From an optimization exercise on the open Yosys and OpenROAD flow, aimed at small area, a short achievable clock period and few clock cycles per item; shortcuts taken in it are not production practice.
Where RTL was checked, it was by simulation tests only, not by an equivalence proof against the original.
Some runs may be left out. An edit can pass the tests and still lose a function that they never use.
Function not checked in runs 2 to 11: the RTL went through the layout flow alone.

==> flow/design.v <==
module rvdff #( parameter WIDTH=1, SHORT=0 )
   (
     input logic [WIDTH-1:0] din,
     input logic           clk,
     input logic                   rst_l,
     output logic [WIDTH-1:0] dout
     );
if (SHORT == 1) begin
   assign dout = din;
end
else begin
   always_ff @(posedge clk or negedge rst_l) begin
      if (rst_l == 0)
        dout[WIDTH-1:0] <= 0;
      else
        dout[WIDTH-1:0] <= din[WIDTH-1:0];
   end
end
endmodule
module rvdffs #( parameter WIDTH=1, SHORT=0 )
   (
     input logic [WIDTH-1:0] din,
     input logic             en,
     input logic           clk,
     input logic                   rst_l,
     output logic [WIDTH-1:0] dout
     );
if (SHORT == 1) begin : genblock
   assign dout = din;
end
else begin : genblock
   rvdff #(WIDTH) dffs (.din((en) ? din[WIDTH-1:0] : dout[WIDTH-1:0]), .*);
end
endmodule
module rvdffe #( parameter WIDTH=1, SHORT=0, OVERRIDE=0 )
   (
     input  logic [WIDTH-1:0] din,
     input  logic           en,
     input  logic           clk,
     input  logic           rst_l,
     input  logic             scan_mode,
     output logic [WIDTH-1:0] dout
     );
   rvdffs #(WIDTH) dff ( .* );
endmodule  
module rvtwoscomp #( parameter WIDTH=32 )
   (
     input logic [WIDTH-1:0] din,
     output logic [WIDTH-1:0] dout
     );
   logic [WIDTH-1:1]          dout_temp;    
   genvar                     i;
   for ( i = 1; i < WIDTH; i++ )  begin : flip_after_first_one
      assign dout_temp[i] = (|din[i-1:0]) ? ~din[i] : din[i];
   end : flip_after_first_one
   assign dout[WIDTH-1:0]  = { dout_temp[WIDTH-1:1], din[0] };
endmodule   
module el2_exu_div_ctl
  (
   input logic           clk,                        
   input logic           rst_l,                      
   input logic           dp_valid,                   
   input logic           dp_unsign,                  
   input logic           dp_rem,                     
   input logic  [31:0]   dividend,                   
   input logic  [31:0]   divisor,                    
   input logic           cancel,                     
   output logic          finish_dly,                 
   output logic [31:0]   out                         
  );
   logic [31:0]          out_raw;
   assign out[31:0] = {32{finish_dly}} & out_raw[31:0];      
        el2_exu_div_new_4bit_fullshortq         i_new_4bit_div_fullshortq       (
            .clk              ( clk                      ),    
            .rst_l            ( rst_l                    ),    
            .scan_mode        ( 1'b0                     ),    
            .cancel           ( cancel                   ),    
            .valid_in         ( dp_valid                 ),    
            .signed_in        (~dp_unsign                ),    
            .rem_in           ( dp_rem                   ),    
            .dividend_in      ( dividend[31:0]           ),    
            .divisor_in       ( divisor[31:0]            ),    
            .valid_out        ( finish_dly               ),    
            .data_out         ( out_raw[31:0]            ));   
endmodule  
module el2_exu_div_new_4bit_fullshortq
  (
   input  logic            clk,                        
   input  logic            rst_l,                      
   input  logic            scan_mode,                  
   input  logic            cancel,                     
   input  logic            valid_in,
   input  logic            signed_in,
   input  logic            rem_in,
   input  logic [31:0]     dividend_in,
   input  logic [31:0]     divisor_in,
   output logic            valid_out,
   output logic [31:0]     data_out
  );
   logic                   valid_ff_in, valid_ff;
   logic                   finish_raw, finish, finish_ff;
   logic                   running_state;
   logic                   misc_enable;
   logic         [2:0]     control_in, control_ff;
   logic                   dividend_sign_ff, divisor_sign_ff, rem_ff;
   logic                   count_enable;
   logic         [6:0]     count_in, count_ff;
   logic                   smallnum_case;
   logic         [3:0]     smallnum;
   logic                   a_enable, a_shift;
   logic        [31:0]     a_in, a_ff;
   logic                   b_enable, b_twos_comp;
   logic        [32:0]     b_in;
   logic        [37:0]     b_ff;
   logic        [31:0]     q_in, q_ff;
   logic                   rq_enable;
   logic                   r_sign_sel;
   logic                   r_restore_sel;
   logic                   r_adder01_sel, r_adder02_sel, r_adder03_sel;
   logic                   r_adder04_sel, r_adder05_sel, r_adder06_sel, r_adder07_sel;
   logic                   r_adder08_sel, r_adder09_sel, r_adder10_sel, r_adder11_sel;
   logic                   r_adder12_sel, r_adder13_sel, r_adder14_sel, r_adder15_sel;
   logic        [32:0]     r_in, r_ff;
   logic                   twos_comp_q_sel, twos_comp_b_sel;
   logic        [31:0]     twos_comp_in, twos_comp_out;
   logic        [15:1]     quotient_raw;
   logic         [3:0]     quotient_new;
   logic        [34:0]     adder01_out;
   logic        [35:0]     adder02_out;
   logic        [36:0]     adder03_out;
   logic        [37:0]     adder04_out;
   logic        [37:0]     adder05_out;
   logic        [37:0]     adder06_out;
   logic        [37:0]     adder07_out;
   logic        [37:0]     adder08_out;
   logic        [37:0]     adder09_out;
   logic        [37:0]     adder10_out;
   logic        [37:0]     adder11_out;
   logic        [37:0]     adder12_out;
   logic        [37:0]     adder13_out;
   logic        [37:0]     adder14_out;
   logic        [37:0]     adder15_out;
   logic        [64:0]     ar_shifted;
   logic         [5:0]     shortq;
   logic         [4:0]     shortq_shift;
   logic         [4:0]     shortq_decode;
   logic         [4:0]     shortq_shift_ff;
   logic                   shortq_enable;
   logic                   shortq_enable_ff;
   logic        [32:0]     shortq_dividend;
   logic                   by_zero_case;
   logic                   by_zero_case_ff;
   rvdffe #(19) i_misc_ff        (.*, .clk(clk), .en(misc_enable),     .din ({valid_ff_in, control_in[2:0], by_zero_case,    shortq_enable,    shortq_shift[4:0],    finish,    count_in[6:0]}),
                                                                       .dout({valid_ff,    control_ff[2:0], by_zero_case_ff, shortq_enable_ff, shortq_shift_ff[4:0], finish_ff, count_ff[6:0]}));
   rvdffe #(32) i_a_ff           (.*, .clk(clk), .en(a_enable),        .din(a_in[31:0]),           .dout(a_ff[31:0]));
   rvdffe #(33) i_b_ff           (.*, .clk(clk), .en(b_enable),        .din(b_in[32:0]),           .dout(b_ff[32:0]));
   rvdffe #(33) i_r_ff           (.*, .clk(clk), .en(rq_enable),       .din(r_in[32:0]),           .dout(r_ff[32:0]));
   rvdffe #(32) i_q_ff           (.*, .clk(clk), .en(rq_enable),       .din(q_in[31:0]),           .dout(q_ff[31:0]));
   assign valid_ff_in            =  valid_in  & ~cancel;
   assign control_in[2]          = (~valid_in & control_ff[2]) | (valid_in & signed_in  & dividend_in[31]);
   assign control_in[1]          = (~valid_in & control_ff[1]) | (valid_in & signed_in  &  divisor_in[31]);
   assign control_in[0]          = (~valid_in & control_ff[0]) | (valid_in & rem_in);
   assign dividend_sign_ff       =  control_ff[2];
   assign divisor_sign_ff        =  control_ff[1];
   assign rem_ff                 =  control_ff[0];
   assign by_zero_case           =  valid_ff & (b_ff[31:0] == 32'b0);
   assign misc_enable            =  valid_in | valid_ff | cancel | running_state | finish_ff;
   assign running_state          = (| count_ff[6:0]) | shortq_enable_ff;
   assign finish_raw             =   smallnum_case      |
                                     by_zero_case       |
                                    (count_ff[6:0] == 7'd32);
   assign finish                 =  finish_raw & ~cancel;
   assign count_enable           = (valid_ff | running_state) & ~finish & ~finish_ff & ~cancel & ~shortq_enable;
   assign count_in[6:0]          = {7{count_enable}} & (count_ff[6:0] + 7'd4 + {2'b0,shortq_shift_ff[4:0]});
   assign a_enable               =  valid_in | running_state;
   assign a_shift                =  running_state & ~shortq_enable_ff;
   assign ar_shifted[64:0]       = { {33{dividend_sign_ff}} , a_ff[31:0]} << {shortq_shift_ff[4:0]};
   assign a_in[31:0]             = ( {32{~a_shift & ~shortq_enable_ff}} &  dividend_in[31:0] ) |
                                   ( {32{ a_shift                    }} & {a_ff[27:0],4'b0}  ) |
                                   ( {32{            shortq_enable_ff}} &  ar_shifted[31:0]  );
   assign b_enable               =    valid_in | b_twos_comp;
   assign b_twos_comp            =    valid_ff & ~(dividend_sign_ff ^ divisor_sign_ff);
   assign b_in[32:0]             = ( {33{~b_twos_comp}} & { (signed_in & divisor_in[31]),divisor_in[31:0] } ) |
                                   ( {33{ b_twos_comp}} & {~divisor_sign_ff,twos_comp_out[31:0] } );
   assign rq_enable              =  valid_in | valid_ff | running_state;
   assign r_sign_sel             =  valid_ff      &  dividend_sign_ff & ~by_zero_case;
   assign r_restore_sel          =  running_state & (quotient_new[3:0] == 4'd00) & ~shortq_enable_ff;
   assign r_adder01_sel          =  running_state & (quotient_new[3:0] == 4'd01) & ~shortq_enable_ff;
   assign r_adder02_sel          =  running_state & (quotient_new[3:0] == 4'd02) & ~shortq_enable_ff;
   assign r_adder03_sel          =  running_state & (quotient_new[3:0] == 4'd03) & ~shortq_enable_ff;
   assign r_adder04_sel          =  running_state & (quotient_new[3:0] == 4'd04) & ~shortq_enable_ff;
   assign r_adder05_sel          =  running_state & (quotient_new[3:0] == 4'd05) & ~shortq_enable_ff;
   assign r_adder06_sel          =  running_state & (quotient_new[3:0] == 4'd06) & ~shortq_enable_ff;
   assign r_adder07_sel          =  running_state & (quotient_new[3:0] == 4'd07) & ~shortq_enable_ff;
   assign r_adder08_sel          =  running_state & (quotient_new[3:0] == 4'd08) & ~shortq_enable_ff;
   assign r_adder09_sel          =  running_state & (quotient_new[3:0] == 4'd09) & ~shortq_enable_ff;
   assign r_adder10_sel          =  running_state & (quotient_new[3:0] == 4'd10) & ~shortq_enable_ff;
   assign r_adder11_sel          =  running_state & (quotient_new[3:0] == 4'd11) & ~shortq_enable_ff;
   assign r_adder12_sel          =  running_state & (quotient_new[3:0] == 4'd12) & ~shortq_enable_ff;
   assign r_adder13_sel          =  running_state & (quotient_new[3:0] == 4'd13) & ~shortq_enable_ff;
   assign r_adder14_sel          =  running_state & (quotient_new[3:0] == 4'd14) & ~shortq_enable_ff;
   assign r_adder15_sel          =  running_state & (quotient_new[3:0] == 4'd15) & ~shortq_enable_ff;
   assign r_in[32:0]             = ( {33{r_sign_sel      }} & {33{1'b1}}               ) |
                                   ( {33{r_restore_sel   }} & {r_ff[28:0],a_ff[31:28]} ) |
                                   ( {33{r_adder01_sel   }} &  adder01_out[32:0]       ) |
                                   ( {33{r_adder02_sel   }} &  adder02_out[32:0]       ) |
                                   ( {33{r_adder03_sel   }} &  adder03_out[32:0]       ) |
                                   ( {33{r_adder04_sel   }} &  adder04_out[32:0]       ) |
                                   ( {33{r_adder05_sel   }} &  adder05_out[32:0]       ) |
                                   ( {33{r_adder06_sel   }} &  adder06_out[32:0]       ) |
                                   ( {33{r_adder07_sel   }} &  adder07_out[32:0]       ) |
                                   ( {33{r_adder08_sel   }} &  adder08_out[32:0]       ) |
                                   ( {33{r_adder09_sel   }} &  adder09_out[32:0]       ) |
                                   ( {33{r_adder10_sel   }} &  adder10_out[32:0]       ) |
                                   ( {33{r_adder11_sel   }} &  adder11_out[32:0]       ) |
                                   ( {33{r_adder12_sel   }} &  adder12_out[32:0]       ) |
                                   ( {33{r_adder13_sel   }} &  adder13_out[32:0]       ) |
                                   ( {33{r_adder14_sel   }} &  adder14_out[32:0]       ) |
                                   ( {33{r_adder15_sel   }} &  adder15_out[32:0]       ) |
                                   ( {33{shortq_enable_ff}} &  ar_shifted[64:32]       ) |
                                   ( {33{by_zero_case    }} & {1'b0,a_ff[31:0]}        );
   assign q_in[31:0]             = ( {32{~valid_ff     }} & {q_ff[27:0], quotient_new[3:0]} ) |
                                   ( {32{ smallnum_case}} & {28'b0     , smallnum[3:0]}     ) |
                                   ( {32{ by_zero_case }} & {32{1'b1}}                      );
   assign b_ff[37:33]            = {b_ff[32],b_ff[32],b_ff[32],b_ff[32],b_ff[32]};
   assign adder01_out[34:0]      = {         r_ff[30:0],a_ff[31:28]}  +                                                                   b_ff[34:0];
   assign adder02_out[35:0]      = {         r_ff[31:0],a_ff[31:28]}  +                                             {b_ff[34:0],1'b0};
   assign adder03_out[36:0]      = {         r_ff[32:0],a_ff[31:28]}  +                                             {b_ff[35:0],1'b0}  +  b_ff[36:0];
   assign adder04_out[37:0]      = {r_ff[32],r_ff[32:0],a_ff[31:28]}  +                       {b_ff[35:0],2'b0};
   assign adder05_out[37:0]      = {r_ff[32],r_ff[32:0],a_ff[31:28]}  +                       {b_ff[35:0],2'b0}  +                        b_ff[37:0];
   assign adder06_out[37:0]      = {r_ff[32],r_ff[32:0],a_ff[31:28]}  +                       {b_ff[35:0],2'b0}  +  {b_ff[36:0],1'b0};
   assign adder07_out[37:0]      = {r_ff[32],r_ff[32:0],a_ff[31:28]}  +                       {b_ff[35:0],2'b0}  +  {b_ff[36:0],1'b0}  +  b_ff[37:0];
   assign adder08_out[37:0]      = {r_ff[32],r_ff[32:0],a_ff[31:28]}  +  {b_ff[34:0],3'b0};
   assign adder09_out[37:0]      = {r_ff[32],r_ff[32:0],a_ff[31:28]}  +  {b_ff[34:0],3'b0} +                                              b_ff[37:0];
   assign adder10_out[37:0]      = {r_ff[32],r_ff[32:0],a_ff[31:28]}  +  {b_ff[34:0],3'b0} +                        {b_ff[36:0],1'b0};
   assign adder11_out[37:0]      = {r_ff[32],r_ff[32:0],a_ff[31:28]}  +  {b_ff[34:0],3'b0} +                        {b_ff[36:0],1'b0}  +  b_ff[37:0];
   assign adder12_out[37:0]      = {r_ff[32],r_ff[32:0],a_ff[31:28]}  +  {b_ff[34:0],3'b0} +  {b_ff[35:0],2'b0};
   assign adder13_out[37:0]      = {r_ff[32],r_ff[32:0],a_ff[31:28]}  +  {b_ff[34:0],3'b0} +  {b_ff[35:0],2'b0}  +                        b_ff[37:0];
   assign adder14_out[37:0]      = {r_ff[32],r_ff[32:0],a_ff[31:28]}  +  {b_ff[34:0],3'b0} +  {b_ff[35:0],2'b0}  +  {b_ff[36:0],1'b0};
   assign adder15_out[37:0]      = {r_ff[32],r_ff[32:0],a_ff[31:28]}  +  {b_ff[34:0],3'b0} +  {b_ff[35:0],2'b0}  +  {b_ff[36:0],1'b0}  +  b_ff[37:0];
   assign quotient_raw[01]       = (~adder01_out[34] ^ dividend_sign_ff) | ( (a_ff[27:0] == 28'b0) & (adder01_out[34:0] == 35'b0) );
   assign quotient_raw[02]       = (~adder02_out[35] ^ dividend_sign_ff) | ( (a_ff[27:0] == 28'b0) & (adder02_out[35:0] == 36'b0) );
   assign quotient_raw[03]       = (~adder03_out[36] ^ dividend_sign_ff) | ( (a_ff[27:0] == 28'b0) & (adder03_out[36:0] == 37'b0) );
   assign quotient_raw[04]       = (~adder04_out[37] ^ dividend_sign_ff) | ( (a_ff[27:0] == 28'b0) & (adder04_out[37:0] == 38'b0) );
   assign quotient_raw[05]       = (~adder05_out[37] ^ dividend_sign_ff) | ( (a_ff[27:0] == 28'b0) & (adder05_out[37:0] == 38'b0) );
   assign quotient_raw[06]       = (~adder06_out[37] ^ dividend_sign_ff) | ( (a_ff[27:0] == 28'b0) & (adder06_out[37:0] == 38'b0) );
   assign quotient_raw[07]       = (~adder07_out[37] ^ dividend_sign_ff) | ( (a_ff[27:0] == 28'b0) & (adder07_out[37:0] == 38'b0) );
   assign quotient_raw[08]       = (~adder08_out[37] ^ dividend_sign_ff) | ( (a_ff[27:0] == 28'b0) & (adder08_out[37:0] == 38'b0) );
   assign quotient_raw[09]       = (~adder09_out[37] ^ dividend_sign_ff) | ( (a_ff[27:0] == 28'b0) & (adder09_out[37:0] == 38'b0) );
   assign quotient_raw[10]       = (~adder10_out[37] ^ dividend_sign_ff) | ( (a_ff[27:0] == 28'b0) & (adder10_out[37:0] == 38'b0) );
   assign quotient_raw[11]       = (~adder11_out[37] ^ dividend_sign_ff) | ( (a_ff[27:0] == 28'b0) & (adder11_out[37:0] == 38'b0) );
   assign quotient_raw[12]       = (~adder12_out[37] ^ dividend_sign_ff) | ( (a_ff[27:0] == 28'b0) & (adder12_out[37:0] == 38'b0) );
   assign quotient_raw[13]       = (~adder13_out[37] ^ dividend_sign_ff) | ( (a_ff[27:0] == 28'b0) & (adder13_out[37:0] == 38'b0) );
   assign quotient_raw[14]       = (~adder14_out[37] ^ dividend_sign_ff) | ( (a_ff[27:0] == 28'b0) & (adder14_out[37:0] == 38'b0) );
   assign quotient_raw[15]       = (~adder15_out[37] ^ dividend_sign_ff) | ( (a_ff[27:0] == 28'b0) & (adder15_out[37:0] == 38'b0) );
   assign quotient_new[0]        = ( quotient_raw[15:01] == 15'b000_0000_0000_0001 ) |   
                                   ( quotient_raw[15:03] == 13'b000_0000_0000_01   ) |   
                                   ( quotient_raw[15:05] == 11'b000_0000_0001      ) |   
                                   ( quotient_raw[15:07] ==  9'b000_0000_01        ) |   
                                   ( quotient_raw[15:09] ==  7'b000_0001           ) |   
                                   ( quotient_raw[15:11] ==  5'b000_01             ) |   
                                   ( quotient_raw[15:13] ==  3'b001                ) |   
                                   ( quotient_raw[   15] ==  1'b1                  );    
   assign quotient_new[1]        = ( quotient_raw[15:02] == 14'b000_0000_0000_001  ) |   
                                   ( quotient_raw[15:03] == 13'b000_0000_0000_01   ) |   
                                   ( quotient_raw[15:06] == 10'b000_0000_001       ) |   
                                   ( quotient_raw[15:07] ==  9'b000_0000_01        ) |   
                                   ( quotient_raw[15:10] ==  6'b000_001            ) |   
                                   ( quotient_raw[15:11] ==  5'b000_01             ) |   
                                   ( quotient_raw[15:14] ==  2'b01                 ) |   
                                   ( quotient_raw[   15] ==  1'b1                  );    
   assign quotient_new[2]        = ( quotient_raw[15:04] == 12'b000_0000_0000_1    ) |   
                                   ( quotient_raw[15:05] == 11'b000_0000_0001      ) |   
                                   ( quotient_raw[15:06] == 10'b000_0000_001       ) |   
                                   ( quotient_raw[15:07] ==  9'b000_0000_01        ) |   
                                   ( quotient_raw[15:12] ==  4'b000_1              ) |   
                                   ( quotient_raw[15:13] ==  3'b001                ) |   
                                   ( quotient_raw[15:14] ==  2'b01                 ) |   
                                   ( quotient_raw[   15] ==  1'b1                  );    
   assign quotient_new[3]        = ( quotient_raw[15:08] ==  8'b000_0000_1         ) |   
                                   ( quotient_raw[15:09] ==  7'b000_0001           ) |   
                                   ( quotient_raw[15:10] ==  6'b000_001            ) |   
                                   ( quotient_raw[15:11] ==  5'b000_01             ) |   
                                   ( quotient_raw[15:12] ==  4'b000_1              ) |   
                                   ( quotient_raw[15:13] ==  3'b001                ) |   
                                   ( quotient_raw[15:14] ==  2'b01                 ) |   
                                   ( quotient_raw[   15] ==  1'b1                  );    
   assign twos_comp_b_sel        =  valid_ff           & ~(dividend_sign_ff ^ divisor_sign_ff);
   assign twos_comp_q_sel        = ~valid_ff & ~rem_ff &  (dividend_sign_ff ^ divisor_sign_ff) & ~by_zero_case_ff;
   assign twos_comp_in[31:0]     = ( {32{twos_comp_q_sel}} & q_ff[31:0] ) |
                                   ( {32{twos_comp_b_sel}} & b_ff[31:0] );
   rvtwoscomp #(32) i_twos_comp  (.din(twos_comp_in[31:0]), .dout(twos_comp_out[31:0]));
   assign valid_out              =  finish_ff & ~cancel;
   assign data_out[31:0]         = ( {32{~rem_ff & ~twos_comp_q_sel}} & q_ff[31:0]          ) |
                                   ( {32{ rem_ff                   }} & r_ff[31:0]          ) |
                                   ( {32{           twos_comp_q_sel}} & twos_comp_out[31:0] );
   assign smallnum_case          = ( (a_ff[31:4]  == 28'b0) & (b_ff[31:4] == 28'b0) & ~by_zero_case & ~rem_ff & valid_ff & ~cancel) |
                                   ( (a_ff[31:0]  == 32'b0) &                         ~by_zero_case & ~rem_ff & valid_ff & ~cancel);
   assign smallnum[3]            = ( a_ff[3] &                                  ~b_ff[3] & ~b_ff[2] & ~b_ff[1]           );
   assign smallnum[2]            = ( a_ff[3] &                                  ~b_ff[3] & ~b_ff[2] &            ~b_ff[0]) |
                                   (            a_ff[2] &                       ~b_ff[3] & ~b_ff[2] & ~b_ff[1]           ) |
                                   ( a_ff[3] &  a_ff[2] &                       ~b_ff[3] & ~b_ff[2]                      );
   assign smallnum[1]            = (            a_ff[2] &                       ~b_ff[3] & ~b_ff[2] &            ~b_ff[0]) |
                                   (                       a_ff[1] &            ~b_ff[3] & ~b_ff[2] & ~b_ff[1]           ) |
                                   ( a_ff[3] &                                  ~b_ff[3] &            ~b_ff[1] & ~b_ff[0]) |
                                   ( a_ff[3] & ~a_ff[2] &                       ~b_ff[3] & ~b_ff[2] &  b_ff[1] &  b_ff[0]) |
                                   (~a_ff[3] &  a_ff[2] &  a_ff[1] &            ~b_ff[3] & ~b_ff[2]                      ) |
                                   ( a_ff[3] &  a_ff[2] &                       ~b_ff[3] &                       ~b_ff[0]) |
                                   ( a_ff[3] &  a_ff[2] &                       ~b_ff[3] &  b_ff[2] & ~b_ff[1]           ) |
                                   ( a_ff[3] &             a_ff[1] &            ~b_ff[3] &            ~b_ff[1]           ) |
                                   ( a_ff[3] &  a_ff[2] &  a_ff[1] &            ~b_ff[3] &  b_ff[2]                      );
   assign smallnum[0]            = (            a_ff[2] &  a_ff[1] &  a_ff[0] & ~b_ff[3] &            ~b_ff[1]           ) |
                                   ( a_ff[3] & ~a_ff[2] &             a_ff[0] & ~b_ff[3] &             b_ff[1] &  b_ff[0]) |
                                   (            a_ff[2] &                       ~b_ff[3] &            ~b_ff[1] & ~b_ff[0]) |
                                   (                       a_ff[1] &            ~b_ff[3] & ~b_ff[2] &            ~b_ff[0]) |
                                   (                                  a_ff[0] & ~b_ff[3] & ~b_ff[2] & ~b_ff[1]           ) |
                                   (~a_ff[3] &  a_ff[2] & ~a_ff[1] &            ~b_ff[3] & ~b_ff[2] &  b_ff[1] &  b_ff[0]) |
                                   (~a_ff[3] &  a_ff[2] &  a_ff[1] &            ~b_ff[3] &                       ~b_ff[0]) |
                                   ( a_ff[3] &                                             ~b_ff[2] & ~b_ff[1] & ~b_ff[0]) |
                                   ( a_ff[3] & ~a_ff[2] &                       ~b_ff[3] &  b_ff[2] &  b_ff[1]           ) |
                                   (~a_ff[3] &  a_ff[2] &  a_ff[1] &            ~b_ff[3] &  b_ff[2] & ~b_ff[1]           ) |
                                   (~a_ff[3] &  a_ff[2] &             a_ff[0] & ~b_ff[3] &            ~b_ff[1]           ) |
                                   ( a_ff[3] & ~a_ff[2] & ~a_ff[1] &            ~b_ff[3] &  b_ff[2] &             b_ff[0]) |
                                   (           ~a_ff[2] &  a_ff[1] &  a_ff[0] & ~b_ff[3] & ~b_ff[2]                      ) |
                                   ( a_ff[3] &  a_ff[2] &                                             ~b_ff[1] & ~b_ff[0]) |
                                   ( a_ff[3] &             a_ff[1] &                       ~b_ff[2] &            ~b_ff[0]) |
                                   (~a_ff[3] &  a_ff[2] &  a_ff[1] &  a_ff[0] & ~b_ff[3] &  b_ff[2]                      ) |
                                   ( a_ff[3] &  a_ff[2] &                        b_ff[3] & ~b_ff[2]                      ) |
                                   ( a_ff[3] &             a_ff[1] &             b_ff[3] & ~b_ff[2] & ~b_ff[1]           ) |
                                   ( a_ff[3] &                        a_ff[0] &            ~b_ff[2] & ~b_ff[1]           ) |
                                   ( a_ff[3] &            ~a_ff[1] &            ~b_ff[3] &  b_ff[2] &  b_ff[1] &  b_ff[0]) |
                                   ( a_ff[3] &  a_ff[2] &  a_ff[1] &             b_ff[3] &                       ~b_ff[0]) |
                                   ( a_ff[3] &  a_ff[2] &  a_ff[1] &             b_ff[3] &            ~b_ff[1]           ) |
                                   ( a_ff[3] &  a_ff[2] &             a_ff[0] &  b_ff[3] &            ~b_ff[1]           ) |
                                   ( a_ff[3] & ~a_ff[2] &  a_ff[1] &            ~b_ff[3] &             b_ff[1]           ) |
                                   ( a_ff[3] &             a_ff[1] &  a_ff[0] &            ~b_ff[2]                      ) |
                                   ( a_ff[3] &  a_ff[2] &  a_ff[1] &  a_ff[0] &  b_ff[3]                                 );
   assign shortq_dividend[32:0]   = {dividend_sign_ff,a_ff[31:0]};
   logic [5:0]  dw_a_enc;
   logic [5:0]  dw_b_enc;
   logic [6:0]  dw_shortq_raw;
   el2_exu_div_cls i_a_cls  (
       .operand  ( shortq_dividend[32:0]  ),
       .cls      ( dw_a_enc[4:0]          ));
   el2_exu_div_cls i_b_cls  (
       .operand  ( b_ff[32:0]             ),
       .cls      ( dw_b_enc[4:0]          ));
   assign dw_a_enc[5]             =  1'b0;
   assign dw_b_enc[5]             =  1'b0;
   assign dw_shortq_raw[6:0]      =  {1'b0,dw_b_enc[5:0]} - {1'b0,dw_a_enc[5:0]} + 7'd1;
   assign shortq[5:0]             =  dw_shortq_raw[6]  ?  6'd0  :  dw_shortq_raw[5:0];
   assign shortq_enable           =  valid_ff & ~shortq[5] & ~(shortq[4:2] ==  3'b111) & ~cancel;
   assign shortq_decode[4:0]      = ( {5{shortq[4:0] == 5'd31}} & 5'd00) |
                                    ( {5{shortq[4:0] == 5'd30}} & 5'd00) |
                                    ( {5{shortq[4:0] == 5'd29}} & 5'd00) |
                                    ( {5{shortq[4:0] == 5'd28}} & 5'd00) |
                                    ( {5{shortq[4:0] == 5'd27}} & 5'd04) |
                                    ( {5{shortq[4:0] == 5'd26}} & 5'd04) |
                                    ( {5{shortq[4:0] == 5'd25}} & 5'd04) |
                                    ( {5{shortq[4:0] == 5'd24}} & 5'd04) |
                                    ( {5{shortq[4:0] == 5'd23}} & 5'd08) |
                                    ( {5{shortq[4:0] == 5'd22}} & 5'd08) |
                                    ( {5{shortq[4:0] == 5'd21}} & 5'd08) |
                                    ( {5{shortq[4:0] == 5'd20}} & 5'd08) |
                                    ( {5{shortq[4:0] == 5'd19}} & 5'd12) |
                                    ( {5{shortq[4:0] == 5'd18}} & 5'd12) |
                                    ( {5{shortq[4:0] == 5'd17}} & 5'd12) |
                                    ( {5{shortq[4:0] == 5'd16}} & 5'd12) |
                                    ( {5{shortq[4:0] == 5'd15}} & 5'd16) |
                                    ( {5{shortq[4:0] == 5'd14}} & 5'd16) |
                                    ( {5{shortq[4:0] == 5'd13}} & 5'd16) |
                                    ( {5{shortq[4:0] == 5'd12}} & 5'd16) |
                                    ( {5{shortq[4:0] == 5'd11}} & 5'd20) |
                                    ( {5{shortq[4:0] == 5'd10}} & 5'd20) |
                                    ( {5{shortq[4:0] == 5'd09}} & 5'd20) |
                                    ( {5{shortq[4:0] == 5'd08}} & 5'd20) |
                                    ( {5{shortq[4:0] == 5'd07}} & 5'd24) |
                                    ( {5{shortq[4:0] == 5'd06}} & 5'd24) |
                                    ( {5{shortq[4:0] == 5'd05}} & 5'd24) |
                                    ( {5{shortq[4:0] == 5'd04}} & 5'd24) |
                                    ( {5{shortq[4:0] == 5'd03}} & 5'd28) |
                                    ( {5{shortq[4:0] == 5'd02}} & 5'd28) |
                                    ( {5{shortq[4:0] == 5'd01}} & 5'd28) |
                                    ( {5{shortq[4:0] == 5'd00}} & 5'd28);
   assign shortq_shift[4:0]       = ~shortq_enable     ?  5'd0  :  shortq_decode[4:0];
endmodule  
module el2_exu_div_cls
  (
   input  logic [32:0] operand,
   output logic [4:0]  cls                   
   );
   logic [4:0]   cls_zeros;
   logic [4:0]   cls_ones;
assign cls_zeros[4:0]             = ({5{operand[31]    ==  {           1'b1} }} & 5'd00) |
                                    ({5{operand[31:30] ==  {{ 1{1'b0}},1'b1} }} & 5'd01) |
                                    ({5{operand[31:29] ==  {{ 2{1'b0}},1'b1} }} & 5'd02) |
                                    ({5{operand[31:28] ==  {{ 3{1'b0}},1'b1} }} & 5'd03) |
                                    ({5{operand[31:27] ==  {{ 4{1'b0}},1'b1} }} & 5'd04) |
                                    ({5{operand[31:26] ==  {{ 5{1'b0}},1'b1} }} & 5'd05) |
                                    ({5{operand[31:25] ==  {{ 6{1'b0}},1'b1} }} & 5'd06) |
                                    ({5{operand[31:24] ==  {{ 7{1'b0}},1'b1} }} & 5'd07) |
                                    ({5{operand[31:23] ==  {{ 8{1'b0}},1'b1} }} & 5'd08) |
                                    ({5{operand[31:22] ==  {{ 9{1'b0}},1'b1} }} & 5'd09) |
                                    ({5{operand[31:21] ==  {{10{1'b0}},1'b1} }} & 5'd10) |
                                    ({5{operand[31:20] ==  {{11{1'b0}},1'b1} }} & 5'd11) |
                                    ({5{operand[31:19] ==  {{12{1'b0}},1'b1} }} & 5'd12) |
                                    ({5{operand[31:18] ==  {{13{1'b0}},1'b1} }} & 5'd13) |
                                    ({5{operand[31:17] ==  {{14{1'b0}},1'b1} }} & 5'd14) |
                                    ({5{operand[31:16] ==  {{15{1'b0}},1'b1} }} & 5'd15) |
                                    ({5{operand[31:15] ==  {{16{1'b0}},1'b1} }} & 5'd16) |
                                    ({5{operand[31:14] ==  {{17{1'b0}},1'b1} }} & 5'd17) |
                                    ({5{operand[31:13] ==  {{18{1'b0}},1'b1} }} & 5'd18) |
                                    ({5{operand[31:12] ==  {{19{1'b0}},1'b1} }} & 5'd19) |
                                    ({5{operand[31:11] ==  {{20{1'b0}},1'b1} }} & 5'd20) |
                                    ({5{operand[31:10] ==  {{21{1'b0}},1'b1} }} & 5'd21) |
                                    ({5{operand[31:09] ==  {{22{1'b0}},1'b1} }} & 5'd22) |
                                    ({5{operand[31:08] ==  {{23{1'b0}},1'b1} }} & 5'd23) |
                                    ({5{operand[31:07] ==  {{24{1'b0}},1'b1} }} & 5'd24) |
                                    ({5{operand[31:06] ==  {{25{1'b0}},1'b1} }} & 5'd25) |
                                    ({5{operand[31:05] ==  {{26{1'b0}},1'b1} }} & 5'd26) |
                                    ({5{operand[31:04] ==  {{27{1'b0}},1'b1} }} & 5'd27) |
                                    ({5{operand[31:03] ==  {{28{1'b0}},1'b1} }} & 5'd28) |
                                    ({5{operand[31:02] ==  {{29{1'b0}},1'b1} }} & 5'd29) |
                                    ({5{operand[31:01] ==  {{30{1'b0}},1'b1} }} & 5'd30) |
                                    ({5{operand[31:00] ==  {{31{1'b0}},1'b1} }} & 5'd31) |
                                    ({5{operand[31:00] ==  {{32{1'b0}}     } }} & 5'd00);     
assign cls_ones[4:0]              = ({5{operand[31:30] ==  {{ 1{1'b1}},1'b0} }} & 5'd00) |
                                    ({5{operand[31:29] ==  {{ 2{1'b1}},1'b0} }} & 5'd01) |
                                    ({5{operand[31:28] ==  {{ 3{1'b1}},1'b0} }} & 5'd02) |
                                    ({5{operand[31:27] ==  {{ 4{1'b1}},1'b0} }} & 5'd03) |
                                    ({5{operand[31:26] ==  {{ 5{1'b1}},1'b0} }} & 5'd04) |
                                    ({5{operand[31:25] ==  {{ 6{1'b1}},1'b0} }} & 5'd05) |
                                    ({5{operand[31:24] ==  {{ 7{1'b1}},1'b0} }} & 5'd06) |
                                    ({5{operand[31:23] ==  {{ 8{1'b1}},1'b0} }} & 5'd07) |
                                    ({5{operand[31:22] ==  {{ 9{1'b1}},1'b0} }} & 5'd08) |
                                    ({5{operand[31:21] ==  {{10{1'b1}},1'b0} }} & 5'd09) |
                                    ({5{operand[31:20] ==  {{11{1'b1}},1'b0} }} & 5'd10) |
                                    ({5{operand[31:19] ==  {{12{1'b1}},1'b0} }} & 5'd11) |
                                    ({5{operand[31:18] ==  {{13{1'b1}},1'b0} }} & 5'd12) |
                                    ({5{operand[31:17] ==  {{14{1'b1}},1'b0} }} & 5'd13) |
                                    ({5{operand[31:16] ==  {{15{1'b1}},1'b0} }} & 5'd14) |
                                    ({5{operand[31:15] ==  {{16{1'b1}},1'b0} }} & 5'd15) |
                                    ({5{operand[31:14] ==  {{17{1'b1}},1'b0} }} & 5'd16) |
                                    ({5{operand[31:13] ==  {{18{1'b1}},1'b0} }} & 5'd17) |
                                    ({5{operand[31:12] ==  {{19{1'b1}},1'b0} }} & 5'd18) |
                                    ({5{operand[31:11] ==  {{20{1'b1}},1'b0} }} & 5'd19) |
                                    ({5{operand[31:10] ==  {{21{1'b1}},1'b0} }} & 5'd20) |
                                    ({5{operand[31:09] ==  {{22{1'b1}},1'b0} }} & 5'd21) |
                                    ({5{operand[31:08] ==  {{23{1'b1}},1'b0} }} & 5'd22) |
                                    ({5{operand[31:07] ==  {{24{1'b1}},1'b0} }} & 5'd23) |
                                    ({5{operand[31:06] ==  {{25{1'b1}},1'b0} }} & 5'd24) |
                                    ({5{operand[31:05] ==  {{26{1'b1}},1'b0} }} & 5'd25) |
                                    ({5{operand[31:04] ==  {{27{1'b1}},1'b0} }} & 5'd26) |
                                    ({5{operand[31:03] ==  {{28{1'b1}},1'b0} }} & 5'd27) |
                                    ({5{operand[31:02] ==  {{29{1'b1}},1'b0} }} & 5'd28) |
                                    ({5{operand[31:01] ==  {{30{1'b1}},1'b0} }} & 5'd29) |
                                    ({5{operand[31:00] ==  {{31{1'b1}},1'b0} }} & 5'd30) |
                                    ({5{operand[31:00] ==  {{32{1'b1}}     } }} & 5'd31);
assign cls[4:0]                   =  operand[32]  ?  cls_ones[4:0]  :  cls_zeros[4:0];
endmodule  
==> flow/run.sh <==
#!/bin/bash
# synth_recipe.tcl (not shown) runs the flow's synth.tcl, then flattens the netlist and writes it again
# the make line also repeats each setting of config.mk as NAME=value (left out here)
make -C /OpenROAD-flow-scripts/flow DESIGN_CONFIG=/design/flow/config.mk WORK_HOME=/design/flow/orfs CLKGATE_MAP_FILE= SYNTH_SCRIPT=/design/flow/synth_recipe.tcl finish
==> flow/config.mk <==
export PLATFORM = sky130hd
export DESIGN_NAME = el2_exu_div_ctl
export DESIGN_NICKNAME = el2_exu_div_ctl
export VERILOG_FILES = /design/flow/design.v
export SDC_FILE = /design/flow/constraint.sdc
export NUM_CORES = 8
export LEC_CHECK = 0
export CAP_MARGIN = 40
export CORE_MARGIN = 2
export CORE_UTILIZATION = 40
export SETUP_SLACK_MARGIN = 1.0
export SLEW_MARGIN = 40
==> flow/constraint.sdc <==
create_clock -name core_clock -period 12.0 [get_ports {clk}]
set_input_delay 2.4000 -clock core_clock [delete_from_list [all_inputs] [get_ports {clk}]]
set_output_delay 2.4000 -clock core_clock [all_outputs]
set_load 0.01 [all_outputs]
run_1/met1.png
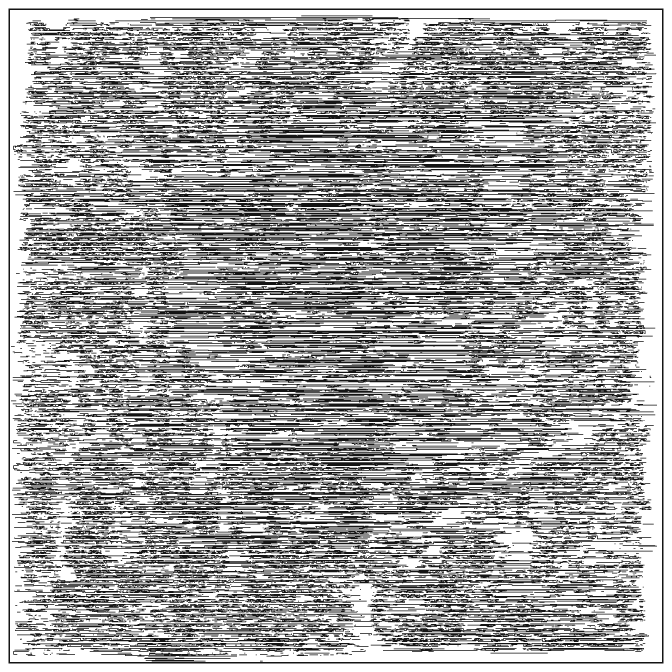
share of all routed wire	35%
wire length on this layer	135 mm
longest straight run	138 µm
main direction	horizontal
drt total wl: 382000 µm
via count: 72200
met1 usage: 0.661

run_1/met2.png
Bar = 100 µm.
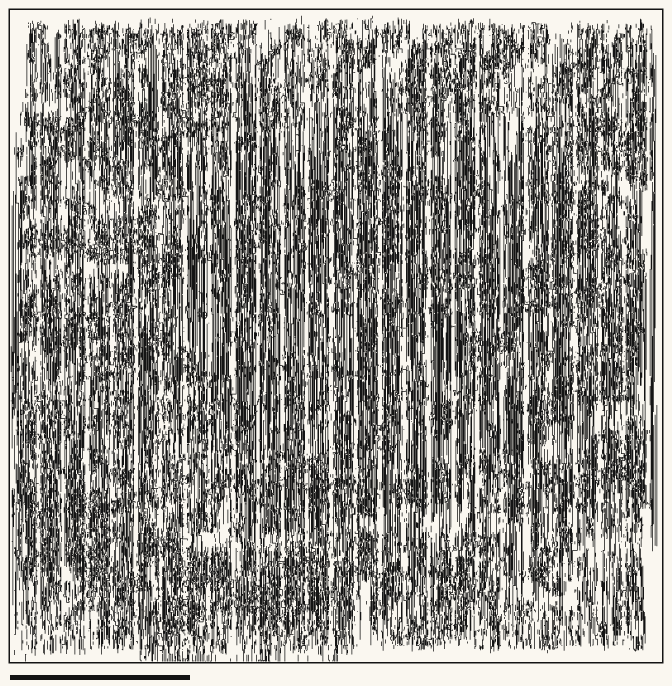
wire length on this layer	143 mm
share of all routed wire	37%
main direction	vertical
longest straight run	162 µm
met2 Use GR: 0.744

run_1/met3.png
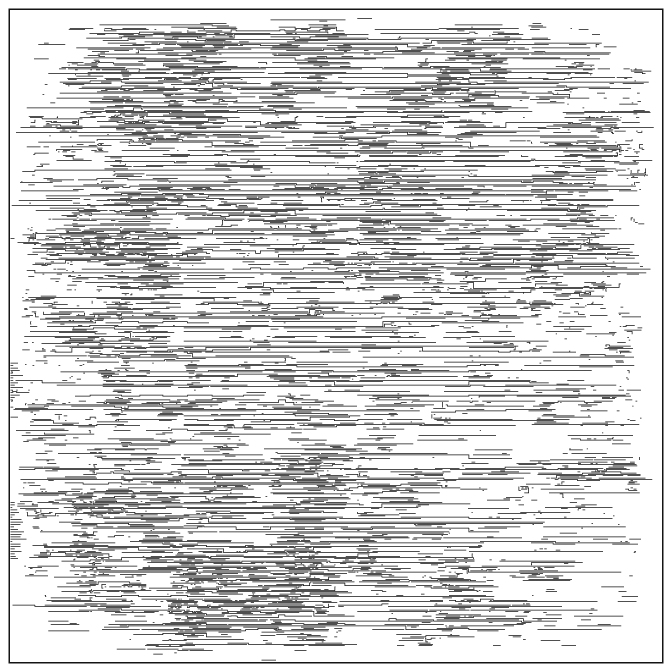
longest straight run	236 µm
wire length on this layer	60.3 mm
grt met3 use: 0.240

run_1/met4.png
Bar = 100 µm.
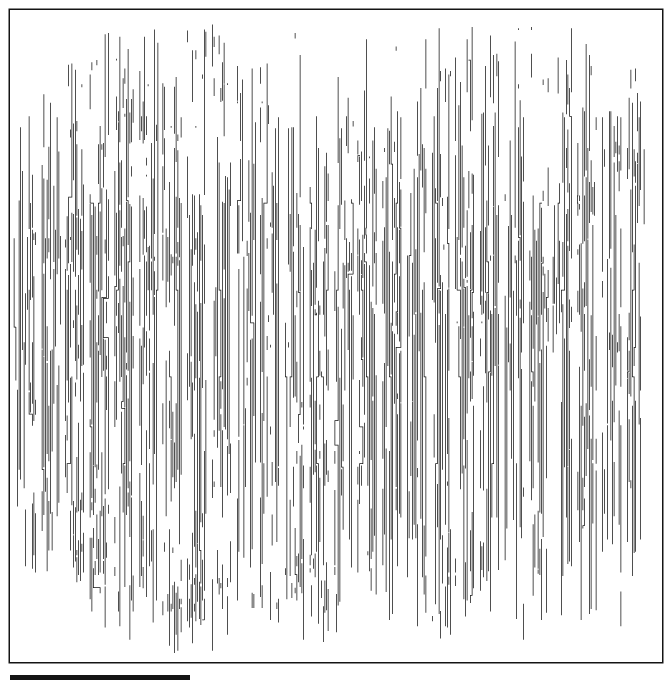
main direction	vertical
wire length on this layer	42.8 mm
longest straight run	197 µm
share of all routed wire	11%

==> results.py, run 1 <==
metrics = {
    "synthesis": {
        "ys_warn_count": 3,
        "yosysUniqueCellTypes": 116,
        "yosysTopAreaCellShare": 0.128,
        "synth_area_per_cell_um2": 6.88,
        "async_flop_share": 1.00,
        "synth.area.top_cells": "ha_1 13%, a21oi_1 7.3%, dfrtp_1 7.1%",
        "ys_ff_latch": 147,
    },
    "floorplanning": {
        "fp-row-count": 131,
        "dieArea_um2": 132000,
        "ios": 103,
        "start_util": 0.403,
    },
    "grt": {
        "antenna_found_initial": 79,
        "grt-ovfl-total": 0,
        "grt_pass1_vias": 63600,
        "grt_pass1_wl_um": 513000,
        "grt_use_total": 0.554,
    },
    "placement": {
        "post_dp_cell_area_um2": 57600,
        "io_buffers": 102,
    },
    "worst_setup_path": {
        "slowest_delay_ns": 0.55,
        "cp_max_fo": 8,
        "crit_arrival_ns": 11.32,
        "worst-endpoint-required_ns": 12.38,
        "worstSetupEndpointType": "register",
        "cp_num_buf_inv": 5,
    },
    "status": {
        "status": "timing/DRC/antenna clean",
    },
    "final_layout": {
        "stdcell_area_um2": 59800,
        "area.growth.synth_to_final_pct": 16.1,
        "fill_cells": 13000,
    },
    "clock_tree": {
        "clock_latency_ns": 0.55,
        "cts.sinks": 147,
        "htree_levels": 4,
        "clk_pin_slew_ns": 0.08,
        "cts_made_buffers": 17,
        "max-clock-path-buffers": 2,
    },
    "sta": {
        "worst_pin_slew_ns": 1.05,
        "skew_ns": 0.0296,
        "rsz0062_at_grt": "true",
        "finalWorstSetupSlack_ns": 1.07,
    },
    "detailed_routing": {
        "drt-met1-wl_um": 135000,
        "drt-pass1-iter-count": 12,
        "met3_length_um": 60300,
        "vias_per_cell": 7.58,
        "drtIter0Drc": 12400,
        "drc_errors": 0,
        "dr_wl_met2_um": 143000,
    },
    "min_path": {
        "min_path_type": "register to register",
    },
    "flow_run": {
        "drv_cap": 0,
    },
}
Testbench counts for the RTL of run 1, summed over its fixed seeds: cycles 20,136, items 3,200.
run 1: worst reg2reg max path: cells and delay by family (launching register included):
family | cells | cell delay [ns]
compound gates | 15 | 4.16
fa+ha+maj | 4 | 1.75
simple gates | 10 | 2.54
mux | 1 | 0.41
buf+inv | 5 | 0.96
xor+xnor | 2 | 0.49
flops | 1 | 0.49
run 1: logic make-up (layout without fill, tap and decap cells):
kind of cell    count (synthesis)  count (layout)  share of synthesized area
compound gates               2907            2907                      0.383
simple gates                 2674            2675                      0.254
buf+inv                       638             931                     0.0478
fa+ha+maj                     570             570                      0.145
xor+xnor                      409             409                     0.0701
flops                         147             147                     0.0714
mux                           144             144                     0.0288
other cells                     0              70                          0
run 1: synth_stat cells, types with 30 or more instances:
master,number
a221oi_1,96
o31ai_1,61
ha_1,526
o2111ai_1,50
nand2b_1,67
or2_2,34
a21oi_1,754
a31oi_1,109
and4_1,39
and2_1,86
clkbuf_1,346
fa_1,44
dfrtp_1,147
a221o_1,41
or3_1,62
o21bai_1,62
a2111oi_0,46
nand3_1,175
inv_1,217
nor3_1,206
a211o_1,42
o21a_1,117
nand4_1,136
xnor2_1,213
o21ai_0,497
o22a_1,33
buf_2,39
a21o_1,177
a22oi_1,81
o22ai_1,42
a22o_1,30
nor2_1,693
o211ai_1,118
nor2b_1,56
mux2i_1,118
nor4_1,107
a21boi_0,38
and3_1,62
a211oi_1,134
or4_1,41
nand2_1,778
xor2_1,194
run 1: area by class of cell:
cell class              instances  area [µm²]  area share
well taps                    1662        2080      0.0348
multi-input cells            6705       46700       0.782
repair buffers                679        5650      0.0945
inverters                     220         826      0.0138
clock buffers                  17         425     0.00711
diodes                         70         175     0.00293
flip-flops and latches        147        3700      0.0619
clock inverters                15         203     0.00339
run 1: metrics by stage:
stage	utilization	hold WS, ns
4_1_cts	0.458	0.518
2_1_floorplan	-	0.465
5_1_grt	0.467	0.531
3_5_place_dp	0.451	0.493
3_3_place_gp	0.448	0.493
6_report	0.468	0.515
run_1/cts_layout.png
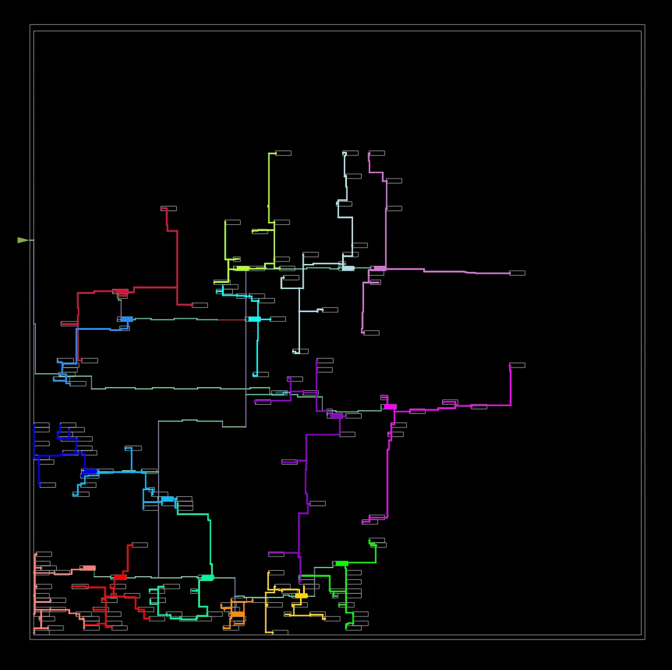

## Run 2: files that changed since run 1, shown whole
==> flow/design.v <==
module el2_exu_div_ctl
  (
   input logic           clk,                        
   input logic           rst_l,                      
   input logic           dp_valid,                   
   input logic           dp_unsign,                  
   input logic           dp_rem,                     
   input logic  [31:0]   dividend,                   
   input logic  [31:0]   divisor,                    
   input logic           cancel,                     
   output logic          finish_dly,                 
   output logic [31:0]   out                         
  );
   function automatic logic [5:0] clz32 (input logic [31:0] x);
      clz32 = 6'd32;
      for (int i = 0; i < 32; i++)
         if (x[i]) clz32 = 31 - i;
   endfunction
   logic        sv_ff;                  
   logic        it_ff;                  
   logic        fin_ff;                 
   logic [3:0]  cnt_ff;                 
   logic        busy;
   logic [31:0] r_ff;                   
   logic [31:0] q_ff;                   
   logic [32:0] b_ff;                   
   logic        rem_ff, negq_ff, negr_ff;
   logic        sa, sb;
   logic [31:0] abs_a, abs_b;
   assign busy  = sv_ff | it_ff;
   assign sa    = ~dp_unsign & dividend[31];
   assign sb    = ~dp_unsign & divisor[31];
   assign abs_a = sa ? -dividend : dividend;
   assign abs_b = sb ? -divisor  : divisor;
   logic [5:0]  clza, clzb;
   logic [6:0]  sdiff;
   logic        bzero, early;
   logic [4:0]  tsh;
   logic [32:0] b_al;
   assign clza  = clz32(r_ff);
   assign clzb  = clz32(b_ff[31:0]);
   assign bzero = clzb[5];
   assign sdiff = {1'b0,clzb} - {1'b0,clza};
   assign early = sdiff[6];                               
   assign tsh   = bzero ? 5'd31 : {sdiff[4:1],1'b1};
   assign b_al  = {1'b0,b_ff[31:0]} << tsh;
   logic [33:0] d1;
   logic [32:0] d2;
   logic        q1, q2;
   logic [31:0] r1, r2;
   assign d1 = {2'b0,r_ff} - {1'b0,b_ff};
   assign q1 = it_ff & ~d1[33];
   assign r1 = q1 ? d1[31:0] : r_ff;
   assign d2 = {1'b0,r1} - {1'b0,b_ff[32:1]};
   assign q2 = it_ff & ~d2[32];
   assign r2 = q2 ? d2[31:0] : r1;
   always_ff @(posedge clk or negedge rst_l) begin
      if (!rst_l) begin
         sv_ff  <= 1'b0;
         it_ff  <= 1'b0;
         fin_ff <= 1'b0;
      end
      else begin
         sv_ff  <= dp_valid & ~cancel;
         it_ff  <= ~cancel & ((sv_ff & ~early) | (it_ff & (cnt_ff != 4'd0)));
         fin_ff <= ~cancel & it_ff & (cnt_ff == 4'd0);
      end
   end
   always_ff @(posedge clk) begin
      cnt_ff <= sv_ff ? tsh[4:1] : cnt_ff - 4'd1;
      q_ff   <= it_ff ? {q_ff[29:0], q1, q2} : 32'b0;
      r_ff   <= busy ? r2 : abs_a;
      b_ff   <= sv_ff ? b_al : it_ff ? {2'b0, b_ff[32:2]} : {1'b0, abs_b};
      if (!busy) begin
         rem_ff  <= dp_rem;
         negr_ff <= sa;
         negq_ff <= sa ^ sb;
      end
      else if (sv_ff & bzero)
         negq_ff <= 1'b0;
   end
   logic [31:0] res;
   logic        negres;
   assign res        = rem_ff ? r_ff : q_ff;
   assign negres     = rem_ff ? negr_ff : negq_ff;
   assign out        = negres ? -res : res;
   assign finish_dly = ~cancel & (fin_ff | (sv_ff & early));
endmodule  
run_2/cts_layout.png
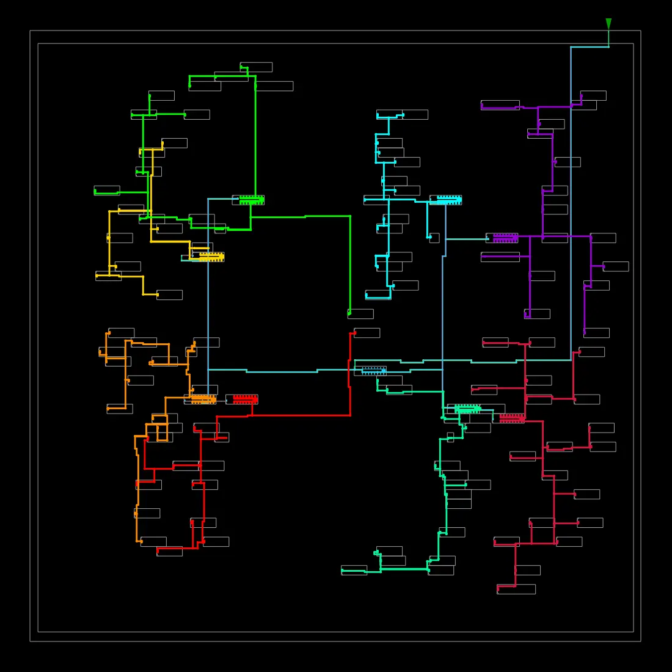
CTS Buf Count: 9
htree depth: 3
root buffer cell: clkbuf_16
Seq Cell Count: 107

run_2/met2.png
Bar = 50 µm.
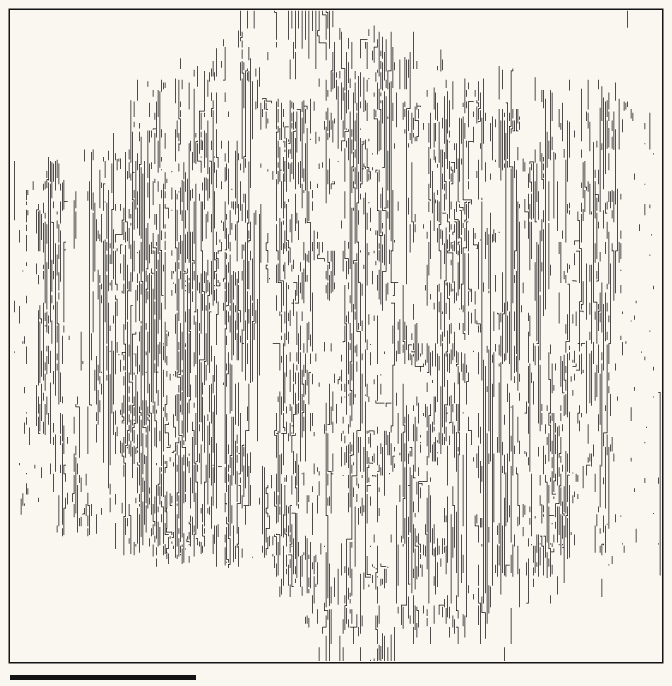
wire length on this layer	16700 µm
share of all routed wire	44%
main direction	vertical
met2 Use GR: 0.390
via count: 11800
drt total wl: 37600 µm

run_2/met3.png
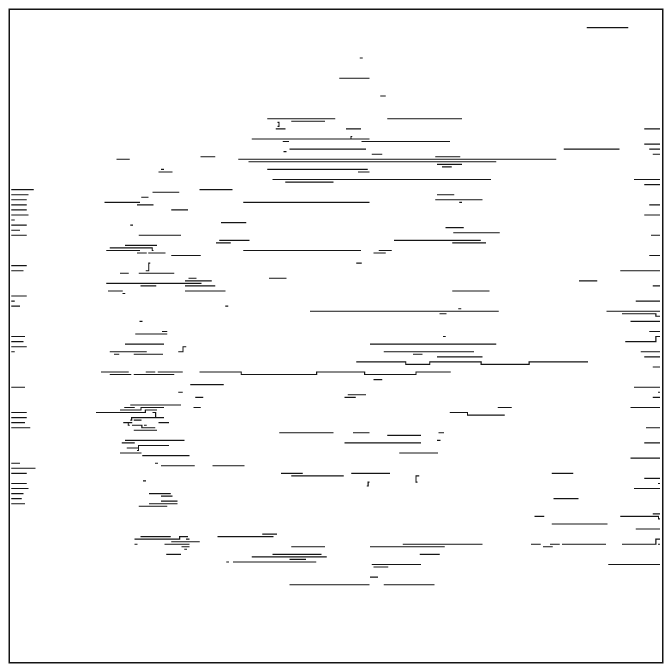
grt met3 use: 0.0315

==> run 2 against run 1 <==
Non-clock buffer count down 564. Highest routed layer is now met4. Maximum frequency increased by 45%.
==> results.py, run 2 <==
metrics = {
    "grt": {
        "grt_pass1_vias": 11000,
        "grt-ovfl-total": 0,
        "antenna_found_initial": 0,
        "grt_pass1_wl_um": 59700,
    },
    "clock_tree": {
        "clock_latency_ns": 0.38,
        "clk_pin_slew_ns": 0.09,
        "cts.sinks": 107,
        "hold_buffers": 0,
    },
    "detailed_routing": {
        "drt-pass1-iter-count": 5,
        "avgRoutedWirePerCell_um": 18.8,
        "drtIter0Drc": 957,
        "vias_per_cell": 5.90,
    },
    "floorplanning": {
        "ios": 103,
        "start_util": 0.407,
        "fp-row-count": 62,
        "dieArea_um2": 30600,
    },
    "flow_run": {
        "drv_cap": 0,
    },
    "worst_setup_path": {
        "worst-endpoint-required_ns": 12.29,
        "worstSetupEndpointType": "register",
        "slowest_delay_ns": 0.55,
        "cp_max_fo": 40,
    },
    "synthesis": {
        "ys_ff_latch": 107,
        "ys_warn_count": 1,
        "synth_common_cells": "160 x a21oi_1, 155 x nor2_1, 108 x o21ai_0",
        "synth_compound_area_frac": 0.277,
        "yosysMostFrequentCell": "a21oi_1",
        "synth_top_family_by_area": "compound AO/OA/AOI/OAI gates",
        "yosysTopAreaCellShare": 0.173,
        "async_flop_share": 0.0280,
        "synth-simple-area-share": 0.207,
        "synth_xor_area_frac": 0.105,
    },
    "final_layout": {
        "antenna_cells": 0,
        "layout.nets": 1757,
        "final_util": 0.465,
        "area.growth.synth_to_final_pct": 14.2,
        "stdcell_area_um2": 13400,
    },
    "placement": {
        "io_buffers": 102,
        "post_dp_cell_area_um2": 13000,
    },
    "min_path": {
        "min_path_type": "register to register",
    },
    "sta": {
        "rsz0062_at_grt": "false",
        "skew_ns": 0.0179,
        "worst_pin_slew_ns": 0.946,
    },
    "status": {
        "status": "timing/DRC/antenna clean",
    },
}
run 2: through the flow:
stage / hold WS, ns / setup slack, ns
after global routing: 0.485 / 3.87
final: 0.467 / 4.48
after detailed placement: 0.454 / 4.63
after floorplan: 0.429 / 5.01
after global placement: 0.448 / 4.83
after CTS: 0.471 / 4.60
run 2: worst max-delay path: cells and delay by family, from the launching register on:
family | cells | cell delay (ns)
simple gates | 5 | 1.54
flops | 1 | 0.48
buf+inv | 5 | 1.08
mux | 1 | 0.30
compound gates | 12 | 3.11
fa+ha+maj | 3 | 0.87
run 2: cell type report:
cell class                      instances  area (µm²)
Clock buffer                            9         225
Sequential cell                       107        2190
Clock inverter                          7        87.6
Inverter                               75         282
Timing Repair Buffer                  115        1130
Multi-Input combinational cell       1303        8970
Fill cell                            2885       15400
Tap cell                              384         480
run 2: layer usage:
metal | routed length (µm) | global-route usage | part of all wire | up-vias
met4 | 983 | 0.0757 | 0.026 | 0
met5 | 0 | 0 | 0 | -
met2 | 16700 | 0.390 | 0.44 | 392
li1 | - | - | - | 5819
met3 | 2000 | 0.0315 | 0.053 | 55
met1 | 18000 | 0.338 | 0.48 | 5527
run 2: worst paths after layout:
| check | startpoint | slack [ns] | depth (start not counted) | endpoint |
|---|---|---|---|---|
| worst min-delay path | q_ff[27] | 0.47 | 1 | q_ff[29] |
| worst max-delay path | b_ff[1] | 4.48 | 26 | r_ff[26] |
| worst min register to register | q_ff[27] | 0.47 | 1 | q_ff[29] |
| min in group asynchronous | rst_l | 2.20 | 1 | sv_ff |
| worst max register to register | b_ff[1] | 4.48 | 26 | r_ff[26] |
| max in group asynchronous | rst_l | 9.65 | 1 | it_ff |
run 2: cell families after synthesis:
| logic type | Yosys count |
|---|---|
| flops | 107 |
| xor+xnor | 140 |
| simple gates | 483 |
| buf+inv | 142 |
| mux | 99 |
| compound gates | 505 |
| fa+ha+maj | 76 |
run_2/met1.png
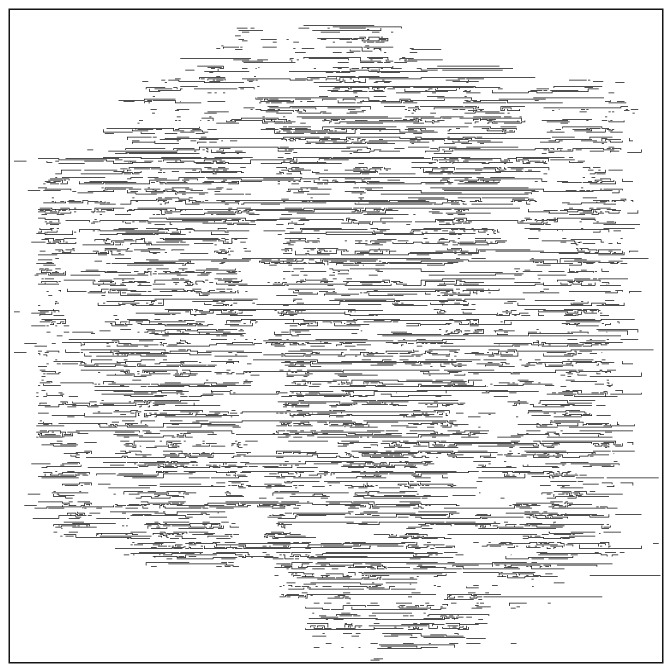

==> run 3: changes to the inputs <==
--- a/flow/config.mk
+++ b/flow/config.mk
@@ -8,5 +8,5 @@
 export CAP_MARGIN = 40
 export CORE_MARGIN = 2
 export CORE_UTILIZATION = 40
-export SETUP_SLACK_MARGIN = 1.0
+export SETUP_SLACK_MARGIN = 5
 export SLEW_MARGIN = 40
run_3/met1.png
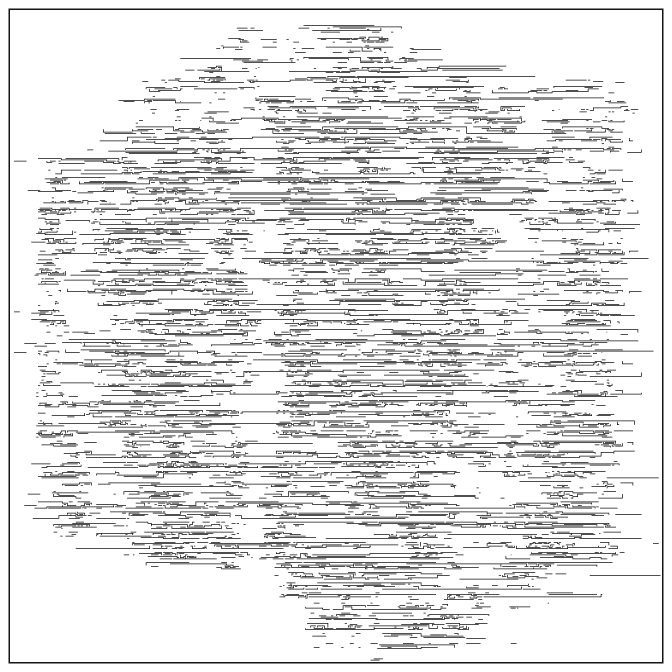
wire length on this layer	18200 µm
share of all routed wire	48%
met1 usage: 0.338
drt total wl: 38200 µm
via count: 11800

run_3/met3.png
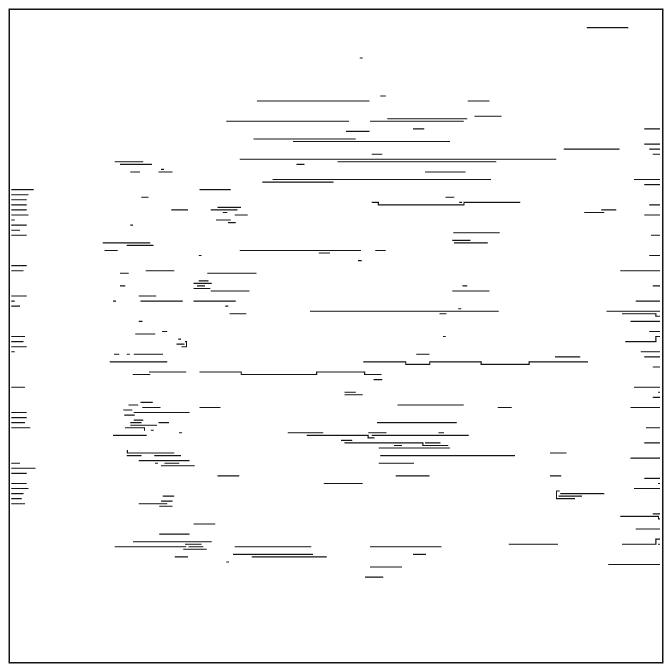
share of all routed wire	4.8%
nets with wire on the layer	186
grt met3 use: 0.0313

==> run 3 against run 2 <==
Utilization up 0.57 points. Via count rose by 0.25%. Global-route usage is essentially flat. Synthesized area unchanged. Largest cell class unchanged.
==> results.py, run 3 <==
metrics = {
    "status": {
        "status": "timing/DRC/antenna clean",
    },
    "clock_tree": {
        "cts.sinks": 107,
        "htree_levels": 3,
        "clock_tree.root_cell": "clkbuf_16",
        "cts_made_buffers": 9,
    },
    "worst_setup_path": {
        "r2r-start": "b_ff[8]",
        "cp_num_buf_inv": 6,
        "worst-endpoint-required_ns": 12.27,
        "cp-startpoint": "b_ff[8]",
        "worstSetupEndpointType": "register",
        "slowest_delay_ns": 0.61,
        "rr_worst_depth": 26,
        "critPathTopFamily": "compound AO/OA/AOI/OAI gates",
        "worstSetupPathDepth": 26,
    },
    "final_layout": {
        "final_util": 0.470,
        "area.growth.synth_to_final_pct": 15.6,
        "fill_cells": 2889,
        "layout.nets": 1762,
        "stdcell_area_um2": 13500,
    },
    "floorplanning": {
        "start_util": 0.407,
        "fp-row-count": 62,
        "ios": 103,
        "dieArea_um2": 30600,
    },
    "grt": {
        "grt-ovfl-total": 0,
        "grt_pass1_vias": 11000,
        "grt_start_max_net_pins": 96,
        "antenna_found_initial": 0,
    },
    "min_path": {
        "whs_path_depth": 1,
        "min_from": "q_ff[27]",
    },
    "detailed_routing": {
        "vias_per_cell": 5.90,
        "avgRoutedWirePerCell_um": 19.0,
        "drtIter0Drc": 1021,
    },
    "synthesis": {
        "yosysMostFrequentCell": "a21oi_1",
        "ys_ff_latch": 107,
        "ys_warn_count": 1,
    },
    "sta": {
        "finalWorstSetupSlack_ns": 5.31,
        "hold_slack_ns": 0.468,
        "rsz0062_at_grt": "false",
    },
    "placement": {
        "dp_slack_ns": 4.63,
        "io_buffers": 102,
    },
    "flow_run": {
        "drv_cap": 0,
    },
}
run_3/met2.png
Bar = 50 µm.
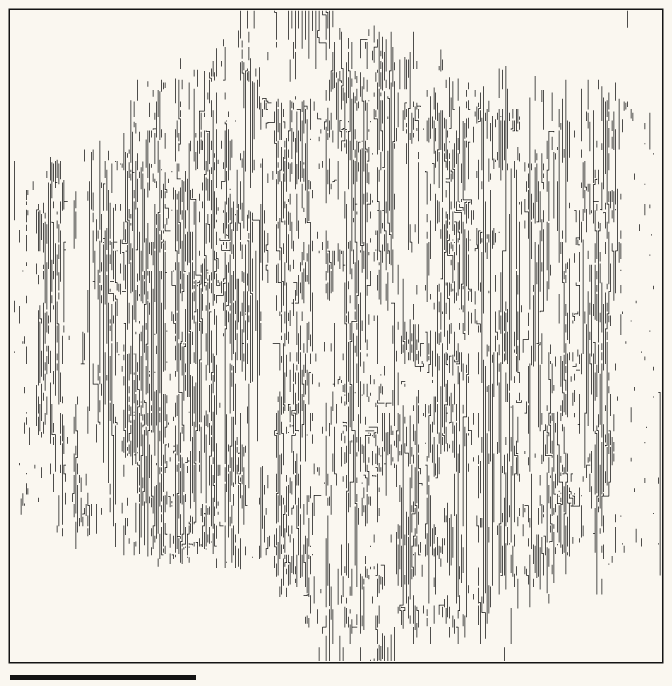
share of all routed wire	45%
wire length on this layer	17300 µm
main direction	vertical
met2 Use GR: 0.392

-- run 3: cell types whose count changed in the layout (fill, tap and decap cells not counted), moves of 3 or more --
| cell | change |
|---|---|
| a21oi_2 | +3 |
| dfxtp_2 | +5 |
| a21oi_1 | -3 |
| dfxtp_1 | -6 |
-- run 3: kinds of logic after synthesis --
family | count (synthesis) | share of synthesized area
AOI/OAI and AO/OA | 505 | 0.277
xor gates and xnor gates | 140 | 0.105
adders and majority gates | 76 | 0.0832
buffers and inverters | 142 | 0.0487
DFF | 107 | 0.187
muxes | 99 | 0.0926
and+or+nand+nor | 483 | 0.207
-- run 3: cell type report --
class,instances,area [µm²],area share
Tap cell,384,480,0.0355
Sequential cell,107,2200,0.162
Clock buffer,9,225,0.0166
Timing Repair Buffer,119,1200,0.0887
Multi-Input combinational cell,1304,9060,0.669
Clock inverter,7,87.6,0.00647
Inverter,75,284,0.0210
-- run 3: metal layers --
metal  global-route usage  vias to the layer above  part of all wire
met5                    0                        -                 0
met4               0.0757                        0             0.025
met3               0.0313                       48             0.048
met2                0.392                      360              0.45
met1                0.338                     5582              0.48
li1                     -                     5833                 -
-- run 3: worst paths after layout --
check                            to  slack (ns)
max in group asynchronous     it_ff        9.65
hold / removal             q_ff[29]        0.47
hold reg to reg            q_ff[29]        0.47
setup reg to reg           r_ff[16]        5.31
min in group asynchronous     sv_ff        2.20
setup / recovery           r_ff[16]        5.31
-- run 3: what timing repair did --
item	in CTS	in global routing
cloned	0	2
buffers inserted	0	3
pin swaps	0	12
endpoints found under the setup margin	22	37
resized for setup	9	31
run_3/cts_layout.png
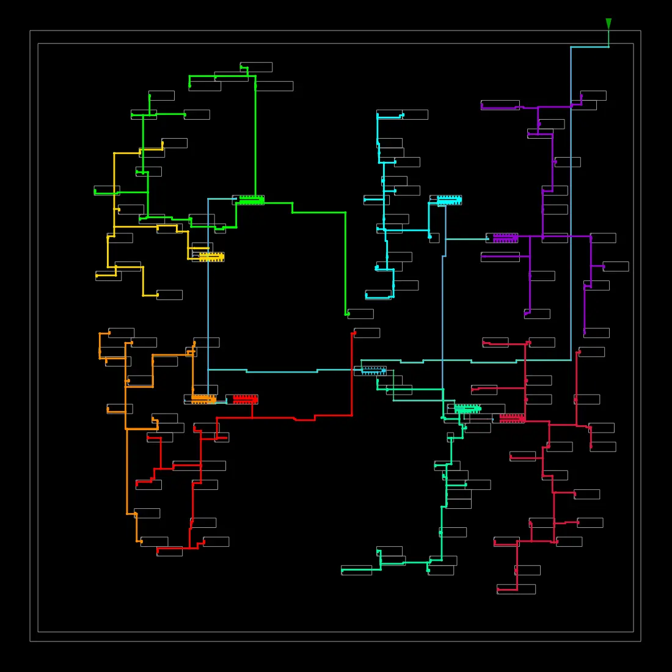

==> run 4: changes to the inputs <==
==> flow/flow/run.sh (new file) <==
#!/bin/bash
set -euo pipefail
MARGIN=${MARGIN:-6.5}
sed -E "s/SETUP_SLACK_MARGIN=[^ ]+/SETUP_SLACK_MARGIN=${MARGIN}/" standard.sh > standard_margin.sh
bash standard_margin.sh > flow.log 2>&1
==> flow/standard.sh (new file) <==
#!/bin/bash
# synth_recipe.tcl (not shown) runs the flow's synth.tcl, then flattens the netlist and writes it again
# the make line also repeats each setting of config.mk as NAME=value (left out here)
make -C /OpenROAD-flow-scripts/flow DESIGN_CONFIG=/design/flow/config.mk WORK_HOME=/design/flow/orfs CLKGATE_MAP_FILE= SYNTH_SCRIPT=/design/flow/synth_recipe.tcl "${@:-finish}"
removed: flow/run.sh
run_4/cts_layout.png
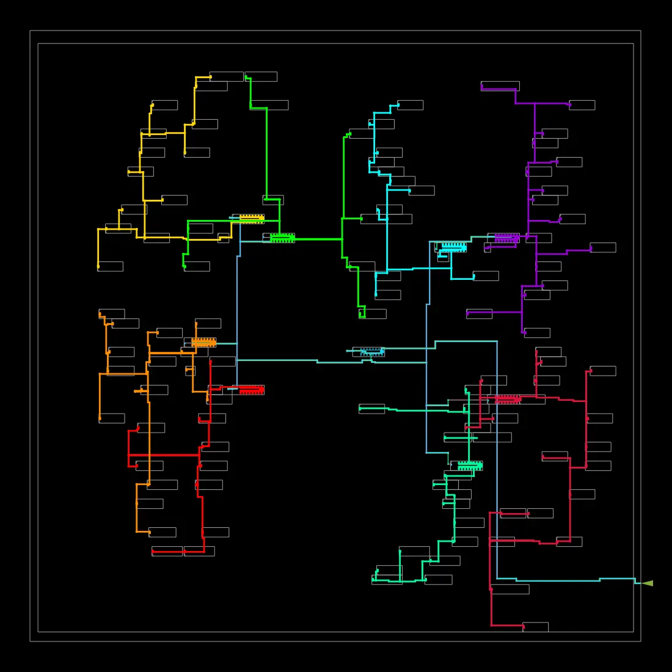
Sink Count: 107

run_4/met3.png
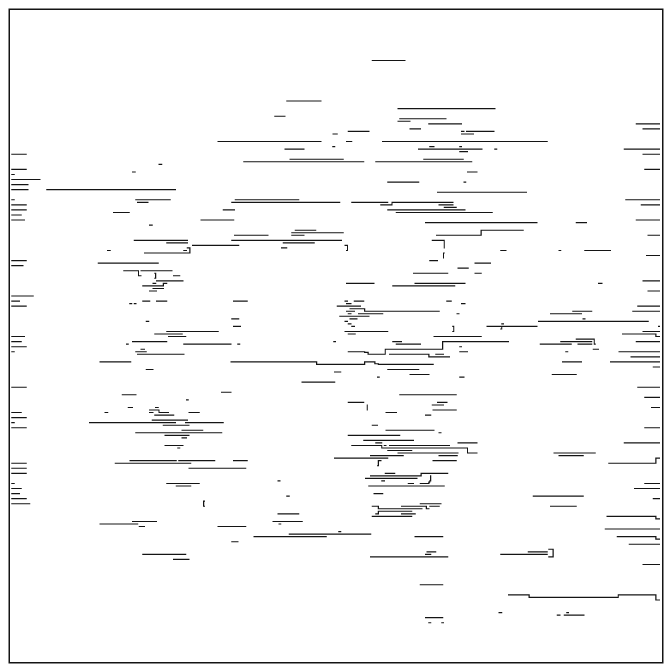
drt total wl: 41400 µm
via count: 12500

==> run 4 against run 3 <==
Register-to-register slack better by 0.72 ns. Critical path depth is 9 lower. Utilization increased by 6.3 points. Synthesized cell count unchanged. First-iteration DRC count up 16%. Routed wire length increased by 8.3%. Highest routed layer unchanged. Maximum frequency grew 11%. Clock-buffer cell count stayed put. Die area is the same.
==> results.py, run 4 <==
metrics = {
    "status": {
        "status": "timing/DRC/antenna clean",
    },
    "grt": {
        "grt_start_max_net_pins": 96,
        "grt_pass1_vias": 12000,
        "antenna_found_initial": 0,
        "grt-ovfl-total": 0,
    },
    "min_path": {
        "whs_path_depth": 1,
    },
    "floorplanning": {
        "fp-row-count": 62,
        "dieArea_um2": 30600,
        "start_util": 0.407,
        "ios": 103,
    },
    "placement": {
        "io_buffers": 102,
    },
    "synthesis": {
        "ys_ff_latch": 107,
        "yosysTopAreaCellShare": 0.173,
        "yosysMostFrequentCell": "a21oi_1",
        "ys_warn_count": 1,
        "synth.area.top_cells": "dfxtp_1 17%, ha_1 7.8%, a21oi_1 6.8%",
        "syn_inst": 1552,
    },
    "sta": {
        "finalSetupViolCount": 0,
        "finalWorstSetupSlack_ns": 5.97,
        "rsz0062_at_grt": "true",
        "maxSlewViolCount": 0,
    },
    "final_layout": {
        "stdcell_area_um2": 15300,
        "multi_input_area_um2": 9860,
        "area.growth.synth_to_final_pct": 31.1,
        "final_util": 0.533,
        "seq_area_um2": 2240,
        "fill_cells": 2740,
        "layout.nets": 1847,
    },
    "detailed_routing": {
        "drt-pass1-iter-count": 6,
        "avgRoutedWirePerCell_um": 19.8,
        "vias_per_cell": 5.99,
        "drtIter0Drc": 1185,
    },
    "worst_setup_path": {
        "worst-endpoint-required_ns": 9.60,
        "slowest_delay_ns": 0.44,
        "worstSetupEndpointType": "output port",
        "rr_worst_depth": 27,
    },
    "clock_tree": {
        "htree_levels": 3,
        "clock_tree.root_cell": "clkbuf_16",
        "cts_made_buffers": 9,
    },
}
run_4/met1.png
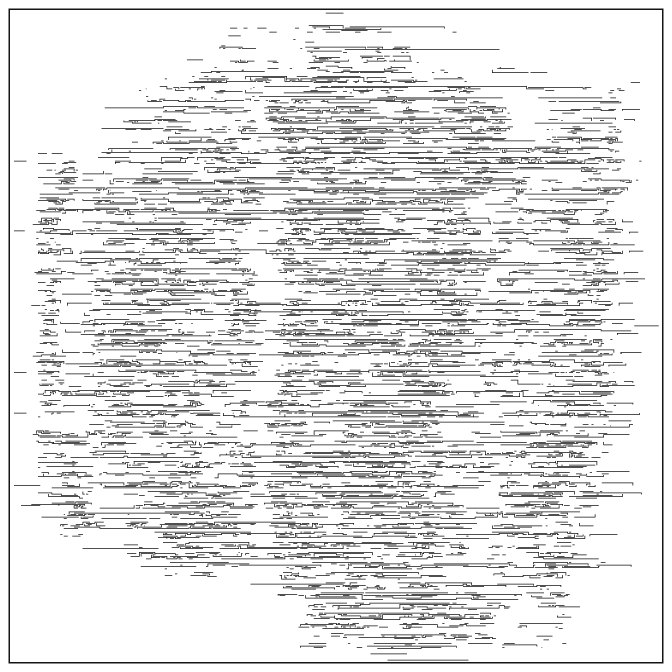
main direction	horizontal
wire length on this layer	18300 µm
share of all routed wire	44%
met1 usage: 0.345

[run 4: layout make-up]
cell class / count / share of cell area
repair buffers: 204 / 0.140
clock inverters: 7 / 0.00571
clock buffers: 9 / 0.0147
flip-flops and latches: 107 / 0.146
inverters: 75 / 0.0196
well taps: 384 / 0.0313
multi-input cells: 1304 / 0.643
[run 4: worst paths after layout]
kind | slack (ns) | from | endpoint
worst max-delay path | 5.97 | r_ff[0] | finish_dly
worst min-delay path | 0.47 | q_ff[27] | q_ff[29]
worst max register to register | 6.03 | b_ff[6] | r_ff[27]
worst min register to register | 0.47 | q_ff[27] | q_ff[29]
max in group asynchronous | 9.64 | rst_l | it_ff
min in group asynchronous | 2.20 | rst_l | sv_ff
[run 4: critical path: cells and delay by family (launching register included)]
family                   cells  cell delay [ns]
AO/OA/AOI/OAI               12             1.94
adder cells (fa/ha/maj)      1             0.44
buffers and inverters        1             0.13
flip-flops                   1             0.37
AND/OR/NAND/NOR              3             0.37
[run 4: kinds of logic (layout without fill, tap and decap cells)]
group,count (synthesis),after routing,share of synthesized area
AO/OA/AOI/OAI,505,505,0.277
multiplexers,99,99,0.0926
XOR/XNOR,140,140,0.105
flip-flops,107,107,0.187
AND/OR/NAND/NOR,483,484,0.207
buffers and inverters,142,295,0.0487
adder cells (fa/ha/maj),76,76,0.0832
[run 4: metal layers]
layer  part of all wire  wire (µm)  global-route usage
met4              0.041       1680               0.106
met3              0.057       2340              0.0235
met5                  0          0                   0
met1               0.44      18300               0.345
met2               0.46      19100               0.430
[run 4: repair_timing]
| item | CTS | global route |
|---|---|---|
| gates resized for setup | 186 | 78 |
| buffers inserted | 45 | 33 |
| endpoints found under the hold margin | 0 | 0 |
| setup endpoints to repair | 60 | 51 |
| gates cloned | 11 | 3 |
| pin swaps | 61 | 65 |
run_4/met4.png
Bar = 50 µm.
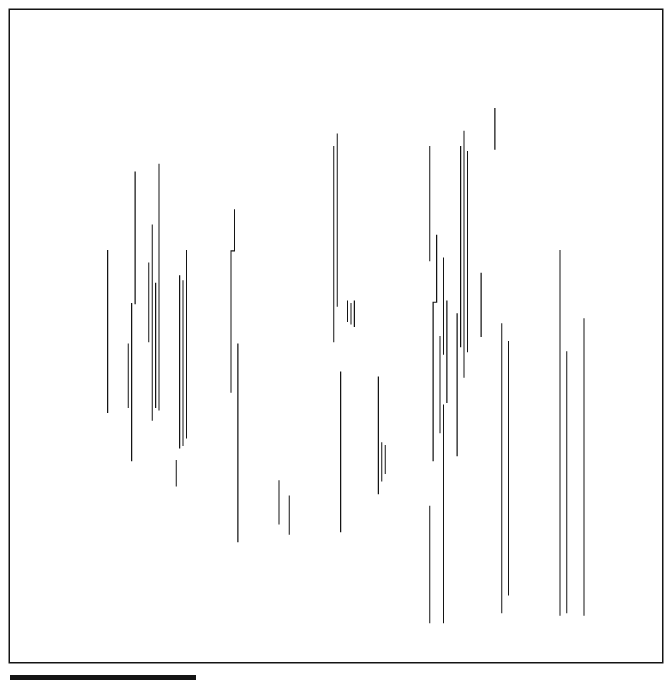

==> run 5: changes to the inputs <==
==> flow/design.v (replaced) <==
module el2_exu_div_ctl
  (
   input logic           clk,                        
   input logic           rst_l,                      
   input logic           dp_valid,                   
   input logic           dp_unsign,                  
   input logic           dp_rem,                     
   input logic  [31:0]   dividend,                   
   input logic  [31:0]   divisor,                    
   input logic           cancel,                     
   output logic          finish_dly,                 
   output logic [31:0]   out                         
  );
   function automatic logic [5:0] clz32 (input logic [31:0] x);
      clz32 = 6'd32;
      for (int i = 0; i < 32; i++)
         if (x[i]) clz32 = 31 - i;
   endfunction
   logic        sv_ff;                  
   logic        it_ff;                  
   logic        fin_ff;                 
   logic [3:0]  cnt_ff;                 
   logic        busy, ans;
   logic [31:0] r_ff;                   
   logic [31:0] q_ff;                   
   logic [32:0] b_ff;                   
   logic        rem_ff, neg_ff;         
   assign busy  = sv_ff | it_ff;
   assign ans   = sv_ff | fin_ff;       
   logic        sa, sb, bz;
   logic [31:0] neg_in, neg_out;
   logic        neg_s;
   assign sa      = ~dp_unsign & dividend[31];
   assign sb      = ~dp_unsign & divisor[31];
   assign bz      = (divisor == 32'b0);
   assign neg_in  = ans ? (rem_ff ? r_ff : q_ff) : dividend;
   assign neg_s   = ans ? neg_ff : sa;
   assign neg_out = neg_s ? -neg_in : neg_in;
   logic [33:0] d1;
   logic [32:0] d2;
   logic        q1, q2;
   logic [31:0] r1, r2;
   assign d1 = {2'b0,r_ff} - {1'b0,b_ff};
   assign q1 = it_ff & ~d1[33];
   assign r1 = q1 ? d1[31:0] : r_ff;
   assign d2 = {1'b0,r1} - {1'b0,b_ff[32:1]};
   assign q2 = it_ff & ~d2[32];
   assign r2 = q2 ? d2[31:0] : r1;
   logic        early;
   logic [5:0]  clza, clzb;
   logic [5:0]  sdiff;
   logic        bzero;
   logic [3:0]  m;
   logic [4:0]  rot;
   logic [32:0] b_r1, b_rot;
   assign early = d1[33];
   assign clza  = clz32(r_ff);
   assign clzb  = clz32(b_ff[31:0]);
   assign bzero = clzb[5];
   assign sdiff = clzb - clza;                            
   assign m     = (bzero | ~sv_ff) ? 4'hf : sdiff[4:1];
   assign b_r1  = {b_ff[31:0], b_ff[32]};
   assign b_rot = ({b_r1, b_r1} << {m, 1'b0}) >> 33;
   always_ff @(posedge clk or negedge rst_l) begin
      if (!rst_l) begin
         sv_ff  <= 1'b0;
         it_ff  <= 1'b0;
         fin_ff <= 1'b0;
      end
      else begin
         sv_ff  <= dp_valid & ~cancel;
         it_ff  <= ~cancel & ((sv_ff & ~early) | (it_ff & (cnt_ff != 4'd0)));
         fin_ff <= ~cancel & it_ff & (cnt_ff == 4'd0);
      end
   end
   always_ff @(posedge clk) begin
      cnt_ff <= sv_ff ? m : cnt_ff - 4'd1;
      q_ff   <= it_ff ? {q_ff[29:0], q1, q2} : 32'b0;
      r_ff   <= busy ? r2 : neg_out;
      b_ff   <= busy ? b_rot : {1'b0, sb ? -divisor : divisor};
      if (!busy) begin
         rem_ff <= dp_rem;
         neg_ff <= dp_rem ? sa : (sa ^ sb) & ~bz;
      end
   end
   assign out        = neg_out;
   assign finish_dly = ~cancel & (fin_ff | (sv_ff & early));
endmodule  
==> flow/run.sh (new file) <==
#!/bin/bash
# synth_recipe.tcl (not shown) runs the flow's synth.tcl, then flattens the netlist and writes it again
# the make line also repeats each setting of config.mk as NAME=value (left out here)
make -C /OpenROAD-flow-scripts/flow DESIGN_CONFIG=/design/flow/config.mk WORK_HOME=/design/flow/orfs CLKGATE_MAP_FILE= SYNTH_SCRIPT=/design/flow/synth_recipe.tcl finish
removed: flow/flow/run.sh
removed: flow/standard.sh
run_5/met4.png
Bar = 50 µm.
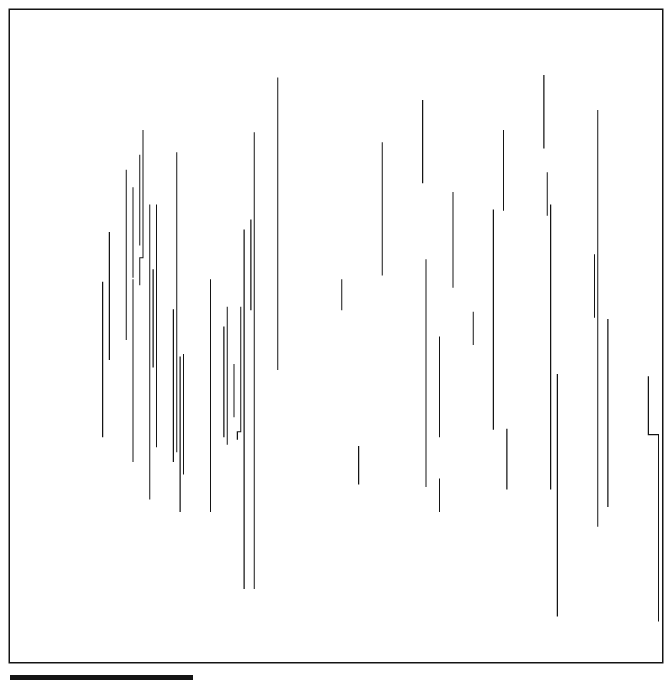
wire length on this layer	1880 µm
nets with wire on the layer	37
share of all routed wire	4.1%
drt total wl: 45500 µm
via count: 12700

run_5/met3.png
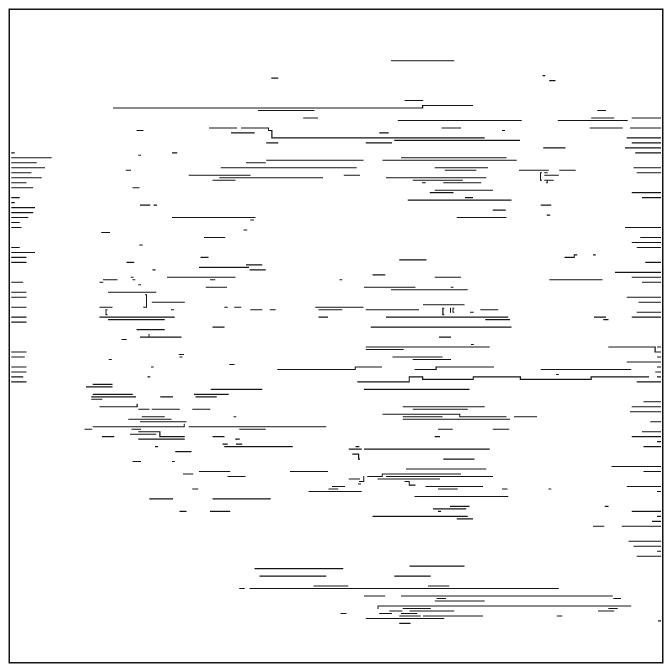
nets with wire on the layer	242
wire length on this layer	2930 µm
longest straight run	84.4 µm
main direction	horizontal
grt met3 use: 0.0330

==> run 5 against run 4 <==
Synthesized area rose by 3.5%. Clock-buffer cell count did not move. Die area rose by 3.5%. Register-to-register slack got worse by 0.60 ns. Via count rose by 1.2%. Final cell count fell by 1.5%. Synthesized cell count rose by 0.64%. Non-clock buffer count fell by 35. Final area fell by 6.3%. Largest cell class unchanged.
==> results.py, run 5 <==
metrics = {
    "clock_tree": {
        "cts_made_buffers": 9,
        "htree_levels": 3,
        "cts.sinks": 106,
    },
    "grt": {
        "antenna_found_initial": 1,
        "grt_pass1_vias": 12000,
        "grt-ovfl-total": 0,
    },
    "worst_setup_path": {
        "worstSetupEndpointType": "output port",
        "slowest_delay_ns": 0.58,
        "critPathTopFamily": "buffers and inverters",
    },
    "synthesis": {
        "ys_ff_latch": 106,
        "synth_xor_area_frac": 0.0780,
        "yosys.area_share.adder": 0.0772,
        "synth_top_family_by_area": "compound AO/OA/AOI/OAI gates",
        "yosysTopAreaCellShare": 0.167,
        "syn_inst": 1562,
        "ys_warn_count": 1,
        "synthMuxAreaShare": 0.144,
    },
    "detailed_routing": {
        "avgRoutedWirePerCell_um": 22.1,
        "drt-pass1-iter-count": 6,
    },
    "final_layout": {
        "fill_cells": 2972,
        "area.growth.synth_to_final_pct": 18.7,
    },
    "floorplanning": {
        "dieArea_um2": 31700,
        "fp-row-count": 63,
    },
    "placement": {
        "io_buffers": 102,
    },
    "status": {
        "status": "timing/DRC/antenna clean",
    },
    "sta": {
        "finalWorstSetupSlack_ns": 5.04,
        "finalSetupViolCount": 0,
        "rsz0062_at_grt": "false",
    },
}
run_5/met2.png
Bar = 50 µm.
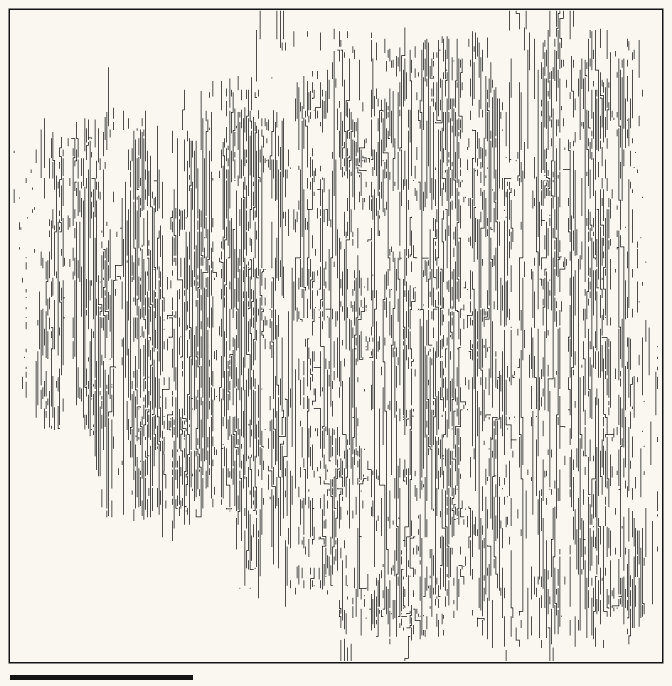
longest straight run	70.4 µm
wire length on this layer	20.9 mm
met2 Use GR: 0.467

[run 5: cell types whose count changed after synthesis, sizes merged, moves of 21 or more]
cell / change
a21oi: -43
a31oi: +21
mux2: +23
mux2i: +28
nor2: -30
o21ai: -25
xor2: -26
[run 5: stage by stage]
| stage | hold WS [ns] | util | cells |
|---|---|---|---|
| after global placement | 0.440 | 0.450 | 1993 |
| after CTS | 0.464 | 0.474 | 2041 |
| final | 0.460 | 0.484 | 2059 |
| after detailed placement | 0.441 | 0.452 | 1994 |
| after global routing | 0.488 | 0.484 | 2059 |
| after floorplan | 0.426 | - | 1562 |
[run 5: final timing paths]
kind / from / end / depth (start not counted)
hold / removal: q_ff[25] / q_ff[27] / 1
max in group asynchronous: rst_l / fin_ff / 1
hold reg to reg: q_ff[25] / q_ff[27] / 1
setup / recovery: dividend[6] / out[11] / 8
min in group asynchronous: rst_l / sv_ff / 1
setup reg to reg: b_ff[19] / r_ff[30] / 21
[run 5: repair_timing]
| item | CTS | global route |
|---|---|---|
| pin swaps | 21 | 13 |
| gates cloned | 0 | 0 |
| gates resized for setup | 57 | 44 |
| buffers inserted | 31 | 18 |
| endpoints found under the setup margin | 39 | 28 |
[run 5: worst register-to-register path: cells and delay by family, from the launching register on]
kind            cells  cell delay [ns]
compound gates      9             2.93
simple gates        6             1.19
buf+inv             3             0.75
fa+ha+maj           2             0.69
flops               1             0.49
mux                 1             0.40
[run 5: per-layer routing]
metal	track usage	part of all wire	up-vias	routed length, µm
li1	-	-	6032	-
met1	0.362	0.43	6026	19700
met2	0.467	0.46	519	20900
met3	0.0330	0.064	89	2930
met4	0.128	0.041	0	1880
met5	0	0	-	0
[run 5: layout make-up]
class / instances / area, µm² / area share
Timing Repair Buffer: 169 / 1560 / 0.108
Sequential cell: 106 / 2160 / 0.150
Multi-Input combinational cell: 1306 / 9610 / 0.668
Clock inverter: 7 / 73.8 / 0.00513
Clock buffer: 9 / 225 / 0.0157
Tap cell: 390 / 488 / 0.0339
Inverter: 72 / 270 / 0.0188
run_5/met1.png
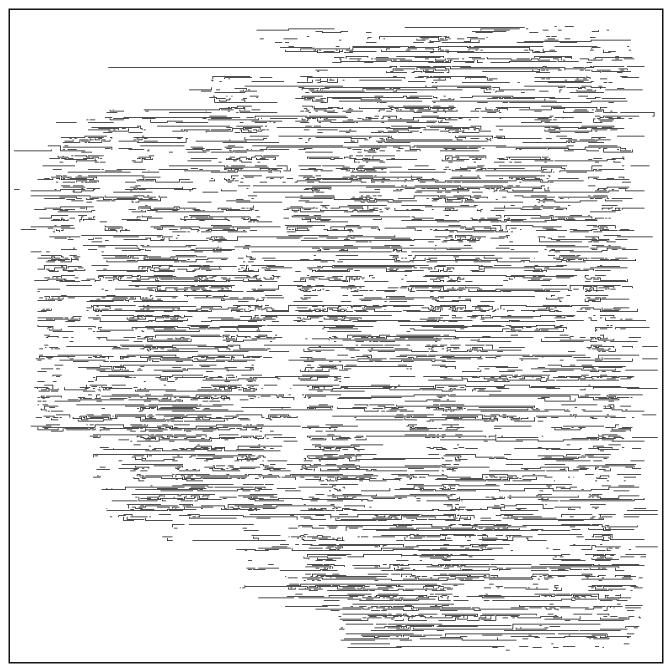

==> run 6: changes to the inputs <==
--- a/flow/design.v
+++ b/flow/design.v
@@ -20,22 +20,17 @@
    logic        it_ff;                  
    logic        fin_ff;                 
    logic [3:0]  cnt_ff;                 
-   logic        busy, ans;
+   logic        busy;
    logic [31:0] r_ff;                   
    logic [31:0] q_ff;                   
    logic [32:0] b_ff;                   
    logic        rem_ff, neg_ff;         
    assign busy  = sv_ff | it_ff;
-   assign ans   = sv_ff | fin_ff;       
    logic        sa, sb, bz;
-   logic [31:0] neg_in, neg_out;
-   logic        neg_s;
+   logic [31:0] res;
    assign sa      = ~dp_unsign & dividend[31];
    assign sb      = ~dp_unsign & divisor[31];
    assign bz      = (divisor == 32'b0);
-   assign neg_in  = ans ? (rem_ff ? r_ff : q_ff) : dividend;
-   assign neg_s   = ans ? neg_ff : sa;
-   assign neg_out = neg_s ? -neg_in : neg_in;
    logic [33:0] d1;
    logic [32:0] d2;
    logic        q1, q2;
@@ -76,13 +71,14 @@
    always_ff @(posedge clk) begin
       cnt_ff <= sv_ff ? m : cnt_ff - 4'd1;
       q_ff   <= it_ff ? {q_ff[29:0], q1, q2} : 32'b0;
-      r_ff   <= busy ? r2 : neg_out;
+      r_ff   <= busy ? r2 : (sa ? -dividend : dividend);
       b_ff   <= busy ? b_rot : {1'b0, sb ? -divisor : divisor};
       if (!busy) begin
          rem_ff <= dp_rem;
          neg_ff <= dp_rem ? sa : (sa ^ sb) & ~bz;
       end
    end
-   assign out        = neg_out;
+   assign res        = rem_ff ? r_ff : q_ff;
+   assign out        = neg_ff ? -res : res;
    assign finish_dly = ~cancel & (fin_ff | (sv_ff & early));
 endmodule  
run_6/met1.png
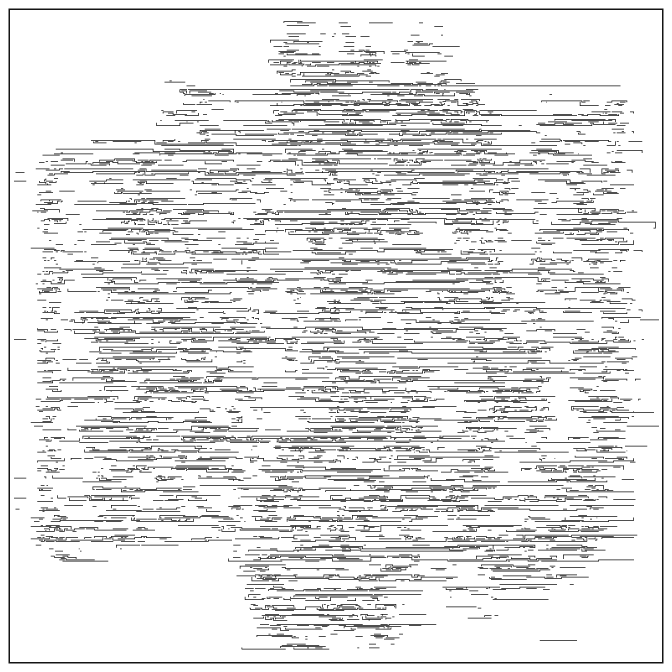
wire length on this layer	18400 µm
main direction	horizontal
longest straight run	64.4 µm
share of all routed wire	45%
drt total wl: 41100 µm
met1 usage: 0.329
via count: 12400

run_6/met4.png
Bar = 50 µm.
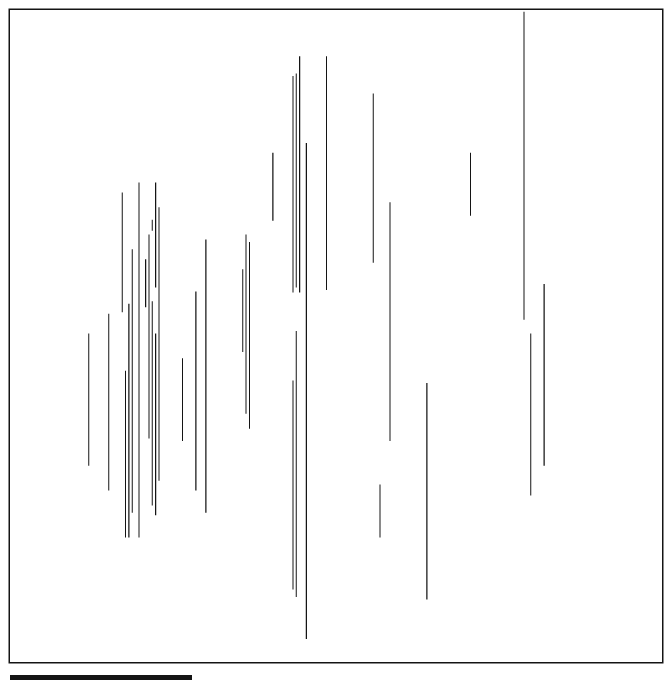
nets with wire on the layer	34
wire length on this layer	1860 µm
share of all routed wire	4.5%
main direction	vertical
longest straight run	136 µm

run_6/cts_layout.png
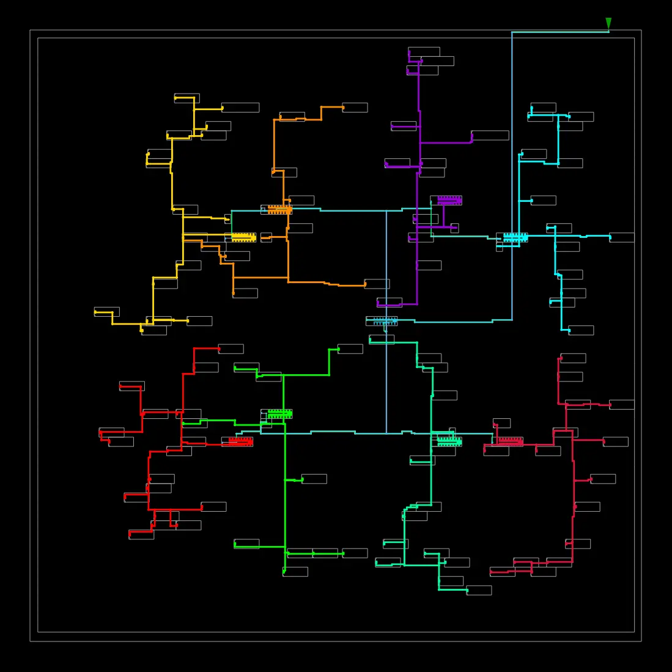
Sink Count: 106
Seq Cell Count: 106

==> run 6 against run 5 <==
Critical path type is now register to output port. Via count down 1.9%. Global-route usage down 2.9 points. Synthesized cell count up 4.0%. Utilization down 2.5 points. Clock skew down 0.0072 ns. Maximum frequency up 2.7%. First-iteration DRC count down 8.4%. Register-to-register slack worse by 0.05 ns.
==> results.py, run 6 <==
metrics = {
    "status": {
        "status": "timing/DRC/antenna clean",
    },
    "synthesis": {
        "synth_edf_count": 2,
        "ys_warn_count": 1,
        "syn_inst": 1624,
    },
    "final_layout": {
        "fill_cells": 3104,
        "layout.cells.non_filler": 2086,
        "area.growth.synth_to_final_pct": 13.8,
    },
    "clock_tree": {
        "cts_made_buffers": 9,
    },
    "grt": {
        "grt_pass1_vias": 11600,
        "grt-ovfl-total": 0,
        "antenna_found_initial": 0,
    },
    "min_path": {
        "min_from": "q_ff[29]",
    },
    "placement": {
        "io_buffers": 102,
    },
    "worst_setup_path": {
        "r2r-start": "r_ff[1]",
        "slowest_delay_ns": 0.57,
        "critPathTopFamily": "simple AND/OR/NAND/NOR gates",
        "worstSetupEndpointType": "output port",
        "cp-startpoint": "rem_ff",
    },
    "floorplanning": {
        "dieArea_um2": 32100,
        "fp-row-count": 64,
    },
    "sta": {
        "hold_slack_ns": 0.470,
        "finalSetupViolCount": 0,
        "rsz0062_at_grt": "true",
    },
    "detailed_routing": {
        "drt-pass1-iter-count": 5,
    },
}
==> run 6: changes by cell type after synthesis, sizes merged, moves of 9 or more <==
cell    before  now
a21oi      117  144
a221o       13    2
a221oi       3   32
a31oi       35   15
mux2        47   25
mux2i       98  127
mux4        10    1
nand3       28   18
nor2       126  157
nor3        48   65
o22ai       23    4
or3          4   15
xor2        44   65
==> run 6: area by class of cell <==
cell class                      instances  area [µm²]  area share
Timing Repair Buffer                  119        1180      0.0847
Clock buffer                           10         239      0.0171
Tap cell                              396         495      0.0355
Timing Repair inverter                  1        7.51    0.000537
Clock inverter                          6        38.8     0.00278
Inverter                               76         289      0.0207
Sequential cell                       106        2160       0.155
Multi-Input combinational cell       1372        9560       0.684
==> run 6: final timing paths <==
check / to / slack, ns / cells after the start
max: out[31] / 5.23 / 11
min: q_ff[31] / 0.47 / 1
max reg2reg: r_ff[4] / 5.38 / 24
min reg2reg: q_ff[31] / 0.47 / 1
max in group asynchronous: it_ff / 9.65 / 1
min in group asynchronous: sv_ff / 2.20 / 1
==> run 6: cells by family (layout without fill, tap and decap cells) <==
logic type	count (synthesis)	in the layout	share of synthesized area
buffers and inverters	146	212	0.0505
adder cells (fa/ha/maj)	74	74	0.0773
XOR/XNOR	136	136	0.0971
flip-flops	106	106	0.176
AND/OR/NAND/NOR	537	537	0.216
AO/OA/AOI/OAI	472	472	0.254
multiplexers	153	153	0.129
==> run 6: repair_timing <==
item                                    CTS  global route
gates resized for setup                   2            15
buffers inserted                          0             2
hold buffers                              0             0
endpoints found under the setup margin    4            36
gates cloned                              0             2
hold endpoints to repair                  0             0
==> run 6: through the flow <==
stage                      util  setup slack (ns)
after floorplan               -              5.13
after global placement    0.446              5.13
after detailed placement  0.446              4.98
after CTS                 0.456              4.99
after global routing      0.459              5.00
final                     0.459              5.23
==> run 6: per-layer routing <==
metal | routed length, µm | GRT usage
met5 | 0 | 0
met4 | 1860 | 0.118
met3 | 2250 | 0.0350
met2 | 18600 | 0.408
met1 | 18400 | 0.329
run_6/met3.png
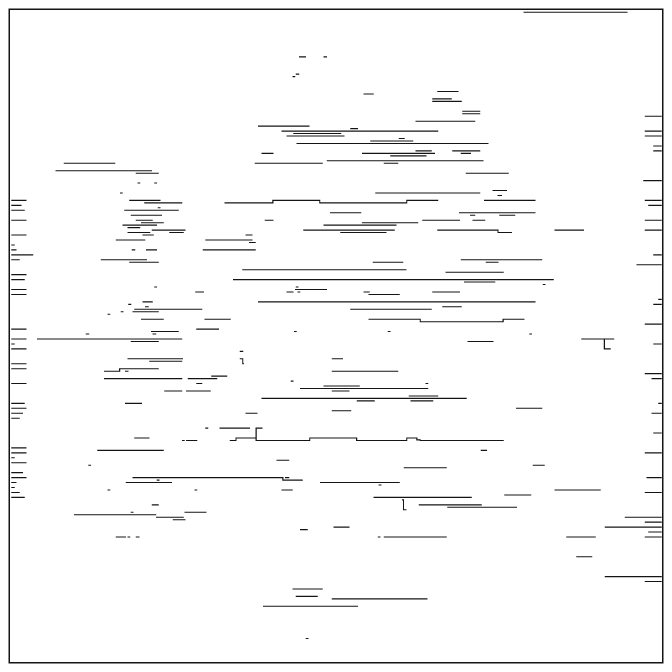

--- run 7 (changed files replaced; the others as in run 6) ---
==> flow/design.v <==
module el2_exu_div_ctl
  (
   input logic           clk,                        
   input logic           rst_l,                      
   input logic           dp_valid,                   
   input logic           dp_unsign,                  
   input logic           dp_rem,                     
   input logic  [31:0]   dividend,                   
   input logic  [31:0]   divisor,                    
   input logic           cancel,                     
   output logic          finish_dly,                 
   output logic [31:0]   out                         
  );
   logic        sv_ff;                  
   logic        it_ff;                  
   logic        fin_ff;                 
   logic [3:0]  cnt_ff;                 
   logic        busy, last;
   logic [31:0] r_ff;                   
   logic [31:0] q_ff;                   
   logic [32:0] b_ff;                   
   logic        rem_ff, neg_ff;         
   assign busy = sv_ff | it_ff;
   assign last = it_ff & (cnt_ff == 4'd0);
   wire  sa = ~dp_unsign & dividend[31];
   wire  sb = ~dp_unsign & divisor[31];
   wire  bz = (divisor == 32'b0);
   wire [31:0] abs_a, abs_b;
   div_cneg_in u_nega (.s(sa), .x(dividend), .y(abs_a));
   div_cneg_in u_negb (.s(sb), .x(divisor),  .y(abs_b));
   wire        q1, d1_co, q2, d2_co;
   wire [31:0] r1, d2;
   div_step34 u_s1 (.en(it_ff), .x({2'b0, r_ff}), .b({1'b0, b_ff}), .q(q1), .co(d1_co), .y(r1));
   div_step33 u_s2 (.en(it_ff), .x({1'b0, r1}), .b({1'b0, b_ff[32:1]}), .q(q2), .co(d2_co), .y(d2));
   wire [31:0] r2_n = busy ? r1 : abs_a;
   wire [31:0] r_next = q2 ? d2 : r2_n;
   wire early = ~d1_co;
   wire [5:0] clza, clzb;
   div_clz32 u_clza (.x(r_ff), .n(clza));
   div_clz32 u_clzb (.x(b_ff[31:0]), .n(clzb));
   wire [5:0]  sdiff = clzb - clza;                     
   wire        bzero = clzb[5];
   wire [3:0]  m     = (bzero | ~sv_ff) ? 4'hf : sdiff[4:1];
   wire [32:0] b_r1  = {b_ff[31:0], b_ff[32]};
   wire [32:0] b_r2  = m[0] ? {b_r1[30:0], b_r1[32:31]} : b_r1;
   wire [32:0] b_r4  = m[1] ? {b_r2[28:0], b_r2[32:29]} : b_r2;
   wire [32:0] b_r8  = m[2] ? {b_r4[24:0], b_r4[32:25]} : b_r4;
   wire [32:0] b_rot = m[3] ? {b_r8[16:0], b_r8[32:17]} : b_r8;
   always_ff @(posedge clk or negedge rst_l) begin
      if (!rst_l) begin
         sv_ff  <= 1'b0;
         it_ff  <= 1'b0;
         fin_ff <= 1'b0;
      end
      else begin
         sv_ff  <= dp_valid & ~cancel;
         it_ff  <= ~cancel & ((sv_ff & ~early) | (it_ff & (cnt_ff != 4'd0)));
         fin_ff <= ~cancel & last;
      end
   end
   always_ff @(posedge clk) begin
      cnt_ff <= sv_ff ? m : cnt_ff - 4'd1;
      r_ff   <= r_next;
      q_ff   <= it_ff ? ((last & rem_ff) ? r_next : {q_ff[29:0], q1, q2}) :
                sv_ff ? 32'b0 : (abs_a & {32{dp_rem}});
      b_ff   <= busy ? b_rot : {1'b0, abs_b};
      if (!busy) begin
         rem_ff <= dp_rem;
         neg_ff <= dp_rem ? sa : (sa ^ sb) & ~bz;
      end
   end
   wire [31:0] ans;
   div_cneg_out u_nego (.s(neg_ff), .x(q_ff), .y(ans));
   assign out        = ans;
   assign finish_dly = ~cancel & (fin_ff | (sv_ff & early));
endmodule  
module div_cneg_in (input logic s, input logic [31:0] x, output logic [31:0] y);
   wire yy_po_l0_1 = x[1] | x[0];
   wire yy_po_l0_3 = x[3] | x[2];
   wire yy_po_l0_5 = x[5] | x[4];
   wire yy_po_l0_7 = x[7] | x[6];
   wire yy_po_l0_9 = x[9] | x[8];
   wire yy_po_l0_11 = x[11] | x[10];
   wire yy_po_l0_13 = x[13] | x[12];
   wire yy_po_l0_15 = x[15] | x[14];
   wire yy_po_l0_17 = x[17] | x[16];
   wire yy_po_l0_19 = x[19] | x[18];
   wire yy_po_l0_21 = x[21] | x[20];
   wire yy_po_l0_23 = x[23] | x[22];
   wire yy_po_l0_25 = x[25] | x[24];
   wire yy_po_l0_27 = x[27] | x[26];
   wire yy_po_l0_29 = x[29] | x[28];
   wire yy_po_l1_2 = x[2] | yy_po_l0_1;
   wire yy_po_l1_3 = yy_po_l0_3 | yy_po_l0_1;
   wire yy_po_l1_6 = x[6] | yy_po_l0_5;
   wire yy_po_l1_7 = yy_po_l0_7 | yy_po_l0_5;
   wire yy_po_l1_10 = x[10] | yy_po_l0_9;
   wire yy_po_l1_11 = yy_po_l0_11 | yy_po_l0_9;
   wire yy_po_l1_14 = x[14] | yy_po_l0_13;
   wire yy_po_l1_15 = yy_po_l0_15 | yy_po_l0_13;
   wire yy_po_l1_18 = x[18] | yy_po_l0_17;
   wire yy_po_l1_19 = yy_po_l0_19 | yy_po_l0_17;
   wire yy_po_l1_22 = x[22] | yy_po_l0_21;
   wire yy_po_l1_23 = yy_po_l0_23 | yy_po_l0_21;
   wire yy_po_l1_26 = x[26] | yy_po_l0_25;
   wire yy_po_l1_27 = yy_po_l0_27 | yy_po_l0_25;
   wire yy_po_l1_30 = x[30] | yy_po_l0_29;
   wire yy_po_l2_4 = x[4] | yy_po_l1_3;
   wire yy_po_l2_5 = yy_po_l0_5 | yy_po_l1_3;
   wire yy_po_l2_6 = yy_po_l1_6 | yy_po_l1_3;
   wire yy_po_l2_7 = yy_po_l1_7 | yy_po_l1_3;
   wire yy_po_l2_12 = x[12] | yy_po_l1_11;
   wire yy_po_l2_13 = yy_po_l0_13 | yy_po_l1_11;
   wire yy_po_l2_14 = yy_po_l1_14 | yy_po_l1_11;
   wire yy_po_l2_15 = yy_po_l1_15 | yy_po_l1_11;
   wire yy_po_l2_20 = x[20] | yy_po_l1_19;
   wire yy_po_l2_21 = yy_po_l0_21 | yy_po_l1_19;
   wire yy_po_l2_22 = yy_po_l1_22 | yy_po_l1_19;
   wire yy_po_l2_23 = yy_po_l1_23 | yy_po_l1_19;
   wire yy_po_l2_28 = x[28] | yy_po_l1_27;
   wire yy_po_l2_29 = yy_po_l0_29 | yy_po_l1_27;
   wire yy_po_l2_30 = yy_po_l1_30 | yy_po_l1_27;
   wire yy_po_l3_8 = x[8] | yy_po_l2_7;
   wire yy_po_l3_9 = yy_po_l0_9 | yy_po_l2_7;
   wire yy_po_l3_10 = yy_po_l1_10 | yy_po_l2_7;
   wire yy_po_l3_11 = yy_po_l1_11 | yy_po_l2_7;
   wire yy_po_l3_12 = yy_po_l2_12 | yy_po_l2_7;
   wire yy_po_l3_13 = yy_po_l2_13 | yy_po_l2_7;
   wire yy_po_l3_14 = yy_po_l2_14 | yy_po_l2_7;
   wire yy_po_l3_15 = yy_po_l2_15 | yy_po_l2_7;
   wire yy_po_l3_24 = x[24] | yy_po_l2_23;
   wire yy_po_l3_25 = yy_po_l0_25 | yy_po_l2_23;
   wire yy_po_l3_26 = yy_po_l1_26 | yy_po_l2_23;
   wire yy_po_l3_27 = yy_po_l1_27 | yy_po_l2_23;
   wire yy_po_l3_28 = yy_po_l2_28 | yy_po_l2_23;
   wire yy_po_l3_29 = yy_po_l2_29 | yy_po_l2_23;
   wire yy_po_l3_30 = yy_po_l2_30 | yy_po_l2_23;
   wire yy_po_l4_16 = x[16] | yy_po_l3_15;
   wire yy_po_l4_17 = yy_po_l0_17 | yy_po_l3_15;
   wire yy_po_l4_18 = yy_po_l1_18 | yy_po_l3_15;
   wire yy_po_l4_19 = yy_po_l1_19 | yy_po_l3_15;
   wire yy_po_l4_20 = yy_po_l2_20 | yy_po_l3_15;
   wire yy_po_l4_21 = yy_po_l2_21 | yy_po_l3_15;
   wire yy_po_l4_22 = yy_po_l2_22 | yy_po_l3_15;
   wire yy_po_l4_23 = yy_po_l2_23 | yy_po_l3_15;
   wire yy_po_l4_24 = yy_po_l3_24 | yy_po_l3_15;
   wire yy_po_l4_25 = yy_po_l3_25 | yy_po_l3_15;
   wire yy_po_l4_26 = yy_po_l3_26 | yy_po_l3_15;
   wire yy_po_l4_27 = yy_po_l3_27 | yy_po_l3_15;
   wire yy_po_l4_28 = yy_po_l3_28 | yy_po_l3_15;
   wire yy_po_l4_29 = yy_po_l3_29 | yy_po_l3_15;
   wire yy_po_l4_30 = yy_po_l3_30 | yy_po_l3_15;
   wire [30:0] yy_po;
   assign yy_po[0] = x[0];
   assign yy_po[1] = yy_po_l0_1;
   assign yy_po[2] = yy_po_l1_2;
   assign yy_po[3] = yy_po_l1_3;
   assign yy_po[4] = yy_po_l2_4;
   assign yy_po[5] = yy_po_l2_5;
   assign yy_po[6] = yy_po_l2_6;
   assign yy_po[7] = yy_po_l2_7;
   assign yy_po[8] = yy_po_l3_8;
   assign yy_po[9] = yy_po_l3_9;
   assign yy_po[10] = yy_po_l3_10;
   assign yy_po[11] = yy_po_l3_11;
   assign yy_po[12] = yy_po_l3_12;
   assign yy_po[13] = yy_po_l3_13;
   assign yy_po[14] = yy_po_l3_14;
   assign yy_po[15] = yy_po_l3_15;
   assign yy_po[16] = yy_po_l4_16;
   assign yy_po[17] = yy_po_l4_17;
   assign yy_po[18] = yy_po_l4_18;
   assign yy_po[19] = yy_po_l4_19;
   assign yy_po[20] = yy_po_l4_20;
   assign yy_po[21] = yy_po_l4_21;
   assign yy_po[22] = yy_po_l4_22;
   assign yy_po[23] = yy_po_l4_23;
   assign yy_po[24] = yy_po_l4_24;
   assign yy_po[25] = yy_po_l4_25;
   assign yy_po[26] = yy_po_l4_26;
   assign yy_po[27] = yy_po_l4_27;
   assign yy_po[28] = yy_po_l4_28;
   assign yy_po[29] = yy_po_l4_29;
   assign yy_po[30] = yy_po_l4_30;
   wire [31:0] yy;
   assign yy[0] = x[0];
   assign yy[31:1] = x[31:1] ^ ({31{s}} & yy_po);
   assign y = yy;
endmodule
module div_cneg_out (input logic s, input logic [31:0] x, output logic [31:0] y);
   wire yy_po_l0_1 = x[1] | x[0];
   wire yy_po_l0_3 = x[3] | x[2];
   wire yy_po_l0_5 = x[5] | x[4];
   wire yy_po_l0_7 = x[7] | x[6];
   wire yy_po_l0_9 = x[9] | x[8];
   wire yy_po_l0_11 = x[11] | x[10];
   wire yy_po_l0_13 = x[13] | x[12];
   wire yy_po_l0_15 = x[15] | x[14];
   wire yy_po_l0_17 = x[17] | x[16];
   wire yy_po_l0_19 = x[19] | x[18];
   wire yy_po_l0_21 = x[21] | x[20];
   wire yy_po_l0_23 = x[23] | x[22];
   wire yy_po_l0_25 = x[25] | x[24];
   wire yy_po_l0_27 = x[27] | x[26];
   wire yy_po_l0_29 = x[29] | x[28];
   wire yy_po_l1_2 = x[2] | yy_po_l0_1;
   wire yy_po_l1_3 = yy_po_l0_3 | yy_po_l0_1;
   wire yy_po_l1_6 = x[6] | yy_po_l0_5;
   wire yy_po_l1_7 = yy_po_l0_7 | yy_po_l0_5;
   wire yy_po_l1_10 = x[10] | yy_po_l0_9;
   wire yy_po_l1_11 = yy_po_l0_11 | yy_po_l0_9;
   wire yy_po_l1_14 = x[14] | yy_po_l0_13;
   wire yy_po_l1_15 = yy_po_l0_15 | yy_po_l0_13;
   wire yy_po_l1_18 = x[18] | yy_po_l0_17;
   wire yy_po_l1_19 = yy_po_l0_19 | yy_po_l0_17;
   wire yy_po_l1_22 = x[22] | yy_po_l0_21;
   wire yy_po_l1_23 = yy_po_l0_23 | yy_po_l0_21;
   wire yy_po_l1_26 = x[26] | yy_po_l0_25;
   wire yy_po_l1_27 = yy_po_l0_27 | yy_po_l0_25;
   wire yy_po_l1_30 = x[30] | yy_po_l0_29;
   wire yy_po_l2_4 = x[4] | yy_po_l1_3;
   wire yy_po_l2_5 = yy_po_l0_5 | yy_po_l1_3;
   wire yy_po_l2_6 = yy_po_l1_6 | yy_po_l1_3;
   wire yy_po_l2_7 = yy_po_l1_7 | yy_po_l1_3;
   wire yy_po_l2_12 = x[12] | yy_po_l1_11;
   wire yy_po_l2_13 = yy_po_l0_13 | yy_po_l1_11;
   wire yy_po_l2_14 = yy_po_l1_14 | yy_po_l1_11;
   wire yy_po_l2_15 = yy_po_l1_15 | yy_po_l1_11;
   wire yy_po_l2_20 = x[20] | yy_po_l1_19;
   wire yy_po_l2_21 = yy_po_l0_21 | yy_po_l1_19;
   wire yy_po_l2_22 = yy_po_l1_22 | yy_po_l1_19;
   wire yy_po_l2_23 = yy_po_l1_23 | yy_po_l1_19;
   wire yy_po_l2_28 = x[28] | yy_po_l1_27;
   wire yy_po_l2_29 = yy_po_l0_29 | yy_po_l1_27;
   wire yy_po_l2_30 = yy_po_l1_30 | yy_po_l1_27;
   wire yy_po_l3_8 = x[8] | yy_po_l2_7;
   wire yy_po_l3_9 = yy_po_l0_9 | yy_po_l2_7;
   wire yy_po_l3_10 = yy_po_l1_10 | yy_po_l2_7;
   wire yy_po_l3_11 = yy_po_l1_11 | yy_po_l2_7;
   wire yy_po_l3_12 = yy_po_l2_12 | yy_po_l2_7;
   wire yy_po_l3_13 = yy_po_l2_13 | yy_po_l2_7;
   wire yy_po_l3_14 = yy_po_l2_14 | yy_po_l2_7;
   wire yy_po_l3_15 = yy_po_l2_15 | yy_po_l2_7;
   wire yy_po_l3_24 = x[24] | yy_po_l2_23;
   wire yy_po_l3_25 = yy_po_l0_25 | yy_po_l2_23;
   wire yy_po_l3_26 = yy_po_l1_26 | yy_po_l2_23;
   wire yy_po_l3_27 = yy_po_l1_27 | yy_po_l2_23;
   wire yy_po_l3_28 = yy_po_l2_28 | yy_po_l2_23;
   wire yy_po_l3_29 = yy_po_l2_29 | yy_po_l2_23;
   wire yy_po_l3_30 = yy_po_l2_30 | yy_po_l2_23;
   wire yy_po_l4_16 = x[16] | yy_po_l3_15;
   wire yy_po_l4_17 = yy_po_l0_17 | yy_po_l3_15;
   wire yy_po_l4_18 = yy_po_l1_18 | yy_po_l3_15;
   wire yy_po_l4_19 = yy_po_l1_19 | yy_po_l3_15;
   wire yy_po_l4_20 = yy_po_l2_20 | yy_po_l3_15;
   wire yy_po_l4_21 = yy_po_l2_21 | yy_po_l3_15;
   wire yy_po_l4_22 = yy_po_l2_22 | yy_po_l3_15;
   wire yy_po_l4_23 = yy_po_l2_23 | yy_po_l3_15;
   wire yy_po_l4_24 = yy_po_l3_24 | yy_po_l3_15;
   wire yy_po_l4_25 = yy_po_l3_25 | yy_po_l3_15;
   wire yy_po_l4_26 = yy_po_l3_26 | yy_po_l3_15;
   wire yy_po_l4_27 = yy_po_l3_27 | yy_po_l3_15;
   wire yy_po_l4_28 = yy_po_l3_28 | yy_po_l3_15;
   wire yy_po_l4_29 = yy_po_l3_29 | yy_po_l3_15;
   wire yy_po_l4_30 = yy_po_l3_30 | yy_po_l3_15;
   wire [30:0] yy_po;
   assign yy_po[0] = x[0];
   assign yy_po[1] = yy_po_l0_1;
   assign yy_po[2] = yy_po_l1_2;
   assign yy_po[3] = yy_po_l1_3;
   assign yy_po[4] = yy_po_l2_4;
   assign yy_po[5] = yy_po_l2_5;
   assign yy_po[6] = yy_po_l2_6;
   assign yy_po[7] = yy_po_l2_7;
   assign yy_po[8] = yy_po_l3_8;
   assign yy_po[9] = yy_po_l3_9;
   assign yy_po[10] = yy_po_l3_10;
   assign yy_po[11] = yy_po_l3_11;
   assign yy_po[12] = yy_po_l3_12;
   assign yy_po[13] = yy_po_l3_13;
   assign yy_po[14] = yy_po_l3_14;
   assign yy_po[15] = yy_po_l3_15;
   assign yy_po[16] = yy_po_l4_16;
   assign yy_po[17] = yy_po_l4_17;
   assign yy_po[18] = yy_po_l4_18;
   assign yy_po[19] = yy_po_l4_19;
   assign yy_po[20] = yy_po_l4_20;
   assign yy_po[21] = yy_po_l4_21;
   assign yy_po[22] = yy_po_l4_22;
   assign yy_po[23] = yy_po_l4_23;
   assign yy_po[24] = yy_po_l4_24;
   assign yy_po[25] = yy_po_l4_25;
   assign yy_po[26] = yy_po_l4_26;
   assign yy_po[27] = yy_po_l4_27;
   assign yy_po[28] = yy_po_l4_28;
   assign yy_po[29] = yy_po_l4_29;
   assign yy_po[30] = yy_po_l4_30;
   wire [31:0] yy;
   assign yy[0] = x[0];
   assign yy[31:1] = x[31:1] ^ ({31{s}} & yy_po);
   assign y = yy;
endmodule
module div_step34 (input logic en, input logic [33:0] x, input logic [33:0] b, output logic q, output logic co, output logic [31:0] y);
   wire [33:0] d_p0 = x ^ ~b;
   wire [33:0] d_g0 = x & ~b;
   wire d_g1_1 = d_g0[1] | (d_p0[1] & (d_g0[0] | d_p0[0]));
   wire d_g1_3 = d_g0[3] | (d_p0[3] & d_g0[2]);
   wire d_p1_3 = d_p0[3] & d_p0[2];
   wire d_g1_5 = d_g0[5] | (d_p0[5] & d_g0[4]);
   wire d_p1_5 = d_p0[5] & d_p0[4];
   wire d_g1_7 = d_g0[7] | (d_p0[7] & d_g0[6]);
   wire d_p1_7 = d_p0[7] & d_p0[6];
   wire d_g1_9 = d_g0[9] | (d_p0[9] & d_g0[8]);
   wire d_p1_9 = d_p0[9] & d_p0[8];
   wire d_g1_11 = d_g0[11] | (d_p0[11] & d_g0[10]);
   wire d_p1_11 = d_p0[11] & d_p0[10];
   wire d_g1_13 = d_g0[13] | (d_p0[13] & d_g0[12]);
   wire d_p1_13 = d_p0[13] & d_p0[12];
   wire d_g1_15 = d_g0[15] | (d_p0[15] & d_g0[14]);
   wire d_p1_15 = d_p0[15] & d_p0[14];
   wire d_g1_17 = d_g0[17] | (d_p0[17] & d_g0[16]);
   wire d_p1_17 = d_p0[17] & d_p0[16];
   wire d_g1_19 = d_g0[19] | (d_p0[19] & d_g0[18]);
   wire d_p1_19 = d_p0[19] & d_p0[18];
   wire d_g1_21 = d_g0[21] | (d_p0[21] & d_g0[20]);
   wire d_p1_21 = d_p0[21] & d_p0[20];
   wire d_g1_23 = d_g0[23] | (d_p0[23] & d_g0[22]);
   wire d_p1_23 = d_p0[23] & d_p0[22];
   wire d_g1_25 = d_g0[25] | (d_p0[25] & d_g0[24]);
   wire d_p1_25 = d_p0[25] & d_p0[24];
   wire d_g1_27 = d_g0[27] | (d_p0[27] & d_g0[26]);
   wire d_p1_27 = d_p0[27] & d_p0[26];
   wire d_g1_29 = d_g0[29] | (d_p0[29] & d_g0[28]);
   wire d_p1_29 = d_p0[29] & d_p0[28];
   wire d_g1_31 = d_g0[31] | (d_p0[31] & d_g0[30]);
   wire d_p1_31 = d_p0[31] & d_p0[30];
   wire d_g1_33 = d_g0[33] | (d_p0[33] & d_g0[32]);
   wire d_p1_33 = d_p0[33] & d_p0[32];
   wire d_g2_2 = d_g0[2] | (d_p0[2] & d_g1_1);
   wire d_g2_3 = d_g1_3 | (d_p1_3 & d_g1_1);
   wire d_g2_6 = d_g0[6] | (d_p0[6] & d_g1_5);
   wire d_p2_6 = d_p0[6] & d_p1_5;
   wire d_g2_7 = d_g1_7 | (d_p1_7 & d_g1_5);
   wire d_p2_7 = d_p1_7 & d_p1_5;
   wire d_g2_10 = d_g0[10] | (d_p0[10] & d_g1_9);
   wire d_p2_10 = d_p0[10] & d_p1_9;
   wire d_g2_11 = d_g1_11 | (d_p1_11 & d_g1_9);
   wire d_p2_11 = d_p1_11 & d_p1_9;
   wire d_g2_14 = d_g0[14] | (d_p0[14] & d_g1_13);
   wire d_p2_14 = d_p0[14] & d_p1_13;
   wire d_g2_15 = d_g1_15 | (d_p1_15 & d_g1_13);
   wire d_p2_15 = d_p1_15 & d_p1_13;
   wire d_g2_18 = d_g0[18] | (d_p0[18] & d_g1_17);
   wire d_p2_18 = d_p0[18] & d_p1_17;
   wire d_g2_19 = d_g1_19 | (d_p1_19 & d_g1_17);
   wire d_p2_19 = d_p1_19 & d_p1_17;
   wire d_g2_22 = d_g0[22] | (d_p0[22] & d_g1_21);
   wire d_p2_22 = d_p0[22] & d_p1_21;
   wire d_g2_23 = d_g1_23 | (d_p1_23 & d_g1_21);
   wire d_p2_23 = d_p1_23 & d_p1_21;
   wire d_g2_26 = d_g0[26] | (d_p0[26] & d_g1_25);
   wire d_p2_26 = d_p0[26] & d_p1_25;
   wire d_g2_27 = d_g1_27 | (d_p1_27 & d_g1_25);
   wire d_p2_27 = d_p1_27 & d_p1_25;
   wire d_g2_30 = d_g0[30] | (d_p0[30] & d_g1_29);
   wire d_p2_30 = d_p0[30] & d_p1_29;
   wire d_g2_31 = d_g1_31 | (d_p1_31 & d_g1_29);
   wire d_p2_31 = d_p1_31 & d_p1_29;
   wire d_g3_4 = d_g0[4] | (d_p0[4] & d_g2_3);
   wire d_g3_5 = d_g1_5 | (d_p1_5 & d_g2_3);
   wire d_g3_6 = d_g2_6 | (d_p2_6 & d_g2_3);
   wire d_g3_7 = d_g2_7 | (d_p2_7 & d_g2_3);
   wire d_g3_12 = d_g0[12] | (d_p0[12] & d_g2_11);
   wire d_p3_12 = d_p0[12] & d_p2_11;
   wire d_g3_13 = d_g1_13 | (d_p1_13 & d_g2_11);
   wire d_p3_13 = d_p1_13 & d_p2_11;
   wire d_g3_14 = d_g2_14 | (d_p2_14 & d_g2_11);
   wire d_p3_14 = d_p2_14 & d_p2_11;
   wire d_g3_15 = d_g2_15 | (d_p2_15 & d_g2_11);
   wire d_p3_15 = d_p2_15 & d_p2_11;
   wire d_g3_20 = d_g0[20] | (d_p0[20] & d_g2_19);
   wire d_p3_20 = d_p0[20] & d_p2_19;
   wire d_g3_21 = d_g1_21 | (d_p1_21 & d_g2_19);
   wire d_p3_21 = d_p1_21 & d_p2_19;
   wire d_g3_22 = d_g2_22 | (d_p2_22 & d_g2_19);
   wire d_p3_22 = d_p2_22 & d_p2_19;
   wire d_g3_23 = d_g2_23 | (d_p2_23 & d_g2_19);
   wire d_p3_23 = d_p2_23 & d_p2_19;
   wire d_g3_28 = d_g0[28] | (d_p0[28] & d_g2_27);
   wire d_p3_28 = d_p0[28] & d_p2_27;
   wire d_g3_29 = d_g1_29 | (d_p1_29 & d_g2_27);
   wire d_p3_29 = d_p1_29 & d_p2_27;
   wire d_g3_30 = d_g2_30 | (d_p2_30 & d_g2_27);
   wire d_p3_30 = d_p2_30 & d_p2_27;
   wire d_g3_31 = d_g2_31 | (d_p2_31 & d_g2_27);
   wire d_p3_31 = d_p2_31 & d_p2_27;
   wire d_g4_8 = d_g0[8] | (d_p0[8] & d_g3_7);
   wire d_g4_9 = d_g1_9 | (d_p1_9 & d_g3_7);
   wire d_g4_10 = d_g2_10 | (d_p2_10 & d_g3_7);
   wire d_g4_11 = d_g2_11 | (d_p2_11 & d_g3_7);
   wire d_g4_12 = d_g3_12 | (d_p3_12 & d_g3_7);
   wire d_g4_13 = d_g3_13 | (d_p3_13 & d_g3_7);
   wire d_g4_14 = d_g3_14 | (d_p3_14 & d_g3_7);
   wire d_g4_15 = d_g3_15 | (d_p3_15 & d_g3_7);
   wire d_g4_24 = d_g0[24] | (d_p0[24] & d_g3_23);
   wire d_p4_24 = d_p0[24] & d_p3_23;
   wire d_g4_25 = d_g1_25 | (d_p1_25 & d_g3_23);
   wire d_p4_25 = d_p1_25 & d_p3_23;
   wire d_g4_26 = d_g2_26 | (d_p2_26 & d_g3_23);
   wire d_p4_26 = d_p2_26 & d_p3_23;
   wire d_g4_27 = d_g2_27 | (d_p2_27 & d_g3_23);
   wire d_p4_27 = d_p2_27 & d_p3_23;
   wire d_g4_28 = d_g3_28 | (d_p3_28 & d_g3_23);
   wire d_p4_28 = d_p3_28 & d_p3_23;
   wire d_g4_29 = d_g3_29 | (d_p3_29 & d_g3_23);
   wire d_p4_29 = d_p3_29 & d_p3_23;
   wire d_g4_30 = d_g3_30 | (d_p3_30 & d_g3_23);
   wire d_p4_30 = d_p3_30 & d_p3_23;
   wire d_g4_31 = d_g3_31 | (d_p3_31 & d_g3_23);
   wire d_p4_31 = d_p3_31 & d_p3_23;
   wire d_g5_16 = d_g0[16] | (d_p0[16] & d_g4_15);
   wire d_g5_17 = d_g1_17 | (d_p1_17 & d_g4_15);
   wire d_g5_18 = d_g2_18 | (d_p2_18 & d_g4_15);
   wire d_g5_19 = d_g2_19 | (d_p2_19 & d_g4_15);
   wire d_g5_20 = d_g3_20 | (d_p3_20 & d_g4_15);
   wire d_g5_21 = d_g3_21 | (d_p3_21 & d_g4_15);
   wire d_g5_22 = d_g3_22 | (d_p3_22 & d_g4_15);
   wire d_g5_23 = d_g3_23 | (d_p3_23 & d_g4_15);
   wire d_g5_24 = d_g4_24 | (d_p4_24 & d_g4_15);
   wire d_g5_25 = d_g4_25 | (d_p4_25 & d_g4_15);
   wire d_g5_26 = d_g4_26 | (d_p4_26 & d_g4_15);
   wire d_g5_27 = d_g4_27 | (d_p4_27 & d_g4_15);
   wire d_g5_28 = d_g4_28 | (d_p4_28 & d_g4_15);
   wire d_g5_29 = d_g4_29 | (d_p4_29 & d_g4_15);
   wire d_g5_30 = d_g4_30 | (d_p4_30 & d_g4_15);
   wire d_g5_31 = d_g4_31 | (d_p4_31 & d_g4_15);
   wire d_g6_32 = d_g0[32] | (d_p0[32] & d_g5_31);
   wire d_g6_33 = d_g1_33 | (d_p1_33 & d_g5_31);
   wire [33:0] d_c = {d_g6_33, d_g6_32, d_g5_31, d_g5_30, d_g5_29, d_g5_28, d_g5_27, d_g5_26, d_g5_25, d_g5_24, d_g5_23, d_g5_22, d_g5_21, d_g5_20, d_g5_19, d_g5_18, d_g5_17, d_g5_16, d_g4_15, d_g4_14, d_g4_13, d_g4_12, d_g4_11, d_g4_10, d_g4_9, d_g4_8, d_g3_7, d_g3_6, d_g3_5, d_g3_4, d_g2_3, d_g2_2, d_g1_1, (d_g0[0] | d_p0[0])};
   wire [33:0] d = d_p0 ^ {d_c[32:0], 1'b1};
   wire d_co = d_c[33];
   assign co = d_co;
   assign q  = en & d_co;
   assign y  = q ? d[31:0] : x[31:0];
endmodule
module div_step33 (input logic en, input logic [32:0] x, input logic [32:0] b, output logic q, output logic co, output logic [31:0] y);
   wire [32:0] d_p0 = x ^ ~b;
   wire [32:0] d_g0 = x & ~b;
   wire d_g1_1 = d_g0[1] | (d_p0[1] & (d_g0[0] | d_p0[0]));
   wire d_g1_3 = d_g0[3] | (d_p0[3] & d_g0[2]);
   wire d_p1_3 = d_p0[3] & d_p0[2];
   wire d_g1_5 = d_g0[5] | (d_p0[5] & d_g0[4]);
   wire d_p1_5 = d_p0[5] & d_p0[4];
   wire d_g1_7 = d_g0[7] | (d_p0[7] & d_g0[6]);
   wire d_p1_7 = d_p0[7] & d_p0[6];
   wire d_g1_9 = d_g0[9] | (d_p0[9] & d_g0[8]);
   wire d_p1_9 = d_p0[9] & d_p0[8];
   wire d_g1_11 = d_g0[11] | (d_p0[11] & d_g0[10]);
   wire d_p1_11 = d_p0[11] & d_p0[10];
   wire d_g1_13 = d_g0[13] | (d_p0[13] & d_g0[12]);
   wire d_p1_13 = d_p0[13] & d_p0[12];
   wire d_g1_15 = d_g0[15] | (d_p0[15] & d_g0[14]);
   wire d_p1_15 = d_p0[15] & d_p0[14];
   wire d_g1_17 = d_g0[17] | (d_p0[17] & d_g0[16]);
   wire d_p1_17 = d_p0[17] & d_p0[16];
   wire d_g1_19 = d_g0[19] | (d_p0[19] & d_g0[18]);
   wire d_p1_19 = d_p0[19] & d_p0[18];
   wire d_g1_21 = d_g0[21] | (d_p0[21] & d_g0[20]);
   wire d_p1_21 = d_p0[21] & d_p0[20];
   wire d_g1_23 = d_g0[23] | (d_p0[23] & d_g0[22]);
   wire d_p1_23 = d_p0[23] & d_p0[22];
   wire d_g1_25 = d_g0[25] | (d_p0[25] & d_g0[24]);
   wire d_p1_25 = d_p0[25] & d_p0[24];
   wire d_g1_27 = d_g0[27] | (d_p0[27] & d_g0[26]);
   wire d_p1_27 = d_p0[27] & d_p0[26];
   wire d_g1_29 = d_g0[29] | (d_p0[29] & d_g0[28]);
   wire d_p1_29 = d_p0[29] & d_p0[28];
   wire d_g1_31 = d_g0[31] | (d_p0[31] & d_g0[30]);
   wire d_p1_31 = d_p0[31] & d_p0[30];
   wire d_g2_2 = d_g0[2] | (d_p0[2] & d_g1_1);
   wire d_g2_3 = d_g1_3 | (d_p1_3 & d_g1_1);
   wire d_g2_6 = d_g0[6] | (d_p0[6] & d_g1_5);
   wire d_p2_6 = d_p0[6] & d_p1_5;
   wire d_g2_7 = d_g1_7 | (d_p1_7 & d_g1_5);
   wire d_p2_7 = d_p1_7 & d_p1_5;
   wire d_g2_10 = d_g0[10] | (d_p0[10] & d_g1_9);
   wire d_p2_10 = d_p0[10] & d_p1_9;
   wire d_g2_11 = d_g1_11 | (d_p1_11 & d_g1_9);
   wire d_p2_11 = d_p1_11 & d_p1_9;
   wire d_g2_14 = d_g0[14] | (d_p0[14] & d_g1_13);
   wire d_p2_14 = d_p0[14] & d_p1_13;
   wire d_g2_15 = d_g1_15 | (d_p1_15 & d_g1_13);
   wire d_p2_15 = d_p1_15 & d_p1_13;
   wire d_g2_18 = d_g0[18] | (d_p0[18] & d_g1_17);
   wire d_p2_18 = d_p0[18] & d_p1_17;
   wire d_g2_19 = d_g1_19 | (d_p1_19 & d_g1_17);
   wire d_p2_19 = d_p1_19 & d_p1_17;
   wire d_g2_22 = d_g0[22] | (d_p0[22] & d_g1_21);
   wire d_p2_22 = d_p0[22] & d_p1_21;
   wire d_g2_23 = d_g1_23 | (d_p1_23 & d_g1_21);
   wire d_p2_23 = d_p1_23 & d_p1_21;
   wire d_g2_26 = d_g0[26] | (d_p0[26] & d_g1_25);
   wire d_p2_26 = d_p0[26] & d_p1_25;
   wire d_g2_27 = d_g1_27 | (d_p1_27 & d_g1_25);
   wire d_p2_27 = d_p1_27 & d_p1_25;
   wire d_g2_30 = d_g0[30] | (d_p0[30] & d_g1_29);
   wire d_p2_30 = d_p0[30] & d_p1_29;
   wire d_g2_31 = d_g1_31 | (d_p1_31 & d_g1_29);
   wire d_p2_31 = d_p1_31 & d_p1_29;
   wire d_g3_4 = d_g0[4] | (d_p0[4] & d_g2_3);
   wire d_g3_5 = d_g1_5 | (d_p1_5 & d_g2_3);
   wire d_g3_6 = d_g2_6 | (d_p2_6 & d_g2_3);
   wire d_g3_7 = d_g2_7 | (d_p2_7 & d_g2_3);
   wire d_g3_12 = d_g0[12] | (d_p0[12] & d_g2_11);
   wire d_p3_12 = d_p0[12] & d_p2_11;
   wire d_g3_13 = d_g1_13 | (d_p1_13 & d_g2_11);
   wire d_p3_13 = d_p1_13 & d_p2_11;
   wire d_g3_14 = d_g2_14 | (d_p2_14 & d_g2_11);
   wire d_p3_14 = d_p2_14 & d_p2_11;
   wire d_g3_15 = d_g2_15 | (d_p2_15 & d_g2_11);
   wire d_p3_15 = d_p2_15 & d_p2_11;
   wire d_g3_20 = d_g0[20] | (d_p0[20] & d_g2_19);
   wire d_p3_20 = d_p0[20] & d_p2_19;
   wire d_g3_21 = d_g1_21 | (d_p1_21 & d_g2_19);
   wire d_p3_21 = d_p1_21 & d_p2_19;
   wire d_g3_22 = d_g2_22 | (d_p2_22 & d_g2_19);
   wire d_p3_22 = d_p2_22 & d_p2_19;
   wire d_g3_23 = d_g2_23 | (d_p2_23 & d_g2_19);
   wire d_p3_23 = d_p2_23 & d_p2_19;
   wire d_g3_28 = d_g0[28] | (d_p0[28] & d_g2_27);
   wire d_p3_28 = d_p0[28] & d_p2_27;
   wire d_g3_29 = d_g1_29 | (d_p1_29 & d_g2_27);
   wire d_p3_29 = d_p1_29 & d_p2_27;
   wire d_g3_30 = d_g2_30 | (d_p2_30 & d_g2_27);
   wire d_p3_30 = d_p2_30 & d_p2_27;
   wire d_g3_31 = d_g2_31 | (d_p2_31 & d_g2_27);
   wire d_p3_31 = d_p2_31 & d_p2_27;
   wire d_g4_8 = d_g0[8] | (d_p0[8] & d_g3_7);
   wire d_g4_9 = d_g1_9 | (d_p1_9 & d_g3_7);
   wire d_g4_10 = d_g2_10 | (d_p2_10 & d_g3_7);
   wire d_g4_11 = d_g2_11 | (d_p2_11 & d_g3_7);
   wire d_g4_12 = d_g3_12 | (d_p3_12 & d_g3_7);
   wire d_g4_13 = d_g3_13 | (d_p3_13 & d_g3_7);
   wire d_g4_14 = d_g3_14 | (d_p3_14 & d_g3_7);
   wire d_g4_15 = d_g3_15 | (d_p3_15 & d_g3_7);
   wire d_g4_24 = d_g0[24] | (d_p0[24] & d_g3_23);
   wire d_p4_24 = d_p0[24] & d_p3_23;
   wire d_g4_25 = d_g1_25 | (d_p1_25 & d_g3_23);
   wire d_p4_25 = d_p1_25 & d_p3_23;
   wire d_g4_26 = d_g2_26 | (d_p2_26 & d_g3_23);
   wire d_p4_26 = d_p2_26 & d_p3_23;
   wire d_g4_27 = d_g2_27 | (d_p2_27 & d_g3_23);
   wire d_p4_27 = d_p2_27 & d_p3_23;
   wire d_g4_28 = d_g3_28 | (d_p3_28 & d_g3_23);
   wire d_p4_28 = d_p3_28 & d_p3_23;
   wire d_g4_29 = d_g3_29 | (d_p3_29 & d_g3_23);
   wire d_p4_29 = d_p3_29 & d_p3_23;
   wire d_g4_30 = d_g3_30 | (d_p3_30 & d_g3_23);
   wire d_p4_30 = d_p3_30 & d_p3_23;
   wire d_g4_31 = d_g3_31 | (d_p3_31 & d_g3_23);
   wire d_p4_31 = d_p3_31 & d_p3_23;
   wire d_g5_16 = d_g0[16] | (d_p0[16] & d_g4_15);
   wire d_g5_17 = d_g1_17 | (d_p1_17 & d_g4_15);
   wire d_g5_18 = d_g2_18 | (d_p2_18 & d_g4_15);
   wire d_g5_19 = d_g2_19 | (d_p2_19 & d_g4_15);
   wire d_g5_20 = d_g3_20 | (d_p3_20 & d_g4_15);
   wire d_g5_21 = d_g3_21 | (d_p3_21 & d_g4_15);
   wire d_g5_22 = d_g3_22 | (d_p3_22 & d_g4_15);
   wire d_g5_23 = d_g3_23 | (d_p3_23 & d_g4_15);
   wire d_g5_24 = d_g4_24 | (d_p4_24 & d_g4_15);
   wire d_g5_25 = d_g4_25 | (d_p4_25 & d_g4_15);
   wire d_g5_26 = d_g4_26 | (d_p4_26 & d_g4_15);
   wire d_g5_27 = d_g4_27 | (d_p4_27 & d_g4_15);
   wire d_g5_28 = d_g4_28 | (d_p4_28 & d_g4_15);
   wire d_g5_29 = d_g4_29 | (d_p4_29 & d_g4_15);
   wire d_g5_30 = d_g4_30 | (d_p4_30 & d_g4_15);
   wire d_g5_31 = d_g4_31 | (d_p4_31 & d_g4_15);
   wire d_g6_32 = d_g0[32] | (d_p0[32] & d_g5_31);
   wire [32:0] d_c = {d_g6_32, d_g5_31, d_g5_30, d_g5_29, d_g5_28, d_g5_27, d_g5_26, d_g5_25, d_g5_24, d_g5_23, d_g5_22, d_g5_21, d_g5_20, d_g5_19, d_g5_18, d_g5_17, d_g5_16, d_g4_15, d_g4_14, d_g4_13, d_g4_12, d_g4_11, d_g4_10, d_g4_9, d_g4_8, d_g3_7, d_g3_6, d_g3_5, d_g3_4, d_g2_3, d_g2_2, d_g1_1, (d_g0[0] | d_p0[0])};
   wire [32:0] d = d_p0 ^ {d_c[31:0], 1'b1};
   wire d_co = d_c[32];
   assign co = d_co;
   assign q  = en & d_co;
   assign y  = d[31:0];
endmodule
module div_clz32 (input logic [31:0] x, output logic [5:0] n);
   wire c_v0_0 = x[1] | x[0];
   wire c_z0_0 = ~x[1];
   wire c_v0_1 = x[3] | x[2];
   wire c_z0_1 = ~x[3];
   wire c_v0_2 = x[5] | x[4];
   wire c_z0_2 = ~x[5];
   wire c_v0_3 = x[7] | x[6];
   wire c_z0_3 = ~x[7];
   wire c_v0_4 = x[9] | x[8];
   wire c_z0_4 = ~x[9];
   wire c_v0_5 = x[11] | x[10];
   wire c_z0_5 = ~x[11];
   wire c_v0_6 = x[13] | x[12];
   wire c_z0_6 = ~x[13];
   wire c_v0_7 = x[15] | x[14];
   wire c_z0_7 = ~x[15];
   wire c_v0_8 = x[17] | x[16];
   wire c_z0_8 = ~x[17];
   wire c_v0_9 = x[19] | x[18];
   wire c_z0_9 = ~x[19];
   wire c_v0_10 = x[21] | x[20];
   wire c_z0_10 = ~x[21];
   wire c_v0_11 = x[23] | x[22];
   wire c_z0_11 = ~x[23];
   wire c_v0_12 = x[25] | x[24];
   wire c_z0_12 = ~x[25];
   wire c_v0_13 = x[27] | x[26];
   wire c_z0_13 = ~x[27];
   wire c_v0_14 = x[29] | x[28];
   wire c_z0_14 = ~x[29];
   wire c_v0_15 = x[31] | x[30];
   wire c_z0_15 = ~x[31];
   wire c_v1_0 = c_v0_1 | c_v0_0;
   wire c_z1_0_0 = c_v0_1 ? c_z0_1 : c_z0_0;
   wire c_v1_1 = c_v0_3 | c_v0_2;
   wire c_z1_1_0 = c_v0_3 ? c_z0_3 : c_z0_2;
   wire c_v1_2 = c_v0_5 | c_v0_4;
   wire c_z1_2_0 = c_v0_5 ? c_z0_5 : c_z0_4;
   wire c_v1_3 = c_v0_7 | c_v0_6;
   wire c_z1_3_0 = c_v0_7 ? c_z0_7 : c_z0_6;
   wire c_v1_4 = c_v0_9 | c_v0_8;
   wire c_z1_4_0 = c_v0_9 ? c_z0_9 : c_z0_8;
   wire c_v1_5 = c_v0_11 | c_v0_10;
   wire c_z1_5_0 = c_v0_11 ? c_z0_11 : c_z0_10;
   wire c_v1_6 = c_v0_13 | c_v0_12;
   wire c_z1_6_0 = c_v0_13 ? c_z0_13 : c_z0_12;
   wire c_v1_7 = c_v0_15 | c_v0_14;
   wire c_z1_7_0 = c_v0_15 ? c_z0_15 : c_z0_14;
   wire c_v2_0 = c_v1_1 | c_v1_0;
   wire c_z2_0_0 = c_v1_1 ? ~c_v0_3 : ~c_v0_1;
   wire c_z2_0_1 = c_v1_1 ? c_z1_1_0 : c_z1_0_0;
   wire c_v2_1 = c_v1_3 | c_v1_2;
   wire c_z2_1_0 = c_v1_3 ? ~c_v0_7 : ~c_v0_5;
   wire c_z2_1_1 = c_v1_3 ? c_z1_3_0 : c_z1_2_0;
   wire c_v2_2 = c_v1_5 | c_v1_4;
   wire c_z2_2_0 = c_v1_5 ? ~c_v0_11 : ~c_v0_9;
   wire c_z2_2_1 = c_v1_5 ? c_z1_5_0 : c_z1_4_0;
   wire c_v2_3 = c_v1_7 | c_v1_6;
   wire c_z2_3_0 = c_v1_7 ? ~c_v0_15 : ~c_v0_13;
   wire c_z2_3_1 = c_v1_7 ? c_z1_7_0 : c_z1_6_0;
   wire c_v3_0 = c_v2_1 | c_v2_0;
   wire c_z3_0_0 = c_v2_1 ? ~c_v1_3 : ~c_v1_1;
   wire c_z3_0_1 = c_v2_1 ? c_z2_1_0 : c_z2_0_0;
   wire c_z3_0_2 = c_v2_1 ? c_z2_1_1 : c_z2_0_1;
   wire c_v3_1 = c_v2_3 | c_v2_2;
   wire c_z3_1_0 = c_v2_3 ? ~c_v1_7 : ~c_v1_5;
   wire c_z3_1_1 = c_v2_3 ? c_z2_3_0 : c_z2_2_0;
   wire c_z3_1_2 = c_v2_3 ? c_z2_3_1 : c_z2_2_1;
   wire c_v4_0 = c_v3_1 | c_v3_0;
   wire c_z4_0_0 = c_v3_1 ? ~c_v2_3 : ~c_v2_1;
   wire c_z4_0_1 = c_v3_1 ? c_z3_1_0 : c_z3_0_0;
   wire c_z4_0_2 = c_v3_1 ? c_z3_1_1 : c_z3_0_1;
   wire c_z4_0_3 = c_v3_1 ? c_z3_1_2 : c_z3_0_2;
   wire [5:0] c = {~c_v4_0, c_v4_0 & ~c_v3_1, c_v4_0 & c_z4_0_0, c_v4_0 & c_z4_0_1, c_v4_0 & c_z4_0_2, c_v4_0 & c_z4_0_3};
   assign n = c;
endmodule
==> flow/config.mk <==
export PLATFORM = sky130hd
export DESIGN_NAME = el2_exu_div_ctl
export DESIGN_NICKNAME = el2_exu_div_ctl
export VERILOG_FILES = /design/flow/design.v
export SDC_FILE = /design/flow/constraint.sdc
export NUM_CORES = 8
export LEC_CHECK = 0
export CAP_MARGIN = 40
export CORE_MARGIN = 2
export CORE_UTILIZATION = 40
export SETUP_SLACK_MARGIN = 5
export SLEW_MARGIN = 40
export SYNTH_HIERARCHICAL = 1
export SYNTH_MINIMUM_KEEP_SIZE = 0
run_7/met3.png
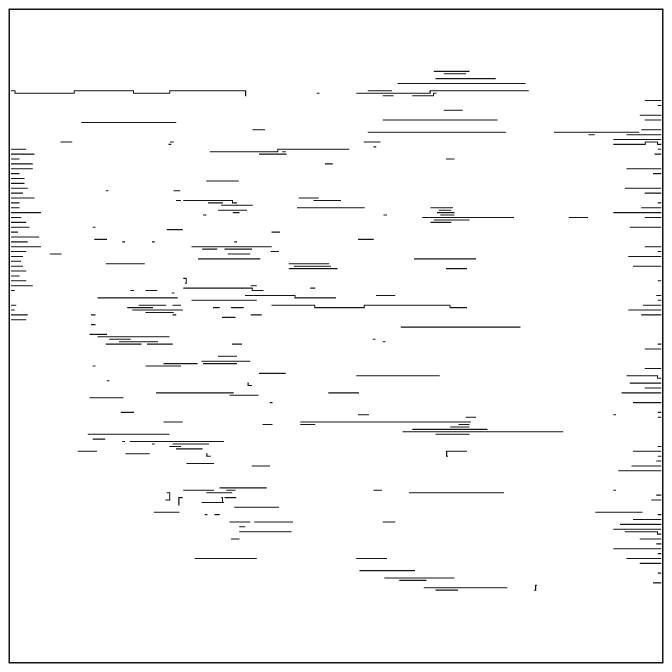
wire length on this layer	2070 µm
share of all routed wire	5.3%
via count: 12100
grt met3 use: 0.0251
drt total wl: 39300 µm

run_7/met2.png
Bar = 50 µm.
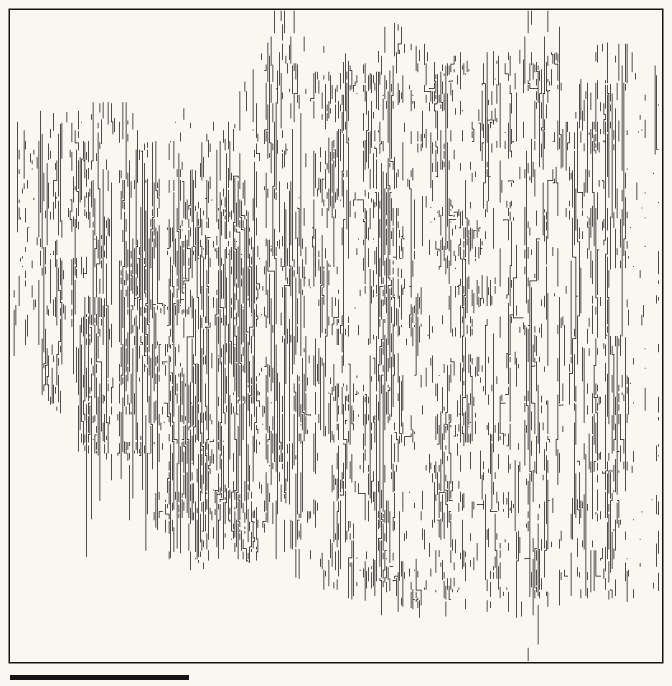
longest straight run	58.8 µm
wire length on this layer	16900 µm
share of all routed wire	43%
nets with wire on the layer	1454
main direction	vertical
met2 Use GR: 0.367

==> run 7 against run 6 <==
Still clean on timing, DRC and antenna. Maximum frequency grew 6.7%. Global-route usage fell by 1.8 points. Sequential cell count unchanged.
==> results.py, run 7 <==
metrics = {
    "sta": {
        "finalWorstSetupSlack_ns": 5.65,
        "hold_slack_ns": 0.469,
        "finalSetupViolCount": 0,
        "rsz0062_at_grt": "false",
    },
    "worst_setup_path": {
        "worstSetupEndpointType": "register",
        "slowest_delay_ns": 0.57,
        "critPathTopFamily": "compound AO/OA/AOI/OAI gates",
    },
    "synthesis": {
        "ys_warn_count": 7,
        "syn_inst": 1635,
    },
    "status": {
        "status": "timing/DRC/antenna clean",
    },
    "final_layout": {
        "layout.cells.non_filler": 2081,
        "final_util": 0.453,
        "regMostFlops": "b_ff",
        "area.growth.synth_to_final_pct": 12.3,
    },
    "grt": {
        "grt_pass1_vias": 11400,
        "antenna_found_initial": 0,
    },
    "detailed_routing": {
        "drt-pass1-iter-count": 5,
    },
    "placement": {
        "dp_slack_ns": 5.51,
        "io_buffers": 102,
    },
    "floorplanning": {
        "fp-row-count": 65,
    },
    "clock_tree": {
        "cts.sinks": 106,
        "cts_tree": "built",
        "cts_setup_buffers": 0,
        "cts_made_buffers": 9,
    },
}
run_7/cts_layout.png
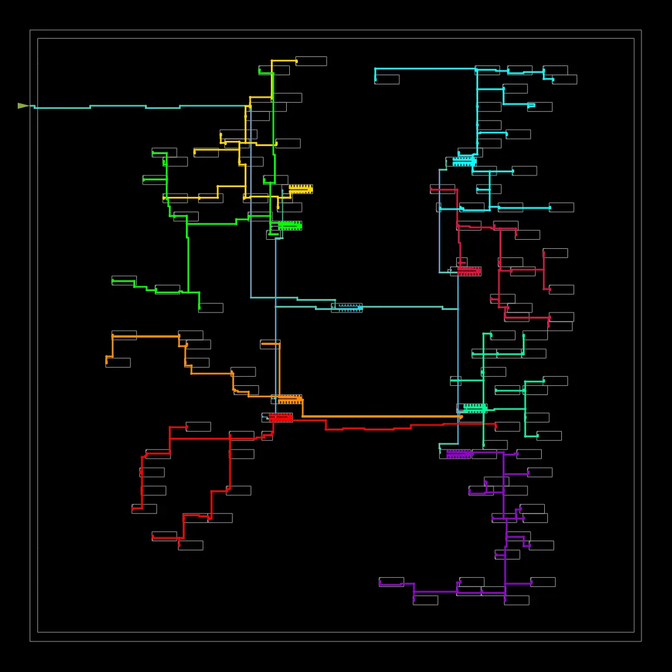

run 7: layer usage:
layer	share of wire	GRT usage	vias up
li1	-	-	6028
met1	0.48	0.325	5634
met2	0.43	0.367	411
met3	0.053	0.0251	74
met4	0.040	0.0981	0
met5	0	0	-
run 7: final timing paths:
kind	start	endpoint	slack (ns)	depth (start not counted)
worst max-delay path	b_ff[11]	q_ff[31]	5.65	26
worst min-delay path	cnt_ff[0]	cnt_ff[0]	0.47	1
worst max register to register	b_ff[11]	q_ff[31]	5.65	26
worst min register to register	cnt_ff[0]	cnt_ff[0]	0.47	1
max in group asynchronous	rst_l	sv_ff	9.64	1
min in group asynchronous	rst_l	fin_ff	2.21	1
run 7: worst register-to-register path: stages, from the launching register on:
cell and delay [ns]:
dfxtp_1 0.57, inv_1 0.09, ha_1 0.39, a21oi_1 0.22, o21ai_0 0.12, a221oi_1 0.42, a21oi_2 0.15, o211ai_2 0.27
a211oi_4 0.12, o211ai_4 0.20, buf_6 0.35, nand2_1 0.12, o21ai_0 0.11, inv_1 0.07, ha_1 0.19, fa_1 0.38
nand2b_1 0.21, a211oi_2 0.29, o2111ai_1 0.32, a21oi_2 0.47, a211oi_1 0.24, a21oi_4 0.18, buf_6 0.36, nand2_1 0.08
o21ai_0 0.19, nand2_1 0.12, nand2_1 0.07
run 7: cell type report:
type	instances	area, µm²
inverter	111	417
clock buffer	10	229
fill	3154	17200
tap	402	503
sequential	106	2160
multi-input combinational	1326	9690
clock inverter	6	62.6
timing repair buffer	120	1170
run 7: timing repair:
action                     in CTS  in global routing
hold buffers                    0                  0
gates resized for setup         0                  2
setup endpoints to repair       0                 64
run_7/met4.png
Bar = 50 µm.
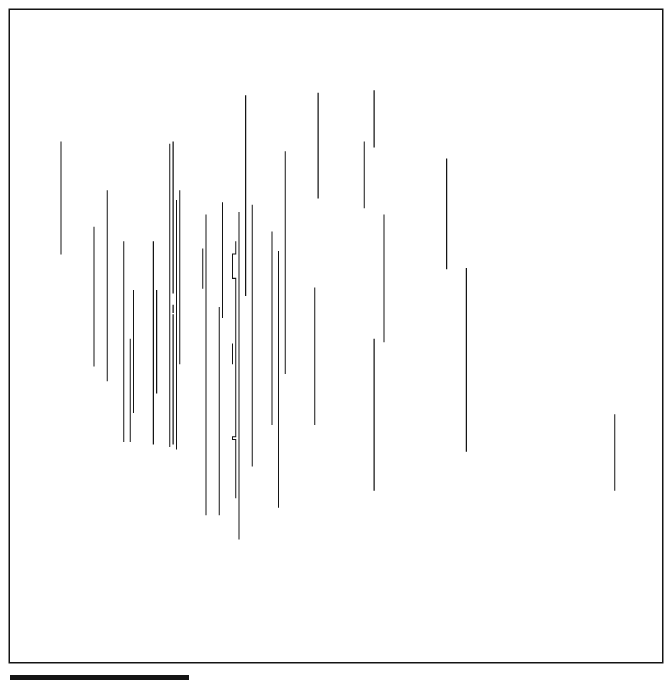

==> run 8: changes to the inputs <==
==> flow/flow/run.sh (new file) <==
#!/bin/bash
set -euo pipefail
MARGIN=${MARGIN:-6.5}
sed -E "s/SETUP_SLACK_MARGIN=[^ ]+/SETUP_SLACK_MARGIN=${MARGIN}/" standard.sh > standard_margin.sh
bash standard_margin.sh > flow.log 2>&1
==> flow/standard.sh (new file) <==
#!/bin/bash
# synth_recipe.tcl (not shown) runs the flow's synth.tcl, then flattens the netlist and writes it again
# the make line also repeats each setting of config.mk as NAME=value (left out here)
make -C /OpenROAD-flow-scripts/flow DESIGN_CONFIG=/design/flow/config.mk WORK_HOME=/design/flow/orfs CLKGATE_MAP_FILE= SYNTH_SCRIPT=/design/flow/synth_recipe.tcl "${@:-finish}"
removed: flow/run.sh
run_8/met4.png
Bar = 50 µm.
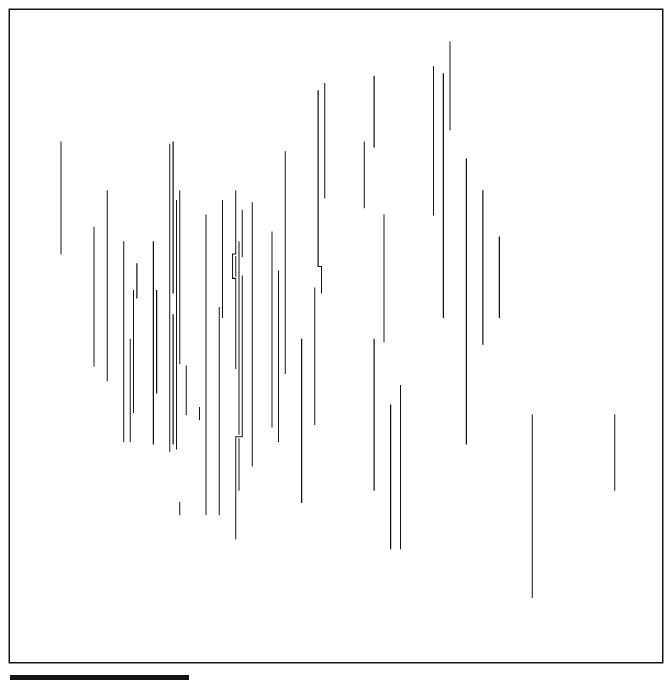
nets with wire on the layer	41
share of all routed wire	4.7%
via count: 12600
drt total wl: 42400 µm

run_8/met1.png
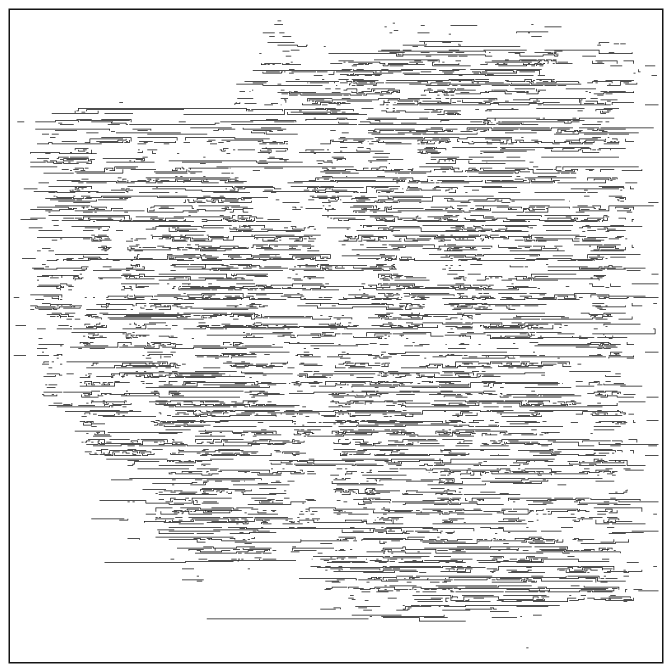
longest straight run	46.9 µm
nets with wire on the layer	1708
share of all routed wire	45%
main direction	horizontal
met1 usage: 0.328

run_8/met2.png
Bar = 50 µm.
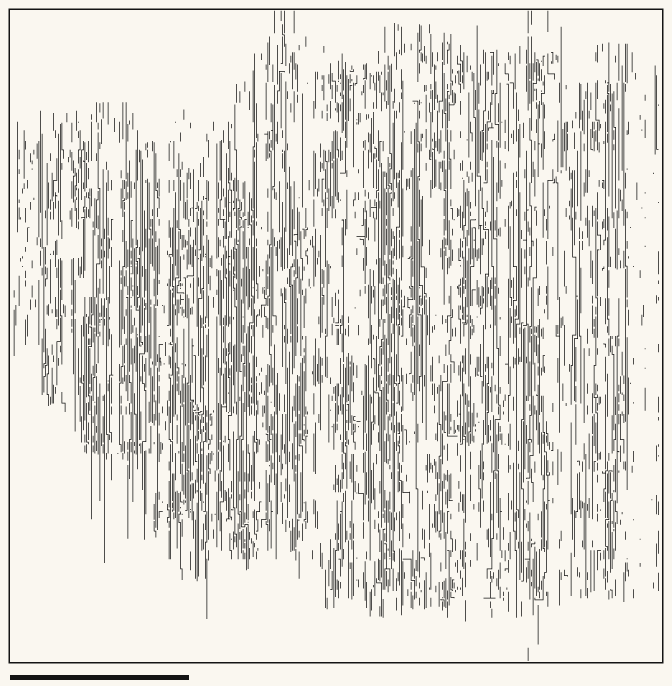
met2 Use GR: 0.381

==> run 8 against run 7 <==
Still clean on timing, DRC and antenna. Critical path depth shrank 11. Sequential cell count is the same. Critical endpoint is now finish_dly.
==> results.py, run 8 <==
metrics = {
    "detailed_routing": {
        "drt-pass1-iter-count": 7,
    },
    "synthesis": {
        "syn_inst": 1635,
        "ys_warn_count": 7,
        "synth_area_per_cell_um2": 7.75,
    },
    "final_layout": {
        "multi_input_area_um2": 9960,
        "fill_cells": 3097,
        "seq_area_um2": 2220,
        "area.growth.synth_to_final_pct": 19.1,
        "regMostFlops": "b_ff",
    },
    "worst_setup_path": {
        "slowest_delay_ns": 0.34,
        "slowest_stage": "dfxtp_2",
        "worstSetupEndpointType": "output port",
        "rr_worst_depth": 28,
        "ff2ff_setup_slack_ns": 6.59,
        "r2r_end": "q_ff[31]",
        "r2r-start": "r_ff[0]",
    },
    "status": {
        "status": "timing/DRC/antenna clean",
    },
    "sta": {
        "finalSetupViolCount": 0,
        "rsz0062_at_grt": "true",
        "fmax_ghz": 0.179,
        "hold_slack_ns": 0.474,
    },
    "grt": {
        "grt_pass1_vias": 11600,
        "antenna_found_initial": 0,
        "grt_use_total": 0.240,
    },
    "floorplanning": {
        "dieArea_um2": 33100,
        "start_util": 0.404,
        "fp-row-count": 65,
    },
    "min_path": {
        "min_from": "cnt_ff[0]",
        "hold_path_end": "cnt_ff[0]",
        "whs_path_depth": 1,
    },
    "placement": {
        "io_buffers": 102,
    },
    "clock_tree": {
        "hold_buffers": 0,
        "cts_tree": "built",
        "cts.sinks": 106,
        "clock_latency_ns": 0.37,
        "cts_made_buffers": 9,
    },
    "flow_run": {
        "drv_cap": 0,
    },
}
## run 8: cell type report
| type | instances | share of cell area |
|---|---|---|
| Inverter | 111 | 0.0276 |
| Timing Repair Buffer | 163 | 0.113 |
| Clock inverter | 6 | 0.00414 |
| Multi-Input combinational cell | 1326 | 0.660 |
| Tap cell | 402 | 0.0333 |
| Clock buffer | 10 | 0.0152 |
| Sequential cell | 106 | 0.147 |
## run 8: layer usage
| metal | track usage | vias to the layer above | wire, µm |
|---|---|---|---|
| li1 | - | 6117 | - |
| met1 | 0.328 | 5875 | 19000 |
| met2 | 0.381 | 491 | 19100 |
| met3 | 0.0237 | 102 | 2350 |
| met4 | 0.107 | 0 | 1990 |
| met5 | 0 | - | 0 |
## run 8: stage by stage
step                      area (µm²)  utilization  setup WS [ns]  std cells
after floorplan                12700            -           6.69       1639
after global placement         13900        0.443           5.67       2063
after detailed placement       13900        0.444           5.51       2065
after CTS                      14500        0.463           6.42       2093
after global routing           15100        0.481           6.26       2124
final                          15100        0.481           6.41       2124
## run 8: worst max-delay path by stage
| stage | cells after the start | to | slack (ns) | from |
|---|---|---|---|---|
| 2_1_floorplan | 27 | q_ff[22] | 6.69 | r_ff[0] |
| 3_3_place_gp | 25 | q_ff[0] | 5.67 | b_ff[11] |
| 3_5_place_dp | 25 | q_ff[4] | 5.51 | b_ff[11] |
| 4_1_cts | 14 | finish_dly | 6.42 | r_ff[0] |
| 5_1_grt | 15 | finish_dly | 6.26 | r_ff[0] |
| 6_report | 15 | finish_dly | 6.41 | r_ff[0] |
## run 8: worst max-delay path, delay by kind of cell, from the launching register on
| kind | cells | cell delay, ns |
|---|---|---|
| buffers and inverters | 4 | 0.39 |
| adder cells (fa/ha/maj) | 2 | 0.48 |
| flip-flops | 1 | 0.34 |
| AO/OA/AOI/OAI | 7 | 1.38 |
| AND/OR/NAND/NOR | 2 | 0.21 |
## run 8: repair_timing
item                                    CTS  global route
pin swaps                                14            22
gates cloned                              3             8
endpoints found under the setup margin   65            65
buffers inserted                          9            23
resized for setup                        44           114
run_8/cts_layout.png
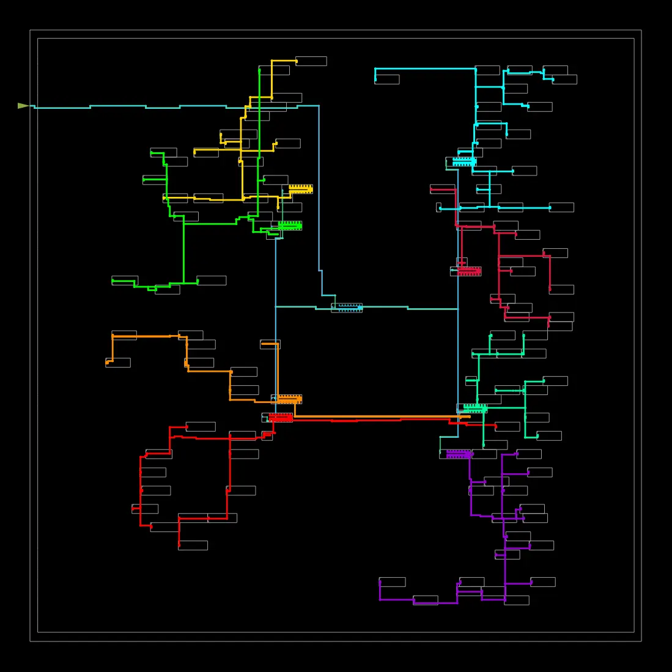

==> run 9: changes to the inputs <==
==> flow/flow/run.sh (replaced) <==
#!/bin/bash
set -euo pipefail
MARGIN=${MARGIN:-6.8}
PORTBUF=${PORTBUF:-sky130_fd_sc_hd__buf_1}
sed -E -e "s/SETUP_SLACK_MARGIN=[^ ]+/SETUP_SLACK_MARGIN=${MARGIN}/" \
       -e "s/CLKGATE_MAP_FILE= /CLKGATE_MAP_FILE= 'BUFFER_PORTS_ARGS=-buffer_cell ${PORTBUF}' /" \
       standard.sh > standard_mod.sh
grep -q "BUFFER_PORTS_ARGS" standard_mod.sh
bash standard_mod.sh > flow.log 2>&1
run_9/cts_layout.png
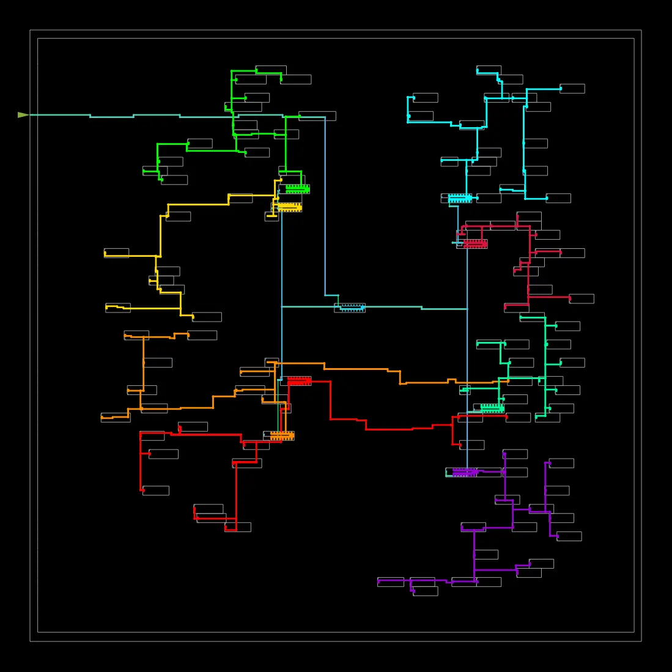

run_9/met4.png
Bar = 50 µm.
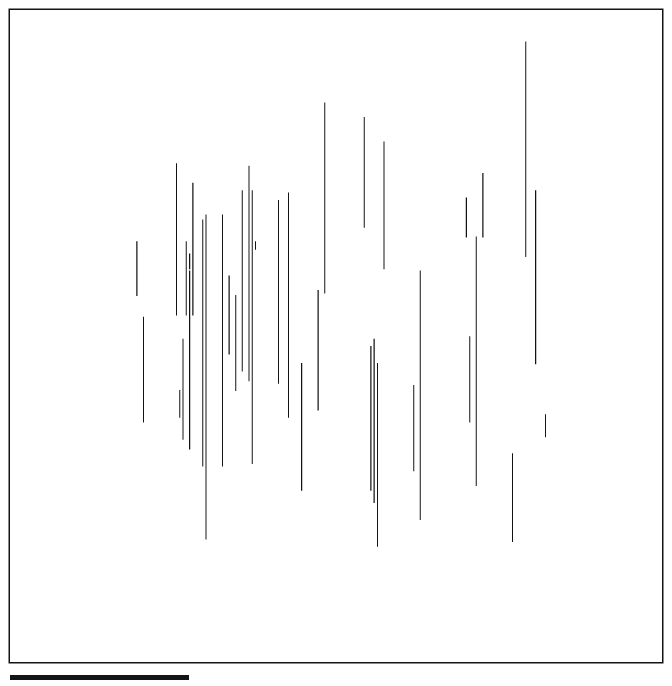
via count: 13000
drt total wl: 44200 µm

==> run 9 against run 8 <==
Register-to-register slack worse by 0.09 ns. First-iteration DRC count up 13%. Non-clock buffer count increased by 35. Setup slack better by 0.033 ns. Routed wire length rose by 4.2%. Final cell count is 1.6% higher. Final area is 3.5% higher.
==> results.py, run 9 <==
metrics = {
    "final_layout": {
        "area.growth.synth_to_final_pct": 23.3,
        "reg_top3": "b_ff x33, q_ff x32, r_ff x32",
        "regMostFlops": "b_ff",
        "fill_cells": 2975,
        "stdcell_area_um2": 15600,
        "layout_common_cells": "230 x nand2_1, 124 x xnor2_1, 110 x inv_1, 101 x buf_1, 82 x dfxtp_1",
    },
    "detailed_routing": {
        "drt-pass1-iter-count": 5,
    },
    "synthesis": {
        "synth_area_per_cell_um2": 7.75,
        "ys_warn_count": 7,
        "syn_inst": 1635,
    },
    "grt": {
        "grt-ovfl-total": 0,
        "grt_pass1_vias": 12400,
        "antenna_found_initial": 0,
        "grt_use_total": 0.261,
    },
    "min_path": {
        "min_path_type": "register to register",
    },
    "floorplanning": {
        "ios": 103,
        "start_util": 0.404,
        "fp-row-count": 65,
        "dieArea_um2": 33100,
    },
    "clock_tree": {
        "cts_made_buffers": 9,
        "hold_buffers": 0,
        "cts.sinks": 106,
        "clk_pin_slew_ns": 0.09,
        "clock_latency_ns": 0.38,
        "cts_tree": "built",
    },
    "placement": {
        "io_buffers": 102,
        "post_dp_cell_area_um2": 13300,
    },
    "status": {
        "status": "timing/DRC/antenna clean",
    },
    "flow_run": {
        "drv_cap": 0,
    },
    "sta": {
        "hold_slack_ns": 0.481,
        "fmax_ghz": 0.180,
        "rsz0062_at_grt": "true",
        "timing.final.crit_share": 0.463,
        "finalSetupViolCount": 0,
        "hold_viol": 0,
    },
    "worst_setup_path": {
        "worstSetupEndpointType": "output port",
        "cp-start-kind": "register",
    },
}
run_9/met1.png
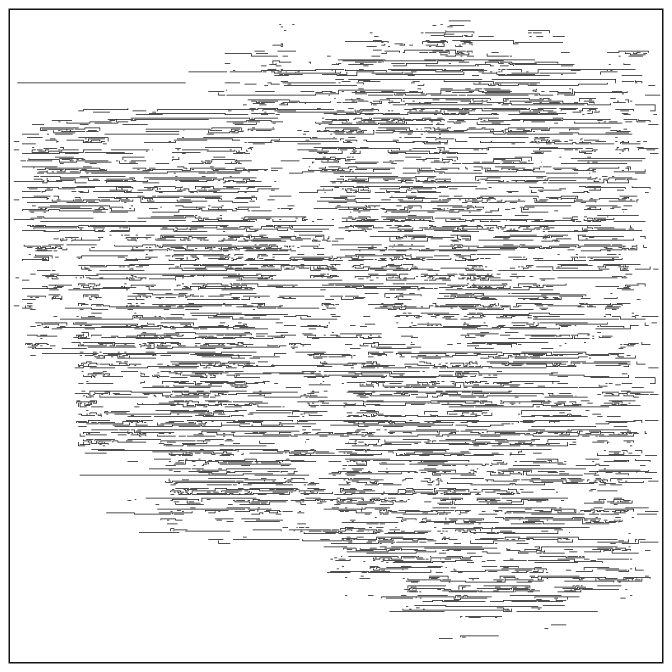
wire length on this layer	19600 µm
longest straight run	46.9 µm
met1 usage: 0.352

-- run 9: layer usage --
metal / part of all wire / track usage / wire [µm]
met4: 0.034 / 0.0939 / 1490
met5: 0 / 0 / 0
met2: 0.46 / 0.435 / 20500
met3: 0.060 / 0.0245 / 2640
met1: 0.44 / 0.352 / 19600
-- run 9: worst paths after layout --
kind / startpoint / to / slack [ns] / depth (start not counted)
max: b_ff[0] / finish_dly / 6.45 / 14
min: cnt_ff[0] / cnt_ff[0] / 0.48 / 1
max reg2reg: b_ff[0] / q_ff[3] / 6.50 / 28
min reg2reg: cnt_ff[0] / cnt_ff[0] / 0.48 / 1
max in group asynchronous: rst_l / sv_ff / 10.02 / 1
min in group asynchronous: rst_l / it_ff / 1.83 / 1
-- run 9: stage by stage --
step                       util  worst slack, ns  std cells
after global routing      0.498             6.29       2159
after detailed placement  0.424             5.48       2065
after global placement    0.422             5.64       2063
after CTS                 0.484             6.49       2138
after floorplan               -             6.86       1639
final                     0.498             6.45       2159
-- run 9: final cells by class --
type,count,area [µm²],area share
Clock inverter,6,55.1,0.00352
Timing Repair Buffer,198,1520,0.0970
Sequential cell,106,2210,0.141
Multi-Input combinational cell,1326,10700,0.684
Tap cell,402,503,0.0322
Inverter,111,417,0.0267
Clock buffer,10,239,0.0153
-- run 9: worst max-delay path, stage by stage (launching register included) --
cell       delay [ns]
dfxtp_4          0.38
ha_4             0.16
fa_2             0.35
nand2b_4         0.17
a211oi_4         0.27
o2111ai_2        0.16
a21oi_2          0.25
o211ai_2         0.15
a211oi_4         0.25
buf_4            0.15
o21a_1           0.13
inv_1            0.06
a21oi_2          0.11
nor2_1           0.05
buf_2            0.14
-- run 9: repair_timing --
action,4_1_cts,5_1_grt
endpoints found under the setup margin,65,65
gates cloned,14,0
resized for setup,258,61
setup buffers,43,21
pin swaps,50,29
run_9/met3.png
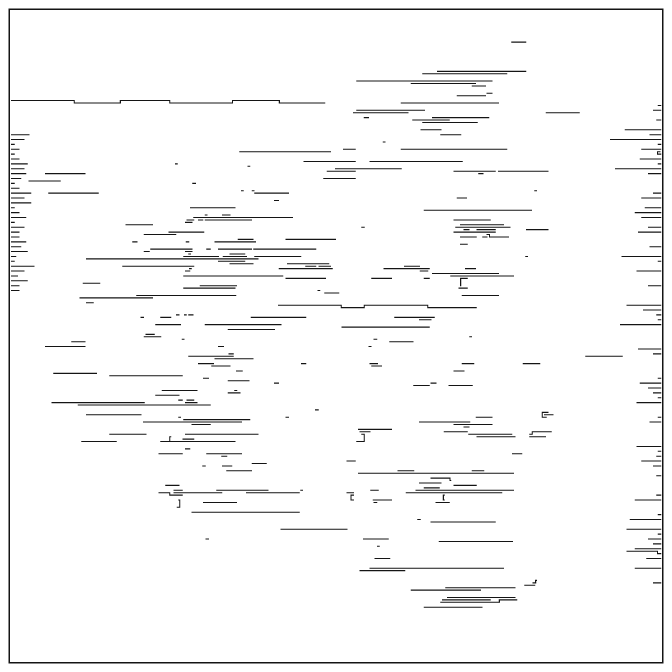

==> run 10: changes to the inputs <==
--- a/flow/design.v
+++ b/flow/design.v
@@ -41,11 +41,8 @@
    wire [5:0]  sdiff = clzb - clza;                     
    wire        bzero = clzb[5];
    wire [3:0]  m     = (bzero | ~sv_ff) ? 4'hf : sdiff[4:1];
-   wire [32:0] b_r1  = {b_ff[31:0], b_ff[32]};
-   wire [32:0] b_r2  = m[0] ? {b_r1[30:0], b_r1[32:31]} : b_r1;
-   wire [32:0] b_r4  = m[1] ? {b_r2[28:0], b_r2[32:29]} : b_r2;
-   wire [32:0] b_r8  = m[2] ? {b_r4[24:0], b_r4[32:25]} : b_r4;
-   wire [32:0] b_rot = m[3] ? {b_r8[16:0], b_r8[32:17]} : b_r8;
+   wire [32:0] b_rot;
+   div_rot33 u_rot (.b(b_ff), .m(m), .y(b_rot));
    always_ff @(posedge clk or negedge rst_l) begin
       if (!rst_l) begin
          sv_ff  <= 1'b0;
@@ -660,3 +657,10 @@
    wire [5:0] c = {~c_v4_0, c_v4_0 & ~c_v3_1, c_v4_0 & c_z4_0_0, c_v4_0 & c_z4_0_1, c_v4_0 & c_z4_0_2, c_v4_0 & c_z4_0_3};
    assign n = c;
 endmodule
+module div_rot33 (input logic [32:0] b, input logic [3:0] m, output logic [32:0] y);
+   wire [32:0] b_r1  = {b[31:0], b[32]};
+   wire [32:0] b_r2  = m[0] ? {b_r1[30:0], b_r1[32:31]} : b_r1;
+   wire [32:0] b_r4  = m[1] ? {b_r2[28:0], b_r2[32:29]} : b_r2;
+   wire [32:0] b_r8  = m[2] ? {b_r4[24:0], b_r4[32:25]} : b_r4;
+   assign y          = m[3] ? {b_r8[16:0], b_r8[32:17]} : b_r8;
+endmodule
==> flow/flow/run.sh (replaced) <==
#!/bin/bash
# The standard layout (standard.sh), with these changes in how the layout is made:
#  - every input and output port still gets its own buffer, but a plain buf_1
#    (OpenROAD's buffer_ports -buffer_cell) instead of the default delay buffer;
#    the resizer upsizes it where timing needs;
#  - any further ORFS variables listed in flow/extra_vars (one NAME=value per line).
# make's output goes to flow.log; ORFS keeps each step's own log under orfs/logs.
set -euo pipefail
MARGIN=${MARGIN:-6.8}
PORTBUF=${PORTBUF:-sky130_fd_sc_hd__buf_1}
EXTRA="'BUFFER_PORTS_ARGS=-buffer_cell ${PORTBUF}'"
if [[ -f flow/extra_vars ]]; then
  while read -r line; do
    [[ -z "$line" || "$line" == \#* ]] && continue
    EXTRA="$EXTRA '$line'"
  done < flow/extra_vars
fi
sed -E -e "s/SETUP_SLACK_MARGIN=[^ ]+/SETUP_SLACK_MARGIN=${MARGIN}/" \
       -e "s|CLKGATE_MAP_FILE= |CLKGATE_MAP_FILE= ${EXTRA} |" \
       standard.sh > standard_mod.sh
grep -q "BUFFER_PORTS_ARGS" standard_mod.sh
bash standard_mod.sh > flow.log 2>&1
==> flow/flow/extra_vars (new file) <==
SKIP_INCREMENTAL_REPAIR=1
run_10/met3.png
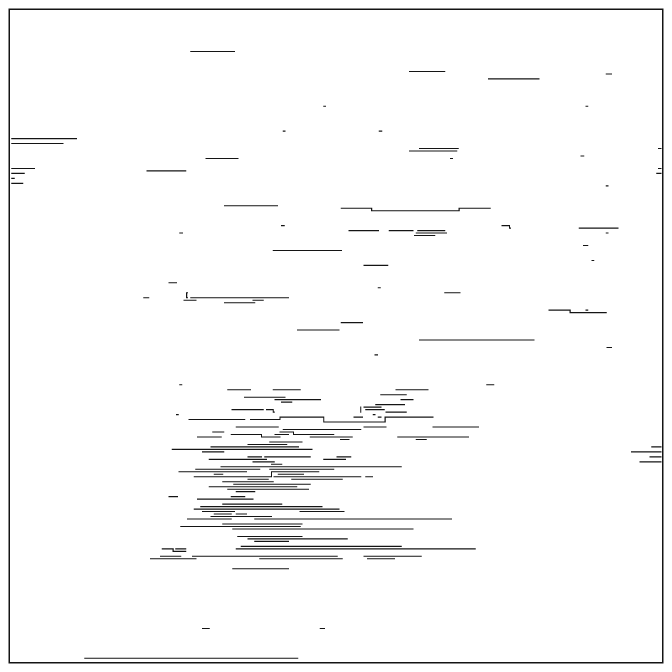
nets with wire on the layer	106
longest straight run	65.3 µm
wire length on this layer	1790 µm
grt met3 use: 0.0384
drt total wl: 35400 µm

run_10/cts_layout.png
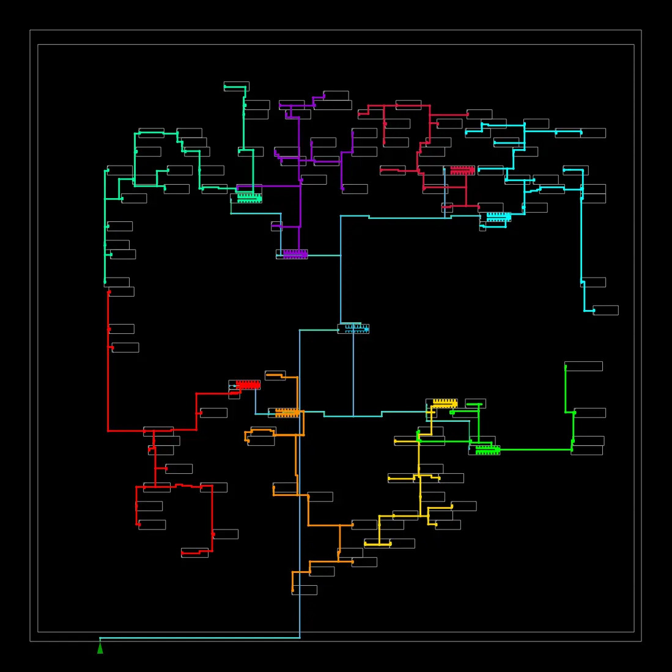

run_10/met1.png
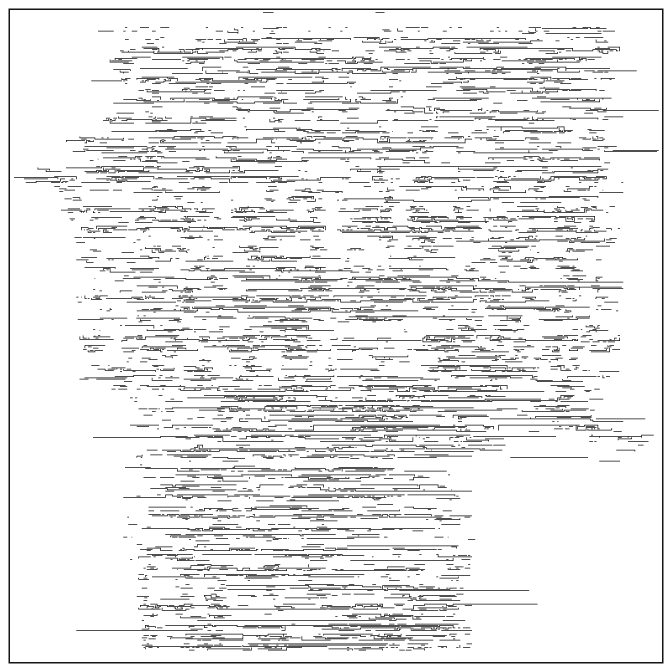
main direction	horizontal
longest straight run	61.2 µm
nets with wire on the layer	1440
share of all routed wire	41%
wire length on this layer	14600 µm
met1 usage: 0.277
via count: 10600

==> run 10 against run 9 <==
Still clean on timing, DRC and antenna. Sequential share of layout area up 2.2 points. Clock-buffer cell count decreased by 1. Synthesized cell count fell by 19%. Final cell count down 18%. Maximum frequency down 2.9%. Setup slack lost 0.17 ns. Final area down 15%. Die area decreased by 4.0%.
==> results.py, run 10 <==
metrics = {
    "floorplanning": {
        "dieArea_um2": 31800,
        "fp-row-count": 63,
    },
    "detailed_routing": {
        "drt-pass1-iter-count": 5,
    },
    "sta": {
        "timing.final.crit_share": 0.477,
        "finalWorstSetupSlack_ns": 6.28,
        "finalSetupViolCount": 0,
    },
    "worst_setup_path": {
        "r2r-start": "b_ff[11]",
        "ff2ff_setup_slack_ns": 6.28,
        "cp-start-kind": "register",
        "rr_worst_depth": 26,
        "worstSetupEndpointType": "register",
        "cp-startpoint": "b_ff[11]",
    },
    "status": {
        "status": "timing/DRC/antenna clean",
    },
    "placement": {
        "dp_slack_ns": 5.35,
        "post_dp_cell_area_um2": 12700,
    },
    "clock_tree": {
        "cts_setup_buffers": 6,
        "cts_tree": "built",
        "cts_resized": 57,
        "clock_latency_ns": 0.37,
        "cts_made_buffers": 9,
    },
    "grt": {
        "grt-ovfl-total": 0,
        "antenna_found_initial": 0,
        "grt_pass1_vias": 10000,
    },
    "final_layout": {
        "area.growth.synth_to_final_pct": 9.53,
        "regMostFlops": "b_ff",
    },
    "flow_run": {
        "drv_cap": 0,
    },
    "synthesis": {
        "ys_warn_count": 7,
    },
    "min_path": {
        "min_path_type": "register to register",
    },
}
run 10: through the flow:
step	instances	hold WS (ns)
after floorplan	1321	0.442
after global placement	1755	0.468
after detailed placement	1756	0.476
after CTS	1780	0.487
after global routing	1780	0.516
final	1780	0.484
run 10: critical path: stages, from the launching register on:
cell and delay (ns):
dfxtp_2 0.42, inv_1 0.07, ha_1 0.37, a21oi_1 0.22, o21ai_0 0.19, a221oi_2 0.37, a21oi_2 0.14, o211ai_2 0.29
a211oi_4 0.12, o211ai_4 0.23, buf_12 0.27, nand2_1 0.11, o21ai_2 0.08, inv_1 0.06, ha_1 0.18, fa_1 0.41
nand2b_4 0.18, a211oi_4 0.32, o2111ai_4 0.24, a21oi_4 0.26, a211oi_4 0.11, a21oi_4 0.18, buf_12 0.14, bufbuf_16 0.33
nand2_1 0.08, o21ai_1 0.10, a221o_1 0.16
run 10: how the worst min path moves through the flow:
stage,startpoint,end,slack [ns],depth (start not counted)
floorplan,cnt_ff[0],cnt_ff[0],0.44,1
global placement,cnt_ff[0],cnt_ff[0],0.47,1
detailed placement,cnt_ff[0],cnt_ff[0],0.48,1
CTS,cnt_ff[0],cnt_ff[0],0.49,1
global route,cnt_ff[0],cnt_ff[0],0.52,1
finish,cnt_ff[0],cnt_ff[0],0.48,1
run 10: metal layers:
layer  up-vias  share of wire  wire length [µm]  global-route usage
li1       5062              -                 -                   -
met1      5158           0.41             14600               0.277
met2       294           0.52             18300               0.402
met3        48          0.050              1790              0.0384
met4         0          0.021               761              0.0606
met5         -              0                 0                   0
run 10: cell type report:
cell class | instances | area [µm²]
well taps | 390 | 488
repair buffers | 120 | 617
multi-input cells | 1039 | 9330
inverters | 109 | 409
clock buffers | 9 | 225
flip-flops and latches | 106 | 2170
fillers | 2945 | 16500
clock inverters | 7 | 72.6
run_10/met2.png
Bar = 50 µm.
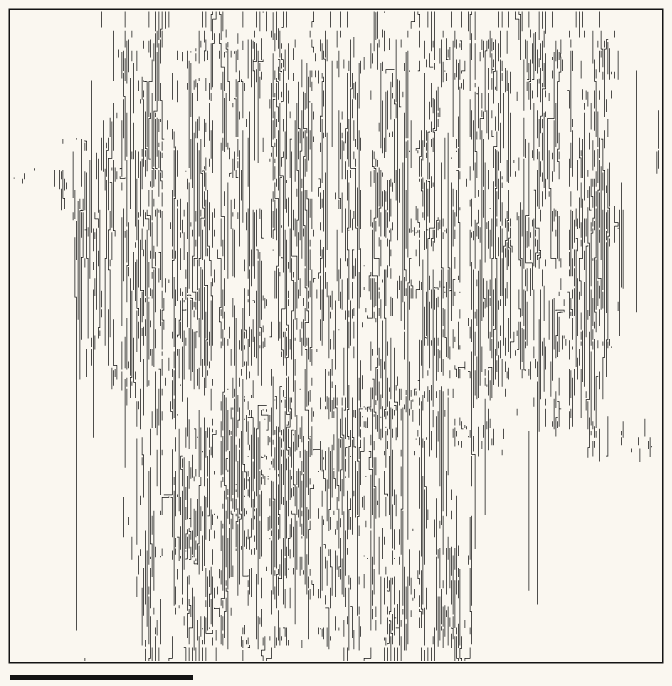

==> run 11: changes to the inputs <==
--- a/flow/design.v
+++ b/flow/design.v
@@ -333,107 +333,61 @@
    wire d_p1_31 = d_p0[31] & d_p0[30];
    wire d_g1_33 = d_g0[33] | (d_p0[33] & d_g0[32]);
    wire d_p1_33 = d_p0[33] & d_p0[32];
-   wire d_g2_2 = d_g0[2] | (d_p0[2] & d_g1_1);
    wire d_g2_3 = d_g1_3 | (d_p1_3 & d_g1_1);
-   wire d_g2_6 = d_g0[6] | (d_p0[6] & d_g1_5);
-   wire d_p2_6 = d_p0[6] & d_p1_5;
    wire d_g2_7 = d_g1_7 | (d_p1_7 & d_g1_5);
    wire d_p2_7 = d_p1_7 & d_p1_5;
-   wire d_g2_10 = d_g0[10] | (d_p0[10] & d_g1_9);
-   wire d_p2_10 = d_p0[10] & d_p1_9;
    wire d_g2_11 = d_g1_11 | (d_p1_11 & d_g1_9);
    wire d_p2_11 = d_p1_11 & d_p1_9;
-   wire d_g2_14 = d_g0[14] | (d_p0[14] & d_g1_13);
-   wire d_p2_14 = d_p0[14] & d_p1_13;
    wire d_g2_15 = d_g1_15 | (d_p1_15 & d_g1_13);
    wire d_p2_15 = d_p1_15 & d_p1_13;
-   wire d_g2_18 = d_g0[18] | (d_p0[18] & d_g1_17);
-   wire d_p2_18 = d_p0[18] & d_p1_17;
    wire d_g2_19 = d_g1_19 | (d_p1_19 & d_g1_17);
    wire d_p2_19 = d_p1_19 & d_p1_17;
-   wire d_g2_22 = d_g0[22] | (d_p0[22] & d_g1_21);
-   wire d_p2_22 = d_p0[22] & d_p1_21;
    wire d_g2_23 = d_g1_23 | (d_p1_23 & d_g1_21);
    wire d_p2_23 = d_p1_23 & d_p1_21;
-   wire d_g2_26 = d_g0[26] | (d_p0[26] & d_g1_25);
-   wire d_p2_26 = d_p0[26] & d_p1_25;
    wire d_g2_27 = d_g1_27 | (d_p1_27 & d_g1_25);
    wire d_p2_27 = d_p1_27 & d_p1_25;
-   wire d_g2_30 = d_g0[30] | (d_p0[30] & d_g1_29);
-   wire d_p2_30 = d_p0[30] & d_p1_29;
    wire d_g2_31 = d_g1_31 | (d_p1_31 & d_g1_29);
    wire d_p2_31 = d_p1_31 & d_p1_29;
-   wire d_g3_4 = d_g0[4] | (d_p0[4] & d_g2_3);
-   wire d_g3_5 = d_g1_5 | (d_p1_5 & d_g2_3);
-   wire d_g3_6 = d_g2_6 | (d_p2_6 & d_g2_3);
    wire d_g3_7 = d_g2_7 | (d_p2_7 & d_g2_3);
-   wire d_g3_12 = d_g0[12] | (d_p0[12] & d_g2_11);
-   wire d_p3_12 = d_p0[12] & d_p2_11;
-   wire d_g3_13 = d_g1_13 | (d_p1_13 & d_g2_11);
-   wire d_p3_13 = d_p1_13 & d_p2_11;
-   wire d_g3_14 = d_g2_14 | (d_p2_14 & d_g2_11);
-   wire d_p3_14 = d_p2_14 & d_p2_11;
    wire d_g3_15 = d_g2_15 | (d_p2_15 & d_g2_11);
    wire d_p3_15 = d_p2_15 & d_p2_11;
-   wire d_g3_20 = d_g0[20] | (d_p0[20] & d_g2_19);
-   wire d_p3_20 = d_p0[20] & d_p2_19;
-   wire d_g3_21 = d_g1_21 | (d_p1_21 & d_g2_19);
-   wire d_p3_21 = d_p1_21 & d_p2_19;
-   wire d_g3_22 = d_g2_22 | (d_p2_22 & d_g2_19);
-   wire d_p3_22 = d_p2_22 & d_p2_19;
    wire d_g3_23 = d_g2_23 | (d_p2_23 & d_g2_19);
    wire d_p3_23 = d_p2_23 & d_p2_19;
-   wire d_g3_28 = d_g0[28] | (d_p0[28] & d_g2_27);
-   wire d_p3_28 = d_p0[28] & d_p2_27;
-   wire d_g3_29 = d_g1_29 | (d_p1_29 & d_g2_27);
-   wire d_p3_29 = d_p1_29 & d_p2_27;
-   wire d_g3_30 = d_g2_30 | (d_p2_30 & d_g2_27);
-   wire d_p3_30 = d_p2_30 & d_p2_27;
    wire d_g3_31 = d_g2_31 | (d_p2_31 & d_g2_27);
    wire d_p3_31 = d_p2_31 & d_p2_27;
-   wire d_g4_8 = d_g0[8] | (d_p0[8] & d_g3_7);
-   wire d_g4_9 = d_g1_9 | (d_p1_9 & d_g3_7);
-   wire d_g4_10 = d_g2_10 | (d_p2_10 & d_g3_7);
-   wire d_g4_11 = d_g2_11 | (d_p2_11 & d_g3_7);
-   wire d_g4_12 = d_g3_12 | (d_p3_12 & d_g3_7);
-   wire d_g4_13 = d_g3_13 | (d_p3_13 & d_g3_7);
-   wire d_g4_14 = d_g3_14 | (d_p3_14 & d_g3_7);
    wire d_g4_15 = d_g3_15 | (d_p3_15 & d_g3_7);
-   wire d_g4_24 = d_g0[24] | (d_p0[24] & d_g3_23);
-   wire d_p4_24 = d_p0[24] & d_p3_23;
-   wire d_g4_25 = d_g1_25 | (d_p1_25 & d_g3_23);
-   wire d_p4_25 = d_p1_25 & d_p3_23;
-   wire d_g4_26 = d_g2_26 | (d_p2_26 & d_g3_23);
-   wire d_p4_26 = d_p2_26 & d_p3_23;
-   wire d_g4_27 = d_g2_27 | (d_p2_27 & d_g3_23);
-   wire d_p4_27 = d_p2_27 & d_p3_23;
-   wire d_g4_28 = d_g3_28 | (d_p3_28 & d_g3_23);
-   wire d_p4_28 = d_p3_28 & d_p3_23;
-   wire d_g4_29 = d_g3_29 | (d_p3_29 & d_g3_23);
-   wire d_p4_29 = d_p3_29 & d_p3_23;
-   wire d_g4_30 = d_g3_30 | (d_p3_30 & d_g3_23);
-   wire d_p4_30 = d_p3_30 & d_p3_23;
    wire d_g4_31 = d_g3_31 | (d_p3_31 & d_g3_23);
    wire d_p4_31 = d_p3_31 & d_p3_23;
-   wire d_g5_16 = d_g0[16] | (d_p0[16] & d_g4_15);
-   wire d_g5_17 = d_g1_17 | (d_p1_17 & d_g4_15);
-   wire d_g5_18 = d_g2_18 | (d_p2_18 & d_g4_15);
-   wire d_g5_19 = d_g2_19 | (d_p2_19 & d_g4_15);
-   wire d_g5_20 = d_g3_20 | (d_p3_20 & d_g4_15);
-   wire d_g5_21 = d_g3_21 | (d_p3_21 & d_g4_15);
-   wire d_g5_22 = d_g3_22 | (d_p3_22 & d_g4_15);
-   wire d_g5_23 = d_g3_23 | (d_p3_23 & d_g4_15);
-   wire d_g5_24 = d_g4_24 | (d_p4_24 & d_g4_15);
-   wire d_g5_25 = d_g4_25 | (d_p4_25 & d_g4_15);
-   wire d_g5_26 = d_g4_26 | (d_p4_26 & d_g4_15);
-   wire d_g5_27 = d_g4_27 | (d_p4_27 & d_g4_15);
-   wire d_g5_28 = d_g4_28 | (d_p4_28 & d_g4_15);
-   wire d_g5_29 = d_g4_29 | (d_p4_29 & d_g4_15);
-   wire d_g5_30 = d_g4_30 | (d_p4_30 & d_g4_15);
    wire d_g5_31 = d_g4_31 | (d_p4_31 & d_g4_15);
-   wire d_g6_32 = d_g0[32] | (d_p0[32] & d_g5_31);
-   wire d_g6_33 = d_g1_33 | (d_p1_33 & d_g5_31);
-   wire [33:0] d_c = {d_g6_33, d_g6_32, d_g5_31, d_g5_30, d_g5_29, d_g5_28, d_g5_27, d_g5_26, d_g5_25, d_g5_24, d_g5_23, d_g5_22, d_g5_21, d_g5_20, d_g5_19, d_g5_18, d_g5_17, d_g5_16, d_g4_15, d_g4_14, d_g4_13, d_g4_12, d_g4_11, d_g4_10, d_g4_9, d_g4_8, d_g3_7, d_g3_6, d_g3_5, d_g3_4, d_g2_3, d_g2_2, d_g1_1, (d_g0[0] | d_p0[0])};
+   wire d_g7_23 = d_g3_23 | (d_p3_23 & d_g4_15);
+   wire d_g8_11 = d_g2_11 | (d_p2_11 & d_g3_7);
+   wire d_g8_19 = d_g2_19 | (d_p2_19 & d_g4_15);
+   wire d_g8_27 = d_g2_27 | (d_p2_27 & d_g7_23);
+   wire d_g9_5 = d_g1_5 | (d_p1_5 & d_g2_3);
+   wire d_g9_9 = d_g1_9 | (d_p1_9 & d_g3_7);
+   wire d_g9_13 = d_g1_13 | (d_p1_13 & d_g8_11);
+   wire d_g9_17 = d_g1_17 | (d_p1_17 & d_g4_15);
+   wire d_g9_21 = d_g1_21 | (d_p1_21 & d_g8_19);
+   wire d_g9_25 = d_g1_25 | (d_p1_25 & d_g7_23);
+   wire d_g9_29 = d_g1_29 | (d_p1_29 & d_g8_27);
+   wire d_g9_33 = d_g1_33 | (d_p1_33 & d_g5_31);
+   wire d_g10_2 = d_g0[2] | (d_p0[2] & d_g1_1);
+   wire d_g10_4 = d_g0[4] | (d_p0[4] & d_g2_3);
+   wire d_g10_6 = d_g0[6] | (d_p0[6] & d_g9_5);
+   wire d_g10_8 = d_g0[8] | (d_p0[8] & d_g3_7);
+   wire d_g10_10 = d_g0[10] | (d_p0[10] & d_g9_9);
+   wire d_g10_12 = d_g0[12] | (d_p0[12] & d_g8_11);
+   wire d_g10_14 = d_g0[14] | (d_p0[14] & d_g9_13);
+   wire d_g10_16 = d_g0[16] | (d_p0[16] & d_g4_15);
+   wire d_g10_18 = d_g0[18] | (d_p0[18] & d_g9_17);
+   wire d_g10_20 = d_g0[20] | (d_p0[20] & d_g8_19);
+   wire d_g10_22 = d_g0[22] | (d_p0[22] & d_g9_21);
+   wire d_g10_24 = d_g0[24] | (d_p0[24] & d_g7_23);
+   wire d_g10_26 = d_g0[26] | (d_p0[26] & d_g9_25);
+   wire d_g10_28 = d_g0[28] | (d_p0[28] & d_g8_27);
+   wire d_g10_30 = d_g0[30] | (d_p0[30] & d_g9_29);
+   wire d_g10_32 = d_g0[32] | (d_p0[32] & d_g5_31);
+   wire [33:0] d_c = {d_g9_33, d_g10_32, d_g5_31, d_g10_30, d_g9_29, d_g10_28, d_g8_27, d_g10_26, d_g9_25, d_g10_24, d_g7_23, d_g10_22, d_g9_21, d_g10_20, d_g8_19, d_g10_18, d_g9_17, d_g10_16, d_g4_15, d_g10_14, d_g9_13, d_g10_12, d_g8_11, d_g10_10, d_g9_9, d_g10_8, d_g3_7, d_g10_6, d_g9_5, d_g10_4, d_g2_3, d_g10_2, d_g1_1, (d_g0[0] | d_p0[0])};
    wire [33:0] d = d_p0 ^ {d_c[32:0], 1'b1};
    wire d_co = d_c[33];
    assign co = d_co;
run_11/met2.png
Bar = 50 µm.
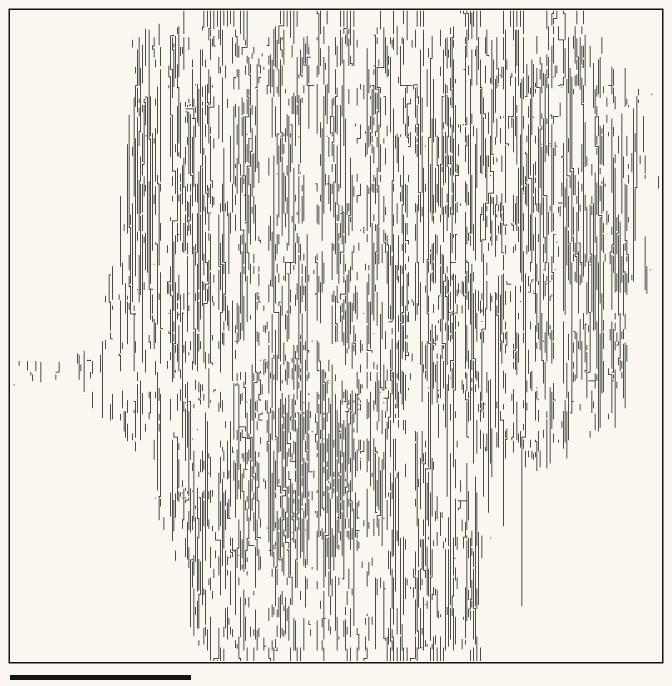
main direction	vertical
wire length on this layer	17800 µm
nets with wire on the layer	1302
share of all routed wire	49%
longest straight run	48.4 µm
drt total wl: 36100 µm
met2 Use GR: 0.389
via count: 10600

run_11/met1.png
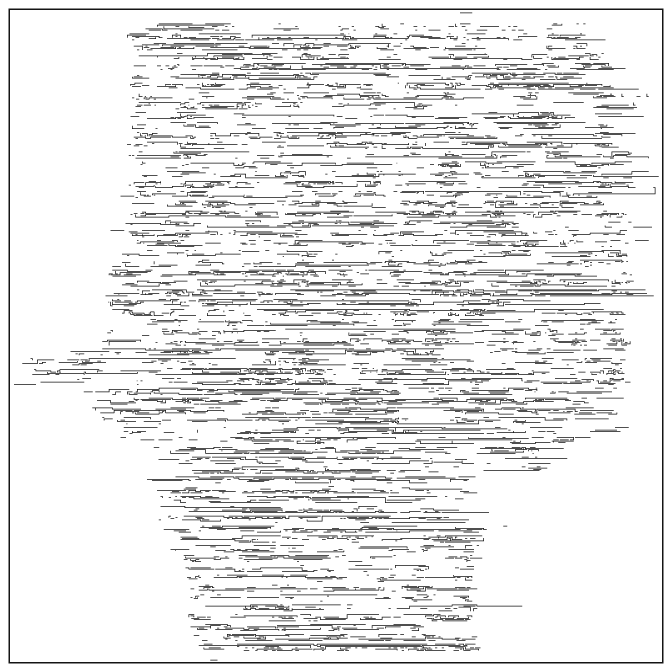
met1 usage: 0.283

==> run 11 against run 10 <==
Still clean. Sequential cell count unchanged. Via count up 0.38%. Utilization rose by 0.55 points. Final area is 3.9% higher. First-iteration DRC count increased by 24%. Non-clock buffer count up 8. Critical path depth decreased by 4. Highest routed layer unchanged.
==> results.py, run 11 <==
metrics = {
    "worst_setup_path": {
        "ff2ff_setup_slack_ns": 6.73,
        "slowest_stage": "fa_1",
        "crit_top_cell": "a21oi_2",
        "rr_worst_depth": 22,
        "slowest_delay_ns": 0.47,
        "cp-start-kind": "register",
        "worst-endpoint-required_ns": 12.26,
        "path_cells": "inv_1 -> ha_1 -> a21oi_2 -> o21ai_0 -> a21oi_2 -> nand3_4 -> a21o_1 -> a21boi_0 -> fa_1 -> mux2i_2 -> ha_4 -> and4_1 -> and3_1 -> and2_1 -> o2bb2ai_1 -> a211oi_2 -> a21oi_4 -> buf_4 -> buf_16 -> nand2_1 -> o21ai_1 -> a221o_1",
        "r2r-start": "b_ff[9]",
        "worstSetupEndpointType": "register",
    },
    "min_path": {
        "whs_path_depth": 1,
        "min_path_type": "register to register",
        "hold_path_end": "cnt_ff[0]",
        "min_from": "cnt_ff[0]",
    },
    "grt": {
        "grt_use_total": 0.226,
        "grt_pass1_vias": 10500,
        "antenna_found_initial": 0,
        "grt-ovfl-total": 0,
    },
    "flow_run": {
        "drv_cap": 0,
    },
    "final_layout": {
        "antenna_cells": 0,
        "regMostFlops": "b_ff",
        "fill_cells": 2910,
        "layout_common_cells": "120 x xnor2_1, 115 x inv_1, 101 x buf_1, 86 x nand2_1, 70 x dfxtp_1",
        "area.growth.synth_to_final_pct": 11.5,
    },
    "clock_tree": {
        "cts_resized": 84,
        "clk_pin_slew_ns": 0.08,
        "cts_made_buffers": 9,
        "cts_setup_buffers": 11,
        "clock_latency_ns": 0.37,
        "cts_tree": "built",
    },
    "floorplanning": {
        "fp-row-count": 64,
        "dieArea_um2": 32500,
    },
    "status": {
        "status": "timing/DRC/antenna clean",
    },
    "sta": {
        "finalSetupViolCount": 0,
        "timing.final.crit_share": 0.439,
    },
    "placement": {
        "place.gp.congestion": 0.923,
    },
    "synthesis": {
        "ys_warn_count": 7,
    },
}
run_11/met4.png
Bar = 50 µm.
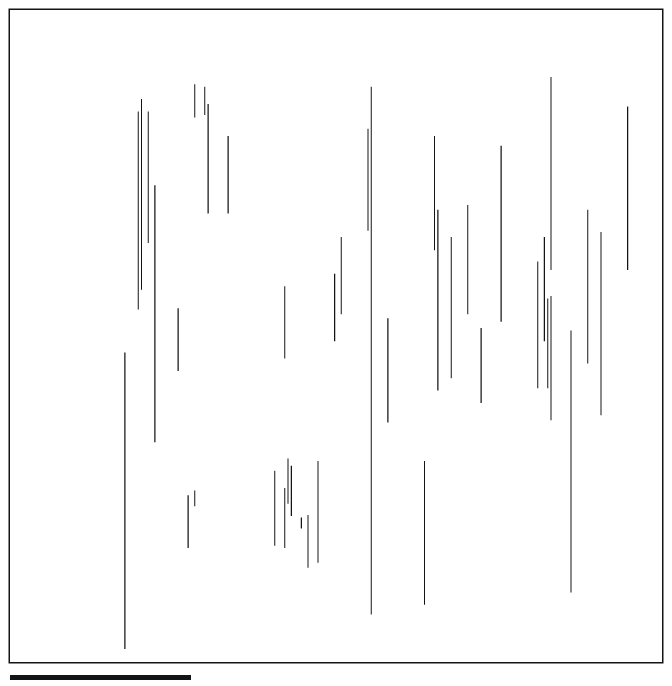

-- run 11: layout make-up --
type / instances / area (µm²) / area share
multi-input combinational: 1012 / 9620 / 0.696
sequential: 106 / 2220 / 0.161
timing repair buffer: 128 / 717 / 0.0518
tap: 396 / 495 / 0.0358
inverter: 115 / 432 / 0.0312
clock buffer: 9 / 225 / 0.0163
clock inverter: 7 / 118 / 0.00850
-- run 11: metrics by stage --
step / setup slack, ns / cells / util / instance area, µm² / hold WS, ns
final: 6.73 / 1773 / 0.452 / 13800 / 0.497
after global routing: 6.40 / 1773 / 0.452 / 13800 / 0.509
after CTS: 6.78 / 1773 / 0.452 / 13800 / 0.493
after detailed placement: 5.49 / 1743 / 0.426 / 13000 / 0.475
after global placement: 5.59 / 1739 / 0.423 / 13000 / 0.477
after floorplan: 6.85 / 1297 / - / 12400 / 0.442
-- run 11: routing by layer --
metal | track usage | part of all wire
met1 | 0.283 | 0.42
met2 | 0.389 | 0.49
met3 | 0.0358 | 0.052
met4 | 0.0887 | 0.039
met5 | 0 | 0
-- run 11: how the worst max path moves through the flow --
stage / from / endpoint / slack, ns / cells past startpoint
2_1_floorplan: b_ff[27] / q_ff[13] / 6.85 / 22
3_3_place_gp: b_ff[27] / q_ff[30] / 5.59 / 21
3_5_place_dp: b_ff[9] / q_ff[30] / 5.49 / 21
4_1_cts: b_ff[9] / q_ff[30] / 6.78 / 22
5_1_grt: b_ff[4] / q_ff[30] / 6.40 / 23
6_report: b_ff[9] / q_ff[30] / 6.73 / 22
-- run 11: worst max-delay path, delay by kind of cell, from the launching register on --
family	cells	cell delay, ns
compound gates	10	2.08
fa+ha+maj	3	1.09
buf+inv	3	0.40
flops	1	0.42
mux	1	0.31
simple gates	5	0.85
run_11/cts_layout.png
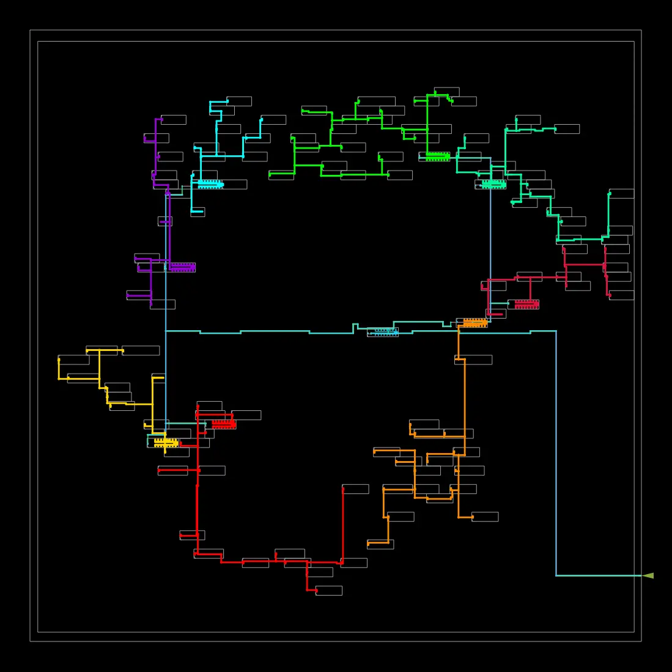

==> run 12: changes to the inputs <==
--- a/flow/design.v
+++ b/flow/design.v
@@ -428,106 +428,60 @@
    wire d_p1_29 = d_p0[29] & d_p0[28];
    wire d_g1_31 = d_g0[31] | (d_p0[31] & d_g0[30]);
    wire d_p1_31 = d_p0[31] & d_p0[30];
-   wire d_g2_2 = d_g0[2] | (d_p0[2] & d_g1_1);
    wire d_g2_3 = d_g1_3 | (d_p1_3 & d_g1_1);
-   wire d_g2_6 = d_g0[6] | (d_p0[6] & d_g1_5);
-   wire d_p2_6 = d_p0[6] & d_p1_5;
    wire d_g2_7 = d_g1_7 | (d_p1_7 & d_g1_5);
    wire d_p2_7 = d_p1_7 & d_p1_5;
-   wire d_g2_10 = d_g0[10] | (d_p0[10] & d_g1_9);
-   wire d_p2_10 = d_p0[10] & d_p1_9;
    wire d_g2_11 = d_g1_11 | (d_p1_11 & d_g1_9);
    wire d_p2_11 = d_p1_11 & d_p1_9;
-   wire d_g2_14 = d_g0[14] | (d_p0[14] & d_g1_13);
-   wire d_p2_14 = d_p0[14] & d_p1_13;
    wire d_g2_15 = d_g1_15 | (d_p1_15 & d_g1_13);
    wire d_p2_15 = d_p1_15 & d_p1_13;
-   wire d_g2_18 = d_g0[18] | (d_p0[18] & d_g1_17);
-   wire d_p2_18 = d_p0[18] & d_p1_17;
    wire d_g2_19 = d_g1_19 | (d_p1_19 & d_g1_17);
    wire d_p2_19 = d_p1_19 & d_p1_17;
-   wire d_g2_22 = d_g0[22] | (d_p0[22] & d_g1_21);
-   wire d_p2_22 = d_p0[22] & d_p1_21;
    wire d_g2_23 = d_g1_23 | (d_p1_23 & d_g1_21);
    wire d_p2_23 = d_p1_23 & d_p1_21;
-   wire d_g2_26 = d_g0[26] | (d_p0[26] & d_g1_25);
-   wire d_p2_26 = d_p0[26] & d_p1_25;
    wire d_g2_27 = d_g1_27 | (d_p1_27 & d_g1_25);
    wire d_p2_27 = d_p1_27 & d_p1_25;
-   wire d_g2_30 = d_g0[30] | (d_p0[30] & d_g1_29);
-   wire d_p2_30 = d_p0[30] & d_p1_29;
    wire d_g2_31 = d_g1_31 | (d_p1_31 & d_g1_29);
    wire d_p2_31 = d_p1_31 & d_p1_29;
-   wire d_g3_4 = d_g0[4] | (d_p0[4] & d_g2_3);
-   wire d_g3_5 = d_g1_5 | (d_p1_5 & d_g2_3);
-   wire d_g3_6 = d_g2_6 | (d_p2_6 & d_g2_3);
    wire d_g3_7 = d_g2_7 | (d_p2_7 & d_g2_3);
-   wire d_g3_12 = d_g0[12] | (d_p0[12] & d_g2_11);
-   wire d_p3_12 = d_p0[12] & d_p2_11;
-   wire d_g3_13 = d_g1_13 | (d_p1_13 & d_g2_11);
-   wire d_p3_13 = d_p1_13 & d_p2_11;
-   wire d_g3_14 = d_g2_14 | (d_p2_14 & d_g2_11);
-   wire d_p3_14 = d_p2_14 & d_p2_11;
    wire d_g3_15 = d_g2_15 | (d_p2_15 & d_g2_11);
    wire d_p3_15 = d_p2_15 & d_p2_11;
-   wire d_g3_20 = d_g0[20] | (d_p0[20] & d_g2_19);
-   wire d_p3_20 = d_p0[20] & d_p2_19;
-   wire d_g3_21 = d_g1_21 | (d_p1_21 & d_g2_19);
-   wire d_p3_21 = d_p1_21 & d_p2_19;
-   wire d_g3_22 = d_g2_22 | (d_p2_22 & d_g2_19);
-   wire d_p3_22 = d_p2_22 & d_p2_19;
    wire d_g3_23 = d_g2_23 | (d_p2_23 & d_g2_19);
    wire d_p3_23 = d_p2_23 & d_p2_19;
-   wire d_g3_28 = d_g0[28] | (d_p0[28] & d_g2_27);
-   wire d_p3_28 = d_p0[28] & d_p2_27;
-   wire d_g3_29 = d_g1_29 | (d_p1_29 & d_g2_27);
-   wire d_p3_29 = d_p1_29 & d_p2_27;
-   wire d_g3_30 = d_g2_30 | (d_p2_30 & d_g2_27);
-   wire d_p3_30 = d_p2_30 & d_p2_27;
    wire d_g3_31 = d_g2_31 | (d_p2_31 & d_g2_27);
    wire d_p3_31 = d_p2_31 & d_p2_27;
-   wire d_g4_8 = d_g0[8] | (d_p0[8] & d_g3_7);
-   wire d_g4_9 = d_g1_9 | (d_p1_9 & d_g3_7);
-   wire d_g4_10 = d_g2_10 | (d_p2_10 & d_g3_7);
-   wire d_g4_11 = d_g2_11 | (d_p2_11 & d_g3_7);
-   wire d_g4_12 = d_g3_12 | (d_p3_12 & d_g3_7);
-   wire d_g4_13 = d_g3_13 | (d_p3_13 & d_g3_7);
-   wire d_g4_14 = d_g3_14 | (d_p3_14 & d_g3_7);
    wire d_g4_15 = d_g3_15 | (d_p3_15 & d_g3_7);
-   wire d_g4_24 = d_g0[24] | (d_p0[24] & d_g3_23);
-   wire d_p4_24 = d_p0[24] & d_p3_23;
-   wire d_g4_25 = d_g1_25 | (d_p1_25 & d_g3_23);
-   wire d_p4_25 = d_p1_25 & d_p3_23;
-   wire d_g4_26 = d_g2_26 | (d_p2_26 & d_g3_23);
-   wire d_p4_26 = d_p2_26 & d_p3_23;
-   wire d_g4_27 = d_g2_27 | (d_p2_27 & d_g3_23);
-   wire d_p4_27 = d_p2_27 & d_p3_23;
-   wire d_g4_28 = d_g3_28 | (d_p3_28 & d_g3_23);
-   wire d_p4_28 = d_p3_28 & d_p3_23;
-   wire d_g4_29 = d_g3_29 | (d_p3_29 & d_g3_23);
-   wire d_p4_29 = d_p3_29 & d_p3_23;
-   wire d_g4_30 = d_g3_30 | (d_p3_30 & d_g3_23);
-   wire d_p4_30 = d_p3_30 & d_p3_23;
    wire d_g4_31 = d_g3_31 | (d_p3_31 & d_g3_23);
    wire d_p4_31 = d_p3_31 & d_p3_23;
-   wire d_g5_16 = d_g0[16] | (d_p0[16] & d_g4_15);
-   wire d_g5_17 = d_g1_17 | (d_p1_17 & d_g4_15);
-   wire d_g5_18 = d_g2_18 | (d_p2_18 & d_g4_15);
-   wire d_g5_19 = d_g2_19 | (d_p2_19 & d_g4_15);
-   wire d_g5_20 = d_g3_20 | (d_p3_20 & d_g4_15);
-   wire d_g5_21 = d_g3_21 | (d_p3_21 & d_g4_15);
-   wire d_g5_22 = d_g3_22 | (d_p3_22 & d_g4_15);
-   wire d_g5_23 = d_g3_23 | (d_p3_23 & d_g4_15);
-   wire d_g5_24 = d_g4_24 | (d_p4_24 & d_g4_15);
-   wire d_g5_25 = d_g4_25 | (d_p4_25 & d_g4_15);
-   wire d_g5_26 = d_g4_26 | (d_p4_26 & d_g4_15);
-   wire d_g5_27 = d_g4_27 | (d_p4_27 & d_g4_15);
-   wire d_g5_28 = d_g4_28 | (d_p4_28 & d_g4_15);
-   wire d_g5_29 = d_g4_29 | (d_p4_29 & d_g4_15);
-   wire d_g5_30 = d_g4_30 | (d_p4_30 & d_g4_15);
    wire d_g5_31 = d_g4_31 | (d_p4_31 & d_g4_15);
-   wire d_g6_32 = d_g0[32] | (d_p0[32] & d_g5_31);
-   wire [32:0] d_c = {d_g6_32, d_g5_31, d_g5_30, d_g5_29, d_g5_28, d_g5_27, d_g5_26, d_g5_25, d_g5_24, d_g5_23, d_g5_22, d_g5_21, d_g5_20, d_g5_19, d_g5_18, d_g5_17, d_g5_16, d_g4_15, d_g4_14, d_g4_13, d_g4_12, d_g4_11, d_g4_10, d_g4_9, d_g4_8, d_g3_7, d_g3_6, d_g3_5, d_g3_4, d_g2_3, d_g2_2, d_g1_1, (d_g0[0] | d_p0[0])};
+   wire d_g7_23 = d_g3_23 | (d_p3_23 & d_g4_15);
+   wire d_g8_11 = d_g2_11 | (d_p2_11 & d_g3_7);
+   wire d_g8_19 = d_g2_19 | (d_p2_19 & d_g4_15);
+   wire d_g8_27 = d_g2_27 | (d_p2_27 & d_g7_23);
+   wire d_g9_5 = d_g1_5 | (d_p1_5 & d_g2_3);
+   wire d_g9_9 = d_g1_9 | (d_p1_9 & d_g3_7);
+   wire d_g9_13 = d_g1_13 | (d_p1_13 & d_g8_11);
+   wire d_g9_17 = d_g1_17 | (d_p1_17 & d_g4_15);
+   wire d_g9_21 = d_g1_21 | (d_p1_21 & d_g8_19);
+   wire d_g9_25 = d_g1_25 | (d_p1_25 & d_g7_23);
+   wire d_g9_29 = d_g1_29 | (d_p1_29 & d_g8_27);
+   wire d_g10_2 = d_g0[2] | (d_p0[2] & d_g1_1);
+   wire d_g10_4 = d_g0[4] | (d_p0[4] & d_g2_3);
+   wire d_g10_6 = d_g0[6] | (d_p0[6] & d_g9_5);
+   wire d_g10_8 = d_g0[8] | (d_p0[8] & d_g3_7);
+   wire d_g10_10 = d_g0[10] | (d_p0[10] & d_g9_9);
+   wire d_g10_12 = d_g0[12] | (d_p0[12] & d_g8_11);
+   wire d_g10_14 = d_g0[14] | (d_p0[14] & d_g9_13);
+   wire d_g10_16 = d_g0[16] | (d_p0[16] & d_g4_15);
+   wire d_g10_18 = d_g0[18] | (d_p0[18] & d_g9_17);
+   wire d_g10_20 = d_g0[20] | (d_p0[20] & d_g8_19);
+   wire d_g10_22 = d_g0[22] | (d_p0[22] & d_g9_21);
+   wire d_g10_24 = d_g0[24] | (d_p0[24] & d_g7_23);
+   wire d_g10_26 = d_g0[26] | (d_p0[26] & d_g9_25);
+   wire d_g10_28 = d_g0[28] | (d_p0[28] & d_g8_27);
+   wire d_g10_30 = d_g0[30] | (d_p0[30] & d_g9_29);
+   wire d_g10_32 = d_g0[32] | (d_p0[32] & d_g5_31);
+   wire [32:0] d_c = {d_g10_32, d_g5_31, d_g10_30, d_g9_29, d_g10_28, d_g8_27, d_g10_26, d_g9_25, d_g10_24, d_g7_23, d_g10_22, d_g9_21, d_g10_20, d_g8_19, d_g10_18, d_g9_17, d_g10_16, d_g4_15, d_g10_14, d_g9_13, d_g10_12, d_g8_11, d_g10_10, d_g9_9, d_g10_8, d_g3_7, d_g10_6, d_g9_5, d_g10_4, d_g2_3, d_g10_2, d_g1_1, (d_g0[0] | d_p0[0])};
    wire [32:0] d = d_p0 ^ {d_c[31:0], 1'b1};
    wire d_co = d_c[32];
    assign co = d_co;
run_12/cts_layout.png
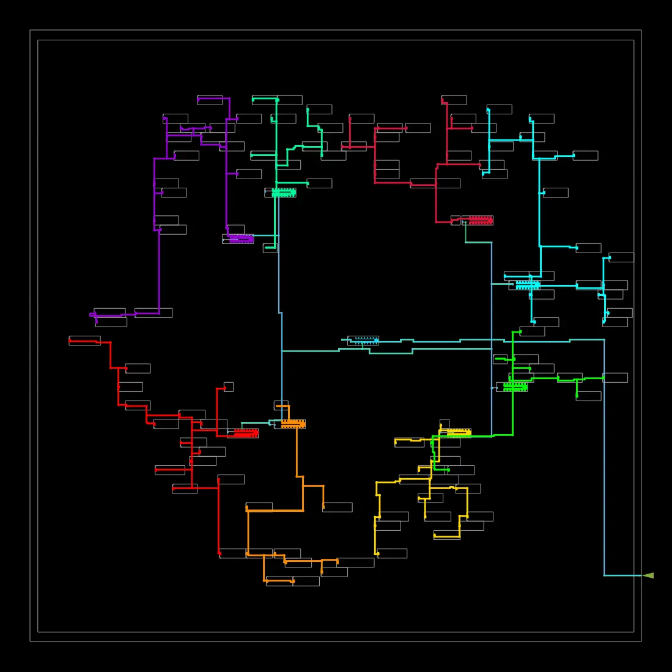

run_12/met1.png
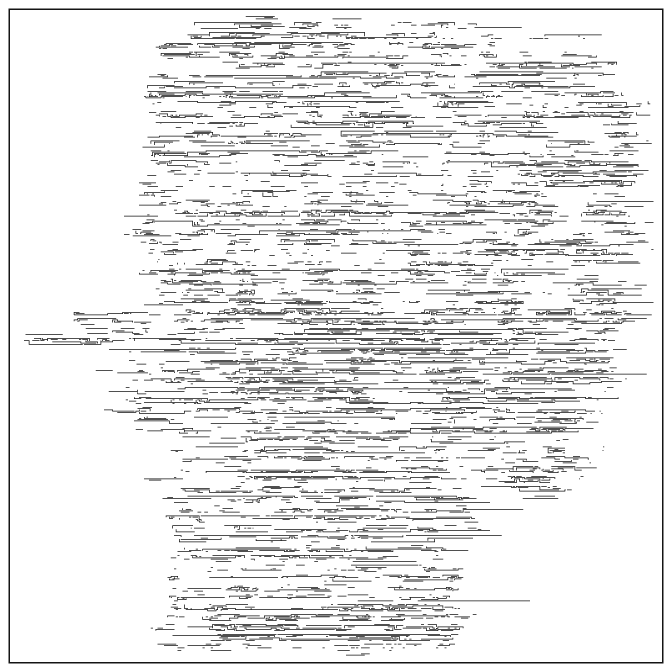
via count: 10100
met1 usage: 0.267

run_12/met2.png
Bar = 50 µm.
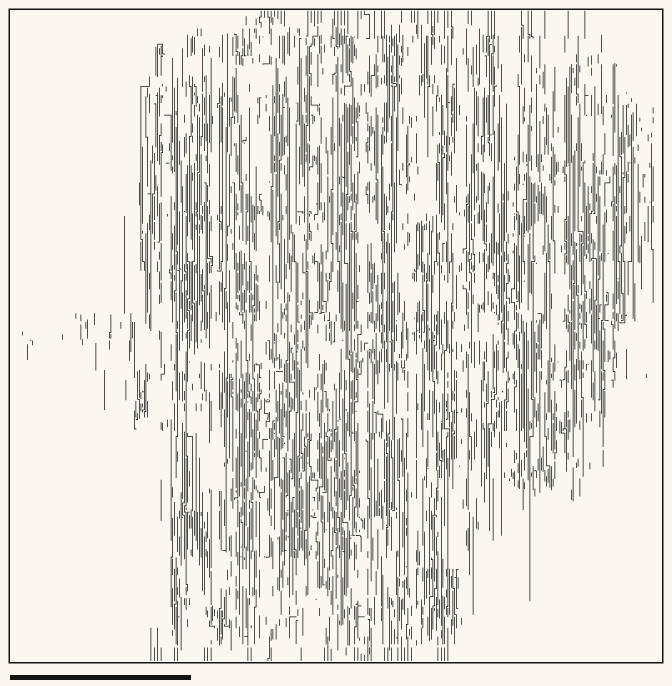
drt total wl: 35100 µm
met2 Use GR: 0.391

==> run 12 against run 11 <==
Via count fell by 4.3%. Sequential share of layout area rose by 0.30 points. Still clean.
==> results.py, run 12 <==
metrics = {
    "status": {
        "status": "timing/DRC/antenna clean",
    },
    "placement": {
        "post_dp_cell_area_um2": 13000,
    },
    "sta": {
        "timing.final.crit_share": 0.436,
        "finalSetupViolCount": 0,
        "finalWorstSetupSlack_ns": 6.77,
        "hold_slack_ns": 0.485,
        "slew_headroom": 0.444,
    },
    "final_layout": {
        "fill_cells": 2920,
        "regMostFlops": "b_ff",
        "stdcell_area_um2": 13500,
        "antenna_cells": 0,
        "layout_common_cells": "118 x inv_1, 110 x xnor2_1, 100 x buf_1, 86 x nand2_1, 71 x dfxtp_1",
        "area.growth.synth_to_final_pct": 9.60,
    },
    "floorplanning": {
        "fp-row-count": 64,
        "dieArea_um2": 32300,
    },
    "grt": {
        "grt_pass1_vias": 10000,
        "grt-ovfl-total": 0,
        "antenna_found_initial": 0,
        "busiest_layer": "met2",
        "grt_use_met3": 0.0377,
    },
    "clock_tree": {
        "cts_made_buffers": 9,
        "clk_pin_slew_ns": 0.08,
        "cts_resized": 62,
        "clock_latency_ns": 0.37,
        "cts_setup_buffers": 10,
        "cts_tree": "built",
    },
    "min_path": {
        "min_path_type": "register to register",
    },
    "worst_setup_path": {
        "cp-start-kind": "register",
        "rr_worst_depth": 22,
        "worst-endpoint-required_ns": 12.26,
    },
    "synthesis": {
        "ys_warn_count": 7,
    },
}
Testbench counts for the RTL of run 12, summed over its fixed seeds: cycles 18,134, items 3,200.
==> run 12: worst paths after layout <==
check                                from         to  slack (ns)
worst min-delay path            cnt_ff[0]  cnt_ff[0]        0.48
min in group asynchronous           rst_l      it_ff        1.82
worst min register to register  cnt_ff[0]  cnt_ff[0]        0.48
max in group asynchronous           rst_l      sv_ff       10.02
worst max register to register   b_ff[29]   q_ff[29]        6.77
worst max-delay path             b_ff[29]   q_ff[29]        6.77
==> run 12: routing by layer <==
metal	up-vias	wire, µm
li1	4845	-
met5	-	0
met4	0	916
met3	62	2020
met2	282	17800
met1	4955	14300
==> run 12: area by class of cell <==
class | count | area (µm²) | share of cell area
well taps | 396 | 495 | 0.0366
inverters | 118 | 443 | 0.0327
clock inverters | 6 | 56.3 | 0.00416
clock buffers | 10 | 239 | 0.0176
multi-input cells | 981 | 9440 | 0.697
flip-flops and latches | 106 | 2220 | 0.164
repair buffers | 125 | 651 | 0.0480
==> run 12: per-stage QoR <==
step	cells
floorplan	1268
global placement	1709
detailed placement	1714
CTS	1742
global route	1742
finish	1742
==> run 12: worst max-delay path, stage by stage (launching register included) <==
cell       delay [ns]
dfxtp_2          0.50
inv_1            0.08
ha_1             0.36
a21o_1           0.18
a21o_1           0.16
a21o_1           0.22
o41ai_4          0.40
buf_12           0.17
mux2i_1          0.22
inv_1            0.06
ha_1             0.19
fa_1             0.38
nand2b_1         0.19
a21oi_2          0.18
o2111ai_2        0.19
o211a_4          0.33
o21ai_4          0.20
a21boi_1         0.12
fa_1             0.38
xnor2_1          0.17
nand2_1          0.10
o21ai_2          0.06
a221o_1          0.29
==> run 13: changes to the inputs <==
==> flow/flow/extra_vars (replaced) <==
SKIP_INCREMENTAL_REPAIR=1
SKIP_LAST_GASP=1
run_13/met3.png
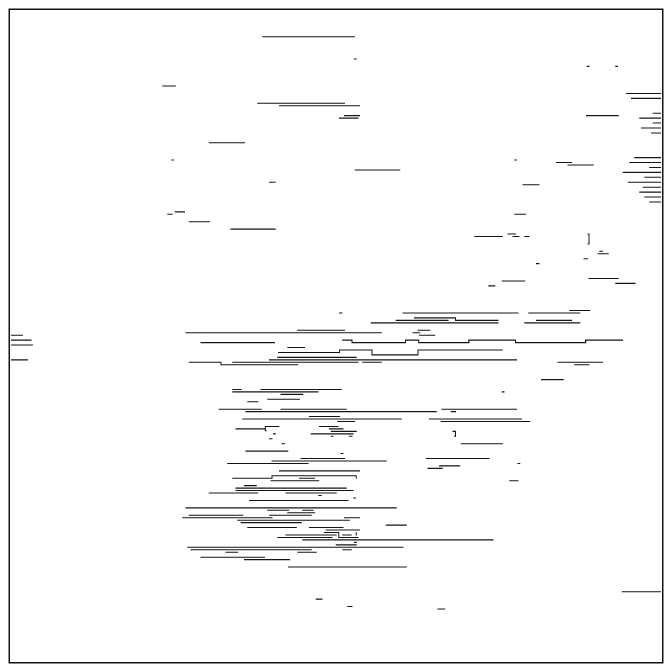
grt met3 use: 0.0377

run_13/met4.png
Bar = 50 µm.
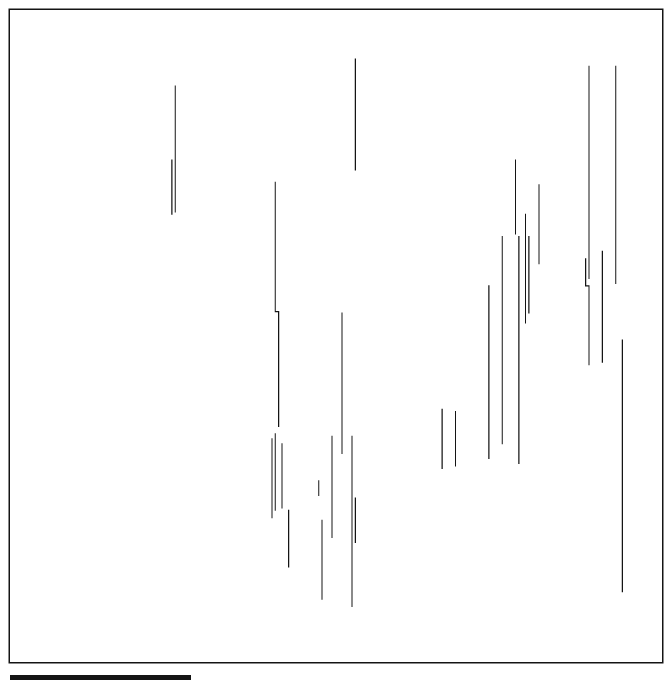
longest straight run	69.4 µm
main direction	vertical
wire length on this layer	916 µm
share of all routed wire	2.6%
nets with wire on the layer	26

==> run 13 against run 12 <==
Non-clock buffer count stayed put. Largest cell class unchanged. Via count stayed put. Utilization stayed put. Synthesized cell count stayed put. Still clean on timing, DRC and antenna. Routed wire length did not move.
==> results.py, run 13 <==
metrics = {
    "final_layout": {
        "regMostFlops": "b_ff",
        "layout_common_cells": "118 x inv_1, 110 x xnor2_1, 100 x buf_1, 86 x nand2_1, 71 x dfxtp_1",
        "reg_top3": "b_ff x33, q_ff x32, r_ff x32",
        "area.growth.synth_to_final_pct": 9.60,
        "stdcell_area_um2": 13500,
        "antenna_cells": 0,
    },
    "worst_setup_path": {
        "cp-start-kind": "register",
        "ff2ff_setup_slack_ns": 6.77,
        "r2r-start": "b_ff[29]",
        "worst-endpoint-required_ns": 12.26,
        "r2r_end": "q_ff[29]",
        "rr_worst_depth": 22,
        "worstSetupEndpointType": "register",
    },
    "clock_tree": {
        "clk_pin_slew_ns": 0.08,
        "cts_resized": 62,
        "hold_buffers": 0,
        "cts_made_buffers": 9,
        "cts_tree": "built",
        "clock_latency_ns": 0.37,
        "cts_setup_buffers": 10,
    },
    "grt": {
        "grt_pass1_vias": 10000,
        "grt-ovfl-total": 0,
        "grt_start_max_net_pins": 65,
        "grt_pass1_wl_um": 56200,
        "antenna_found_initial": 0,
    },
    "sta": {
        "finalSetupViolCount": 0,
        "worst_pin_slew_ns": 0.834,
        "timing.final.crit_share": 0.436,
        "slew_headroom": 0.444,
    },
    "detailed_routing": {
        "num_vias": 10100,
        "wl_um": 35100,
        "avgRoutedWirePerCell_um": 20.1,
        "drtIter0Drc": 811,
    },
    "synthesis": {
        "synth_area_per_cell_um2": 9.78,
        "ys_warn_count": 7,
        "syn_inst": 1264,
    },
    "placement": {
        "post_dp_cell_area_um2": 13000,
        "dp_hpwl_um": 27200,
    },
    "status": {
        "status": "timing/DRC/antenna clean",
    },
    "floorplanning": {
        "dieArea_um2": 32300,
        "fp.coreArea_um2": 30500,
        "fp-row-count": 64,
    },
    "min_path": {
        "hold_path_end": "cnt_ff[0]",
        "min_path_type": "register to register",
        "min_from": "cnt_ff[0]",
    },
}
run 13: through the flow:
step	hold slack (ns)	setup WS, ns	util	std cells
6_report	0.485	6.77	0.444	1742
4_1_cts	0.488	6.80	0.444	1742
5_1_grt	0.512	6.45	0.444	1742
2_1_floorplan	0.442	6.99	-	1268
3_3_place_gp	0.476	5.51	0.422	1709
3_5_place_dp	0.464	5.41	0.425	1714
run 13: final cells by class:
class	count	area (µm²)
Fill cell	2920	17000
Multi-Input combinational cell	981	9440
Sequential cell	106	2220
Timing Repair Buffer	125	651
Tap cell	396	495
Inverter	118	443
Clock buffer	10	239
Clock inverter	6	56.3
run 13: critical path, cell delays in order, from the launching register on:
cell	delay, ns
dfxtp_2	0.50
inv_1	0.08
ha_1	0.36
a21o_1	0.18
a21o_1	0.16
a21o_1	0.22
o41ai_4	0.40
buf_12	0.17
mux2i_1	0.22
inv_1	0.06
ha_1	0.19
fa_1	0.38
nand2b_1	0.19
a21oi_2	0.18
o2111ai_2	0.19
o211a_4	0.33
o21ai_4	0.20
a21boi_1	0.12
fa_1	0.38
xnor2_1	0.17
nand2_1	0.10
o21ai_2	0.06
a221o_1	0.29
run 13: worst max path at each step:
stage	endpoint	slack, ns	start	cells past startpoint
final	q_ff[29]	6.77	b_ff[29]	22
after global routing	q_ff[23]	6.45	b_ff[5]	24
after CTS	finish_dly	6.80	cancel	3
after detailed placement	q_ff[12]	5.41	b_ff[23]	21
after global placement	q_ff[3]	5.51	b_ff[23]	21
after floorplan	q_ff[27]	6.99	b_ff[27]	23
run 13: layer usage:
| layer | vias up | track usage | wire length (µm) |
|---|---|---|---|
| met2 | 282 | 0.391 | 17800 |
| met5 | - | 0 | 0 |
| met1 | 4955 | 0.267 | 14300 |
| met3 | 62 | 0.0377 | 2020 |
| met4 | 0 | 0.0637 | 916 |
| li1 | 4845 | - | - |
==> run 14: changes to the inputs <==
==> flow/flow/extra_vars (replaced) <==
SKIP_LAST_GASP=1
run_14/met2.png
Bar = 50 µm.
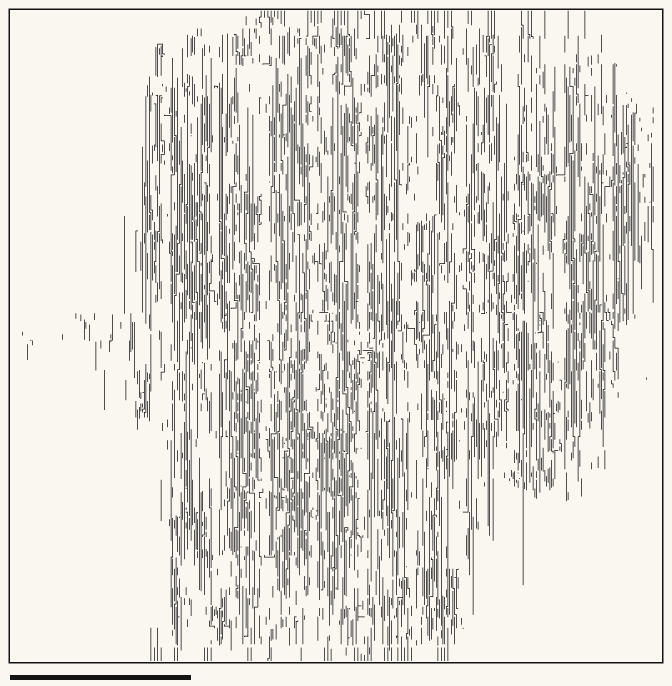
share of all routed wire	51%
wire length on this layer	18200 µm
longest straight run	88.4 µm
main direction	vertical
nets with wire on the layer	1328
drt total wl: 35700 µm
via count: 10300

run_14/met1.png
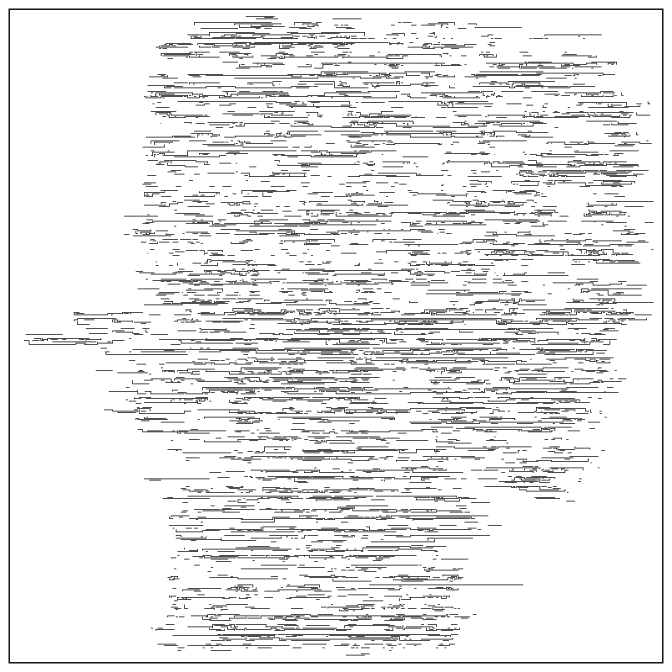

==> run 14 against run 13 <==
Final area is 3.9% higher. Synthesized area stayed put. Clock skew hardly changed. Register-to-register slack better by 0.04 ns. Critical endpoint is now finish_dly.
==> results.py, run 14 <==
metrics = {
    "status": {
        "status": "timing/DRC/antenna clean",
    },
    "sta": {
        "timing.final.crit_share": 0.437,
        "slew_headroom": 0.422,
        "worst_pin_slew_ns": 0.865,
        "finalSetupViolCount": 0,
    },
    "grt": {
        "grt_use_met1": 0.267,
        "grt_pass1_wl_um": 56200,
        "grt_use_met3": 0.0377,
        "grt_pass1_vias": 10000,
        "grt_use_met2": 0.391,
        "grt_start_max_net_pins": 65,
        "grt-ovfl-total": 0,
        "antenna_found_initial": 0,
    },
    "worst_setup_path": {
        "cp-start-kind": "register",
        "r2r-start": "r_ff[3]",
        "worstSetupPathType": "register to output port",
        "worstSetupEndpointType": "output port",
        "path_cells": "inv_2 -> ha_4 -> fa_2 -> nand2b_4 -> a21oi_4 -> o211ai_1 -> buf_4 -> a31oi_4 -> nor3_2 -> o21ai_2 -> inv_1 -> a21oi_2 -> nor2_1 -> buf_2",
        "slowest_stage": "fa_2",
        "worst-endpoint-required_ns": 9.60,
        "slowest_delay_ns": 0.36,
    },
    "final_layout": {
        "seq_area_um2": 2270,
        "multi_input_area_um2": 9700,
        "layout.cells.non_filler": 1768,
        "antenna_cells": 0,
        "fill_cells": 2874,
        "regMostFlops": "b_ff",
    },
    "clock_tree": {
        "hold_buffers": 0,
        "cts_tree": "built",
        "htree_levels": 3,
        "cts_made_buffers": 9,
        "clock_latency_ns": 0.38,
    },
    "min_path": {
        "min_path_type": "register to register",
    },
    "detailed_routing": {
        "drc_errors": 0,
        "drtIter0Drc": 874,
        "avgRoutedWirePerCell_um": 20.2,
    },
    "floorplanning": {
        "dieArea_um2": 32300,
        "fp-row-count": 64,
    },
    "synthesis": {
        "ys_warn_count": 7,
        "synth_area_per_cell_um2": 9.78,
    },
    "placement": {
        "dp.cells": 1714,
        "dp_hpwl_um": 27200,
    },
}
run_14/cts_layout.png
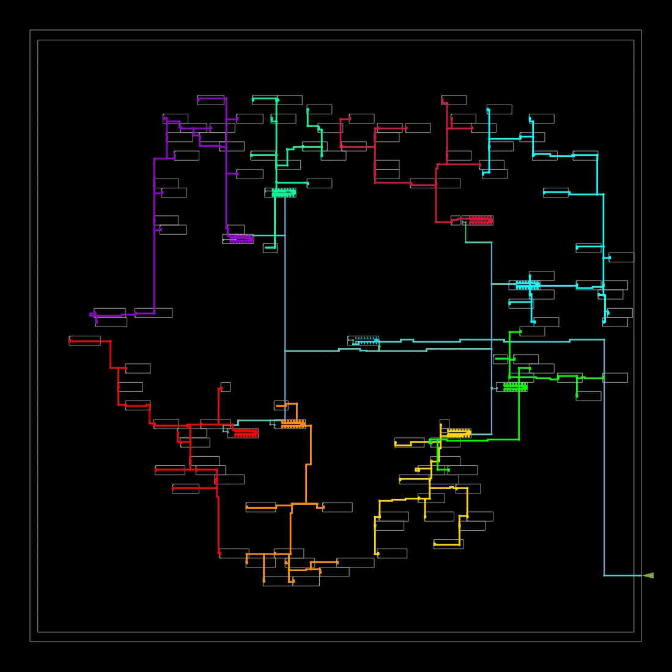

run 14: changes by cell type in the layout (fill, tap and decap cells not counted), moves of 7 or more:
cell / before / now
buf_4: 15 / 39
dfxtp_4: 9 / 26
ha_1: 69 / 59
dfxtp_1: 71 / 62
a21oi_1: 43 / 35
dfxtp_2: 21 / 13
ha_4: 0 / 7
run 14: what timing repair did:
action                     in CTS  in global routing
setup endpoints to repair      76                 61
gates cloned                    2                  0
pin swaps                       8                 19
buffers inserted               10                 26
resized for setup              62                 87
run 14: stage by stage:
| step | area, µm² | utilization | setup WS (ns) | hold WS, ns |
|---|---|---|---|---|
| floorplan | 12400 | - | 6.99 | 0.442 |
| global placement | 12900 | 0.422 | 5.51 | 0.476 |
| detailed placement | 13000 | 0.425 | 5.41 | 0.464 |
| CTS | 13500 | 0.444 | 6.80 | 0.488 |
| global route | 14100 | 0.461 | 6.62 | 0.512 |
| finish | 14100 | 0.461 | 6.76 | 0.482 |
run 14: layer usage:
layer / wire length [µm] / up-vias
met4: 979 / 0
met2: 18200 / 301
met1: 14500 / 5085
li1: - / 4887
met3: 2040 / 63
met5: 0 / -
run 14: critical path: cells and delay by family (launching register included):
kind                       cells  cell delay, ns
DFF                            1            0.35
AOI/OAI and AO/OA              5            0.86
and+or+nand+nor                3            0.28
buffers and inverters          4            0.45
adders and majority gates      2            0.51
run 14: path summary, 6_finish.rpt:
check	end	slack [ns]	cells after the start
min in group asynchronous	it_ff	1.82	1
max reg2reg	q_ff[26]	6.81	23
min	cnt_ff[0]	0.48	1
max	finish_dly	6.76	14
max in group asynchronous	sv_ff	10.02	1
min reg2reg	cnt_ff[0]	0.48	1
run 14: layout make-up:
| cell class | instances | area share |
|---|---|---|
| Timing Repair Buffer | 151 | 0.0609 |
| Tap cell | 396 | 0.0352 |
| Inverter | 118 | 0.0317 |
| Sequential cell | 106 | 0.161 |
| Multi-Input combinational cell | 981 | 0.690 |
| Clock buffer | 10 | 0.0170 |
| Clock inverter | 6 | 0.00400 |
==> run 15: changes to the inputs <==
removed: flow/flow/extra_vars
run_15/met4.png
Bar = 50 µm.
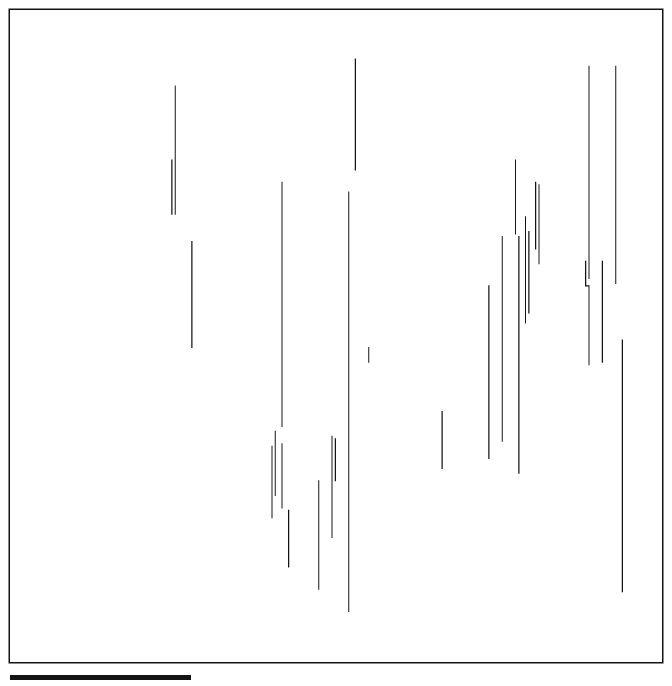
share of all routed wire	2.7%
main direction	vertical
wire length on this layer	979 µm

==> run 15 against run 14 <==
Sequential share of layout area unchanged. Sequential cell count unchanged. Critical path depth unchanged. Routed wire length unchanged. Setup slack unchanged. Clock skew unchanged. Synthesized area unchanged. Synthesized cell count unchanged. Critical endpoint unchanged.
==> results.py, run 15 <==
metrics = {
    "status": {
        "status": "timing/DRC/antenna clean",
    },
    "final_layout": {
        "drive_above_1_share": 0.285,
        "stdcell_area_um2": 14100,
        "antenna_cells": 0,
        "layout.cells.non_filler": 1768,
        "largest_reg_flops": 33,
        "final_util": 0.461,
        "regMostFlops": "b_ff",
    },
    "detailed_routing": {
        "drc_errors": 0,
        "num_vias": 10300,
        "vias_per_cell": 5.85,
        "avgRoutedWirePerCell_um": 20.2,
        "wl_um": 35700,
        "drtIter0Drc": 874,
    },
    "worst_setup_path": {
        "worstSetupEndpointType": "output port",
        "worstSetupPathType": "register to output port",
        "worst-endpoint-required_ns": 9.60,
        "crit_arrival_ns": 2.84,
        "cp-start-kind": "register",
    },
    "clock_tree": {
        "cts_made_buffers": 9,
        "hold_buffers": 0,
        "htree_levels": 3,
        "clock_latency_ns": 0.38,
        "cts_tree": "built",
        "max-clock-path-buffers": 2,
    },
    "grt": {
        "grt_pass1_vias": 10000,
        "grt_use_met3": 0.0377,
        "grt_pass1_wl_um": 56200,
        "grt_use_met2": 0.391,
        "grt-ovfl-total": 0,
        "grt_use_met1": 0.267,
        "antenna_found_initial": 0,
    },
    "placement": {
        "dp.cells": 1714,
        "dp_hpwl_um": 27200,
        "io_buffers": 102,
        "post_dp_cell_area_um2": 13000,
    },
    "min_path": {
        "min_path_type": "register to register",
    },
    "synthesis": {
        "ys_warn_count": 7,
        "synth_area_per_cell_um2": 9.78,
        "syn_inst": 1264,
    },
    "sta": {
        "finalSetupViolCount": 0,
        "timing.final.crit_share": 0.437,
        "slew_headroom": 0.422,
        "worst_pin_slew_ns": 0.865,
    },
    "flow_run": {
        "drv_cap": 0,
    },
    "floorplanning": {
        "dieArea_um2": 32300,
        "fp-row-count": 64,
    },
}
run_15/met3.png
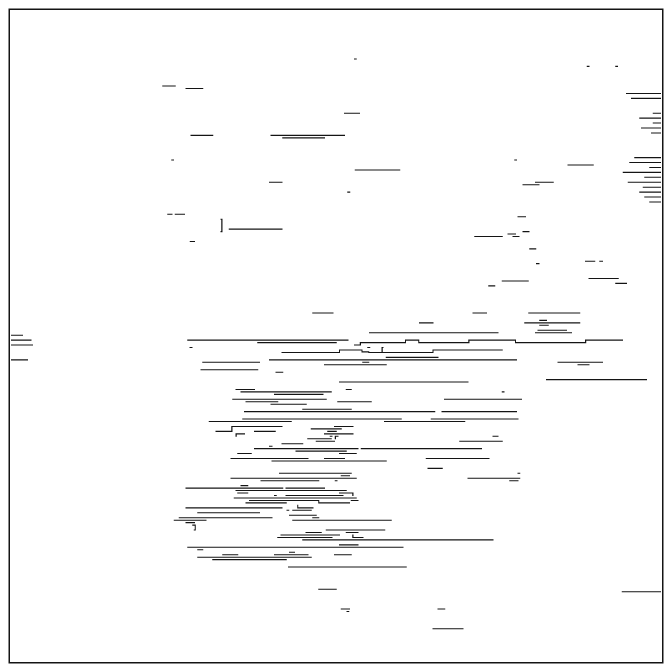
nets with wire on the layer	120
main direction	horizontal
longest straight run	68.1 µm
share of all routed wire	5.7%
wire length on this layer	2040 µm

-- run 15: routing by layer --
metal	up-vias	share of wire
li1	4887	-
met2	301	0.51
met1	5085	0.41
met5	-	0
met3	63	0.057
met4	0	0.027
-- run 15: repair_timing --
action                                  CTS  global route
pin swaps                                 8            19
setup buffers                            10            26
cloned                                    2             0
gates resized for setup                  62            87
endpoints found under the setup margin   76            61
-- run 15: path summary, 6_finish.rpt --
path,from,end,slack (ns),cells past startpoint
max in group asynchronous,rst_l,sv_ff,10.02,1
max reg2reg,r_ff[3],q_ff[26],6.81,23
min,cnt_ff[0],cnt_ff[0],0.48,1
min reg2reg,cnt_ff[0],cnt_ff[0],0.48,1
min in group asynchronous,rst_l,it_ff,1.82,1
max,r_ff[0],finish_dly,6.76,14
-- run 15: area by class of cell --
| type | count | area (µm²) |
|---|---|---|
| inverter | 118 | 445 |
| fill | 2874 | 16400 |
| sequential | 106 | 2270 |
| timing repair buffer | 151 | 856 |
| tap | 396 | 495 |
| clock buffer | 10 | 239 |
| multi-input combinational | 981 | 9700 |
| clock inverter | 6 | 56.3 |
-- run 15: per-stage QoR --
stage	hold slack [ns]	worst slack, ns
global placement	0.476	5.51
detailed placement	0.464	5.41
finish	0.482	6.76
CTS	0.488	6.80
global route	0.512	6.62
floorplan	0.442	6.99
-- run 15: critical path, stage by stage (launching register included) --
cell	delay [ns]
dfxtp_2	0.35
inv_2	0.06
ha_4	0.15
fa_2	0.36
nand2b_4	0.16
a21oi_4	0.13
o211ai_1	0.11
buf_4	0.16
a31oi_4	0.22
nor3_2	0.07
o21ai_2	0.28
inv_1	0.09
a21oi_2	0.12
nor2_1	0.05
buf_2	0.14
==> run 16: changes to the inputs <==
==> flow/flow/extra_vars (new file) <==
SKIP_INCREMENTAL_REPAIR=1
RECOVER_POWER=100
run_16/met1.png
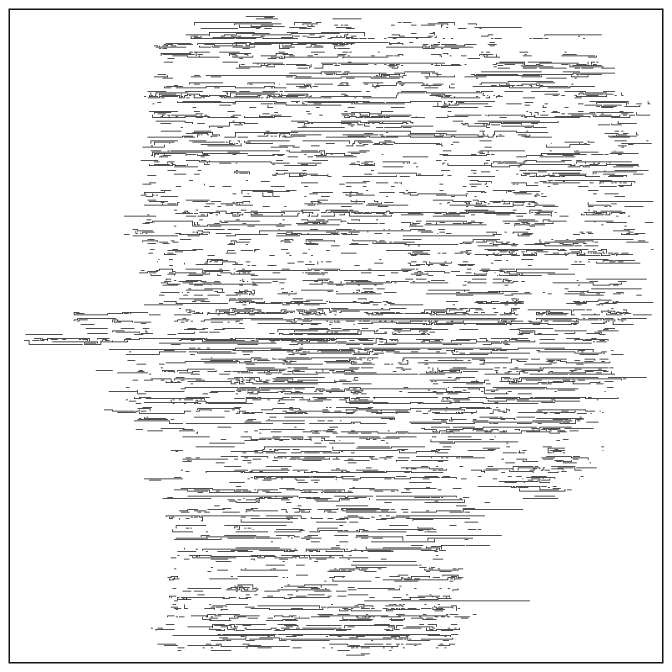
longest straight run	58.4 µm
nets with wire on the layer	1406
wire length on this layer	14600 µm
main direction	horizontal
via count: 10100
drt total wl: 35300 µm

run_16/met4.png
Bar = 50 µm.
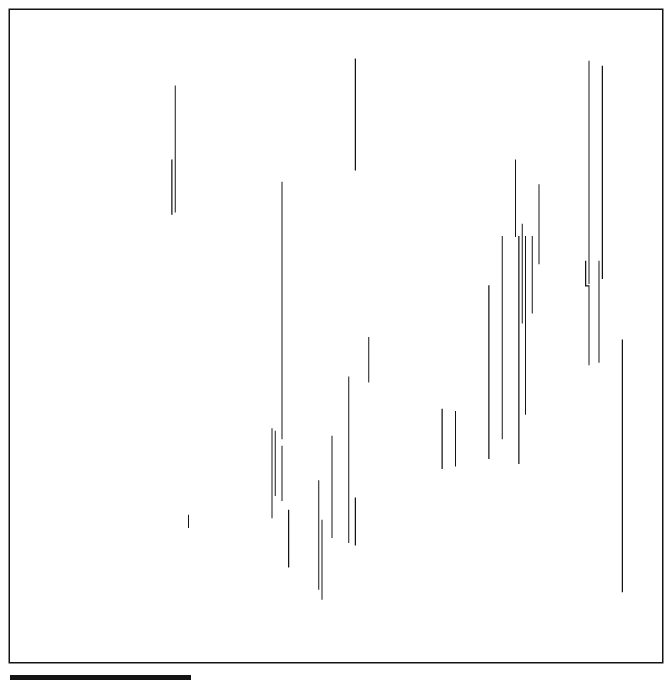
wire length on this layer	961 µm
longest straight run	70.7 µm

run_16/met3.png
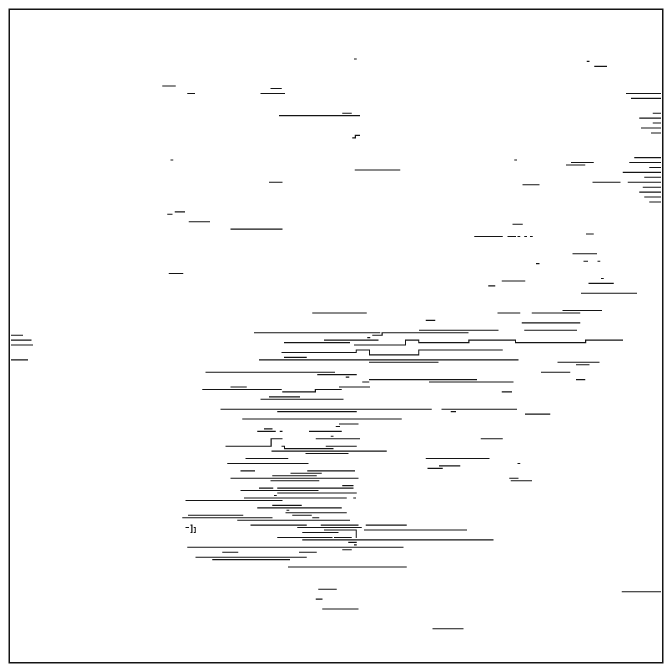
nets with wire on the layer	114
main direction	horizontal
longest straight run	71.3 µm
wire length on this layer	1970 µm
share of all routed wire	5.6%

==> run 16 against run 15 <==
Via count shrank 1.8%. Synthesized cell count is the same. Register-to-register slack lost 2.0 ns. Highest routed layer unchanged. The layout now fails its checks (max-capacitance violations, max-slew violations).
==> results.py, run 16 <==
metrics = {
    "clock_tree": {
        "cts_made_buffers": 9,
        "clock_latency_ns": 0.38,
        "cts_tree": "built",
        "cts_setup_buffers": 10,
        "hold_buffers": 0,
        "max-clock-path-buffers": 2,
        "cts_resized": 62,
        "htree_levels": 3,
    },
    "worst_setup_path": {
        "rr_worst_depth": 20,
        "worst-endpoint-required_ns": 12.26,
        "slowest_delay_ns": 1.25,
        "r2r-start": "b_ff[24]",
        "crit_arrival_ns": 7.47,
        "r2r_end": "q_ff[12]",
        "path_cells": "inv_1 -> ha_1 -> and2_0 -> nor2b_1 -> nor2_1 -> nor3_1 -> o41ai_1 -> clkdlybuf4s25_1 -> buf_4 -> mux2_2 -> ha_1 -> o211ai_2 -> a21oi_1 -> o2111ai_1 -> o211a_4 -> o211ai_1 -> and3_2 -> clkbuf_1 -> o21ai_0 -> a221o_1",
        "cp-start-kind": "register",
        "worstSetupPathType": "register to register",
        "slowest_stage": "clkbuf_1",
        "ff2ff_setup_slack_ns": 4.79,
        "critPathTopFamily": "compound AO/OA/AOI/OAI gates",
        "worstSetupEndpointType": "register",
    },
    "placement": {
        "io_buffers": 102,
    },
    "flow_run": {
        "drv_cap": 4,
    },
    "synthesis": {
        "synth_area_per_cell_um2": 9.78,
        "ys_warn_count": 7,
        "syn_inst": 1264,
    },
    "sta": {
        "maxSlewViolCount": 151,
        "hold_slack_ns": 0.490,
        "worst_pin_slew_ns": 1.87,
        "slew_headroom": -0.245,
        "timing.final.crit_share": 0.601,
    },
    "detailed_routing": {
        "drtIter0Drc": 787,
        "vias_per_cell": 5.83,
        "avgRoutedWirePerCell_um": 20.2,
        "drc_errors": 0,
    },
    "grt": {
        "grt_use_met2": 0.391,
        "grt_use_met1": 0.267,
    },
    "min_path": {
        "min_path_type": "register to register",
        "whs_path_depth": 1,
        "min_from": "cnt_ff[0]",
        "hold_path_end": "cnt_ff[0]",
    },
    "status": {
        "check.faults": "max-capacitance violations, max-slew violations",
        "status": "finished with violations",
    },
    "final_layout": {
        "drive_above_1_share": 0.189,
        "antenna_cells": 0,
        "regMostFlops": "b_ff",
        "largest_reg_flops": 33,
    },
    "floorplanning": {
        "fp-row-count": 64,
    },
}
[run 16: changes by cell type in the layout (fill, tap and decap cells not counted), moves of 7 or more]
cell / previous run / this run
dfxtp_2: 13 / 20
ha_1: 59 / 69
dfxtp_1: 62 / 72
o21ai_0: 45 / 84
dfxtp_4: 26 / 9
o21ai_2: 38 / 2
a21oi_1: 35 / 44
ha_4: 7 / 0
buf_4: 39 / 14
[run 16: final cells by class]
cell class	count	area (µm²)
Multi-Input combinational cell	981	9160
Tap cell	396	495
Inverter	118	443
Timing Repair Buffer	125	608
Sequential cell	106	2220
Clock inverter	6	56.3
Clock buffer	10	239
Fill cell	3002	17300
[run 16: how the worst max path moves through the flow]
stage                     startpoint          to  slack [ns]  cells after the start
after floorplan             b_ff[27]    q_ff[27]        6.99                     23
after global placement      b_ff[23]     q_ff[3]        5.51                     21
after detailed placement    b_ff[23]    q_ff[12]        5.41                     21
after CTS                     cancel  finish_dly        6.80                      3
after global routing        b_ff[24]     q_ff[8]        4.23                     21
final                       b_ff[24]    q_ff[12]        4.79                     20
[run 16: routing by layer]
metal  share of wire  vias up
li1                -     4832
met1            0.41     4959
met2            0.50      289
met3           0.056       68
met4           0.027        0
met5               0        -
[run 16: stage by stage]
stage | instances | instance area, µm² | setup WS [ns]
3_3_place_gp | 1709 | 12900 | 5.51
3_5_place_dp | 1714 | 13000 | 5.41
5_1_grt | 1742 | 13200 | 4.23
6_report | 1742 | 13200 | 4.79
4_1_cts | 1742 | 13500 | 6.80
2_1_floorplan | 1268 | 12400 | 6.99
[run 16: worst register-to-register path: cells and delay by family, from the launching register on]
kind                       cells  cell delay [ns]
AOI/OAI and AO/OA              8             2.44
adders and majority gates      2             0.68
buffers and inverters          4             2.13
DFF                            1             0.68
muxes                          1             0.39
and+or+nand+nor                5             0.80

static timing again, ports no longer ideal:
How much do the figures lean on ideal ports? The routed layouts below were timed once more, with nothing changed but the port constraints. Step 1 assumes that a clkbuf_16 drives the clock port and a buf_2 every other input. Step 2 adds t to the input delays and takes it off the output delays; t is the mean of the earliest and latest rising clock arrival at the registers after step 1. Input paths then give back, and output paths get back, about the clock's delay inside the block. a / b / c = ideal ports / drivers / drivers and shift; a / b = the first two.
run | t, ns | slack for setup (ns) | worst setup path after step 2 | pins driven straight from the clock port
run 1 | 0.603 | 1.065 / 1.065 / 1.065 | register to register | 1
run 2 | 0.422 | 4.483 / 4.483 / 4.483 | register to register | 1
run 3 | 0.422 | 5.313 / 5.280 / 5.313 | register to register | 1
run 4 | 0.419 | 5.974 / 5.923 / 6.021 | input to register | 1
run 5 | 0.413 | 5.045 / 5.019 / 5.019 | input to output | 1
run 6 | 0.411 | 5.228 / 5.179 / 5.376 | register to register | 1
run 7 | 0.408 | 5.655 / 5.655 / 5.655 | register to register | 1
run 8 | 0.409 | 6.413 / 6.366 / 6.469 | input to output | 1
run 9 | 0.415 | 6.446 / 6.397 / 6.500 | register to register | 1
run 10 | 0.410 | 6.281 / 6.281 / 6.281 | register to register | 1
run 11 | 0.411 | 6.727 / 6.727 / 6.727 | register to register | 1
run 12 | 0.418 | 6.774 / 6.740 / 6.770 | input to output | 1
run 13 | 0.418 | 6.774 / 6.740 / 6.770 | input to output | 1
run 14 | 0.418 | 6.761 / 6.712 / 6.777 | input to output | 1
run 15 | 0.418 | 6.761 / 6.712 / 6.777 | input to output | 1
run 16 | 0.419 | 4.787 / 4.787 / 4.787 | register to register | 1
For run 5, which loses most, drivers alone change the setup slack by -0.026 ns; drivers and shift together by -0.026 ns.
